What follows belongs to an exercise in optimizing a design on an open flow for small area, a short achievable clock period and few clock cycles per item; a production flow would make more cautious choices.
RTL that was checked went through simulation tests only; none was proved equivalent to the original.
The series may have gaps, and a smaller design here may also do less where the tests do not look.
For runs 2, 3, 8 and 9, only the layout was checked, not whether the RTL still works.

### Sequential cells coloured by netlist name, run 1

Other sequential cells in the stronger grey, the rest of the logic in the fainter grey.
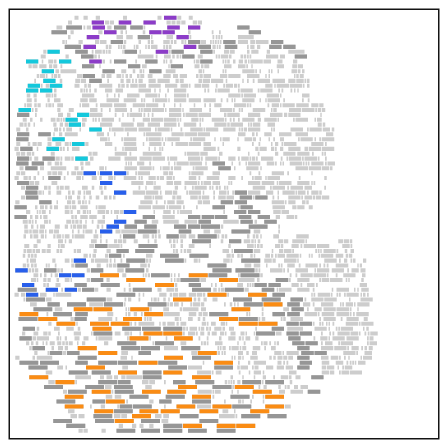
### Routed clock nets over the placement, run 1

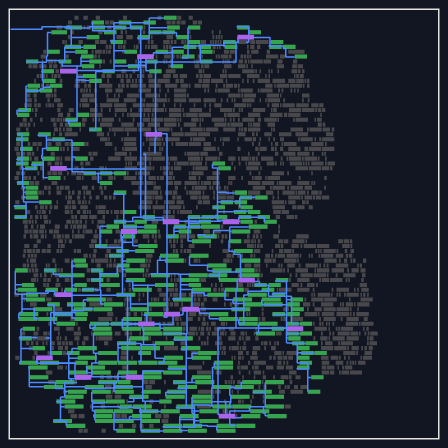
### Top view of the die, run 1

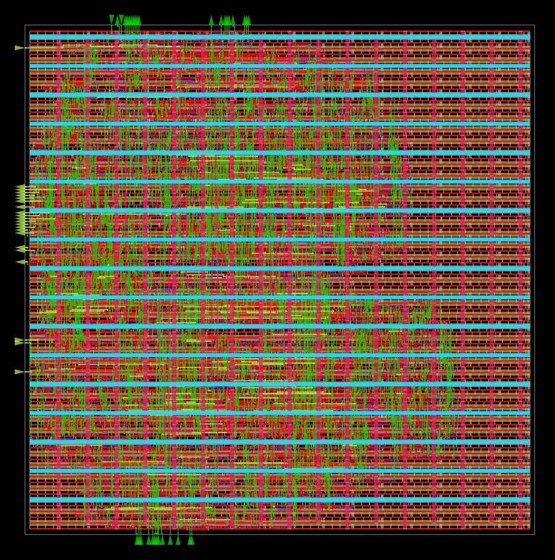
==> config.mk <==
export PLATFORM = sky130hd
export DESIGN_NAME = M1
export DESIGN_NICKNAME = M1
export VERILOG_FILES = /design/flow/design.v
export SDC_FILE = /design/flow/constraint.sdc
export NUM_CORES = 4
export LEC_CHECK = 0
export CAP_MARGIN = 20
export CORE_MARGIN = 2
export CORE_UTILIZATION = 40
export SLEW_MARGIN = 20
==> constraint.sdc <==
create_clock -name core_clock -period 24.0 [get_ports {Clock}]
set_input_delay 4.8000 -clock core_clock [delete_from_list [all_inputs] [get_ports {Clock}]]
set_output_delay 4.8000 -clock core_clock [all_outputs]
set_load 0.01 [all_outputs]
==> design.v <==
`timescale 1ns/100ps
`default_nettype none
module M1 (
  input logic Clock,
  input logic Resetn,
  input logic Start,
  output logic Stop,
  output logic[17:0]   SRAM_address,
  output logic[15:0]   SRAM_write_data,
  output logic         SRAM_we_n,
  input logic[15:0]    SRAM_read_data
);
localparam logic [17:0] U_START   = 18'd38400;
localparam logic [17:0] V_START   = 18'd57600;
localparam logic [17:0] RGB_START = 18'd146944;
logic        act;
logic [9:0]  ph;       
logic [16:0] ya;       
logic [17:0] wa;       
logic [6:0]  col;      
logic        wen;
logic [7:0]  pu [0:7];
logic [7:0]  pv [0:7];
logic [15:0] yw;              
logic [8:0]  iu, iv;          
logic i_v, i_3, m0, m78, m79;
always_comb begin
  i_v = ph[0] | ph[4];        
  i_3 = ph[3] | ph[4];        
  m0  = (col == 7'd0);
  m78 = (col == 7'd78);
  m79 = (col == 7'd79);
end
logic [7:0] t [0:5];
logic [7:0] s0, s1, s2, s3, s4, s5;
always_comb begin
  for (int k = 0; k < 6; k++) t[k] = i_v ? pv[k] : pu[k];
  s1 = (m0 & ~i_3) ? t[2] : t[1];
  s0 = m0 ? s1 : t[0];
  s2 = t[2];
  s3 = (m79 & i_3) ? t[2] : t[3];
  s4 = m79 ? s3 : t[4];
  s5 = m79 ? s3 : (m78 & i_3) ? t[4] : t[5];
end
logic [8:0] ia, ib, ic;       
always_ff @(posedge Clock) begin
  ia <= {1'b0, s0} + {1'b0, s5};
  ib <= {1'b0, s1} + {1'b0, s4};
  ic <= {1'b0, s2} + {1'b0, s3};
end
wire [16:0] isum;
wire ti_w1 = ia[7] ^ ia[5]; wire ti_w2 = ia[7] & ia[5];
wire ti_w3 = ia[8] ^ ia[6]; wire ti_w4 = ia[8] & ia[6];
wire ti_w5 = ia[4] ^ ia[2]; wire ti_w6 = ia[4] & ia[2];
wire ti_w7 = ia[5] ^ ia[3] ^ ia[1]; wire ti_w8 = (ia[5] & ia[3]) | (ia[1] & (ia[5] ^ ia[3]));
wire ti_w9 = ~ib[3] ^ ~ib[1] ^ ~ib[0]; wire ti_w10 = (~ib[3] & ~ib[1]) | (~ib[0] & (~ib[3] ^ ~ib[1]));
wire ti_w11 = ia[6] ^ ia[4] ^ ia[2]; wire ti_w12 = (ia[6] & ia[4]) | (ia[2] & (ia[6] ^ ia[4]));
wire ti_w13 = ~ib[4] ^ ~ib[2] ^ ~ib[1]; wire ti_w14 = (~ib[4] & ~ib[2]) | (~ib[1] & (~ib[4] ^ ~ib[2]));
wire ti_w15 = ia[3] ^ ~ib[5] ^ ~ib[3]; wire ti_w16 = (ia[3] & ~ib[5]) | (~ib[3] & (ia[3] ^ ~ib[5]));
wire ti_w17 = ~ib[2] ^ ~ic[7] ^ ic[2]; wire ti_w18 = (~ib[2] & ~ic[7]) | (ic[2] & (~ib[2] ^ ~ic[7]));
wire ti_w19 = ic[0] ^ ti_w1; wire ti_w20 = ic[0] & ti_w1;
wire ti_w21 = ia[4] ^ ~ib[6] ^ ~ib[4]; wire ti_w22 = (ia[4] & ~ib[6]) | (~ib[4] & (ia[4] ^ ~ib[6]));
wire ti_w23 = ~ib[3] ^ ~ic[8] ^ ic[3]; wire ti_w24 = (~ib[3] & ~ic[8]) | (ic[3] & (~ib[3] ^ ~ic[8]));
wire ti_w25 = ic[1] ^ ti_w2 ^ ti_w3; wire ti_w26 = (ic[1] & ti_w2) | (ti_w3 & (ic[1] ^ ti_w2));
wire ti_w27 = ia[7] ^ ia[5] ^ ~ib[7]; wire ti_w28 = (ia[7] & ia[5]) | (~ib[7] & (ia[7] ^ ia[5]));
wire ti_w29 = ~ib[5] ^ ~ib[4] ^ ic[4]; wire ti_w30 = (~ib[5] & ~ib[4]) | (ic[4] & (~ib[5] ^ ~ib[4]));
wire ti_w31 = ~(ic[2] ^ ti_w4); wire ti_w32 = (ic[2]) | (ti_w4);
wire ti_w33 = ia[8] ^ ia[6] ^ ~ib[8]; wire ti_w34 = (ia[8] & ia[6]) | (~ib[8] & (ia[8] ^ ia[6]));
wire ti_w35 = ~ib[6] ^ ~ib[5] ^ ic[5]; wire ti_w36 = (~ib[6] & ~ib[5]) | (ic[5] & (~ib[6] ^ ~ib[5]));
wire ti_w37 = ~(ic[3]); wire ti_w38 = ic[3];
wire ti_w39 = ia[7] ^ ~ib[7] ^ ~ib[6]; wire ti_w40 = (ia[7] & ~ib[7]) | (~ib[6] & (ia[7] ^ ~ib[7]));
wire ti_w41 = ia[8] ^ ~ib[8]; wire ti_w42 = ia[8] & ~ib[8];
wire ti_w43 = ia[2] ^ ia[0]; wire ti_w44 = ia[2] & ia[0];
wire ti_w45 = ia[3] ^ ia[1]; wire ti_w46 = ia[3] & ia[1];
wire ti_w47 = ia[0] ^ ~ib[2] ^ ~ib[0]; wire ti_w48 = (ia[0] & ~ib[2]) | (~ib[0] & (ia[0] ^ ~ib[2]));
wire ti_w49 = ~ic[4] ^ ti_w5; wire ti_w50 = ~ic[4] & ti_w5;
wire ti_w51 = ~ic[5] ^ ic[0] ^ ti_w6; wire ti_w52 = (~ic[5] & ic[0]) | (ti_w6 & (~ic[5] ^ ic[0]));
wire ti_w53 = ~(ti_w7 ^ ti_w9); wire ti_w54 = (ti_w7) | (ti_w9);
wire ti_w55 = ~ic[6] ^ ic[1] ^ ti_w8; wire ti_w56 = (~ic[6] & ic[1]) | (ti_w8 & (~ic[6] ^ ic[1]));
wire ti_w57 = ti_w10 ^ ti_w11 ^ ti_w13; wire ti_w58 = (ti_w10 & ti_w11) | (ti_w13 & (ti_w10 ^ ti_w11));
wire ti_w59 = ti_w12 ^ ti_w14 ^ ti_w15; wire ti_w60 = (ti_w12 & ti_w14) | (ti_w15 & (ti_w12 ^ ti_w14));
wire ti_w61 = ~(ti_w17 ^ ti_w19); wire ti_w62 = (ti_w17) | (ti_w19);
wire ti_w63 = ti_w16 ^ ti_w18 ^ ti_w20; wire ti_w64 = (ti_w16 & ti_w18) | (ti_w20 & (ti_w16 ^ ti_w18));
wire ti_w65 = ti_w21 ^ ti_w23 ^ ti_w25; wire ti_w66 = (ti_w21 & ti_w23) | (ti_w25 & (ti_w21 ^ ti_w23));
wire ti_w67 = ti_w22 ^ ti_w24 ^ ti_w26; wire ti_w68 = (ti_w22 & ti_w24) | (ti_w26 & (ti_w22 ^ ti_w24));
wire ti_w69 = ti_w27 ^ ti_w29 ^ ti_w31; wire ti_w70 = (ti_w27 & ti_w29) | (ti_w31 & (ti_w27 ^ ti_w29));
wire ti_w71 = ti_w28 ^ ti_w30 ^ ti_w32; wire ti_w72 = (ti_w28 & ti_w30) | (ti_w32 & (ti_w28 ^ ti_w30));
wire ti_w73 = ti_w33 ^ ti_w35 ^ ti_w37; wire ti_w74 = (ti_w33 & ti_w35) | (ti_w37 & (ti_w33 ^ ti_w35));
wire ti_w75 = ic[6] ^ ic[4] ^ ti_w34; wire ti_w76 = (ic[6] & ic[4]) | (ti_w34 & (ic[6] ^ ic[4]));
wire ti_w77 = ti_w36 ^ ti_w38 ^ ti_w39; wire ti_w78 = (ti_w36 & ti_w38) | (ti_w39 & (ti_w36 ^ ti_w38));
wire ti_w79 = ~ib[7] ^ ic[7] ^ ic[5]; wire ti_w80 = (~ib[7] & ic[7]) | (ic[5] & (~ib[7] ^ ic[7]));
wire ti_w81 = ~(ti_w40 ^ ti_w41); wire ti_w82 = (ti_w40) | (ti_w41);
wire ti_w83 = ~ib[8] ^ ic[8] ^ ic[6]; wire ti_w84 = (~ib[8] & ic[8]) | (ic[6] & (~ib[8] ^ ic[8]));
wire ti_w85 = ~ib[0] ^ ~ic[2]; wire ti_w86 = ~ib[0] & ~ic[2];
wire ti_w87 = ~ib[1] ^ ~ic[3] ^ ti_w44; wire ti_w88 = (~ib[1] & ~ic[3]) | (ti_w44 & (~ib[1] ^ ~ic[3]));
wire ti_w89 = ti_w46 ^ ti_w47 ^ ti_w49; wire ti_w90 = (ti_w46 & ti_w47) | (ti_w49 & (ti_w46 ^ ti_w47));
wire ti_w91 = ti_w48 ^ ti_w50 ^ ti_w51; wire ti_w92 = (ti_w48 & ti_w50) | (ti_w51 & (ti_w48 ^ ti_w50));
wire ti_w93 = ti_w52 ^ ti_w54 ^ ti_w55; wire ti_w94 = (ti_w52 & ti_w54) | (ti_w55 & (ti_w52 ^ ti_w54));
wire ti_w95 = ti_w56 ^ ti_w58 ^ ti_w59; wire ti_w96 = (ti_w56 & ti_w58) | (ti_w59 & (ti_w56 ^ ti_w58));
wire ti_w97 = ti_w60 ^ ti_w62 ^ ti_w63; wire ti_w98 = (ti_w60 & ti_w62) | (ti_w63 & (ti_w60 ^ ti_w62));
wire ti_w99 = ti_w64 ^ ti_w66 ^ ti_w67; wire ti_w100 = (ti_w64 & ti_w66) | (ti_w67 & (ti_w64 ^ ti_w66));
wire ti_w101 = ti_w68 ^ ti_w70 ^ ti_w71; wire ti_w102 = (ti_w68 & ti_w70) | (ti_w71 & (ti_w68 ^ ti_w70));
wire ti_w103 = ti_w72 ^ ti_w74 ^ ti_w75; wire ti_w104 = (ti_w72 & ti_w74) | (ti_w75 & (ti_w72 ^ ti_w74));
wire ti_w105 = ti_w76 ^ ti_w78 ^ ti_w79; wire ti_w106 = (ti_w76 & ti_w78) | (ti_w79 & (ti_w76 ^ ti_w78));
wire ti_w107 = ti_w42 ^ ti_w80 ^ ti_w82; wire ti_w108 = (ti_w42 & ti_w80) | (ti_w82 & (ti_w42 ^ ti_w80));
wire ti_w109 = ia[0] ^ ~ic[0]; wire ti_w110 = ia[0] & ~ic[0];
wire ti_w111 = ia[1] ^ ~ic[1]; wire ti_w112 = ia[1] & ~ic[1];
wire ti_w113 = ~(ti_w43 ^ ti_w85); wire ti_w114 = (ti_w43) | (ti_w85);
wire ti_w115 = ti_w45 ^ ti_w86 ^ ti_w87; wire ti_w116 = (ti_w45 & ti_w86) | (ti_w87 & (ti_w45 ^ ti_w86));
wire ti_w117 = ~(ti_w88 ^ ti_w89); wire ti_w118 = (ti_w88) | (ti_w89);
wire ti_w119 = ti_w53 ^ ti_w90 ^ ti_w91; wire ti_w120 = (ti_w53 & ti_w90) | (ti_w91 & (ti_w53 ^ ti_w90));
wire ti_w121 = ti_w57 ^ ti_w92 ^ ti_w93; wire ti_w122 = (ti_w57 & ti_w92) | (ti_w93 & (ti_w57 ^ ti_w92));
wire ti_w123 = ti_w61 ^ ti_w94 ^ ti_w95; wire ti_w124 = (ti_w61 & ti_w94) | (ti_w95 & (ti_w61 ^ ti_w94));
wire ti_w125 = ti_w65 ^ ti_w96 ^ ti_w97; wire ti_w126 = (ti_w65 & ti_w96) | (ti_w97 & (ti_w65 ^ ti_w96));
wire ti_w127 = ti_w69 ^ ti_w98 ^ ti_w99; wire ti_w128 = (ti_w69 & ti_w98) | (ti_w99 & (ti_w69 ^ ti_w98));
wire ti_w129 = ti_w73 ^ ti_w100 ^ ti_w101; wire ti_w130 = (ti_w73 & ti_w100) | (ti_w101 & (ti_w73 ^ ti_w100));
wire ti_w131 = ti_w77 ^ ti_w102 ^ ti_w103; wire ti_w132 = (ti_w77 & ti_w102) | (ti_w103 & (ti_w77 ^ ti_w102));
wire ti_w133 = ti_w81 ^ ti_w104 ^ ti_w105; wire ti_w134 = (ti_w81 & ti_w104) | (ti_w105 & (ti_w81 ^ ti_w104));
wire ti_w135 = ti_w83 ^ ti_w106 ^ ti_w107; wire ti_w136 = (ti_w83 & ti_w106) | (ti_w107 & (ti_w83 ^ ti_w106));
wire ti_w137 = ic[7] ^ ti_w84 ^ ti_w108; wire ti_w138 = (ic[7] & ti_w84) | (ti_w108 & (ic[7] ^ ti_w84));
wire [16:0] ti_ra = {1'b0, ic[8], ti_w136, ti_w134, ti_w132, ti_w130, ti_w128, ti_w126, ti_w124, ti_w122, ti_w120, ti_w118, ti_w116, ti_w114, ti_w112, ti_w110, 1'b1};
wire [16:0] ti_rb = {1'b0, ti_w138, ti_w137, ti_w135, ti_w133, ti_w131, ti_w129, ti_w127, ti_w125, ti_w123, ti_w121, ti_w119, ti_w117, ti_w115, ti_w113, ti_w111, ti_w109};
assign isum = ti_ra + ti_rb;
logic [7:0] ey;
logic [8:0] eu, ev, ex;       
logic       mb;               
logic [8:0] u_even, v_even;
always_comb begin
  u_even = {pu[1][7], ~pu[1][7], pu[1][6:0]};
  v_even = {pv[2][7], ~pv[2][7], pv[2][6:0]};
end
always_ff @(posedge Clock) begin
  ey <= ({8{ph[0] | ph[4]}} & SRAM_read_data[15:8])
      | ({8{ph[1] | ph[5]}} & yw[15:8])
      | ({8{ph[2] | ph[3] | ph[6] | ph[7]}} & yw[7:0]);
  if (ph[0] | ph[1] | ph[4] | ph[5]) begin
    eu <= u_even;
    ev <= v_even;
  end else begin
    eu <= iu;
    ev <= iv;
  end
  if (ph[0] | ph[4]) ex <= v_even;
  else if (ph[1] | ph[5]) ex <= u_even;
  else if (ph[2] | ph[6]) ex <= iv;
  else ex <= iu;
  mb <= ph[1] | ph[3] | ph[5] | ph[7];
end
wire [26:0] sX, sG;
wire tx_w1 = ~ey[6] ^ ex[8]; wire tx_w2 = ~ey[6] & ex[8];
wire tx_w3 = ~ey[7] ^ ey[0]; wire tx_w4 = ~ey[7] & ey[0];
wire tx_w5 = ey[2] ^ ey[0]; wire tx_w6 = ey[2] & ey[0];
wire tx_w7 = ey[3] ^ ey[1]; wire tx_w8 = ey[3] & ey[1];
wire tx_w9 = ey[4] ^ ey[2]; wire tx_w10 = ey[4] & ey[2];
wire tx_w11 = ey[5] ^ ey[3] ^ ey[1]; wire tx_w12 = (ey[5] & ey[3]) | (ey[1] & (ey[5] ^ ey[3]));
wire tx_w13 = ey[6] ^ ey[4] ^ ey[2]; wire tx_w14 = (ey[6] & ey[4]) | (ey[2] & (ey[6] ^ ey[4]));
wire tx_w15 = ex[8] ^ (mb ? ex[5] : ex[4]); wire tx_w16 = ex[8] & (mb ? ex[5] : ex[4]);
wire tx_w17 = ey[7] ^ ey[5] ^ ey[3]; wire tx_w18 = (ey[7] & ey[5]) | (ey[3] & (ey[7] ^ ey[5]));
wire tx_w19 = ey[0] ^ (mb ? ex[6] : ex[5]) ^ (~mb & ex[0]); wire tx_w20 = (ey[0] & (mb ? ex[6] : ex[5])) | ((~mb & ex[0]) & (ey[0] ^ (mb ? ex[6] : ex[5])));
wire tx_w21 = ey[6] ^ ey[4] ^ ey[1]; wire tx_w22 = (ey[6] & ey[4]) | (ey[1] & (ey[6] ^ ey[4]));
wire tx_w23 = (mb ? ex[7] : ex[6]) ^ (mb ? ex[0] : ex[1]); wire tx_w24 = (mb ? ex[7] : ex[6]) & (mb ? ex[0] : ex[1]);
wire tx_w25 = ey[7] ^ ey[5] ^ ey[2]; wire tx_w26 = (ey[7] & ey[5]) | (ey[2] & (ey[7] ^ ey[5]));
wire tx_w27 = ~mb ^ (mb ? ex[8] : ex[7]) ^ (mb ? ex[1] : ex[2]); wire tx_w28 = (~mb & (mb ? ex[8] : ex[7])) | ((mb ? ex[1] : ex[2]) & (~mb ^ (mb ? ex[8] : ex[7])));
wire tx_w29 = ey[6] ^ ey[3] ^ mb; wire tx_w30 = (ey[6] & ey[3]) | (mb & (ey[6] ^ ey[3]));
wire tx_w31 = (~mb & ex[8]) ^ (mb ? ex[2] : ex[3]); wire tx_w32 = (~mb & ex[8]) & (mb ? ex[2] : ex[3]);
wire tx_w33 = ey[7] ^ ey[4] ^ ~mb; wire tx_w34 = (ey[7] & ey[4]) | (~mb & (ey[7] ^ ey[4]));
wire tx_w35 = ~ey[2] ^ ex[4]; wire tx_w36 = ~ey[2] & ex[4];
wire tx_w37 = ~ey[3] ^ ex[5] ^ ex[4]; wire tx_w38 = (~ey[3] & ex[5]) | (ex[4] & (~ey[3] ^ ex[5]));
wire tx_w39 = ~ey[4] ^ ex[6] ^ ex[5]; wire tx_w40 = (~ey[4] & ex[6]) | (ex[5] & (~ey[4] ^ ex[6]));
wire tx_w41 = ex[2] ^ (mb & ex[3]); wire tx_w42 = ex[2] & (mb & ex[3]);
wire tx_w43 = ~ey[5] ^ ex[7] ^ ex[6]; wire tx_w44 = (~ey[5] & ex[7]) | (ex[6] & (~ey[5] ^ ex[7]));
wire tx_w45 = ex[3] ^ ex[0] ^ (mb & ex[4]); wire tx_w46 = (ex[3] & ex[0]) | ((mb & ex[4]) & (ex[3] ^ ex[0]));
wire tx_w47 = ex[7] ^ ex[4] ^ ex[1]; wire tx_w48 = (ex[7] & ex[4]) | (ex[1] & (ex[7] ^ ex[4]));
wire tx_w49 = ~((mb & ex[5]) ^ tx_w1); wire tx_w50 = ((mb & ex[5])) | (tx_w1);
wire tx_w51 = ex[8] ^ ex[5] ^ ex[2]; wire tx_w52 = (ex[8] & ex[5]) | (ex[2] & (ex[8] ^ ex[5]));
wire tx_w53 = (mb & ex[6]) ^ tx_w2 ^ tx_w3; wire tx_w54 = ((mb & ex[6]) & tx_w2) | (tx_w3 & ((mb & ex[6]) ^ tx_w2));
wire tx_w55 = ey[1] ^ ex[6] ^ ex[3]; wire tx_w56 = (ey[1] & ex[6]) | (ex[3] & (ey[1] ^ ex[6]));
wire tx_w57 = (mb & ex[0]) ^ (mb & ex[7]) ^ tx_w4; wire tx_w58 = ((mb & ex[0]) & (mb & ex[7])) | (tx_w4 & ((mb & ex[0]) ^ (mb & ex[7])));
wire tx_w59 = ex[7] ^ ex[4] ^ ~mb; wire tx_w60 = (ex[7] & ex[4]) | (~mb & (ex[7] ^ ex[4]));
wire tx_w61 = (mb ? ex[1] : ex[0]) ^ (mb & ex[8]) ^ tx_w5; wire tx_w62 = ((mb ? ex[1] : ex[0]) & (mb & ex[8])) | (tx_w5 & ((mb ? ex[1] : ex[0]) ^ (mb & ex[8])));
wire tx_w63 = ex[8] ^ ex[5] ^ (mb ? ex[2] : ex[1]); wire tx_w64 = (ex[8] & ex[5]) | ((mb ? ex[2] : ex[1]) & (ex[8] ^ ex[5]));
wire tx_w65 = (~mb & ex[0]) ^ tx_w6 ^ tx_w7; wire tx_w66 = ((~mb & ex[0]) & tx_w6) | (tx_w7 & ((~mb & ex[0]) ^ tx_w6));
wire tx_w67 = ey[0] ^ ex[6] ^ (mb ? ex[3] : ex[2]); wire tx_w68 = (ey[0] & ex[6]) | ((mb ? ex[3] : ex[2]) & (ey[0] ^ ex[6]));
wire tx_w69 = (~mb & ex[1]) ^ tx_w8 ^ tx_w9; wire tx_w70 = ((~mb & ex[1]) & tx_w8) | (tx_w9 & ((~mb & ex[1]) ^ tx_w8));
wire tx_w71 = ex[7] ^ (mb ? ex[4] : ex[3]) ^ (~mb & ex[2]); wire tx_w72 = (ex[7] & (mb ? ex[4] : ex[3])) | ((~mb & ex[2]) & (ex[7] ^ (mb ? ex[4] : ex[3])));
wire tx_w73 = ~(tx_w10 ^ tx_w11); wire tx_w74 = (tx_w10) | (tx_w11);
wire tx_w75 = (~mb & ex[3]) ^ (~mb & ex[0]) ^ tx_w12; wire tx_w76 = ((~mb & ex[3]) & (~mb & ex[0])) | (tx_w12 & ((~mb & ex[3]) ^ (~mb & ex[0])));
wire tx_w77 = ~(tx_w13 ^ tx_w15); wire tx_w78 = (tx_w13) | (tx_w15);
wire tx_w79 = (~mb & ex[4]) ^ (~mb & ex[1]) ^ tx_w14; wire tx_w80 = ((~mb & ex[4]) & (~mb & ex[1])) | (tx_w14 & ((~mb & ex[4]) ^ (~mb & ex[1])));
wire tx_w81 = tx_w16 ^ tx_w17 ^ tx_w19; wire tx_w82 = (tx_w16 & tx_w17) | (tx_w19 & (tx_w16 ^ tx_w17));
wire tx_w83 = (~mb & ex[5]) ^ (~mb & ex[2]) ^ tx_w18; wire tx_w84 = ((~mb & ex[5]) & (~mb & ex[2])) | (tx_w18 & ((~mb & ex[5]) ^ (~mb & ex[2])));
wire tx_w85 = tx_w20 ^ tx_w21 ^ tx_w23; wire tx_w86 = (tx_w20 & tx_w21) | (tx_w23 & (tx_w20 ^ tx_w21));
wire tx_w87 = (~mb & ex[6]) ^ (~mb & ex[3]) ^ tx_w22; wire tx_w88 = ((~mb & ex[6]) & (~mb & ex[3])) | (tx_w22 & ((~mb & ex[6]) ^ (~mb & ex[3])));
wire tx_w89 = tx_w24 ^ tx_w25 ^ tx_w27; wire tx_w90 = (tx_w24 & tx_w25) | (tx_w27 & (tx_w24 ^ tx_w25));
wire tx_w91 = (~mb & ex[7]) ^ (~mb & ex[4]) ^ tx_w26; wire tx_w92 = ((~mb & ex[7]) & (~mb & ex[4])) | (tx_w26 & ((~mb & ex[7]) ^ (~mb & ex[4])));
wire tx_w93 = tx_w28 ^ tx_w29 ^ tx_w31; wire tx_w94 = (tx_w28 & tx_w29) | (tx_w31 & (tx_w28 ^ tx_w29));
wire tx_w95 = (mb ? ex[3] : ex[4]) ^ (~mb & ex[8]) ^ (~mb & ex[5]); wire tx_w96 = ((mb ? ex[3] : ex[4]) & (~mb & ex[8])) | ((~mb & ex[5]) & ((mb ? ex[3] : ex[4]) ^ (~mb & ex[8])));
wire tx_w97 = tx_w30 ^ tx_w32 ^ tx_w33; wire tx_w98 = (tx_w30 & tx_w32) | (tx_w33 & (tx_w30 ^ tx_w32));
wire tx_w99 = ey[5] ^ mb ^ (mb ? ex[4] : ex[5]); wire tx_w100 = (ey[5] & mb) | ((mb ? ex[4] : ex[5]) & (ey[5] ^ mb));
wire tx_w101 = (~mb & ex[6]) ^ tx_w34; wire tx_w102 = (~mb & ex[6]) & tx_w34;
wire tx_w103 = ey[6] ^ (mb ? ex[5] : ex[6]) ^ (~mb & ex[7]); wire tx_w104 = (ey[6] & (mb ? ex[5] : ex[6])) | ((~mb & ex[7]) & (ey[6] ^ (mb ? ex[5] : ex[6])));
wire tx_w105 = ey[7] ^ mb; wire tx_w106 = ey[7] & mb;
wire tx_w107 = ~ey[0] ^ ex[2]; wire tx_w108 = ~ey[0] & ex[2];
wire tx_w109 = ~ey[1] ^ ex[3] ^ ex[2]; wire tx_w110 = (~ey[1] & ex[3]) | (ex[2] & (~ey[1] ^ ex[3]));
wire tx_w111 = ex[3] ^ ex[0] ^ (mb & ex[1]); wire tx_w112 = (ex[3] & ex[0]) | ((mb & ex[1]) & (ex[3] ^ ex[0]));
wire tx_w113 = ex[1] ^ (mb & ex[2]) ^ tx_w36; wire tx_w114 = (ex[1] & (mb & ex[2])) | (tx_w36 & (ex[1] ^ (mb & ex[2])));
wire tx_w115 = tx_w38 ^ tx_w39 ^ tx_w41; wire tx_w116 = (tx_w38 & tx_w39) | (tx_w41 & (tx_w38 ^ tx_w39));
wire tx_w117 = tx_w40 ^ tx_w42 ^ tx_w43; wire tx_w118 = (tx_w40 & tx_w42) | (tx_w43 & (tx_w40 ^ tx_w42));
wire tx_w119 = tx_w44 ^ tx_w46 ^ tx_w47; wire tx_w120 = (tx_w44 & tx_w46) | (tx_w47 & (tx_w44 ^ tx_w46));
wire tx_w121 = tx_w48 ^ tx_w50 ^ tx_w51; wire tx_w122 = (tx_w48 & tx_w50) | (tx_w51 & (tx_w48 ^ tx_w50));
wire tx_w123 = tx_w52 ^ tx_w54 ^ tx_w55; wire tx_w124 = (tx_w52 & tx_w54) | (tx_w55 & (tx_w52 ^ tx_w54));
wire tx_w125 = tx_w56 ^ tx_w58 ^ tx_w59; wire tx_w126 = (tx_w56 & tx_w58) | (tx_w59 & (tx_w56 ^ tx_w58));
wire tx_w127 = tx_w60 ^ tx_w62 ^ tx_w63; wire tx_w128 = (tx_w60 & tx_w62) | (tx_w63 & (tx_w60 ^ tx_w62));
wire tx_w129 = tx_w64 ^ tx_w66 ^ tx_w67; wire tx_w130 = (tx_w64 & tx_w66) | (tx_w67 & (tx_w64 ^ tx_w66));
wire tx_w131 = tx_w68 ^ tx_w70 ^ tx_w71; wire tx_w132 = (tx_w68 & tx_w70) | (tx_w71 & (tx_w68 ^ tx_w70));
wire tx_w133 = tx_w72 ^ tx_w74 ^ tx_w75; wire tx_w134 = (tx_w72 & tx_w74) | (tx_w75 & (tx_w72 ^ tx_w74));
wire tx_w135 = tx_w76 ^ tx_w78 ^ tx_w79; wire tx_w136 = (tx_w76 & tx_w78) | (tx_w79 & (tx_w76 ^ tx_w78));
wire tx_w137 = tx_w80 ^ tx_w82 ^ tx_w83; wire tx_w138 = (tx_w80 & tx_w82) | (tx_w83 & (tx_w80 ^ tx_w82));
wire tx_w139 = tx_w84 ^ tx_w86 ^ tx_w87; wire tx_w140 = (tx_w84 & tx_w86) | (tx_w87 & (tx_w84 ^ tx_w86));
wire tx_w141 = tx_w88 ^ tx_w90 ^ tx_w91; wire tx_w142 = (tx_w88 & tx_w90) | (tx_w91 & (tx_w88 ^ tx_w90));
wire tx_w143 = tx_w92 ^ tx_w94 ^ tx_w95; wire tx_w144 = (tx_w92 & tx_w94) | (tx_w95 & (tx_w92 ^ tx_w94));
wire tx_w145 = tx_w96 ^ tx_w98 ^ tx_w99; wire tx_w146 = (tx_w96 & tx_w98) | (tx_w99 & (tx_w96 ^ tx_w98));
wire tx_w147 = tx_w100 ^ tx_w102 ^ tx_w103; wire tx_w148 = (tx_w100 & tx_w102) | (tx_w103 & (tx_w100 ^ tx_w102));
wire tx_w149 = (mb ? ex[6] : ex[7]) ^ (~mb & ex[8]) ^ tx_w104; wire tx_w150 = ((mb ? ex[6] : ex[7]) & (~mb & ex[8])) | (tx_w104 & ((mb ? ex[6] : ex[7]) ^ (~mb & ex[8])));
wire tx_w151 = mb ^ (mb ? ex[7] : ex[8]); wire tx_w152 = mb & (mb ? ex[7] : ex[8]);
wire tx_w153 = ex[1] ^ tx_w107; wire tx_w154 = ex[1] & tx_w107;
wire tx_w155 = (mb & ex[0]) ^ tx_w108 ^ tx_w109; wire tx_w156 = ((mb & ex[0]) & tx_w108) | (tx_w109 & ((mb & ex[0]) ^ tx_w108));
wire tx_w157 = tx_w35 ^ tx_w110 ^ tx_w111; wire tx_w158 = (tx_w35 & tx_w110) | (tx_w111 & (tx_w35 ^ tx_w110));
wire tx_w159 = tx_w37 ^ tx_w112 ^ tx_w113; wire tx_w160 = (tx_w37 & tx_w112) | (tx_w113 & (tx_w37 ^ tx_w112));
wire tx_w161 = ~(tx_w114 ^ tx_w115); wire tx_w162 = (tx_w114) | (tx_w115);
wire tx_w163 = tx_w45 ^ tx_w116 ^ tx_w117; wire tx_w164 = (tx_w45 & tx_w116) | (tx_w117 & (tx_w45 ^ tx_w116));
wire tx_w165 = tx_w49 ^ tx_w118 ^ tx_w119; wire tx_w166 = (tx_w49 & tx_w118) | (tx_w119 & (tx_w49 ^ tx_w118));
wire tx_w167 = tx_w53 ^ tx_w120 ^ tx_w121; wire tx_w168 = (tx_w53 & tx_w120) | (tx_w121 & (tx_w53 ^ tx_w120));
wire tx_w169 = tx_w57 ^ tx_w122 ^ tx_w123; wire tx_w170 = (tx_w57 & tx_w122) | (tx_w123 & (tx_w57 ^ tx_w122));
wire tx_w171 = tx_w61 ^ tx_w124 ^ tx_w125; wire tx_w172 = (tx_w61 & tx_w124) | (tx_w125 & (tx_w61 ^ tx_w124));
wire tx_w173 = tx_w65 ^ tx_w126 ^ tx_w127; wire tx_w174 = (tx_w65 & tx_w126) | (tx_w127 & (tx_w65 ^ tx_w126));
wire tx_w175 = tx_w69 ^ tx_w128 ^ tx_w129; wire tx_w176 = (tx_w69 & tx_w128) | (tx_w129 & (tx_w69 ^ tx_w128));
wire tx_w177 = tx_w73 ^ tx_w130 ^ tx_w131; wire tx_w178 = (tx_w73 & tx_w130) | (tx_w131 & (tx_w73 ^ tx_w130));
wire tx_w179 = tx_w77 ^ tx_w132 ^ tx_w133; wire tx_w180 = (tx_w77 & tx_w132) | (tx_w133 & (tx_w77 ^ tx_w132));
wire tx_w181 = tx_w81 ^ tx_w134 ^ tx_w135; wire tx_w182 = (tx_w81 & tx_w134) | (tx_w135 & (tx_w81 ^ tx_w134));
wire tx_w183 = tx_w85 ^ tx_w136 ^ tx_w137; wire tx_w184 = (tx_w85 & tx_w136) | (tx_w137 & (tx_w85 ^ tx_w136));
wire tx_w185 = tx_w89 ^ tx_w138 ^ tx_w139; wire tx_w186 = (tx_w89 & tx_w138) | (tx_w139 & (tx_w89 ^ tx_w138));
wire tx_w187 = tx_w93 ^ tx_w140 ^ tx_w141; wire tx_w188 = (tx_w93 & tx_w140) | (tx_w141 & (tx_w93 ^ tx_w140));
wire tx_w189 = tx_w97 ^ tx_w142 ^ tx_w143; wire tx_w190 = (tx_w97 & tx_w142) | (tx_w143 & (tx_w97 ^ tx_w142));
wire tx_w191 = tx_w101 ^ tx_w144 ^ tx_w145; wire tx_w192 = (tx_w101 & tx_w144) | (tx_w145 & (tx_w101 ^ tx_w144));
wire tx_w193 = ~(tx_w146 ^ tx_w147); wire tx_w194 = (tx_w146) | (tx_w147);
wire tx_w195 = tx_w105 ^ tx_w148 ^ tx_w149; wire tx_w196 = (tx_w105 & tx_w148) | (tx_w149 & (tx_w105 ^ tx_w148));
wire tx_w197 = tx_w106 ^ tx_w150 ^ tx_w151; wire tx_w198 = (tx_w106 & tx_w150) | (tx_w151 & (tx_w106 ^ tx_w150));
wire tx_w199 = ~mb ^ (mb & ex[8]) ^ tx_w152; wire tx_w200 = (~mb & (mb & ex[8])) | (tx_w152 & (~mb ^ (mb & ex[8])));
wire [26:0] tx_ra = {1'b1, tx_w198, tx_w196, tx_w194, tx_w192, tx_w190, tx_w188, tx_w186, tx_w184, tx_w182, tx_w180, tx_w178, tx_w176, tx_w174, tx_w172, tx_w170, tx_w168, tx_w166, tx_w164, tx_w162, tx_w160, tx_w158, tx_w156, tx_w154, 1'b1, ex[1], ex[0]};
wire [26:0] tx_rb = {tx_w200, tx_w199, tx_w197, tx_w195, tx_w193, tx_w191, tx_w189, tx_w187, tx_w185, tx_w183, tx_w181, tx_w179, tx_w177, tx_w175, tx_w173, tx_w171, tx_w169, tx_w167, tx_w165, tx_w163, tx_w161, tx_w159, tx_w157, tx_w155, tx_w153, ex[0], 1'b0};
assign sX = tx_ra + tx_rb;
wire tg_w1 = ey[7] ^ ey[5]; wire tg_w2 = ey[7] & ey[5];
wire tg_w3 = ey[6] ^ ey[4] ^ ey[1]; wire tg_w4 = (ey[6] & ey[4]) | (ey[1] & (ey[6] ^ ey[4]));
wire tg_w5 = ey[7] ^ ey[5]; wire tg_w6 = ey[7] & ey[5];
wire tg_w7 = ey[3] ^ ey[1]; wire tg_w8 = ey[3] & ey[1];
wire tg_w9 = ey[4] ^ ey[2] ^ ey[0]; wire tg_w10 = (ey[4] & ey[2]) | (ey[0] & (ey[4] ^ ey[2]));
wire tg_w11 = ey[5] ^ ey[3] ^ ey[1]; wire tg_w12 = (ey[5] & ey[3]) | (ey[1] & (ey[5] ^ ey[3]));
wire tg_w13 = ~eu[4] ^ ~eu[1] ^ ~eu[0]; wire tg_w14 = (~eu[4] & ~eu[1]) | (~eu[0] & (~eu[4] ^ ~eu[1]));
wire tg_w15 = ey[6] ^ ey[4] ^ ey[2]; wire tg_w16 = (ey[6] & ey[4]) | (ey[2] & (ey[6] ^ ey[4]));
wire tg_w17 = ~eu[5] ^ ~eu[2] ^ ~eu[1]; wire tg_w18 = (~eu[5] & ~eu[2]) | (~eu[1] & (~eu[5] ^ ~eu[2]));
wire tg_w19 = ~ev[3] ^ ~ev[1]; wire tg_w20 = ~ev[3] & ~ev[1];
wire tg_w21 = ey[3] ^ ey[0] ^ ~eu[6]; wire tg_w22 = (ey[3] & ey[0]) | (~eu[6] & (ey[3] ^ ey[0]));
wire tg_w23 = ~eu[3] ^ ~eu[2] ^ ~ev[4]; wire tg_w24 = (~eu[3] & ~eu[2]) | (~ev[4] & (~eu[3] ^ ~eu[2]));
wire tg_w25 = ~ev[2] ^ ~ev[1] ^ tg_w1; wire tg_w26 = (~ev[2] & ~ev[1]) | (tg_w1 & (~ev[2] ^ ~ev[1]));
wire tg_w27 = ~eu[7] ^ ~eu[4] ^ ~eu[3]; wire tg_w28 = (~eu[7] & ~eu[4]) | (~eu[3] & (~eu[7] ^ ~eu[4]));
wire tg_w29 = ~ev[5] ^ ~ev[3] ^ ~ev[2]; wire tg_w30 = (~ev[5] & ~ev[3]) | (~ev[2] & (~ev[5] ^ ~ev[3]));
wire tg_w31 = ~(tg_w2 ^ tg_w3); wire tg_w32 = (tg_w2) | (tg_w3);
wire tg_w33 = ey[2] ^ ~eu[8] ^ ~eu[5]; wire tg_w34 = (ey[2] & ~eu[8]) | (~eu[5] & (ey[2] ^ ~eu[8]));
wire tg_w35 = ~eu[4] ^ ~ev[6] ^ ~ev[4]; wire tg_w36 = (~eu[4] & ~ev[6]) | (~ev[4] & (~eu[4] ^ ~ev[6]));
wire tg_w37 = ~ev[3] ^ tg_w4 ^ tg_w5; wire tg_w38 = (~ev[3] & tg_w4) | (tg_w5 & (~ev[3] ^ tg_w4));
wire tg_w39 = ey[6] ^ ey[3] ^ ~eu[6]; wire tg_w40 = (ey[6] & ey[3]) | (~eu[6] & (ey[6] ^ ey[3]));
wire tg_w41 = ~eu[5] ^ ~ev[7] ^ ~ev[5]; wire tg_w42 = (~eu[5] & ~ev[7]) | (~ev[5] & (~eu[5] ^ ~ev[7]));
wire tg_w43 = ~(~ev[4] ^ tg_w6); wire tg_w44 = (~ev[4]) | (tg_w6);
wire tg_w45 = ey[7] ^ ey[4] ^ ~eu[7]; wire tg_w46 = (ey[7] & ey[4]) | (~eu[7] & (ey[7] ^ ey[4]));
wire tg_w47 = ~eu[6] ^ ~ev[8] ^ ~ev[6]; wire tg_w48 = (~eu[6] & ~ev[8]) | (~ev[6] & (~eu[6] ^ ~ev[8]));
wire tg_w49 = ~(~ev[5]); wire tg_w50 = ~ev[5];
wire tg_w51 = ey[5] ^ ~eu[8] ^ ~eu[7]; wire tg_w52 = (ey[5] & ~eu[8]) | (~eu[7] & (ey[5] ^ ~eu[8]));
wire tg_w53 = ~ev[7] ^ ~ev[6]; wire tg_w54 = ~ev[7] & ~ev[6];
wire tg_w55 = ~ey[2] ^ ~eu[1]; wire tg_w56 = ~ey[2] & ~eu[1];
wire tg_w57 = ~ey[3] ^ ~eu[2] ^ ~eu[1]; wire tg_w58 = (~ey[3] & ~eu[2]) | (~eu[1] & (~ey[3] ^ ~eu[2]));
wire tg_w59 = ~ev[5] ^ ~ev[0]; wire tg_w60 = ~ev[5] & ~ev[0];
wire tg_w61 = ~ey[4] ^ ~eu[3] ^ ~eu[2]; wire tg_w62 = (~ey[4] & ~eu[3]) | (~eu[2] & (~ey[4] ^ ~eu[3]));
wire tg_w63 = ~(~ev[6] ^ ~ev[1]); wire tg_w64 = (~ev[6]) | (~ev[1]);
wire tg_w65 = ~ey[5] ^ ~eu[4] ^ ~eu[3]; wire tg_w66 = (~ey[5] & ~eu[4]) | (~eu[3] & (~ey[5] ^ ~eu[4]));
wire tg_w67 = ~ev[7] ^ ~ev[2]; wire tg_w68 = ~ev[7] & ~ev[2];
wire tg_w69 = ~ey[6] ^ ~eu[5] ^ ~eu[4]; wire tg_w70 = (~ey[6] & ~eu[5]) | (~eu[4] & (~ey[6] ^ ~eu[5]));
wire tg_w71 = ~(~ev[8] ^ ~ev[3]); wire tg_w72 = (~ev[8]) | (~ev[3]);
wire tg_w73 = ~ey[7] ^ ey[0] ^ ~eu[6]; wire tg_w74 = (~ey[7] & ey[0]) | (~eu[6] & (~ey[7] ^ ey[0]));
wire tg_w75 = ~(~eu[5] ^ ~ev[4]); wire tg_w76 = (~eu[5]) | (~ev[4]);
wire tg_w77 = ey[1] ^ ~eu[7] ^ ~eu[6]; wire tg_w78 = (ey[1] & ~eu[7]) | (~eu[6] & (ey[1] ^ ~eu[7]));
wire tg_w79 = ~(~eu[0] ^ ~ev[5]); wire tg_w80 = (~eu[0]) | (~ev[5]);
wire tg_w81 = ey[2] ^ ey[0] ^ ~eu[8]; wire tg_w82 = (ey[2] & ey[0]) | (~eu[8] & (ey[2] ^ ey[0]));
wire tg_w83 = ~eu[7] ^ ~eu[1] ^ ~ev[6]; wire tg_w84 = (~eu[7] & ~eu[1]) | (~ev[6] & (~eu[7] ^ ~eu[1]));
wire tg_w85 = ~eu[8] ^ ~eu[2] ^ ~ev[7]; wire tg_w86 = (~eu[8] & ~eu[2]) | (~ev[7] & (~eu[8] ^ ~eu[2]));
wire tg_w87 = ~(~ev[0] ^ tg_w7); wire tg_w88 = (~ev[0]) | (tg_w7);
wire tg_w89 = ~eu[3] ^ ~eu[0] ^ ~ev[8]; wire tg_w90 = (~eu[3] & ~eu[0]) | (~ev[8] & (~eu[3] ^ ~eu[0]));
wire tg_w91 = ~ev[1] ^ tg_w8 ^ tg_w9; wire tg_w92 = (~ev[1] & tg_w8) | (tg_w9 & (~ev[1] ^ tg_w8));
wire tg_w93 = ~ev[2] ^ ~ev[0] ^ tg_w10; wire tg_w94 = (~ev[2] & ~ev[0]) | (tg_w10 & (~ev[2] ^ ~ev[0]));
wire tg_w95 = ~(tg_w11 ^ tg_w13); wire tg_w96 = (tg_w11) | (tg_w13);
wire tg_w97 = ~ev[0] ^ tg_w12 ^ tg_w14; wire tg_w98 = (~ev[0] & tg_w12) | (tg_w14 & (~ev[0] ^ tg_w12));
wire tg_w99 = tg_w15 ^ tg_w17 ^ tg_w19; wire tg_w100 = (tg_w15 & tg_w17) | (tg_w19 & (tg_w15 ^ tg_w17));
wire tg_w101 = tg_w16 ^ tg_w18 ^ tg_w20; wire tg_w102 = (tg_w16 & tg_w18) | (tg_w20 & (tg_w16 ^ tg_w18));
wire tg_w103 = tg_w21 ^ tg_w23 ^ tg_w25; wire tg_w104 = (tg_w21 & tg_w23) | (tg_w25 & (tg_w21 ^ tg_w23));
wire tg_w105 = tg_w22 ^ tg_w24 ^ tg_w26; wire tg_w106 = (tg_w22 & tg_w24) | (tg_w26 & (tg_w22 ^ tg_w24));
wire tg_w107 = tg_w27 ^ tg_w29 ^ tg_w31; wire tg_w108 = (tg_w27 & tg_w29) | (tg_w31 & (tg_w27 ^ tg_w29));
wire tg_w109 = tg_w28 ^ tg_w30 ^ tg_w32; wire tg_w110 = (tg_w28 & tg_w30) | (tg_w32 & (tg_w28 ^ tg_w30));
wire tg_w111 = tg_w33 ^ tg_w35 ^ tg_w37; wire tg_w112 = (tg_w33 & tg_w35) | (tg_w37 & (tg_w33 ^ tg_w35));
wire tg_w113 = tg_w34 ^ tg_w36 ^ tg_w38; wire tg_w114 = (tg_w34 & tg_w36) | (tg_w38 & (tg_w34 ^ tg_w36));
wire tg_w115 = tg_w39 ^ tg_w41 ^ tg_w43; wire tg_w116 = (tg_w39 & tg_w41) | (tg_w43 & (tg_w39 ^ tg_w41));
wire tg_w117 = tg_w40 ^ tg_w42 ^ tg_w44; wire tg_w118 = (tg_w40 & tg_w42) | (tg_w44 & (tg_w40 ^ tg_w42));
wire tg_w119 = tg_w45 ^ tg_w47 ^ tg_w49; wire tg_w120 = (tg_w45 & tg_w47) | (tg_w49 & (tg_w45 ^ tg_w47));
wire tg_w121 = tg_w46 ^ tg_w48 ^ tg_w50; wire tg_w122 = (tg_w46 & tg_w48) | (tg_w50 & (tg_w46 ^ tg_w48));
wire tg_w123 = ~(tg_w51 ^ tg_w53); wire tg_w124 = (tg_w51) | (tg_w53);
wire tg_w125 = ey[6] ^ ~eu[8] ^ ~ev[8]; wire tg_w126 = (ey[6] & ~eu[8]) | (~ev[8] & (ey[6] ^ ~eu[8]));
wire tg_w127 = ~ev[7] ^ tg_w52 ^ tg_w54; wire tg_w128 = (~ev[7] & tg_w52) | (tg_w54 & (~ev[7] ^ tg_w52));
wire tg_w129 = ey[7] ^ ~ev[8]; wire tg_w130 = ey[7] & ~ev[8];
wire tg_w131 = ~ey[1] ^ ~eu[0]; wire tg_w132 = ~ey[1] & ~eu[0];
wire tg_w133 = ~eu[0] ^ ~ev[4] ^ tg_w55; wire tg_w134 = (~eu[0] & ~ev[4]) | (tg_w55 & (~eu[0] ^ ~ev[4]));
wire tg_w135 = tg_w56 ^ tg_w57 ^ tg_w59; wire tg_w136 = (tg_w56 & tg_w57) | (tg_w59 & (tg_w56 ^ tg_w57));
wire tg_w137 = tg_w58 ^ tg_w60 ^ tg_w61; wire tg_w138 = (tg_w58 & tg_w60) | (tg_w61 & (tg_w58 ^ tg_w60));
wire tg_w139 = tg_w62 ^ tg_w64 ^ tg_w65; wire tg_w140 = (tg_w62 & tg_w64) | (tg_w65 & (tg_w62 ^ tg_w64));
wire tg_w141 = tg_w66 ^ tg_w68 ^ tg_w69; wire tg_w142 = (tg_w66 & tg_w68) | (tg_w69 & (tg_w66 ^ tg_w68));
wire tg_w143 = tg_w70 ^ tg_w72 ^ tg_w73; wire tg_w144 = (tg_w70 & tg_w72) | (tg_w73 & (tg_w70 ^ tg_w72));
wire tg_w145 = tg_w74 ^ tg_w76 ^ tg_w77; wire tg_w146 = (tg_w74 & tg_w76) | (tg_w77 & (tg_w74 ^ tg_w76));
wire tg_w147 = tg_w78 ^ tg_w80 ^ tg_w81; wire tg_w148 = (tg_w78 & tg_w80) | (tg_w81 & (tg_w78 ^ tg_w80));
wire tg_w149 = tg_w82 ^ tg_w84 ^ tg_w85; wire tg_w150 = (tg_w82 & tg_w84) | (tg_w85 & (tg_w82 ^ tg_w84));
wire tg_w151 = tg_w86 ^ tg_w88 ^ tg_w89; wire tg_w152 = (tg_w86 & tg_w88) | (tg_w89 & (tg_w86 ^ tg_w88));
wire tg_w153 = tg_w90 ^ tg_w92 ^ tg_w93; wire tg_w154 = (tg_w90 & tg_w92) | (tg_w93 & (tg_w90 ^ tg_w92));
wire tg_w155 = tg_w94 ^ tg_w96 ^ tg_w97; wire tg_w156 = (tg_w94 & tg_w96) | (tg_w97 & (tg_w94 ^ tg_w96));
wire tg_w157 = tg_w98 ^ tg_w100 ^ tg_w101; wire tg_w158 = (tg_w98 & tg_w100) | (tg_w101 & (tg_w98 ^ tg_w100));
wire tg_w159 = tg_w102 ^ tg_w104 ^ tg_w105; wire tg_w160 = (tg_w102 & tg_w104) | (tg_w105 & (tg_w102 ^ tg_w104));
wire tg_w161 = tg_w106 ^ tg_w108 ^ tg_w109; wire tg_w162 = (tg_w106 & tg_w108) | (tg_w109 & (tg_w106 ^ tg_w108));
wire tg_w163 = tg_w110 ^ tg_w112 ^ tg_w113; wire tg_w164 = (tg_w110 & tg_w112) | (tg_w113 & (tg_w110 ^ tg_w112));
wire tg_w165 = tg_w114 ^ tg_w116 ^ tg_w117; wire tg_w166 = (tg_w114 & tg_w116) | (tg_w117 & (tg_w114 ^ tg_w116));
wire tg_w167 = tg_w118 ^ tg_w120 ^ tg_w121; wire tg_w168 = (tg_w118 & tg_w120) | (tg_w121 & (tg_w118 ^ tg_w120));
wire tg_w169 = tg_w122 ^ tg_w124 ^ tg_w125; wire tg_w170 = (tg_w122 & tg_w124) | (tg_w125 & (tg_w122 ^ tg_w124));
wire tg_w171 = tg_w126 ^ tg_w128 ^ tg_w129; wire tg_w172 = (tg_w126 & tg_w128) | (tg_w129 & (tg_w126 ^ tg_w128));
wire tg_w173 = ~ey[0] ^ ~ev[2]; wire tg_w174 = ~ey[0] & ~ev[2];
wire tg_w175 = ~(~ev[3] ^ tg_w131); wire tg_w176 = (~ev[3]) | (tg_w131);
wire tg_w177 = ~(tg_w132 ^ tg_w133); wire tg_w178 = (tg_w132) | (tg_w133);
wire tg_w179 = ~(tg_w134 ^ tg_w135); wire tg_w180 = (tg_w134) | (tg_w135);
wire tg_w181 = tg_w63 ^ tg_w136 ^ tg_w137; wire tg_w182 = (tg_w63 & tg_w136) | (tg_w137 & (tg_w63 ^ tg_w136));
wire tg_w183 = tg_w67 ^ tg_w138 ^ tg_w139; wire tg_w184 = (tg_w67 & tg_w138) | (tg_w139 & (tg_w67 ^ tg_w138));
wire tg_w185 = tg_w71 ^ tg_w140 ^ tg_w141; wire tg_w186 = (tg_w71 & tg_w140) | (tg_w141 & (tg_w71 ^ tg_w140));
wire tg_w187 = tg_w75 ^ tg_w142 ^ tg_w143; wire tg_w188 = (tg_w75 & tg_w142) | (tg_w143 & (tg_w75 ^ tg_w142));
wire tg_w189 = tg_w79 ^ tg_w144 ^ tg_w145; wire tg_w190 = (tg_w79 & tg_w144) | (tg_w145 & (tg_w79 ^ tg_w144));
wire tg_w191 = tg_w83 ^ tg_w146 ^ tg_w147; wire tg_w192 = (tg_w83 & tg_w146) | (tg_w147 & (tg_w83 ^ tg_w146));
wire tg_w193 = tg_w87 ^ tg_w148 ^ tg_w149; wire tg_w194 = (tg_w87 & tg_w148) | (tg_w149 & (tg_w87 ^ tg_w148));
wire tg_w195 = tg_w91 ^ tg_w150 ^ tg_w151; wire tg_w196 = (tg_w91 & tg_w150) | (tg_w151 & (tg_w91 ^ tg_w150));
wire tg_w197 = tg_w95 ^ tg_w152 ^ tg_w153; wire tg_w198 = (tg_w95 & tg_w152) | (tg_w153 & (tg_w95 ^ tg_w152));
wire tg_w199 = tg_w99 ^ tg_w154 ^ tg_w155; wire tg_w200 = (tg_w99 & tg_w154) | (tg_w155 & (tg_w99 ^ tg_w154));
wire tg_w201 = tg_w103 ^ tg_w156 ^ tg_w157; wire tg_w202 = (tg_w103 & tg_w156) | (tg_w157 & (tg_w103 ^ tg_w156));
wire tg_w203 = tg_w107 ^ tg_w158 ^ tg_w159; wire tg_w204 = (tg_w107 & tg_w158) | (tg_w159 & (tg_w107 ^ tg_w158));
wire tg_w205 = tg_w111 ^ tg_w160 ^ tg_w161; wire tg_w206 = (tg_w111 & tg_w160) | (tg_w161 & (tg_w111 ^ tg_w160));
wire tg_w207 = tg_w115 ^ tg_w162 ^ tg_w163; wire tg_w208 = (tg_w115 & tg_w162) | (tg_w163 & (tg_w115 ^ tg_w162));
wire tg_w209 = tg_w119 ^ tg_w164 ^ tg_w165; wire tg_w210 = (tg_w119 & tg_w164) | (tg_w165 & (tg_w119 ^ tg_w164));
wire tg_w211 = tg_w123 ^ tg_w166 ^ tg_w167; wire tg_w212 = (tg_w123 & tg_w166) | (tg_w167 & (tg_w123 ^ tg_w166));
wire tg_w213 = tg_w127 ^ tg_w168 ^ tg_w169; wire tg_w214 = (tg_w127 & tg_w168) | (tg_w169 & (tg_w127 ^ tg_w168));
wire tg_w215 = ~(tg_w170 ^ tg_w171); wire tg_w216 = (tg_w170) | (tg_w171);
wire tg_w217 = tg_w130 ^ tg_w172; wire tg_w218 = tg_w130 & tg_w172;
wire [26:0] tg_ra = {1'b1, 1'b1, tg_w216, tg_w214, tg_w212, tg_w210, tg_w208, tg_w206, tg_w204, tg_w202, tg_w200, tg_w198, tg_w196, tg_w194, tg_w192, tg_w190, tg_w188, tg_w186, tg_w184, tg_w182, tg_w180, tg_w178, tg_w176, tg_w174, 1'b1, ~ev[1], ~ev[0]};
wire [26:0] tg_rb = {1'b0, tg_w218, tg_w217, tg_w215, tg_w213, tg_w211, tg_w209, tg_w207, tg_w205, tg_w203, tg_w201, tg_w199, tg_w197, tg_w195, tg_w193, tg_w191, tg_w189, tg_w187, tg_w185, tg_w183, tg_w181, tg_w179, tg_w177, tg_w175, tg_w173, 1'b0, 1'b1};
assign sG = tg_ra + tg_rb;
logic [10:0] qx, qg;          
logic [7:0] cx, cg, hb;
function automatic logic [7:0] clip(input logic [10:0] x);
  if (x[10]) clip = 8'd0;
  else if (x[9:8] != 2'b00) clip = 8'd255;
  else clip = x[7:0];
endfunction
always_comb begin
  cx = clip(qx);
  cg = clip(qg);
end
logic wr_next;     
always_comb wr_next = wen & (ph[2] | ph[4] | ph[5] | ph[6] | ph[8] | ph[9]);
logic we;          
assign SRAM_we_n = ~we;
always_ff @(posedge Clock or negedge Resetn) begin
  if (~Resetn) begin
    act <= 1'b0;
    Stop <= 1'b0;
    we <= 1'b0;
  end else begin
    we <= 1'b0;
    if (!act) begin
      if (Start && !Stop) act <= 1'b1;
    end else if (wr_next) begin
      we <= 1'b1;
      if (wa == 18'h3FFFF) begin
        Stop <= 1'b1;
        act <= 1'b0;
      end
    end
  end
end
always_ff @(posedge Clock) begin
  if (!act) begin
    ph <= 10'b00_0000_0010;
    ya <= -17'sd5;
    wa <= RGB_START;
    col <= 7'd77;
    wen <= 1'b0;
    SRAM_address <= U_START;
  end else begin
    ph <= {ph[8:0], ph[9]};
    if (ph[0]) SRAM_address <= U_START + 18'd3 + {{2{ya[16]}}, ya[16:1]};
    if (ph[3]) SRAM_address <= V_START + 18'd2 + {{2{ya[16]}}, ya[16:1]};
    if (ph[1] | ph[7]) begin SRAM_address <= {2'd0, ya[15:0]}; ya <= ya + 17'd1; end
    if (wr_next) begin SRAM_address <= wa; wa <= wa + 18'd1; end
    if (ph[1] && ya == 17'd1) wen <= 1'b1;
    if (ph[8]) col <= (col == 7'd79) ? 7'd0 : col + 7'd1;
  end
end
always_ff @(posedge Clock) begin
  if (ph[0] | ph[4]) yw <= SRAM_read_data;
  if (ph[9] | ph[3]) begin
    for (int k = 0; k < 6; k++) pu[k] <= pu[k+1];
    pu[6] <= ph[3] ? SRAM_read_data[15:8] : pu[7];
    pu[7] <= SRAM_read_data[7:0];
  end
  if (ph[1] | ph[6]) begin
    for (int k = 0; k < 6; k++) pv[k] <= pv[k+1];
    pv[6] <= ph[6] ? SRAM_read_data[15:8] : pv[7];
    pv[7] <= SRAM_read_data[7:0];
  end
  if (ph[0] | ph[4]) iu <= isum[16:8];
  if (ph[1] | ph[5]) iv <= isum[16:8];
  qx <= sX[26:16];
  qg <= sG[26:16];
  hb <= cx;
  if (ph[4] | ph[8]) SRAM_write_data <= {hb, cx};
  else if (ph[5] | ph[9]) SRAM_write_data <= {cg, cx};
  else SRAM_write_data <= {cx, cg};
end
endmodule
==> flow/run.sh <==
#!/bin/bash
# Standard synthesis and layout, with faster port buffers (buf_4) and
# clock-tree clustering settings from flow/cts.env. Logs go to this folder.
set -uo pipefail
here=$(pwd)
bash standard.sh synth > "$here/synth.log" 2>&1 || exit 1
bash standard.sh finish "BUFFER_PORTS_ARGS=-buffer_cell sky130_fd_sc_hd__buf_4" \
  $(cat flow/cts.env) > "$here/layout.log" 2>&1 || exit 1
==> flow/cts.env <==
CTS_CLUSTER_SIZE=25 CTS_CLUSTER_DIAMETER=100
==> standard.sh <==
#!/bin/bash
# synth_recipe.tcl (not shown) runs the flow's synth.tcl, then flattens the netlist and writes it again
# the make line also repeats each setting of config.mk as NAME=value (left out here)
make -C /OpenROAD-flow-scripts/flow DESIGN_CONFIG=/design/flow/config.mk WORK_HOME=/design/flow/orfs CLKGATE_MAP_FILE= SYNTH_SCRIPT=/design/flow/synth_recipe.tcl "${@:-finish}"
==> results.txt, run 1 <==
* Top FF cell, synth: dfxtp_1
* Post-CTS Setup Inserts at 0
* Adder-Cell Fraction of Synth Area at 28.00%
* Final #Nets at 2491
* Clk buf depth at 3
* Final hold vios at 0
* Max-cap viol count at 0
* Status: finished clean
* Post-CTS sizing at 0
* H-tree depth at 1
* Root buf cell: clkbuf_16
* Die area at 57410 um2
* Ranking of synthesized cells by area: edfxtp_1 (22%), fa_1 (19%), dfxtp_1 (16%), ha_1 (8.8%), inv_1 (6.1%)
* Syn_area_per_cell at 10.65 um2
* Seq/Total Area, Yosys at 38.48%
* Initial antenna violation count at 0
* Minimum clock period at 5897 ps
* Crit path to: Stop
* Post-synthesis compound-gate area fraction at 9.034%
* Final worst path period share at 24.57%
* R2R Setup Slk at 18830 ps
Testbench counts for the RTL of run 1, summed over its fixed seeds: cycles 768,124, images 4.
Notes on 'Sequential cells coloured by netlist name' above:
[orange] pv | sequential cells: 64
[blue] ya | sequential cells: 17 | where: left middle
[purple] SRAM_write_data | sequential cells: 16
[cyan] wa | sequential cells: 18 | where: top left
not coloured: 230
fraction of area in registers: 35.70%
post-layout util: 43.52%

Notes on 'Routed clock nets over the placement' above:
[blue] clock wires | length: 4020 um
[green] flip-flops | count: 345
[purple] clock-net drivers | count: 18
routed clock nets: 19
Clk Latency, worst-skew pair: 560 ps

Notes on 'Top view of the die' above:
post-route cell area: 23930 um2
final instance count without filler cells: 2862
Die Y: 239.6 um
I/O pins: 55
row count: 86

run 1: layout by cell type (no fill, tap or decap), drive strengths merged, types with 8 or more instances in the layout:
| cell type | synthesis | layout |
|---|---|---|
| o21bai | 12 | 12 |
| nor3 | 28 | 28 |
| o21ai | 93 | 93 |
| mux2 | 40 | 40 |
| a222oi | 8 | 8 |
| a21oi | 84 | 84 |
| inv | 359 | 360 |
| xor2 | 26 | 26 |
| dfxtp | 180 | 180 |
| xnor2 | 51 | 51 |
| mux4 | 8 | 8 |
| nand3 | 32 | 32 |
| clkbuf | 55 | 28 |
| nand2 | 198 | 198 |
| edfxtp | 162 | 162 |
| ha | 156 | 156 |
| and2 | 29 | 29 |
| nor2 | 101 | 101 |
| fa | 213 | 213 |
| a31oi | 23 | 23 |
| buf | 14 | 68 |
| nor2b | 16 | 16 |
| nand2b | 20 | 20 |
| nand4 | 14 | 14 |
| or2 | 10 | 10 |
| mux2i | 19 | 19 |
| a21o | 17 | 17 |
| and3 | 8 | 8 |
| o211ai | 19 | 19 |
| a21boi | 11 | 11 |
| a211oi | 9 | 9 |
run 1: per-stage QoR:
step                cell area [um2]  cells  utilization (%)  setup WS [ps]
finish                        23930   2862            43.52          18100
global route                  23930   2862            43.52          18060
CTS                           23930   2862            43.52          18070
detailed placement            23380   2831            42.52          18540
global placement              23380   2831            42.52          18570
floorplan                     22200   2084                -          18700
run 1: final cells by class:
type                       instances  area, um2
fill                            5238      31050
multi-input combinational       1310      12040
sequential                       345       8544
inverter                         360       1351
tap                              748      935.9
timing repair buffer              68      510.5
clock buffer                      28      488.0
clock inverter                     3      66.31
run 1: registers in the layout, summed over array words and instances (netlist names), 7 cells and up:
register / cells
SRAM_address: 18
SRAM_write_data: 16
col: 7
eu: 9
ev: 9
ex: 9
ey: 8
hb: 8
ia: 9
ib: 9
ic: 9
iu: 9
iv: 9
ph: 10
pu: 64
pv: 64
qg: 11
qx: 11
wa: 18
ya: 17
yw: 16
run 1: metal layers:
layer	part of all wire [%]	up-vias	track usage, %	wire, um
met2	48	287	30.89	24150
li1	-	6904	-	-
met1	45	7151	24.49	22660
met4	2.6	0	5.246	1321
met3	4.3	52	2.017	2183
met5	0	-	0	0
### Metal layers overlaid, run 1

The bar under the picture is 50 um long.
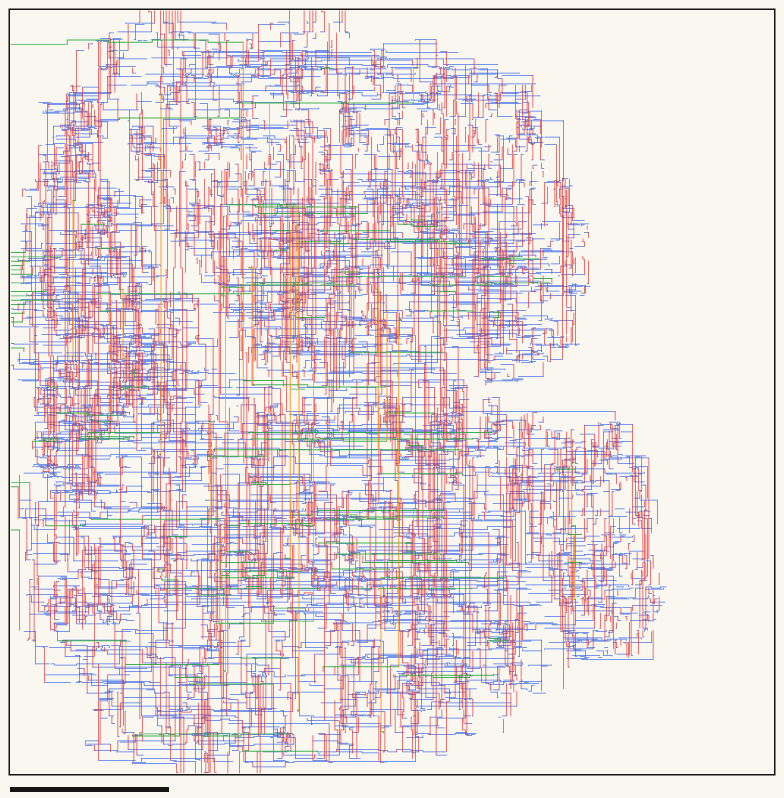

## Run 2: what changed since run 1
--- a/design.v
+++ b/design.v
@@ -22,11 +22,10 @@
 logic [7:0]  pu [0:7];
 logic [7:0]  pv [0:7];
 logic [15:0] yw;              
-logic [8:0]  iu, iv;          
 logic i_v, i_3, m0, m78, m79;
 always_comb begin
-  i_v = ph[0] | ph[4];        
-  i_3 = ph[3] | ph[4];        
+  i_v = ph[1] | ph[5];        
+  i_3 = ph[4] | ph[5];        
   m0  = (col == 7'd0);
   m78 = (col == 7'd78);
   m79 = (col == 7'd79);
@@ -49,6 +48,7 @@
   ic <= {1'b0, s2} + {1'b0, s3};
 end
 wire [16:0] isum;
+wire [8:0]  ichr = isum[16:8];
 wire ti_w1 = ia[7] ^ ia[5]; wire ti_w2 = ia[7] & ia[5];
 wire ti_w3 = ia[8] ^ ia[6]; wire ti_w4 = ia[8] & ia[6];
 wire ti_w5 = ia[4] ^ ia[2]; wire ti_w6 = ia[4] & ia[2];
@@ -126,24 +126,20 @@
 logic       mb;               
 logic [8:0] u_even, v_even;
 always_comb begin
-  u_even = {pu[1][7], ~pu[1][7], pu[1][6:0]};
+  u_even = {pu[2][7], ~pu[2][7], pu[2][6:0]};
   v_even = {pv[2][7], ~pv[2][7], pv[2][6:0]};
 end
 always_ff @(posedge Clock) begin
-  ey <= ({8{ph[0] | ph[4]}} & SRAM_read_data[15:8])
-      | ({8{ph[1] | ph[5]}} & yw[15:8])
+  ey <= ({8{ph[0]}} & SRAM_read_data[15:8])
+      | ({8{ph[1] | ph[4] | ph[5]}} & yw[15:8])
       | ({8{ph[2] | ph[3] | ph[6] | ph[7]}} & yw[7:0]);
-  if (ph[0] | ph[1] | ph[4] | ph[5]) begin
-    eu <= u_even;
-    ev <= v_even;
-  end else begin
-    eu <= iu;
-    ev <= iv;
-  end
+  if (ph[0] | ph[4]) eu <= u_even;
+  else if (ph[1] | ph[5]) eu <= ichr;
+  if (ph[0] | ph[4]) ev <= v_even;
+  else if (ph[2] | ph[6]) ev <= ichr;
   if (ph[0] | ph[4]) ex <= v_even;
-  else if (ph[1] | ph[5]) ex <= u_even;
-  else if (ph[2] | ph[6]) ex <= iv;
-  else ex <= iu;
+  else if (ph[2] | ph[6]) ex <= ichr;
+  else ex <= eu;
   mb <= ph[1] | ph[3] | ph[5] | ph[7];
 end
 wire [26:0] sX, sG;
@@ -397,36 +393,34 @@
 end
 always_ff @(posedge Clock) begin
   if (!act) begin
-    ph <= 10'b00_0000_0010;
-    ya <= -17'sd5;
+    ph <= 10'b00_0000_0100;
+    ya <= -17'sd4;
     wa <= RGB_START;
     col <= 7'd77;
     wen <= 1'b0;
     SRAM_address <= U_START;
   end else begin
     ph <= {ph[8:0], ph[9]};
-    if (ph[0]) SRAM_address <= U_START + 18'd3 + {{2{ya[16]}}, ya[16:1]};
+    if (ph[1]) SRAM_address <= U_START + 18'd2 + {{2{ya[16]}}, ya[16:1]};
     if (ph[3]) SRAM_address <= V_START + 18'd2 + {{2{ya[16]}}, ya[16:1]};
-    if (ph[1] | ph[7]) begin SRAM_address <= {2'd0, ya[15:0]}; ya <= ya + 17'd1; end
+    if (ph[0] | ph[7]) begin SRAM_address <= {2'd0, ya[15:0]}; ya <= ya + 17'd1; end
     if (wr_next) begin SRAM_address <= wa; wa <= wa + 18'd1; end
-    if (ph[1] && ya == 17'd1) wen <= 1'b1;
-    if (ph[8]) col <= (col == 7'd79) ? 7'd0 : col + 7'd1;
+    if (ph[1] && ya == 17'd2) wen <= 1'b1;
+    if (ph[6]) col <= (col == 7'd79) ? 7'd0 : col + 7'd1;
   end
 end
 always_ff @(posedge Clock) begin
-  if (ph[0] | ph[4]) yw <= SRAM_read_data;
-  if (ph[9] | ph[3]) begin
+  if (ph[0] | ph[3]) yw <= SRAM_read_data;
+  if (ph[2] | ph[4]) begin
     for (int k = 0; k < 6; k++) pu[k] <= pu[k+1];
-    pu[6] <= ph[3] ? SRAM_read_data[15:8] : pu[7];
+    pu[6] <= ph[4] ? SRAM_read_data[15:8] : pu[7];
     pu[7] <= SRAM_read_data[7:0];
   end
-  if (ph[1] | ph[6]) begin
+  if (ph[2] | ph[6]) begin
     for (int k = 0; k < 6; k++) pv[k] <= pv[k+1];
     pv[6] <= ph[6] ? SRAM_read_data[15:8] : pv[7];
     pv[7] <= SRAM_read_data[7:0];
   end
-  if (ph[0] | ph[4]) iu <= isum[16:8];
-  if (ph[1] | ph[5]) iv <= isum[16:8];
   qx <= sX[26:16];
   qg <= sG[26:16];
   hb <= cx;
==> flow/run.sh (replaced) <==
#!/bin/bash
# Standard synthesis and layout, with faster port buffers (buf_4) and the
# extra ORFS settings listed in flow/make.env (one NAME=value per line).
# Logs go to this folder.
set -uo pipefail
here=$(pwd)
args=()
while IFS= read -r line; do [ -n "$line" ] && args+=("$line"); done < flow/make.env
bash standard.sh synth > "$here/synth.log" 2>&1 || exit 1
bash standard.sh finish "BUFFER_PORTS_ARGS=-buffer_cell sky130_fd_sc_hd__buf_4" \
  "${args[@]}" > "$here/layout.log" 2>&1 || exit 1
==> flow/make.env (new file) <==
CTS_CLUSTER_SIZE=25
CTS_CLUSTER_DIAMETER=100
removed: flow/cts.env
### Metal layers overlaid, run 2

The bar under the picture is 50 um long.
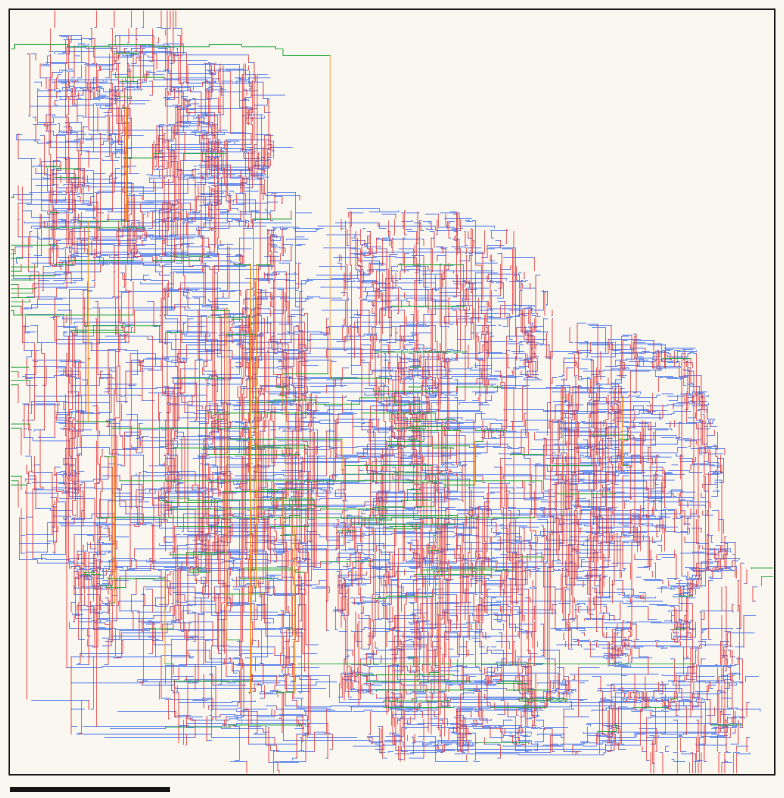
[red] M2 | wire length: 25.1 mm
[green] M3 | wire length: 2650 um
[orange] M4 | wire length: 1240 um
[blue] M1 | wire length: 23.4 mm
Final Routed Wirelength: 52340 um
Vias: 14580

==> results.txt, run 2 <==
* Final hold vios at 0 (unchanged)
* Regs by FF count: pu x64, pv x64
* Ranking of synthesized cells by area: edfxtp_1 (22%), fa_1 (19%), dfxtp_1 (15%), ha_1 (9.1%), inv_1 (6.4%)
* I/O pins at 55 (unchanged)
* Max-cap viol count at 0 (unchanged)
* Row count at 85 (-1.2%)
* Minimum clock period at 5900 ps (+3.000 ps)
* Share of post-route cells with drive strength above 1 at 7.943%
* Area of the multi-input gates at 12110 um2 (+0.58%)
* Syn_area_per_cell at 10.58 um2 (-0.73%)
* Post-CTS Setup Inserts at 0 (unchanged)
* Final #Nets at 2495 (+0.16%)
* H-tree depth at 1 (unchanged)
* Dpl ws at 18500 ps (-43.20 ps)
* Most instantiated cells after synthesis: inv_1 (377), fa_1 (213), dfxtp_1 (162), edfxtp_1 (162), ha_1 (159)
* Largest net degree at the start of global routing at 66
* Commonest non-fill, non-tap cell in the layout: inv_1
* Post-layout util at 43.78% (+0.26 points)
* Die Y at 238.2 um (-0.57%)
* Most common cell in the netlist: inv_1
* Most frequent cells in the layout: inv_1 (376), fa_1 (213), dfxtp_1 (162), edfxtp_1 (162), ha_1 (159)
* Clk Latency, worst-skew pair at 540 ps (-20 ps)
* R2R Setup Slk at 18750 ps (-80 ps)
* Initial antenna violation count at 1 (+1)
* Final worst path period share at 24.59% (about the same)
* Top FF cell, synth: edfxtp_1
* Die area at 56750 um2 (-1.1%)
* Register bit total from synthesis at 327
* Post-CTS sizing at 0 (unchanged)
* Register area at 8184 um2 (-4.2%)
* Setup ws final at 18100 ps (-3.000 ps)
* Fillers at 5086 (-2.9%)
* Status: finished clean
* Unrepaired setup endpoints after global routing: no
* Antenna-violating nets left at 0
* Clk buf depth at 3 (unchanged)
* Root buf cell: clkbuf_16
### Routed clock nets over the placement, run 2

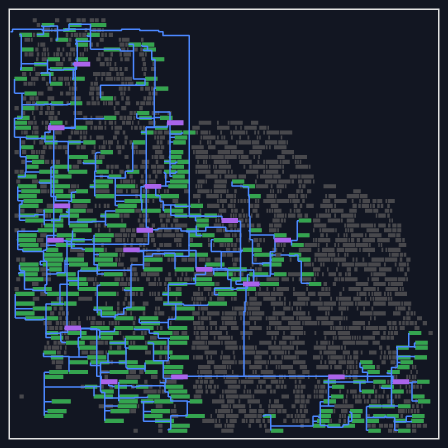
[green] flip-flops | count: 327
[purple] clock-net drivers | count: 17
[blue] clock wires | length: 3830 um
flops lie: spread over the die

==> run 2: changes by cell type in the layout (fill, tap and decap cells not counted), moves of 10 or more <==
cell and delta:
nand2_1 -50, inv_1 +18, a31oi_1 -15, dfxtp_1 -18
a21oi_1 +34, a21o_1 +10
==> run 2: logic make-up (layout without fill, tap and decap cells) <==
kind of cell | count (synthesis) | after routing | share of synthesized area (%)
mux | 70 | 70 | 3.894
xor+xnor | 70 | 70 | 2.794
buf+inv | 437 | 477 | 7.583
flops | 327 | 327 | 37.29
fa+ha+maj | 372 | 372 | 28.50
simple gates | 441 | 441 | 9.790
compound gates | 358 | 358 | 10.15
==> run 2: cell type report <==
cell class	count	share of cell area [%]
Clock inverter	5	0.3703
Multi-Input combinational cell	1311	51.18
Tap cell	696	3.682
Sequential cell	327	34.60
Clock buffer	25	1.968
Inverter	377	5.983
Timing Repair Buffer	70	2.222
==> run 2: worst max path at each step <==
stage,start,end,slack (ps),depth (start not counted)
2_1_floorplan,SRAM_read_data[8],pu[6][0],18700,1
3_3_place_gp,SRAM_read_data[14],ey[6],18540,3
3_5_place_dp,SRAM_read_data[11],ey[3],18500,3
4_1_cts,Stop,Stop,18080,1
5_1_grt,Stop,Stop,18060,1
6_report,Stop,Stop,18100,1
==> run 2: routing by layer <==
metal  global-route usage (%)  routed length, um  vias up
met4                    4.659               1236        0
met2                    31.43              25060      346
met1                    26.02              23390     7207
met3                    2.279               2645       61
li1                         -                  -     6961
met5                        0                  0        -
==> run 2: worst register-to-register path: cells and delay by family (launching register included) <==
kind                       cells  cell delay (ps)
AOI/OAI and AO/OA              6             1340
adders and majority gates      5             2300
buffers and inverters          2              540
DFF                            1              740
and+or+nand+nor                1              220
==> run 2: metrics by stage <==
stage                     hold WS (ps)  instance area [um2]  instances
after floorplan                  400.3                21940       2075
after global placement           400.8                23100       2781
after detailed placement         406.2                23100       2781
after CTS                        428.8                23650       2811
after global routing             442.6                23650       2811
final                            427.5                23650       2811
### Sequential cells coloured by netlist name, run 2

Other sequential cells in the stronger grey, the rest of the logic in the fainter grey.
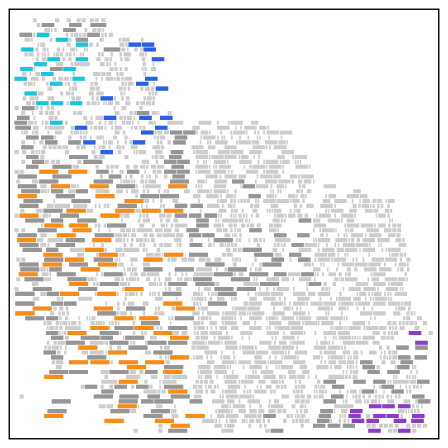

## Run 3: what changed since run 2
--- a/design.v
+++ b/design.v
@@ -19,12 +19,10 @@
 logic [17:0] wa;       
 logic [6:0]  col;      
 logic        wen;
-logic [7:0]  pu [0:7];
-logic [7:0]  pv [0:7];
+logic [7:0]  cw [0:15];
 logic [15:0] yw;              
-logic i_v, i_3, m0, m78, m79;
+logic i_3, m0, m78, m79;
 always_comb begin
-  i_v = ph[1] | ph[5];        
   i_3 = ph[4] | ph[5];        
   m0  = (col == 7'd0);
   m78 = (col == 7'd78);
@@ -33,7 +31,7 @@
 logic [7:0] t [0:5];
 logic [7:0] s0, s1, s2, s3, s4, s5;
 always_comb begin
-  for (int k = 0; k < 6; k++) t[k] = i_v ? pv[k] : pu[k];
+  for (int k = 0; k < 6; k++) t[k] = cw[2*k];
   s1 = (m0 & ~i_3) ? t[2] : t[1];
   s0 = m0 ? s1 : t[0];
   s2 = t[2];
@@ -126,8 +124,8 @@
 logic       mb;               
 logic [8:0] u_even, v_even;
 always_comb begin
-  u_even = {pu[2][7], ~pu[2][7], pu[2][6:0]};
-  v_even = {pv[2][7], ~pv[2][7], pv[2][6:0]};
+  u_even = {cw[4][7], ~cw[4][7], cw[4][6:0]};
+  v_even = {cw[5][7], ~cw[5][7], cw[5][6:0]};
 end
 always_ff @(posedge Clock) begin
   ey <= ({8{ph[0]}} & SRAM_read_data[15:8])
@@ -411,15 +409,10 @@
 end
 always_ff @(posedge Clock) begin
   if (ph[0] | ph[3]) yw <= SRAM_read_data;
-  if (ph[2] | ph[4]) begin
-    for (int k = 0; k < 6; k++) pu[k] <= pu[k+1];
-    pu[6] <= ph[4] ? SRAM_read_data[15:8] : pu[7];
-    pu[7] <= SRAM_read_data[7:0];
-  end
-  if (ph[2] | ph[6]) begin
-    for (int k = 0; k < 6; k++) pv[k] <= pv[k+1];
-    pv[6] <= ph[6] ? SRAM_read_data[15:8] : pv[7];
-    pv[7] <= SRAM_read_data[7:0];
+  if (ph[0] | ph[1] | ph[4] | ph[6]) begin
+    for (int k = 0; k < 15; k++) cw[k] <= cw[k+1];
+    cw[13] <= (ph[4] | ph[6]) ? SRAM_read_data[15:8] : cw[14];
+    cw[15] <= SRAM_read_data[7:0];
   end
   qx <= sX[26:16];
   qg <= sG[26:16];
### Sequential cells coloured by netlist name, run 3

Other sequential cells in the stronger grey, the rest of the logic in the fainter grey.
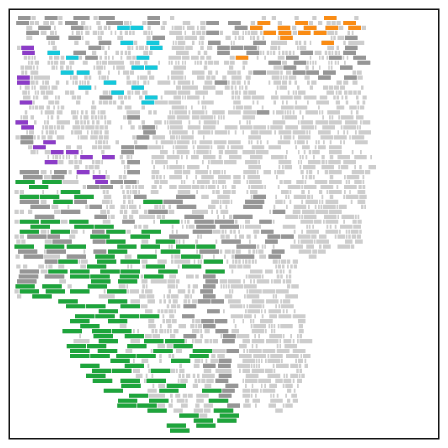
[green] cw | sequential cells: 128
[cyan] wa | sequential cells: 18
[purple] ya | sequential cells: 17
[orange] SRAM_write_data | sequential cells: 16

==> results.txt, run 3 <==
* Die area at 54860 um2 (-3.3%)
* Worst hold slack at 417.0 ps (-10.49 ps)
* Ranking of synthesized cells by area: edfxtp_1 (23%), fa_1 (20%), dfxtp_1 (15%), ha_1 (9.4%), inv_1 (6.4%)
* H-tree depth at 1 (unchanged)
* Most instantiated cells after synthesis: inv_1 (362), fa_1 (213), dfxtp_1 (162), edfxtp_1 (162), ha_1 (159)
* Max-cap viol count at 0 (unchanged)
* Post-CTS Setup Inserts at 0 (unchanged)
* Minimum clock period at 5902 ps (+1.700 ps)
* Initial antenna violation count at 0 (-1)
* Fillers at 4906 (-3.5%)
* Setup ws final at 18100 ps (-1.700 ps)
* Final worst path period share at 24.59% (about the same)
* Regs by FF count: cw x128, SRAM_address x18, wa x18
* Final #Nets at 2355 (-5.6%)
* Most common cell in the netlist: inv_1
* Syn_area_per_cell at 10.98 um2 (+3.8%)
* Dpl ws at 18510 ps (+12.30 ps)
* Final hold vios at 0 (unchanged)
* Root buf cell: clkbuf_16
* Register area at 8184 um2 (unchanged)
* Crit path to: Stop
* Unrepaired setup endpoints after global routing: no
* Worst Setup SP: Stop
* Register bit total from synthesis at 327 (unchanged)
* Post-layout util at 43.45% (-0.33 points)
* Post-CTS sizing at 0 (unchanged)
* Area of the multi-input gates at 11430 um2 (-5.6%)
* Share of post-route cells with drive strength above 1 at 8.051% (+0.11 points)
* Status: finished clean
* Clk buf depth at 3 (unchanged)
* Die Y at 234.2 um (-1.7%)
* Antenna-violating nets left at 0 (unchanged)
* Row count at 84 (-1.2%)
* Vias at 13170 (-9.6%)
### Routed clock nets over the placement, run 3

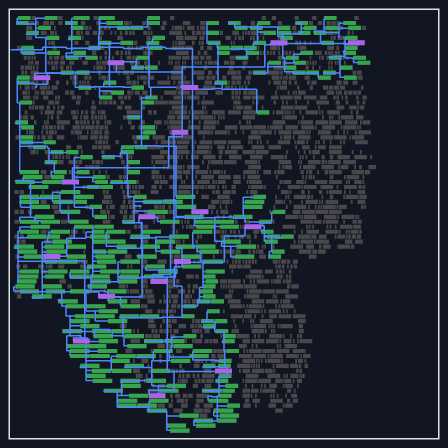
[purple] clock-net drivers | count: 17
[green] flip-flops | count: 327
[blue] clock wires | length: 3740 um
routed clock nets: 18
Clk Latency, worst-skew pair: 540 ps
Layout Skew: 18.62 ps

## run 3: changes by cell type after synthesis, sizes merged, moves of 8 or more
| cell | previous run | this run |
|---|---|---|
| mux4 | 8 | 0 |
| clkbuf | 49 | 33 |
| nand3 | 39 | 31 |
| a21boi | 16 | 5 |
| or3 | 14 | 6 |
| and3 | 13 | 22 |
| inv | 377 | 362 |
| o21ai | 96 | 58 |
| nand2 | 148 | 134 |
| a21oi | 118 | 98 |
| nor3 | 26 | 16 |
## run 3: routing by layer
layer | wire length (um) | part of all wire, % | track usage, % | vias to the layer above
li1 | - | - | - | 6406
met1 | 20750 | 47 | 23.21 | 6504
met2 | 21620 | 48 | 28.83 | 207
met3 | 1374 | 3.1 | 1.411 | 54
met4 | 866 | 1.9 | 3.699 | 0
met5 | 0 | 0 | 0 | -
## run 3: stage by stage
step | cell area [um2] | std cells
after floorplan | 21200 | 1931
after global placement | 22290 | 2633
after detailed placement | 22290 | 2633
after CTS | 22790 | 2663
after global routing | 22790 | 2663
final | 22790 | 2664
## run 3: worst reg2reg max path, stage by stage, from the launching register on
cell       delay, ps
dfxtp_1          930
nand2_1          320
and2_1           260
fa_1             420
fa_1             430
fa_1             510
inv_1             50
fa_1             360
ha_1             360
a21oi_1          160
o21ai_0          100
nor4_1           590
nor3_1           160
a2111oi_2        350
xor2_1           180
## run 3: kinds of logic (layout without fill, tap and decap cells)
family / Yosys count / count (layout) / synth area share, %
DFF: 327 / 327 / 38.60
adders and majority gates: 372 / 372 / 29.50
muxes: 57 / 57 / 3.075
and+or+nand+nor: 406 / 406 / 9.366
other: 0 / 1 / 0
AOI/OAI and AO/OA: 279 / 279 / 8.587
buffers and inverters: 409 / 453 / 7.531
xor gates and xnor gates: 81 / 81 / 3.346
## run 3: layout make-up
class                   instances  area share (%)
flip-flops and latches        327           35.91
inverters                     362           5.962
well taps                     688           3.777
clock inverters                 4          0.1647
multi-input cells            1195           50.15
repair buffers                 61           2.009
diodes                          1         0.01098
clock buffers                  26           2.015
### A small window of the routed layout, run 3

The bar under the picture is 10 um long. Region (46, 163) to (71, 188) um. Cells in grey, sequential cells in the stronger grey; small squares are vias.
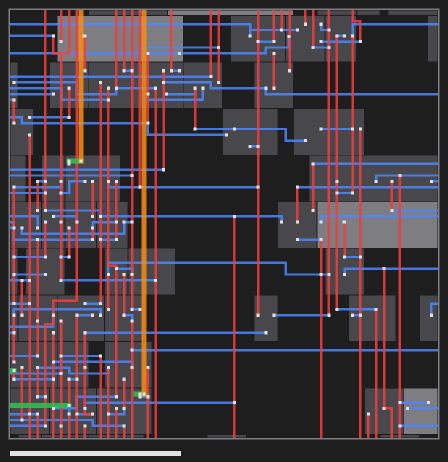

## Run 4: what changed since run 3
--- a/design.v
+++ b/design.v
@@ -357,7 +357,7 @@
 wire [26:0] tg_rb = {1'b0, tg_w218, tg_w217, tg_w215, tg_w213, tg_w211, tg_w209, tg_w207, tg_w205, tg_w203, tg_w201, tg_w199, tg_w197, tg_w195, tg_w193, tg_w191, tg_w189, tg_w187, tg_w185, tg_w183, tg_w181, tg_w179, tg_w177, tg_w175, tg_w173, 1'b0, 1'b1};
 assign sG = tg_ra + tg_rb;
 logic [10:0] qx, qg;          
-logic [7:0] cx, cg, hb;
+logic [7:0] cx, cg;
 function automatic logic [7:0] clip(input logic [10:0] x);
   if (x[10]) clip = 8'd0;
   else if (x[9:8] != 2'b00) clip = 8'd255;
@@ -416,9 +416,7 @@
   end
   qx <= sX[26:16];
   qg <= sG[26:16];
-  hb <= cx;
-  if (ph[4] | ph[8]) SRAM_write_data <= {hb, cx};
-  else if (ph[5] | ph[9]) SRAM_write_data <= {cg, cx};
-  else SRAM_write_data <= {cx, cg};
+  if (!(ph[4] | ph[8])) SRAM_write_data[15:8] <= (ph[5] | ph[9]) ? cg : cx;
+  SRAM_write_data[7:0] <= (ph[2] | ph[6]) ? cg : cx;
 end
 endmodule
### A small window of the routed layout, run 4

The bar under the picture is 10 um long. Region (46, 163) to (71, 188) um. Cells in grey, sequential cells in the stronger grey; small squares are vias.
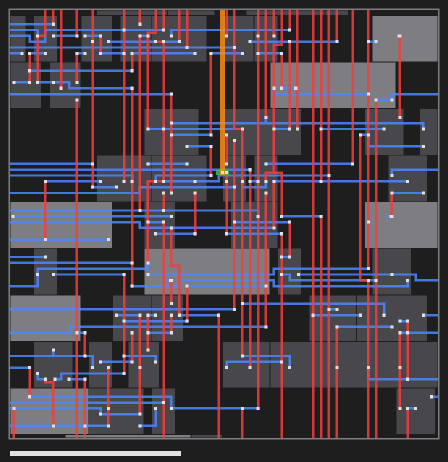
[orange] M4
[green] M3
[red] M2
[blue] M1
netlist names of flops here include: ph (3), wa (3)
most frequent: dfxtp_1 (7), nor2_1 (4), nand2_1 (4)
sequential cells in the window: 7
cells with their middle in the window: 40

### Metal layers overlaid, run 4

The bar under the picture is 50 um long.
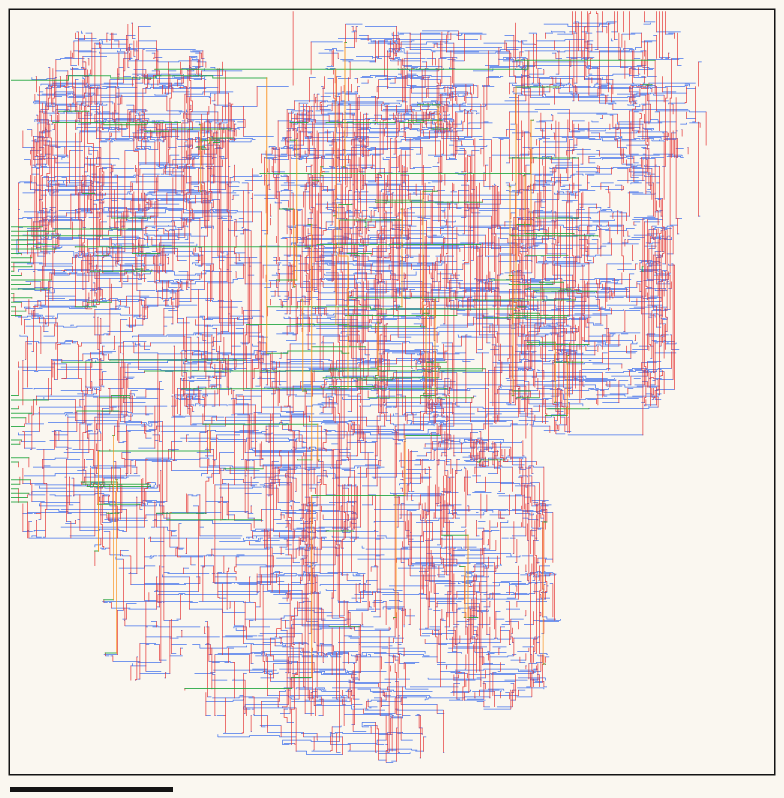
[green] M3 | wire length: 2360 um
[orange] M4 | wire length: 1160 um
[red] M2 | wire length: 22.2 mm
[blue] M1 | wire length: 21.5 mm
Vias: 13470
drt wl/cell: 17.65 um
Final Routed Wirelength: 47260 um
gr usage total: 17.79%

==> results.txt, run 4 <==
* Status: finished clean
* Minimum clock period at 5883 ps (-19.10 ps)
* Simple-gate share of the synthesized area at 8.844% (-0.52 points)
* Max-cap viol count at 0 (unchanged)
* Clk buf depth at 3 (unchanged)
* Worst path cell trace: buf_4
* Commonest non-fill, non-tap cell in the layout: inv_1
* Post-synthesis mux area share at 2.134% (-0.94 points)
* Register area at 8103 um2 (-0.99%)
* Sink Count at 319
* Ranking of synthesized cells by area: edfxtp_1 (24%), fa_1 (20%), dfxtp_1 (14%), ha_1 (9.4%), inv_1 (6.5%)
* Most common cell in the netlist: inv_1
* H-tree depth at 1 (unchanged)
* Yosys cell types at 79
* Worst path max stage delay at 400 ps
* Share of post-route cells with drive strength above 1 at 7.139% (-0.91 points)
* Antenna-violating nets left at 0 (unchanged)
* Syn Nets at 2341
* Xor/xnor share of the synthesized area at 3.269% (-0.077 points)
* Area of the multi-input gates at 11450 um2 (+0.18%)
* Most instantiated cells after synthesis: inv_1 (368), fa_1 (213), edfxtp_1 (170)
* GR Overflow Total at 0
* Layout Skew at 31.86 ps (+13.24 ps)
* # diodes at 0 (-1)
* Post-synthesis compound-gate area fraction at 10.26% (+1.7 points)
* Clk Latency, worst-skew pair at 540 ps (about the same)
* Final #Nets at 2368 (+0.55%)
* Root buf cell: clkbuf_16
* Die area at 54770 um2 (-0.17%)
* Final hold vios at 0 (unchanged)
* Row count at 84 (unchanged)
* Unrepaired setup endpoints after global routing: no
* Post-CTS sizing at 0 (unchanged)
* Syn_area_per_cell at 10.85 um2 (-1.1%)
* Register bit total from synthesis at 319 (-2.4%)
* Final worst path period share at 24.51% (-0.080 points)
* Die Y at 234.0 um (about the same)
* Adder-Cell Fraction of Synth Area at 29.55% (+0.051 points)
* DRT Pass-1 Iters at 5
* Combinational family with the most area after synthesis: adder cells
Testbench counts for the RTL of run 4, summed over its fixed seeds: cycles 768,120, images 4.
run 4: cell types whose count changed after synthesis, sizes merged, moves of 7 or more:
cell / delta
and3: -7
o21ai: +16
and2: -15
mux2: -16
dfxtp: -16
a21o: +16
edfxtp: +8
a211oi: +11
nand3: +7
o21bai: +8
run 4: worst max-delay path by stage:
stage	start	end	cells after the start
after floorplan	SRAM_read_data[8]	cw[13][0]	1
after global placement	SRAM_read_data[10]	ey[2]	3
after detailed placement	SRAM_read_data[9]	ey[1]	3
after CTS	we	SRAM_we_n	2
after global routing	we	SRAM_we_n	2
final	Stop	Stop	1
run 4: area by class of cell:
| cell class | count | area share (%) |
|---|---|---|
| Inverter | 368 | 6.052 |
| Clock inverter | 6 | 0.3125 |
| Timing Repair Buffer | 61 | 2.006 |
| Sequential cell | 319 | 35.50 |
| Tap cell | 688 | 3.772 |
| Multi-Input combinational cell | 1209 | 50.16 |
| Clock buffer | 26 | 2.198 |
run 4: through the flow:
step	cell area (um2)	worst slack [ps]	util, %	std cells	hold WS [ps]
3_3_place_gp	22250	18540	42.42	2645	400.4
5_1_grt	22820	18030	43.52	2677	417.8
3_5_place_dp	22250	18510	42.42	2645	404.5
6_report	22820	18120	43.52	2677	406.4
2_1_floorplan	21160	18710	-	1950	400.3
4_1_cts	22820	18080	43.52	2677	400.6
run 4: kinds of logic after synthesis:
kind of cell | after synthesis
flops | 319
fa+ha+maj | 372
xor+xnor | 79
mux | 39
buf+inv | 422
simple gates | 391
compound gates | 328
run 4: metal layers:
metal	up-vias	global-route usage, %	share of wire [%]
li1	6487	-	-
met1	6623	24.17	46
met2	284	29.68	47
met3	74	2.748	5.0
met4	0	4.688	2.5
met5	-	0	0
### Top view of the die, run 4

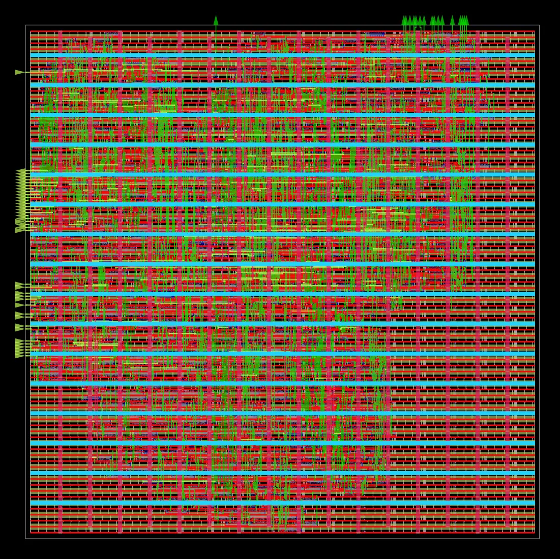

## Run 5: what changed since run 4
--- a/design.v
+++ b/design.v
@@ -40,10 +40,19 @@
   s5 = m79 ? s3 : (m78 & i_3) ? t[4] : t[5];
 end
 logic [8:0] ia, ib, ic;       
+function automatic logic [8:0] add8(input logic [7:0] x, input logic [7:0] y);
+  logic c;
+  c = 1'b0;
+  for (int i = 0; i < 8; i++) begin
+    add8[i] = x[i] ^ y[i] ^ c;
+    c = (x[i] & y[i]) | (x[i] & c) | (y[i] & c);
+  end
+  add8[8] = c;
+endfunction
 always_ff @(posedge Clock) begin
-  ia <= {1'b0, s0} + {1'b0, s5};
-  ib <= {1'b0, s1} + {1'b0, s4};
-  ic <= {1'b0, s2} + {1'b0, s3};
+  ia <= add8(s0, s5);
+  ib <= add8(s1, s4);
+  ic <= add8(s2, s3);
 end
 wire [16:0] isum;
 wire [8:0]  ichr = isum[16:8];
### Top view of the die, run 5

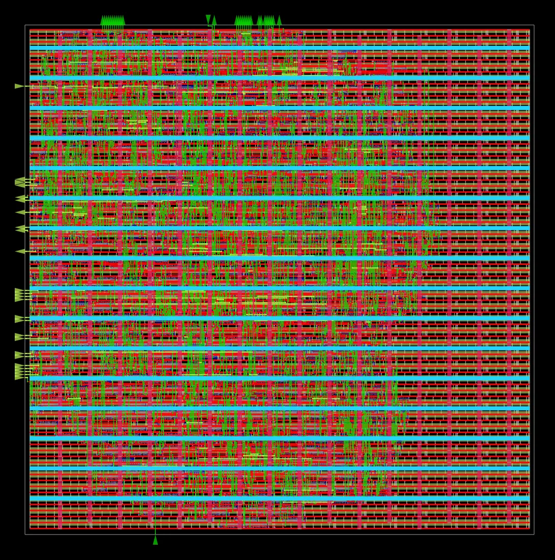
Die Y: 230.7 um
final instance count without filler cells: 2554
chip width: 230.7 um
row count: 83
Final Routed Wirelength: 42810 um

==> results.txt, run 5 <==
* Commonest non-fill, non-tap cell in the layout: inv_1
* Worst path max stage delay at 410 ps (about the same)
* Vias at 12610 (-6.3%)
* Worst path cell trace: buf_4
* Largest net degree at the start of global routing at 93
* Synth Instances at 1829
* Most frequent cells in the layout: inv_1 (358), fa_1 (231), edfxtp_1 (170)
* Unrepaired setup endpoints after global routing: no
* H-tree depth at 1 (unchanged)
* Post-CTS sizing at 0 (unchanged)
* GR Overflow Total at 0 (unchanged)
* Slew @ Worst Pin at 916.1 ps
* Syn_area_per_cell at 11.24 um2 (+3.5%)
* Min-delay src: cw[11][7]
* Root buf cell: clkbuf_16
* Most instantiated cells after synthesis: inv_1 (358), fa_1 (231), edfxtp_1 (170)
* DRT Pass-1 Iters at 5 (unchanged)
* Worst hold slack at 419.5 ps (+13.08 ps)
* Vias in the first global route at 13340
* # DRC at 0
* Ranking of synthesized cells by area: edfxtp_1 (25%), fa_1 (22%), dfxtp_1 (14%), ha_1 (8.4%), inv_1 (6.5%)
* Synth area leader: edfxtp_1
* Sink Count at 319 (unchanged)
* Share of flip-flops with an asynchronous set or reset at 0.9404%
* Setup ws final at 18120 ps (-0.5000 ps)
* # diodes at 0 (unchanged)
* Core box area at 51090 um2
* Clk Latency, worst-skew pair at 530 ps (about the same)
* Final #Nets at 2251 (-4.9%)
* Fmax at 0.1700 GHz
* DR vias/cell at 4.939
* Final hold vios at 0 (unchanged)
* Arrival time of the worst setup path at 1080 ps
* Status: finished clean
* Starting Density at 40.23%
* Slew Limit Fails at 0
* Clk buf depth at 3 (unchanged)
* CP Launch Type: flip-flop
* Antenna-violating nets left at 0 (unchanged)
* Post-CTS Setup Inserts at 0
* CTS Buf Count at 17
* Dpl ws at 18530 ps (+19.60 ps)
* CP required at 19200 ps
* Most common cell in the netlist: inv_1
* Die area at 53210 um2 (-2.8%)
* Final worst path period share at 24.51% (about the same)
* CTS clk-pin slew, worst paths at 100 ps
* Max-cap viol count at 0 (unchanged)
* Share of post-route cells with drive strength above 1 at 7.684% (+0.54 points)
* Yosys cell types at 81 (+2.5%)
* Worst Setup SP: Stop
* Max FO, Critical Path at 3
* Register bit total from synthesis at 319 (unchanged)
* Layout Skew at 21.96 ps (-9.896 ps)
* Syn Nets at 2217 (-5.3%)
* Minimum clock period at 5884 ps (+0.5000 ps)
* Post-layout util at 43.45% (-0.066 points)
Testbench counts for the RTL of run 5, summed over its fixed seeds: cycles 768,120, images 4.
### Metal layers overlaid, run 5

The bar under the picture is 50 um long.
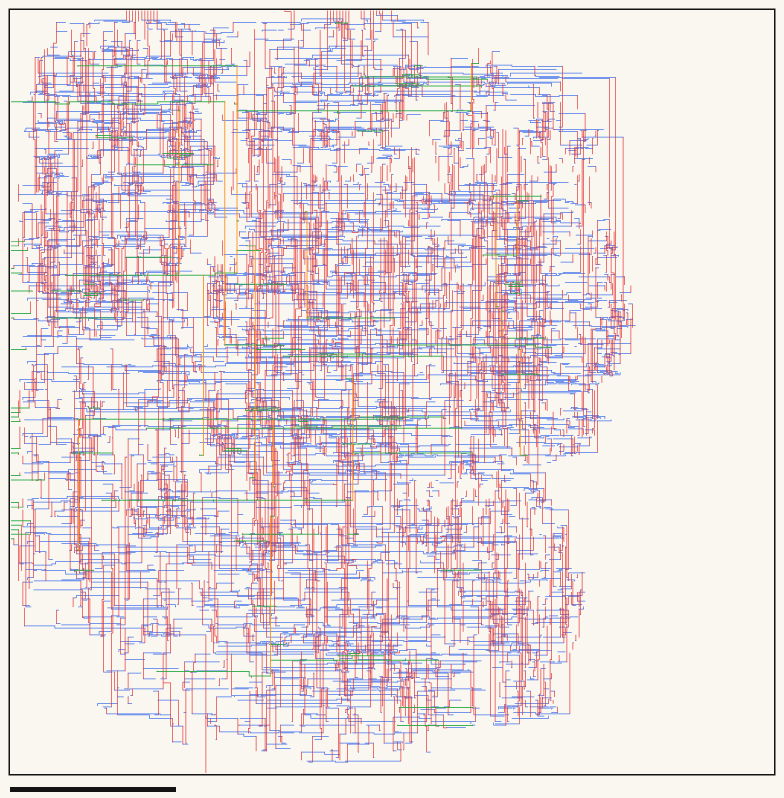
[orange] M4 | wire length: 592 um
[red] M2 | wire length: 21.0 mm
[green] M3 | wire length: 1470 um
[blue] M1 | wire length: 19800 um
gr usage total: 16.63%
drt wl/cell: 16.76 um

[run 5: cell type report]
class,instances,area (um2)
clock buffers,26,480.5
clock inverters,4,42.54
fillers,4891,28890
inverters,359,1348
multi-input cells,1106,10920
flip-flops and latches,319,8107
well taps,680,850.8
repair buffers,60,454.2
[run 5: worst paths after layout]
path                        endpoint  cells after the start  slack, ps
setup / recovery                Stop                      1      18120
max in group asynchronous        act                      1      19820
hold reg to reg            cw[10][7]                      0        420
setup reg to reg               ia[7]                     19      18590
min in group asynchronous        act                      1       4050
hold / removal             cw[10][7]                      0        420
[run 5: through the flow]
step	cells	instance area, um2
after floorplan	1829	20550
after global placement	2524	21670
after detailed placement	2524	21670
after CTS	2554	22200
after global routing	2554	22200
final	2554	22200
[run 5: metal layers]
| layer | wire [um] | up-vias | global-route usage (%) |
|---|---|---|---|
| met5 | 0 | - | 0 |
| met2 | 20950 | 175 | 28.84 |
| li1 | - | 6070 | - |
| met3 | 1465 | 37 | 1.742 |
| met1 | 19800 | 6331 | 22.89 |
| met4 | 592 | 0 | 2.823 |
[run 5: cell families (layout without fill, tap and decap cells)]
logic type / count (synthesis) / after routing / synth area share, %
AOI/OAI and AO/OA: 273 / 273 / 9.131
xor gates and xnor gates: 54 / 54 / 2.301
adders and majority gates: 369 / 369 / 30.90
buffers and inverters: 404 / 449 / 7.494
DFF: 319 / 319 / 39.42
muxes: 33 / 33 / 1.851
and+or+nand+nor: 377 / 377 / 8.900
### A small window of the routed layout, run 5

The bar under the picture is 10 um long. Region (45, 161) to (70, 186) um. Cells in grey, sequential cells in the stronger grey; small squares are vias.
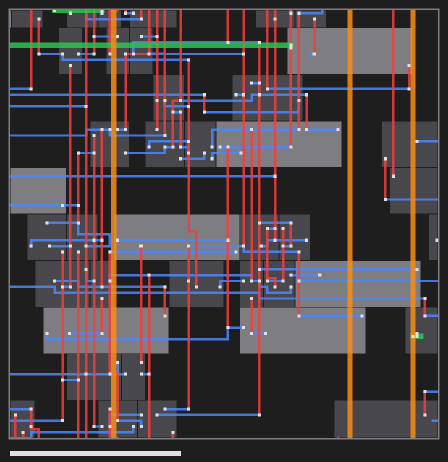

## Run 6: what changed since run 5
==> flow/make.env (replaced) <==
CTS_CLUSTER_SIZE=32
CTS_CLUSTER_DIAMETER=120
### A small window of the routed layout, run 6

The bar under the picture is 10 um long. Region (45, 161) to (70, 186) um. Cells in grey, sequential cells in the stronger grey; small squares are vias.
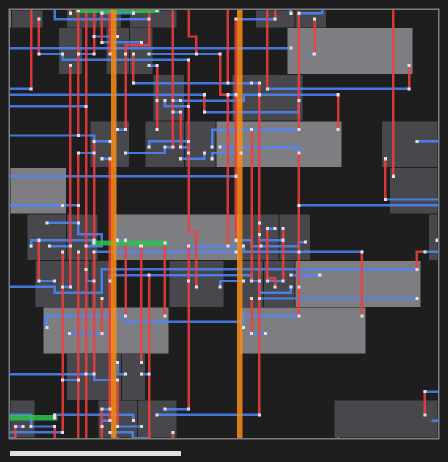
[orange] M4
[blue] M1
[red] M2
[green] M3
netlist names of flops here include: ya (6)
sequential cells in the window: 6
cells with their middle in the window: 30
most frequent: dfxtp_1 (6), nand2_1 (5), nand3_1 (3)

### Metal layers overlaid, run 6

The bar under the picture is 50 um long.
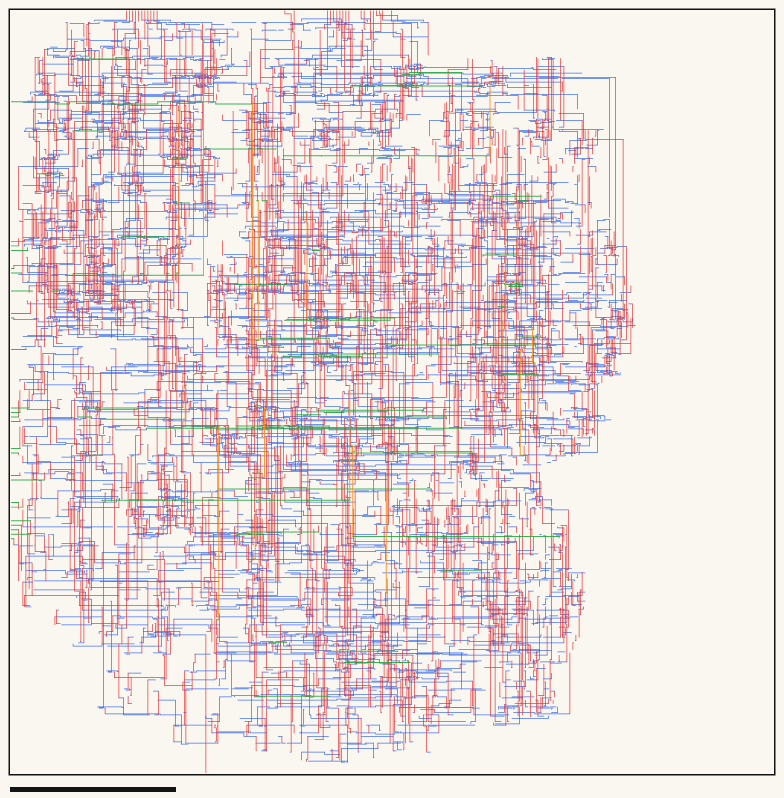
[red] M2 | wire length: 21.0 mm
[green] M3 | wire length: 1420 um
[orange] M4 | wire length: 654 um
[blue] M1 | wire length: 19800 um
gr usage total: 16.68%
drt wl/cell: 16.84 um
Final Routed Wirelength: 42920 um
Vias: 12650

==> results.txt, run 6 <==
* Status: finished clean
* Share of post-route cells with drive strength above 1 at 7.495% (-0.19 points)
* Max-cap viol count at 0 (unchanged)
* Synth Instances at 1829 (unchanged)
* # DRC at 0 (unchanged)
* Max FO, Critical Path at 3 (unchanged)
* Post-CTS sizing at 0 (unchanged)
* Largest net degree at the start of global routing at 93 (unchanged)
* Worst path max stage delay at 410 ps (about the same)
* Fillers at 4903 (+0.25%)
* Commonest non-fill, non-tap cell in the layout: inv_1
* Synth area leader: edfxtp_1
* Core box area at 51090 um2 (unchanged)
* Vias in the first global route at 13350 (+0.10%)
* Most instantiated cells after synthesis: inv_1 (358), fa_1 (231), edfxtp_1 (170)
* Yosys cell types at 81 (unchanged)
* Sink Count at 319 (unchanged)
* Antenna-violating nets left at 0 (unchanged)
* Most common cell in the netlist: inv_1
* Die area at 53210 um2 (unchanged)
* DR vias/cell at 4.964 (+0.52%)
* CP Launch Type: flip-flop
* # diodes at 0 (unchanged)
* Area of the multi-input gates at 10920 um2 (unchanged)
* CP required at 19200 ps (about the same)
* Register area at 8107 um2 (unchanged)
* GR Overflow Total at 0 (unchanged)
* Row count at 83 (unchanged)
* Die Y at 230.7 um (unchanged)
* Post-layout util at 43.26% (-0.19 points)
* Share of flip-flops with an asynchronous set or reset at 0.9404% (unchanged)
* Unrepaired setup endpoints after global routing: no
* Fmax at 0.1699 GHz (about the same)
* Slew Limit Fails at 0 (unchanged)
* Arrival time of the worst setup path at 1090 ps (about the same)
* CTS Buf Count at 14 (-3)
* Final worst path period share at 24.53% (about the same)
* Register bit total from synthesis at 319 (unchanged)
* CTS clk-pin slew, worst paths at 120 ps (+20 ps)
* DRT Pass-1 Iters at 5 (unchanged)
* H-tree depth at 1 (unchanged)
* Most frequent cells in the layout: inv_1 (358), fa_1 (231), edfxtp_1 (170)
* Syn Nets at 2217 (unchanged)
* Layout Skew at 31.21 ps (+9.242 ps)
* Syn_area_per_cell at 11.24 um2 (unchanged)
* Starting Density at 40.23% (unchanged)
* Clk buf depth at 3 (unchanged)
* Ranking of synthesized cells by area: edfxtp_1 (25%), fa_1 (22%), dfxtp_1 (14%), ha_1 (8.4%), inv_1 (6.5%)
* Slew @ Worst Pin at 914.1 ps (-2.027 ps)
* Minimum clock period at 5886 ps (+2.800 ps)
==> run 6: final cells by class <==
type,count,share of cell area (%)
Timing Repair Buffer,60,2.055
Inverter,359,6.096
Multi-Input combinational cell,1106,49.40
Tap cell,680,3.849
Sequential cell,319,36.67
Clock inverter,4,0.2377
Clock buffer,20,1.687
==> run 6: logic make-up (layout without fill, tap and decap cells) <==
group,count (synthesis),count (layout),synth area share [%]
flops,319,319,39.42
mux,33,33,1.851
compound gates,273,273,9.131
fa+ha+maj,369,369,30.90
xor+xnor,54,54,2.301
simple gates,377,377,8.900
buf+inv,404,443,7.494
==> run 6: final timing paths <==
path | startpoint | end | slack, ps | cells past startpoint
worst max-delay path | Stop | Stop | 18110 | 1
worst min-delay path | cw[11][7] | cw[10][7] | 410 | 0
worst max register to register | mb | qx[10] | 18590 | 16
worst min register to register | cw[11][7] | cw[10][7] | 410 | 0
max in group asynchronous | Resetn | act | 19810 | 1
min in group asynchronous | Resetn | act | 4060 | 1
==> run 6: layer usage <==
layer,vias up,GRT usage (%),wire [um]
met1,6377,22.74,19810
met5,-,0,0
li1,6055,-,-
met2,175,29.09,21030
met3,42,1.754,1422
met4,0,3.024,654
==> run 6: stage by stage <==
step / setup WS (ps) / std cells / cell area (um2)
global route: 18070 / 2548 / 22110
CTS: 18090 / 2548 / 22100
floorplan: 18710 / 1829 / 20550
detailed placement: 18530 / 2524 / 21670
global placement: 18570 / 2524 / 21670
finish: 18110 / 2548 / 22110
### Routed clock nets over the placement, run 6

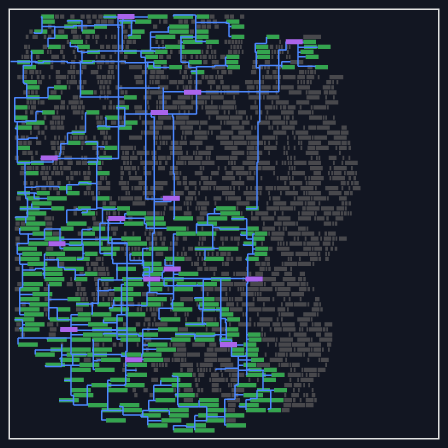

## Run 7: what changed since run 6
==> flow/make.env (replaced) <==
CTS_ARGS=-sink_clustering_enable -repair_clock_nets -sink_clustering_size 25 -sink_clustering_max_diameter 100 -branching_point_buffers_distance 2000 -distance_between_buffers 2000
### Routed clock nets over the placement, run 7

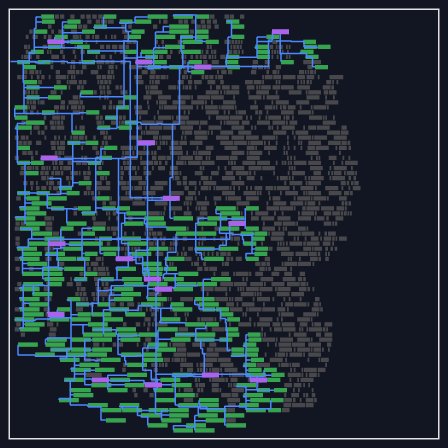
[purple] clock-net drivers | count: 17
[blue] clock wires | length: 3730 um
[green] flip-flops | count: 319
routed clock nets: 18

### Sequential cells coloured by netlist name, run 7

Other sequential cells in the stronger grey, the rest of the logic in the fainter grey.
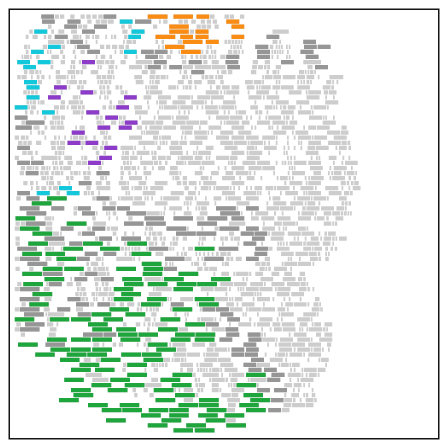
[green] cw | sequential cells: 128
[orange] SRAM_write_data | sequential cells: 16 | where: top middle
[cyan] wa | sequential cells: 18 | where: top left
[purple] ya | sequential cells: 17 | where: top left

==> results.txt, run 7 <==
* # DRC at 0 (unchanged)
* CP required at 19200 ps (about the same)
* Core box area at 51090 um2 (unchanged)
* Sink Count at 319 (unchanged)
* Final worst path period share at 24.51% (about the same)
* Worst Reg-to-Reg Cells at 19 (+3)
* Max FO, Critical Path at 3 (unchanged)
* Clk buf depth at 3 (unchanged)
* Max-cap viol count at 0 (unchanged)
* Final Routed Wirelength at 42810 um (-0.26%)
* CTS clk-pin slew, worst paths at 100 ps (-20 ps)
* Share of post-route cells with drive strength above 1 at 7.684% (+0.19 points)
* Yosys cell types at 81 (unchanged)
* Slew Limit Fails at 0 (unchanged)
* Area of the multi-input gates at 10920 um2 (unchanged)
* Dpl ws at 18530 ps (unchanged)
* Row count at 83 (unchanged)
* Most frequent cells in the layout: inv_1 (358), fa_1 (231), edfxtp_1 (170)
* Die Y at 230.7 um (unchanged)
* Min-delay src: cw[11][7]
* Share of flip-flops with an asynchronous set or reset at 0.9404% (unchanged)
* Largest net degree at the start of global routing at 93 (unchanged)
* Drt wl/cell at 16.76 um (-0.49%)
* Most instantiated cells after synthesis: inv_1 (358), fa_1 (231), edfxtp_1 (170)
* DRT Pass-1 Iters at 5 (unchanged)
* Commonest non-fill, non-tap cell in the layout: inv_1
* Fmax at 0.1700 GHz (about the same)
* Unrepaired setup endpoints after global routing: no
* Most common cell in the netlist: inv_1
* CTS Buf Count at 17 (+3)
* CP Launch Type: flip-flop
* Status: finished clean
* Slew @ Worst Pin at 916.1 ps (+2.027 ps)
* Vias in the first global route at 13340 (-0.10%)
* Post-layout util at 43.45% (+0.19 points)
* Vias at 12610 (-0.28%)
* Fillers at 4891 (-0.24%)
* Synth Instances at 1829 (unchanged)
* # diodes at 0 (unchanged)
* Syn Nets at 2217 (unchanged)
* Worst path max stage delay at 410 ps (about the same)
* Reg2reg start: col[0]
* R2r endpoint: ia[7]
* Worst Hold End: cw[10][7]
* DR vias/cell at 4.939 (-0.52%)
* Minimum clock period at 5884 ps (-2.800 ps)
* Die area at 53210 um2 (unchanged)
* Register area at 8107 um2 (unchanged)
==> run 7: cell count changes in the layout (fill, tap and decap cells not counted) <==
| cell | change |
|---|---|
| inv_16 | -1 |
| clkinv_4 | +1 |
| clkbuf_16 | +4 |
| clkinv_2 | -1 |
| inv_8 | -1 |
| clkinv_8 | -1 |
| inv_6 | +2 |
| clkbuf_1 | +2 |
| inv_12 | +1 |
==> run 7: logic make-up (layout without fill, tap and decap cells) <==
| kind of cell | count (synthesis) | count (layout) | share of synthesized area (%) |
|---|---|---|---|
| adder cells (fa/ha/maj) | 369 | 369 | 30.90 |
| AO/OA/AOI/OAI | 273 | 273 | 9.131 |
| multiplexers | 33 | 33 | 1.851 |
| flip-flops | 319 | 319 | 39.42 |
| AND/OR/NAND/NOR | 377 | 377 | 8.900 |
| buffers and inverters | 404 | 449 | 7.494 |
| XOR/XNOR | 54 | 54 | 2.301 |
==> run 7: per-layer routing <==
layer | vias to the layer above | global-route usage, % | part of all wire (%)
li1 | 6070 | - | -
met3 | 37 | 1.742 | 3.4
met5 | - | 0 | 0
met2 | 175 | 28.84 | 49
met4 | 0 | 2.823 | 1.4
met1 | 6331 | 22.89 | 46
==> run 7: final cells by class <==
class                   count  area share (%)
multi-input cells        1106           49.19
flip-flops and latches    319           36.51
inverters                 359           6.069
well taps                 680           3.832
clock buffers              26           2.164
repair buffers             60           2.046
clock inverters             4          0.1916
==> run 7: worst max path at each step <==
stage                            start   endpoint  slack (ps)  depth (start not counted)
finish                            Stop       Stop       18120                          1
global route                      Stop       Stop       18070                          1
CTS                               Stop       Stop       18100                          1
detailed placement  SRAM_read_data[12]      ey[4]       18530                          3
global placement    SRAM_read_data[11]      ey[3]       18570                          3
floorplan            SRAM_read_data[8]  cw[13][0]       18710                          1
==> run 7: metrics by stage <==
step	hold WS (ps)	area, um2	instances
4_1_cts	423.5	22200	2554
2_1_floorplan	400.3	20550	1829
3_5_place_dp	404.5	21670	2524
3_3_place_gp	401.4	21670	2524
5_1_grt	432.9	22200	2554
6_report	419.5	22200	2554
## Run 8: what changed since run 7
--- a/design.v
+++ b/design.v
@@ -365,33 +365,32 @@
 wire [26:0] tg_ra = {1'b1, 1'b1, tg_w216, tg_w214, tg_w212, tg_w210, tg_w208, tg_w206, tg_w204, tg_w202, tg_w200, tg_w198, tg_w196, tg_w194, tg_w192, tg_w190, tg_w188, tg_w186, tg_w184, tg_w182, tg_w180, tg_w178, tg_w176, tg_w174, 1'b1, ~ev[1], ~ev[0]};
 wire [26:0] tg_rb = {1'b0, tg_w218, tg_w217, tg_w215, tg_w213, tg_w211, tg_w209, tg_w207, tg_w205, tg_w203, tg_w201, tg_w199, tg_w197, tg_w195, tg_w193, tg_w191, tg_w189, tg_w187, tg_w185, tg_w183, tg_w181, tg_w179, tg_w177, tg_w175, tg_w173, 1'b0, 1'b1};
 assign sG = tg_ra + tg_rb;
-logic [10:0] qx, qg;          
-logic [7:0] cx, cg;
+logic [7:0] cx, cg;           
 function automatic logic [7:0] clip(input logic [10:0] x);
   if (x[10]) clip = 8'd0;
   else if (x[9:8] != 2'b00) clip = 8'd255;
   else clip = x[7:0];
 endfunction
-always_comb begin
-  cx = clip(qx);
-  cg = clip(qg);
-end
 logic wr_next;     
 always_comb wr_next = wen & (ph[2] | ph[4] | ph[5] | ph[6] | ph[8] | ph[9]);
 logic we;          
 assign SRAM_we_n = ~we;
+logic fin;         
 always_ff @(posedge Clock or negedge Resetn) begin
   if (~Resetn) begin
     act <= 1'b0;
+    fin <= 1'b0;
     Stop <= 1'b0;
     we <= 1'b0;
   end else begin
     we <= 1'b0;
+    Stop <= fin;
     if (!act) begin
-      if (Start && !Stop) act <= 1'b1;
+      if (Start && !fin) act <= 1'b1;
     end else if (wr_next) begin
       we <= 1'b1;
       if (wa == 18'h3FFFF) begin
+        fin <= 1'b1;
         Stop <= 1'b1;
         act <= 1'b0;
       end
@@ -423,8 +422,8 @@
     cw[13] <= (ph[4] | ph[6]) ? SRAM_read_data[15:8] : cw[14];
     cw[15] <= SRAM_read_data[7:0];
   end
-  qx <= sX[26:16];
-  qg <= sG[26:16];
+  cx <= clip(sX[26:16]);
+  cg <= clip(sG[26:16]);
   if (!(ph[4] | ph[8])) SRAM_write_data[15:8] <= (ph[5] | ph[9]) ? cg : cx;
   SRAM_write_data[7:0] <= (ph[2] | ph[6]) ? cg : cx;
 end
==> flow/make.env (replaced) <==
CTS_CLUSTER_SIZE=25
CTS_CLUSTER_DIAMETER=100
### Sequential cells coloured by netlist name, run 8

Other sequential cells in the stronger grey, the rest of the logic in the fainter grey.
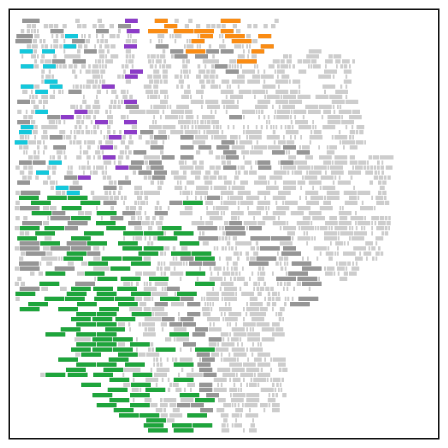
[purple] ya | sequential cells: 17 | where: top left
[cyan] wa | sequential cells: 18 | where: top left
[orange] SRAM_write_data | sequential cells: 16 | where: top middle
[green] cw | sequential cells: 128
not coloured: 134

==> results.txt, run 8 <==
* Hold path depth at 0
* Worst Hold End: cw[10][4]
* Share of flip-flops with an asynchronous set or reset at 0.9585% (+0.018 points)
* Slew @ Worst Pin at 1046 ps (+129.6 ps)
* Vias in the first global route at 13730 (+2.9%)
* CTS clk-pin slew, worst paths at 100 ps (about the same)
* Ranking of synthesized cells by area: edfxtp_1 (25%), fa_1 (23%), dfxtp_1 (14%), ha_1 (8.4%), inv_1 (6.5%)
* Dpl ws at 18260 ps (-270.9 ps)
* Largest net degree at the start of global routing at 76 (-18%)
* Worst hold slack at 406.2 ps (-13.30 ps)
* DRT Pass-1 Iters at 5 (unchanged)
* I/O pins at 55
* Yosys cell types at 70 (-14%)
* Fmax at 0.1701 GHz (about the same)
* Sink Count at 313 (-1.9%)
* Row count at 82 (-1.2%)
* Adder-Cell Fraction of Synth Area at 31.00% (+0.10 points)
* Min-delay src: cw[11][4]
* Most instantiated cells after synthesis: inv_1 (356), fa_1 (231), edfxtp_1 (170)
* Core box area at 50380 um2 (-1.4%)
* Critical path class: flip-flop to output port
* Final worst path period share at 24.50% (about the same)
* Post-synthesis mux area share at 2.681% (+0.83 points)
* Max FO, Critical Path at 3 (unchanged)
* Max-cap viol count at 0 (unchanged)
* Minimum clock period at 5881 ps (-2.900 ps)
* GR Overflow Total at 0
* Final Routed Wirelength at 44000 um (+2.8%)
* Xor/xnor share of the synthesized area at 2.480% (+0.18 points)
* Post-synthesis compound-gate area fraction at 8.599% (-0.53 points)
* Combinational family with the most area after synthesis: adder cells
* Share of post-route cells with drive strength above 1 at 7.705% (+0.021 points)
* Starting Density at 40.67%
* Syn Nets at 2212 (-0.23%)
* CP Launch Type: flip-flop
* Vias at 12720 (+0.83%)
* Slew Limit Fails at 0 (unchanged)
* CP required at 19200 ps (about the same)
* Status: finished clean
* Drt wl/cell at 17.31 um (+3.3%)
* Worst Reg-to-Reg Cells at 17 (-2)
* R2r endpoint: cx[3]
* DR vias/cell at 5.005 (+1.3%)
* Unrepaired setup endpoints after global routing: no
* CTS Buf Count at 17 (unchanged)
* Synth Instances at 1824 (-0.27%)
* Die Y at 230.3 um (-0.16%)
* Most frequent cells in the layout: inv_1 (356), fa_1 (231), edfxtp_1 (170)
* Most common cell in the netlist: inv_1
* # DRC at 0 (unchanged)
* Reg2reg start: mb
* Die area at 53050 um2 (-0.32%)
* Worst path max stage delay at 400 ps (about the same)
* Commonest non-fill, non-tap cell in the layout: inv_1
* # diodes at 0 (unchanged)
* Post-layout util at 43.92% (+0.46 points)
### Metal layers overlaid, run 8

The bar under the picture is 50 um long.
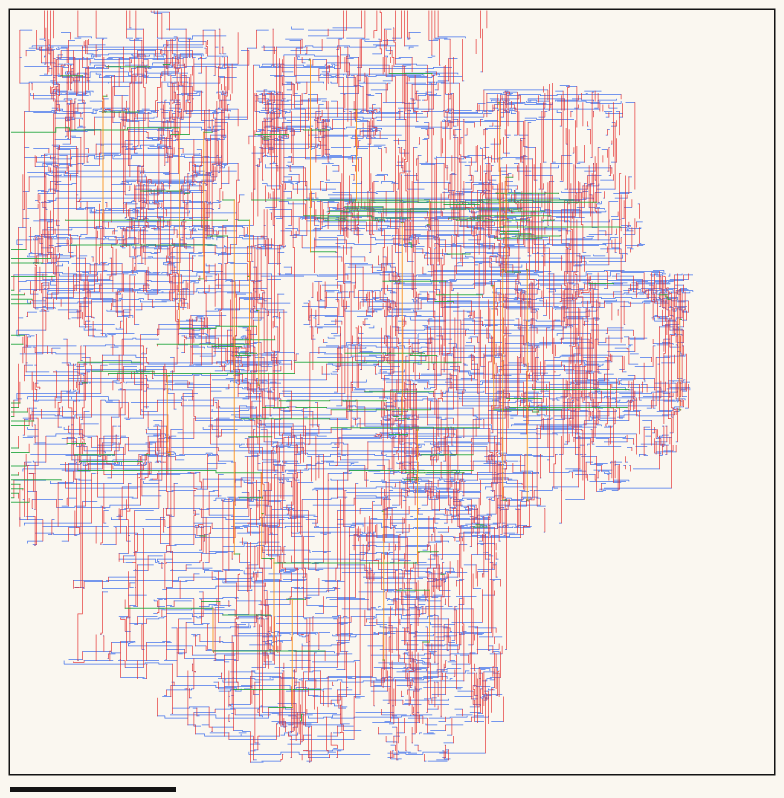
[orange] M4 | wire length: 953 um
[red] M2 | wire length: 21.0 mm
[blue] M1 | wire length: 20.2 mm
[green] M3 | wire length: 1860 um

## run 8: layer usage
metal	GRT usage, %	up-vias	part of all wire (%)
li1	-	6088	-
met2	29.19	261	48
met4	4.194	0	2.2
met3	1.910	53	4.2
met5	0	-	0
met1	23.83	6316	46
## run 8: cells by family after synthesis
group	after synthesis
compound gates	258
xor+xnor	58
fa+ha+maj	369
buf+inv	404
flops	313
mux	50
simple gates	372
## run 8: worst max-delay path by stage
| stage | startpoint | endpoint | slack [ps] | cells after the start |
|---|---|---|---|---|
| after floorplan | SRAM_read_data[8] | cw[13][0] | 18710 | 1 |
| after global placement | SRAM_read_data[8] | ey[0] | 18260 | 3 |
| after detailed placement | SRAM_read_data[8] | ey[0] | 18260 | 3 |
| after CTS | Stop | Stop | 18090 | 1 |
| after global routing | mb | cx[2] | 17830 | 17 |
| final | Stop | Stop | 18120 | 1 |
## run 8: through the flow
step	instances	area, um2
2_1_floorplan	1824	20490
3_3_place_gp	2511	21620
3_5_place_dp	2511	21620
4_1_cts	2541	22120
5_1_grt	2541	22120
6_report	2541	22120
## run 8: area by class of cell
cell class              count  area [um2]
repair buffers             62       465.4
flip-flops and latches    313        7984
clock buffers              26       459.2
well taps                 672       840.8
inverters                 357        1340
fillers                  4669       28250
multi-input cells        1107       10990
clock inverters             4       48.80
### Top view of the die, run 8

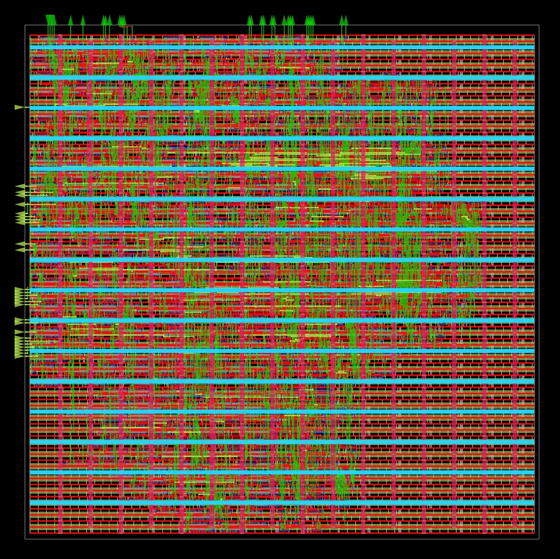

## Run 9: what changed since run 8
--- a/design.v
+++ b/design.v
@@ -391,7 +391,6 @@
       we <= 1'b1;
       if (wa == 18'h3FFFF) begin
         fin <= 1'b1;
-        Stop <= 1'b1;
         act <= 1'b0;
       end
     end
### Top view of the die, run 9

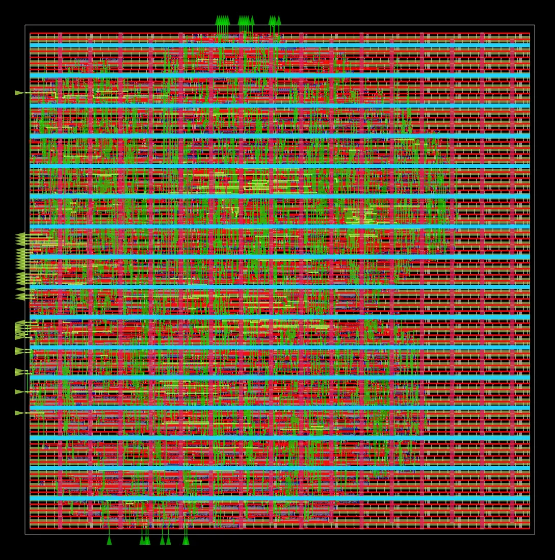
die area: 52660 um2
Final Routed Wirelength: 44760 um
post-route cell area: 21950 um2

==> results.txt, run 9 <==
* Register area at 8008 um2 (+0.30%)
* Port bufs at 54
* GR Overflow Total at 0 (unchanged)
* Share of post-route cells with drive strength above 1 at 7.227% (-0.48 points)
* DRT Pass-1 Iters at 5 (unchanged)
* Critical path class: flip-flop to output port
* CTS tree: yes
* Post-synth EDFFs at 170
* Synth Instances at 1821 (-0.16%)
* Die Y at 229.5 um (-0.37%)
* Hold path depth at 0 (unchanged)
* Status: finished clean
* Most frequent cells in the layout: inv_1 (363), fa_1 (231), edfxtp_1 (170)
* Unrepaired setup endpoints after global routing: no
* Antenna-violating nets left at 0
* Final instance count without filler cells at 2540 (-0.039%)
* Yosys cell types at 69 (-1.4%)
* CTS clk-pin slew, worst paths at 100 ps (about the same)
* Reg2reg start: mb
* Fillers at 4740 (+1.5%)
* Slew @ Worst Pin at 1008 ps (-38.13 ps)
* DP Cell Count at 2511 (unchanged)
* I/O pins at 55 (unchanged)
* Vias at 12840 (+0.95%)
* Sink Count at 314 (+0.32%)
* Vias in the first global route at 13680 (-0.34%)
* R2r endpoint: cx[5]
* Top FF cell, synth: edfxtp_1
* Cell area after synthesis at 20330 um2
* Drt wl/cell at 17.62 um (+1.8%)
* Minimum clock period at 5876 ps (-5.000 ps)
* CP Launch Type: flip-flop
* Fmax at 0.1702 GHz (about the same)
* Post-layout util at 43.75% (-0.16 points)
* Area of the multi-input gates at 10780 um2 (-1.9%)
* Ranking of synthesized cells by area: edfxtp_1 (25%), fa_1 (23%), dfxtp_1 (14%), ha_1 (8.5%), inv_1 (6.7%)
* # diodes at 0 (unchanged)
* CP required at 19200 ps (about the same)
* Min-delay src: cw[11][5]
* Syn Nets at 2209 (-0.14%)
* Share of flip-flops with an asynchronous set or reset at 1.274% (+0.32 points)
* Core box area at 50170 um2 (-0.41%)
* Row count at 82 (unchanged)
* Slew Limit Fails at 0 (unchanged)
* # DRC at 0 (unchanged)
* Worst Reg-to-Reg Cells at 16 (-1)
* Starting Density at 40.53% (-0.14 points)
* Final worst path period share at 24.48% (about the same)
* Hold WC Path Type: flip-flop to flip-flop
* DR vias/cell at 5.055 (+0.99%)
* Initial antenna violation count at 1
* Max-cap viol count at 0 (unchanged)
* Commonest non-fill, non-tap cell in the layout: inv_1
* Worst path max stage delay at 390 ps (about the same)
* Worst Hold End: cw[10][5]
* Max FO, Critical Path at 1 (-2)
* Most instantiated cells after synthesis: inv_1 (363), fa_1 (231), edfxtp_1 (170)
* Most common cell in the netlist: inv_1
### Routed clock nets over the placement, run 9

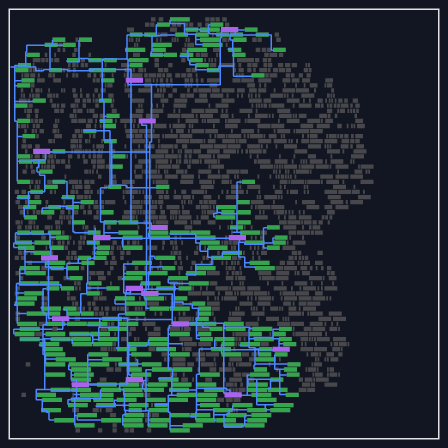
[green] flip-flops | count: 314
[purple] clock-net drivers | count: 16
[blue] clock wires | length: 3470 um
routed clock nets: 17

==> run 9: cell families after synthesis <==
group,count (synthesis),synth area share [%]
buffers and inverters,408,7.648
AND/OR/NAND/NOR,370,8.405
adder cells (fa/ha/maj),369,31.23
flip-flops,314,39.38
AO/OA/AOI/OAI,263,8.639
XOR/XNOR,49,2.111
multiplexers,48,2.584
==> run 9: how the worst max path moves through the flow <==
stage	start	endpoint	slack, ps	cells past startpoint
3_3_place_gp	SRAM_read_data[8]	ey[0]	18410	3
2_1_floorplan	SRAM_read_data[8]	cw[13][0]	18710	1
3_5_place_dp	mb	cx[5]	18330	16
5_1_grt	mb	cx[5]	17900	16
6_report	SRAM_write_data[11]	SRAM_write_data[11]	18120	1
4_1_cts	SRAM_write_data[11]	SRAM_write_data[11]	18090	1
==> run 9: final cells by class <==
cell class | instances | share of cell area, %
sequential | 314 | 36.48
timing repair buffer | 63 | 2.155
multi-input combinational | 1099 | 49.11
inverter | 364 | 6.224
clock buffer | 26 | 2.092
tap | 672 | 3.830
clock inverter | 2 | 0.1140
==> run 9: worst register-to-register path: stages, from the launching register on <==
cell and delay, ps:
dfxtp_1 760, clkinv_1 450, nand2_1 280, inv_1 80, fa_1 460, fa_1 410
fa_1 530, fa_1 410, ha_1 390, a21oi_1 160, nand2_1 60, a41oi_1 260
a31oi_2 210, a221o_1 400, a21o_1 210, a211oi_2 470, o21a_1 220
==> run 9: metrics by stage <==
step	area (um2)	setup WS (ps)	hold slack, ps
floorplan	20330	18710	369.0
detailed placement	21460	18330	396.3
global placement	21460	18410	395.8
CTS	21940	18090	417.5
finish	21950	18120	416.8
global route	21950	17900	433.5
==> run 9: routing by layer <==
layer,vias up,routed length [um],track usage (%)
met4,0,978,4.363
met1,6476,19900,23.35
met5,-,0,0
met3,55,1989,2.415
met2,251,21890,30.04
li1,6057,-,-
### Sequential cells coloured by netlist name, run 9

Other sequential cells in the stronger grey, the rest of the logic in the fainter grey.
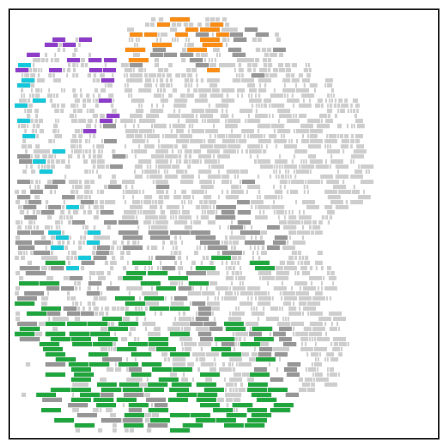

## Run 10: what changed since run 9
--- a/design.v
+++ b/design.v
@@ -375,22 +375,19 @@
 always_comb wr_next = wen & (ph[2] | ph[4] | ph[5] | ph[6] | ph[8] | ph[9]);
 logic we;          
 assign SRAM_we_n = ~we;
-logic fin;         
 always_ff @(posedge Clock or negedge Resetn) begin
   if (~Resetn) begin
     act <= 1'b0;
-    fin <= 1'b0;
     Stop <= 1'b0;
     we <= 1'b0;
   end else begin
     we <= 1'b0;
-    Stop <= fin;
     if (!act) begin
-      if (Start && !fin) act <= 1'b1;
+      if (Start && !Stop) act <= 1'b1;
     end else if (wr_next) begin
       we <= 1'b1;
       if (wa == 18'h3FFFF) begin
-        fin <= 1'b1;
+        Stop <= 1'b1;
         act <= 1'b0;
       end
     end
### Sequential cells coloured by netlist name, run 10

Other sequential cells in the stronger grey, the rest of the logic in the fainter grey.
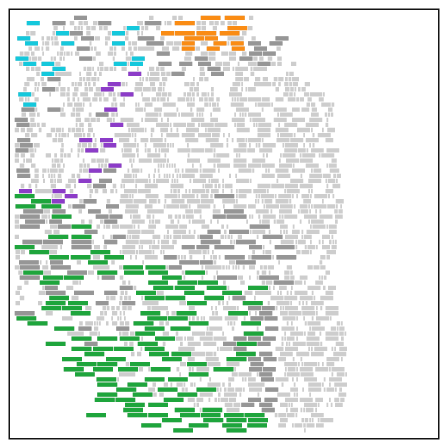
[purple] ya | sequential cells: 17
[orange] SRAM_write_data | sequential cells: 16 | where: top middle
[cyan] wa | sequential cells: 18 | where: top left
[green] cw | sequential cells: 128

==> results.txt, run 10 <==
* Antenna-violating nets left at 0 (unchanged)
* Drt wl/cell at 16.82 um (-4.5%)
* Final worst path period share at 24.50% (about the same)
* CP Depth at 1 (unchanged)
* GR Layer Usage met3 at 1.709% (-0.71 points)
* CP required at 19200 ps (about the same)
* Max-cap viol count at 0 (unchanged)
* Vias in the first global route at 13280 (-2.9%)
* DRT Pass-1 Iters at 6 (+1)
* Slew Limit Fails at 0 (unchanged)
* Hold path depth at 0 (unchanged)
* Critical path class: flip-flop to output port
* Hold WC Path Type: flip-flop to flip-flop
* Die Y at 228.7 um (-0.35%)
* Ranking of synthesized cells by area: edfxtp_1 (25%), fa_1 (23%), dfxtp_1 (14%), ha_1 (8.6%), inv_1 (6.5%)
* Fmax at 0.1701 GHz (about the same)
* Synth Instances at 1763 (-3.2%)
* Share of flip-flops with an asynchronous set or reset at 0.9585% (-0.32 points)
* Minimum clock period at 5880 ps (+4.800 ps)
* Syn Nets at 2151 (-2.6%)
* Status: finished clean
* Initial antenna violation count at 0 (-1)
* DR vias/cell at 4.970 (-1.7%)
* # DRC at 0 (unchanged)
* Core box area at 49970 um2 (-0.41%)
* Sink Count at 313 (-0.32%)
* # diodes at 0 (unchanged)
* CTS clk-pin slew, worst paths at 100 ps (about the same)
* Met2 Use GR at 28.56% (-1.5 points)
* Met1 GRT Util at 22.50% (-0.84 points)
* Vias at 12340 (-3.9%)
* Starting Density at 40.41% (-0.12 points)
* Share of post-route cells with drive strength above 1 at 7.951% (+0.72 points)
* Yosys cell types at 70 (+1.4%)
* Port bufs at 54 (unchanged)
* Cell area after synthesis at 20190 um2 (-0.71%)
* Grt peak-use layer: met2
* Unrepaired setup endpoints after global routing: no
* CP Launch Type: flip-flop
* GR Overflow Total at 0 (unchanged)
* Most common cell in the netlist: inv_1
Testbench counts for the RTL of run 10, summed over its fixed seeds: cycles 768,120, images 4.
### Routed clock nets over the placement, run 10

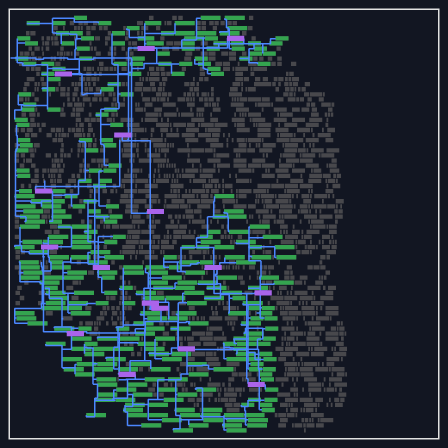
[purple] clock-net drivers | count: 16
[green] flip-flops | count: 313
[blue] clock wires | length: 3370 um
routed clock nets: 17

run 10: cell count changes after synthesis, moves of 10 or more:
cell | previous run | this run
nor3_1 | 20 | 8
xnor2_1 | 22 | 40
inv_1 | 363 | 352
xor2_1 | 27 | 17
nand2_1 | 149 | 125
nor2_1 | 81 | 51
nor2b_1 | 2 | 18
and2_1 | 16 | 28
run 10: area by class of cell:
cell class | count | area, um2
Tap cell | 672 | 840.8
Inverter | 354 | 1329
Clock inverter | 2 | 32.53
Multi-Input combinational cell | 1054 | 10730
Clock buffer | 26 | 437.9
Fill cell | 4668 | 28140
Sequential cell | 313 | 7984
Timing Repair Buffer | 62 | 465.4
run 10: final timing paths:
path                            startpoint         to  slack (ps)
worst min-delay path             cw[11][4]  cw[10][4]         410
worst max register to register       ey[0]      cg[1]       18430
worst max-delay path                  Stop       Stop       18120
max in group asynchronous           Resetn        act       19850
worst min register to register   cw[11][4]  cw[10][4]         410
min in group asynchronous           Resetn         we        4050
run 10: kinds of logic after synthesis:
kind of cell / Yosys count / synth area share [%]
buffers and inverters: 396 / 7.375
AOI/OAI and AO/OA: 252 / 8.602
adders and majority gates: 369 / 31.46
muxes: 51 / 2.783
xor gates and xnor gates: 57 / 2.473
and+or+nand+nor: 325 / 7.771
DFF: 313 / 39.54
run 10: stage by stage:
step           setup WS, ps  hold slack, ps  std cells  cell area (um2)  utilization (%)
2_1_floorplan         18710           400.3       1763            20190                -
4_1_cts               18090           411.5       2483            21820            43.68
3_5_place_dp          18460           405.2       2455            21350            42.74
5_1_grt               18030           420.0       2483            21820            43.68
6_report              18120           411.6       2483            21820            43.68
3_3_place_gp          18480           400.2       2455            21350            42.74
run 10: layer usage:
layer / vias up / routed length (um)
li1: 5875 / -
met1: 6182 / 19010
met2: 237 / 20400
met3: 47 / 1596
met4: 0 / 757
met5: - / 0
### Metal layers overlaid, run 10

The bar under the picture is 50 um long.
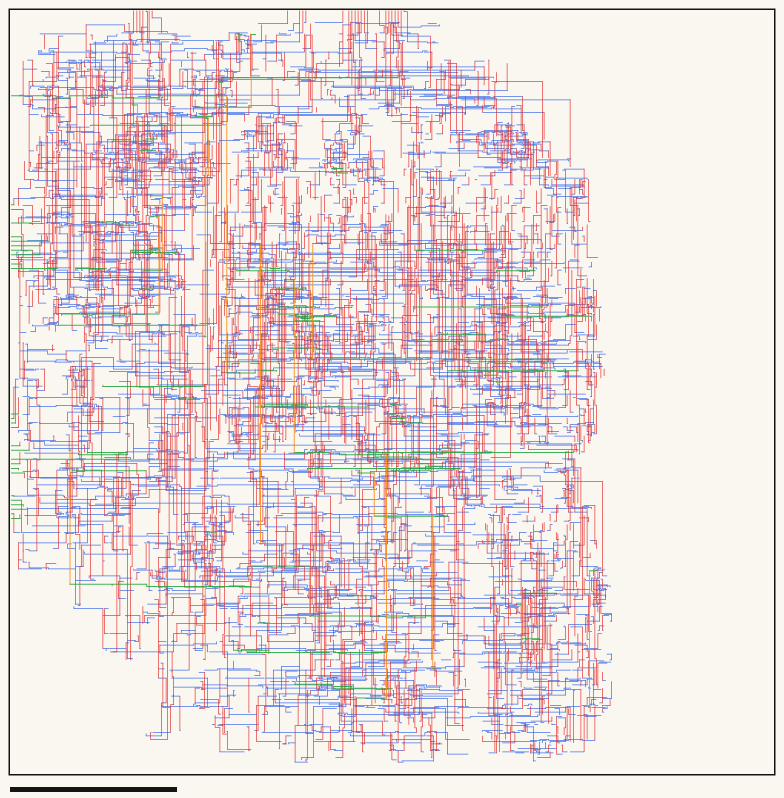

## Run 11: what changed since run 10
--- a/config.mk
+++ b/config.mk
@@ -7,5 +7,5 @@
 export LEC_CHECK = 0
 export CAP_MARGIN = 20
 export CORE_MARGIN = 2
-export CORE_UTILIZATION = 40
+export CORE_UTILIZATION = 70
 export SLEW_MARGIN = 20
### Metal layers overlaid, run 11

The bar under the picture is 50 um long.
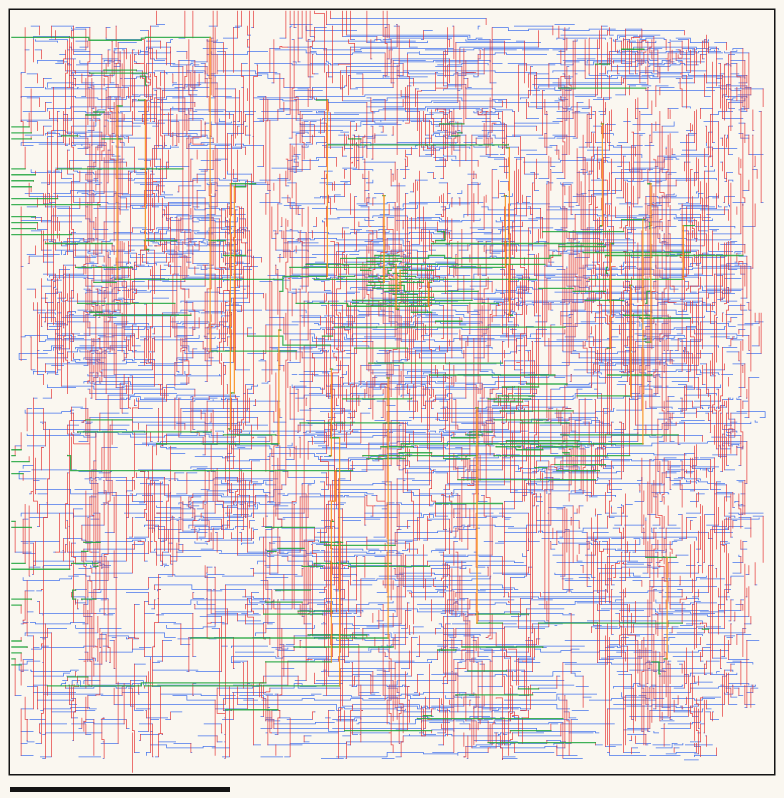
[orange] M4 | wire length: 831 um
[green] M3 | wire length: 2400 um
[red] M2 | wire length: 18900 um
[blue] M1 | wire length: 18200 um

==> results.txt, run 11 <==
* Ranking of synthesized cells by area: edfxtp_1 (25%), fa_1 (23%), dfxtp_1 (14%), ha_1 (8.6%), inv_1 (6.5%)
* DRT Pass-1 Iters at 7 (+1)
* Hold WC Path Type: flip-flop to flip-flop
* CTS clk-pin slew, worst paths at 100 ps (about the same)
* Unrepaired setup endpoints after global routing: no
* Starting Density at 70.72% (+30 points)
* Sink Count at 313 (unchanged)
* Share of post-route cells with drive strength above 1 at 7.901% (-0.051 points)
* DR vias/cell at 5.722 (+15%)
* Register area at 7986 um2 (about the same)
* Cell area after synthesis at 20190 um2 (unchanged)
* Slew Limit Fails at 0 (unchanged)
* CP Launch Type: flip-flop
* Antenna-violating nets left at 0 (unchanged)
* Port bufs at 54 (unchanged)
* Drt wl/cell at 18.39 um (+9.3%)
* Area of the multi-input gates at 10730 um2 (about the same)
* Initial antenna violation count at 0 (unchanged)
* Critical path class: flip-flop to output port
* Minimum clock period at 5861 ps (-19.60 ps)
* Min-delay src: cw[13][2]
* Status: finished clean
* Final worst path period share at 24.42% (-0.082 points)
* Most common cell in the netlist: inv_1
* R2R Setup Slk at 18490 ps (+60 ps)
* Worst hold slack at 418.0 ps (+6.330 ps)
* R2r endpoint: cx[4]
### Top view of the die, run 11

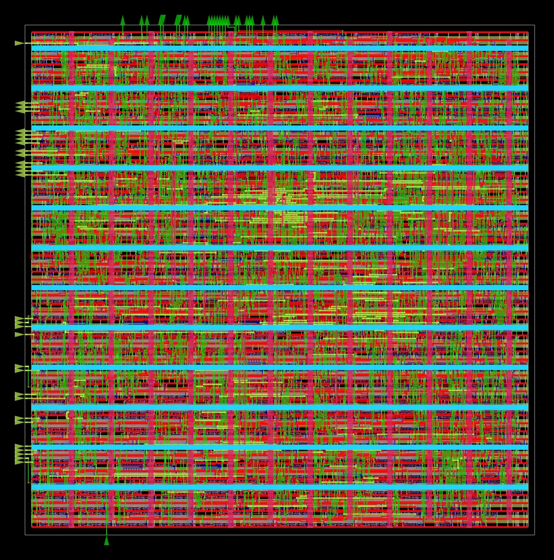
row count: 62
Final Routed Wirelength: 40340 um
Die Y: 173.8 um
post-layout util: 75.14%
final instance count without filler cells: 2194

==> run 11: cell count changes in the layout (fill, tap and decap cells not counted), sizes merged <==
cell,previous run,this run
buf,62,61
clkbuf,26,25
clkinv,3,4
==> run 11: cell type report <==
type | instances | area share (%)
Clock buffer | 25 | 2.024
Clock inverter | 3 | 0.1575
Inverter | 354 | 6.195
Multi-Input combinational cell | 1054 | 50.01
Sequential cell | 313 | 37.23
Tap cell | 384 | 2.240
Timing Repair Buffer | 61 | 2.135
==> run 11: how the worst max path moves through the flow <==
stage                         end          startpoint  slack (ps)  depth (start not counted)
2_1_floorplan           cw[13][0]   SRAM_read_data[8]       18710                          1
3_3_place_gp                ey[2]  SRAM_read_data[10]       18100                          3
3_5_place_dp                ey[2]  SRAM_read_data[10]       18150                          3
4_1_cts        SRAM_write_data[9]  SRAM_write_data[9]       18120                          1
5_1_grt        SRAM_write_data[9]  SRAM_write_data[9]       18100                          1
6_report       SRAM_write_data[9]  SRAM_write_data[9]       18140                          1
==> run 11: logic make-up (layout without fill, tap and decap cells) <==
| family | count (synthesis) | after routing | synth area share, % |
|---|---|---|---|
| compound gates | 252 | 252 | 8.602 |
| xor+xnor | 57 | 57 | 2.473 |
| fa+ha+maj | 369 | 369 | 31.46 |
| buf+inv | 396 | 443 | 7.375 |
| flops | 313 | 313 | 39.54 |
| mux | 51 | 51 | 2.783 |
| simple gates | 325 | 325 | 7.771 |
==> run 11: stage by stage <==
| step | setup WS, ps | util (%) | instance area [um2] | cells |
|---|---|---|---|---|
| 6_report | 18140 | 75.14 | 21450 | 2194 |
| 5_1_grt | 18100 | 75.14 | 21450 | 2194 |
| 4_1_cts | 18120 | 75.13 | 21450 | 2194 |
| 3_5_place_dp | 18150 | 73.49 | 20980 | 2166 |
| 3_3_place_gp | 18100 | 73.49 | 20980 | 2166 |
| 2_1_floorplan | 18710 | - | 20190 | 1763 |
==> run 11: metal layers <==
layer | vias up | track usage [%] | share of wire (%)
met1 | 6253 | 40.50 | 45
met5 | - | 0 | 0
li1 | 5867 | - | -
met4 | 0 | 5.672 | 2.1
met3 | 54 | 4.364 | 5.9
met2 | 379 | 45.55 | 47
### Sequential cells coloured by netlist name, run 11

Other sequential cells in the stronger grey, the rest of the logic in the fainter grey.
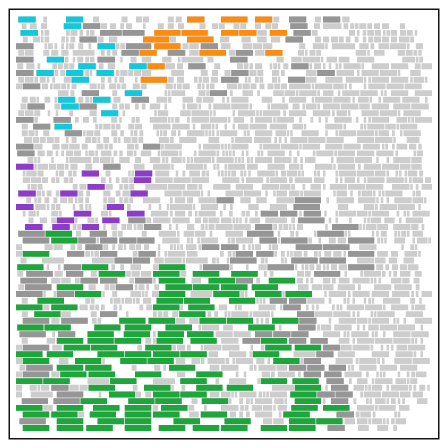

## Run 12: what changed since run 11
--- a/config.mk
+++ b/config.mk
@@ -7,5 +7,5 @@
 export LEC_CHECK = 0
 export CAP_MARGIN = 20
 export CORE_MARGIN = 2
-export CORE_UTILIZATION = 70
+export CORE_UTILIZATION = 60
 export SLEW_MARGIN = 20
### Sequential cells coloured by netlist name, run 12

Other sequential cells in the stronger grey, the rest of the logic in the fainter grey.
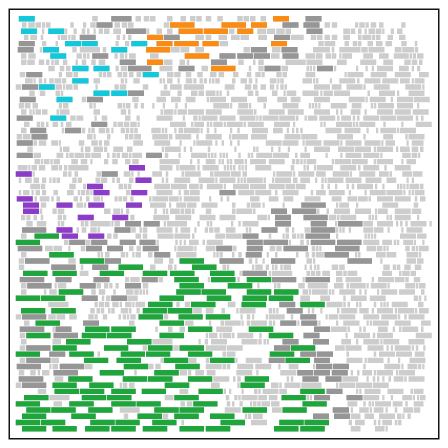
[cyan] wa | sequential cells: 18 | where: top left
[green] cw | sequential cells: 128
[purple] ya | sequential cells: 17 | where: left middle
[orange] SRAM_write_data | sequential cells: 16 | where: top middle
post-layout util: 64.56%

### A small window of the routed layout, run 12

The bar under the picture is 10 um long. Region (34, 128) to (59, 153) um. Cells in grey, sequential cells in the stronger grey; small squares are vias.
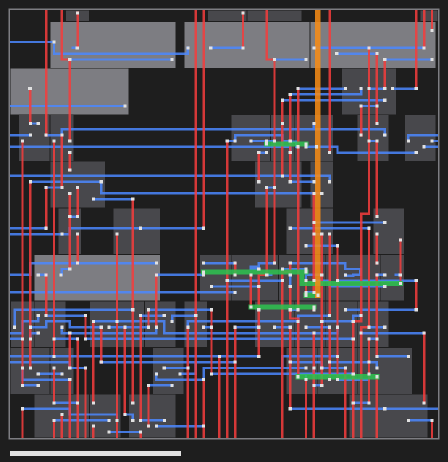
[green] M3
[red] M2
[blue] M1
[orange] M4
most frequent: o21ai_0 (6), nand2_1 (6), dfxtp_1 (5)
sequential cells in the window: 5
netlist names of flops here include: SRAM_address (3), wa (2)
cells with their middle in the window: 44

==> results.txt, run 12 <==
* Initial antenna violation count at 0 (unchanged)
* Drt wl/cell at 18.27 um (-0.65%)
* Antenna-violating nets left at 0 (unchanged)
* DR vias/cell at 5.409 (-5.5%)
* Initial DRC count at 833
* CP Launch Type: flip-flop
* Min-delay src: cw[11][7]
* Sink Count at 313 (unchanged)
* Most common cell in the netlist: inv_1
* Post-route cell area at 21540 um2 (+0.42%)
* Worst Setup SP: SRAM_write_data[13]
* Unrepaired setup endpoints after global routing: no
* Register bit total from synthesis at 313
* Share of post-route cells with drive strength above 1 at 7.896% (about the same)
* R2R Setup Slk at 18410 ps (-80 ps)
* DRT Pass-1 Iters at 5 (-2)
* Minimum clock period at 5856 ps (-5.100 ps)
* First-pass GRT wire length at 69000 um
* Hold WC Path Type: flip-flop to flip-flop
* CTS clk-pin slew, worst paths at 110 ps (about the same)
* Ranking of synthesized cells by area: edfxtp_1 (25%), fa_1 (23%), dfxtp_1 (14%), ha_1 (8.6%), inv_1 (6.5%)
* Post-synth EDFFs at 170
* Slew Limit Fails at 0 (unchanged)
* Crit path to: SRAM_write_data[13]
* CP Depth at 1 (unchanged)
* Placement-stage cell area at 21070 um2 (+0.42%)
* Cell area after synthesis at 20190 um2 (unchanged)
* Number of flip-flops under the largest register name at 128
* Critical path class: flip-flop to output port
* Final Routed Wirelength at 41260 um (+2.3%)
* Status: finished clean
* R2r endpoint: cx[2]
* Starting Density at 60.51% (-10 points)
* Final hold vios at 0
* Row count at 67 (+8.1%)
* Commonest non-fill, non-tap cell in the layout: inv_1
## run 12: changes by cell type in the layout (fill, tap and decap cells not counted), sizes merged
cell    before  now
buf         61   62
clkbuf      25   26
clkinv       4    3
## run 12: stage by stage
step,worst slack [ps],utilization (%),hold WS (ps),std cells
global placement,17970,63.14,400.3,2231
floorplan,18710,-,400.3,1763
detailed placement,17950,63.14,404.5,2231
finish,18140,64.56,404.2,2259
global route,18050,64.56,414.4,2259
CTS,18130,64.55,404.5,2259
## run 12: worst min-delay path by stage
stage / endpoint / cells after the start
after floorplan: cw[0][0] / 0
after global placement: cw[6][4] / 0
after detailed placement: cw[10][5] / 0
after CTS: cw[10][7] / 0
after global routing: cw[10][7] / 0
final: cw[10][7] / 0
## run 12: layout make-up
type	instances	area (um2)
Sequential cell	313	7986
Multi-Input combinational cell	1054	10730
Tap cell	448	560.5
Timing Repair Buffer	62	465.4
Inverter	354	1329
Fill cell	2735	11830
Clock buffer	26	437.9
Clock inverter	2	32.53
## run 12: per-layer routing
| layer | track usage (%) | up-vias | part of all wire (%) |
|---|---|---|---|
| li1 | - | 5874 | - |
| met1 | 37.91 | 6075 | 49 |
| met2 | 39.51 | 230 | 46 |
| met3 | 2.589 | 41 | 3.9 |
| met4 | 4.331 | 0 | 1.6 |
| met5 | 0 | - | 0 |
## run 12: cell families (layout without fill, tap and decap cells)
| kind of cell | count (synthesis) | after routing | synth area share (%) |
|---|---|---|---|
| flops | 313 | 313 | 39.54 |
| mux | 51 | 51 | 2.783 |
| xor+xnor | 57 | 57 | 2.473 |
| simple gates | 325 | 325 | 7.771 |
| buf+inv | 396 | 444 | 7.375 |
| compound gates | 252 | 252 | 8.602 |
| fa+ha+maj | 369 | 369 | 31.46 |

port drivers added, routing unchanged:
The flow's constraints put no driver on any port. The routed layouts listed below were extracted and timed again, unchanged, in two steps.
Step 1 assumes that a clkbuf_16 drives the clock port and a buf_2 every other input.
Step 2 also shifts input and output timing later by t, the mid clock arrival at the registers, as if the neighbouring blocks saw the same clock.
Slacks: ideal ports / drivers / drivers and shift; pairs: ideal ports / drivers.
run	t (ns)	slack for setup (ns)	hold slack, ns	worst data-port slew with drivers (ns)
run 1	0.599	18.103 / 18.049 / 18.531	0.420 / 0.420 / 0.420	0.07
run 2	0.585	18.100 / 18.043 / 18.499	0.427 / 0.427 / 0.427	0.06
run 3	0.583	18.098 / 18.041 / 18.503	0.417 / 0.417 / 0.417	0.05
run 4	0.581	18.117 / 18.064 / 18.492	0.406 / 0.406 / 0.406	0.04
run 5	0.574	18.117 / 18.067 / 18.513	0.419 / 0.419 / 0.419	0.05
run 6	0.569	18.114 / 18.062 / 18.544	0.411 / 0.411 / 0.411	0.05
run 7	0.574	18.117 / 18.067 / 18.513	0.419 / 0.419 / 0.419	0.05
run 8	0.567	18.119 / 18.071 / 18.233	0.406 / 0.406 / 0.406	0.04
run 9	0.571	18.124 / 18.072 / 18.197	0.417 / 0.417 / 0.417	0.05
run 10	0.574	18.120 / 18.069 / 18.430	0.412 / 0.412 / 0.412	0.05
run 11	0.558	18.139 / 18.090 / 18.100	0.418 / 0.418 / 0.418	0.04
run 12	0.552	18.144 / 18.094 / 18.005	0.404 / 0.404 / 0.404	0.04
After both steps every run listed still meets setup and hold. The setup slack of run 12, which loses most, moves by -0.050 ns with the drivers and by -0.139 ns with both steps.
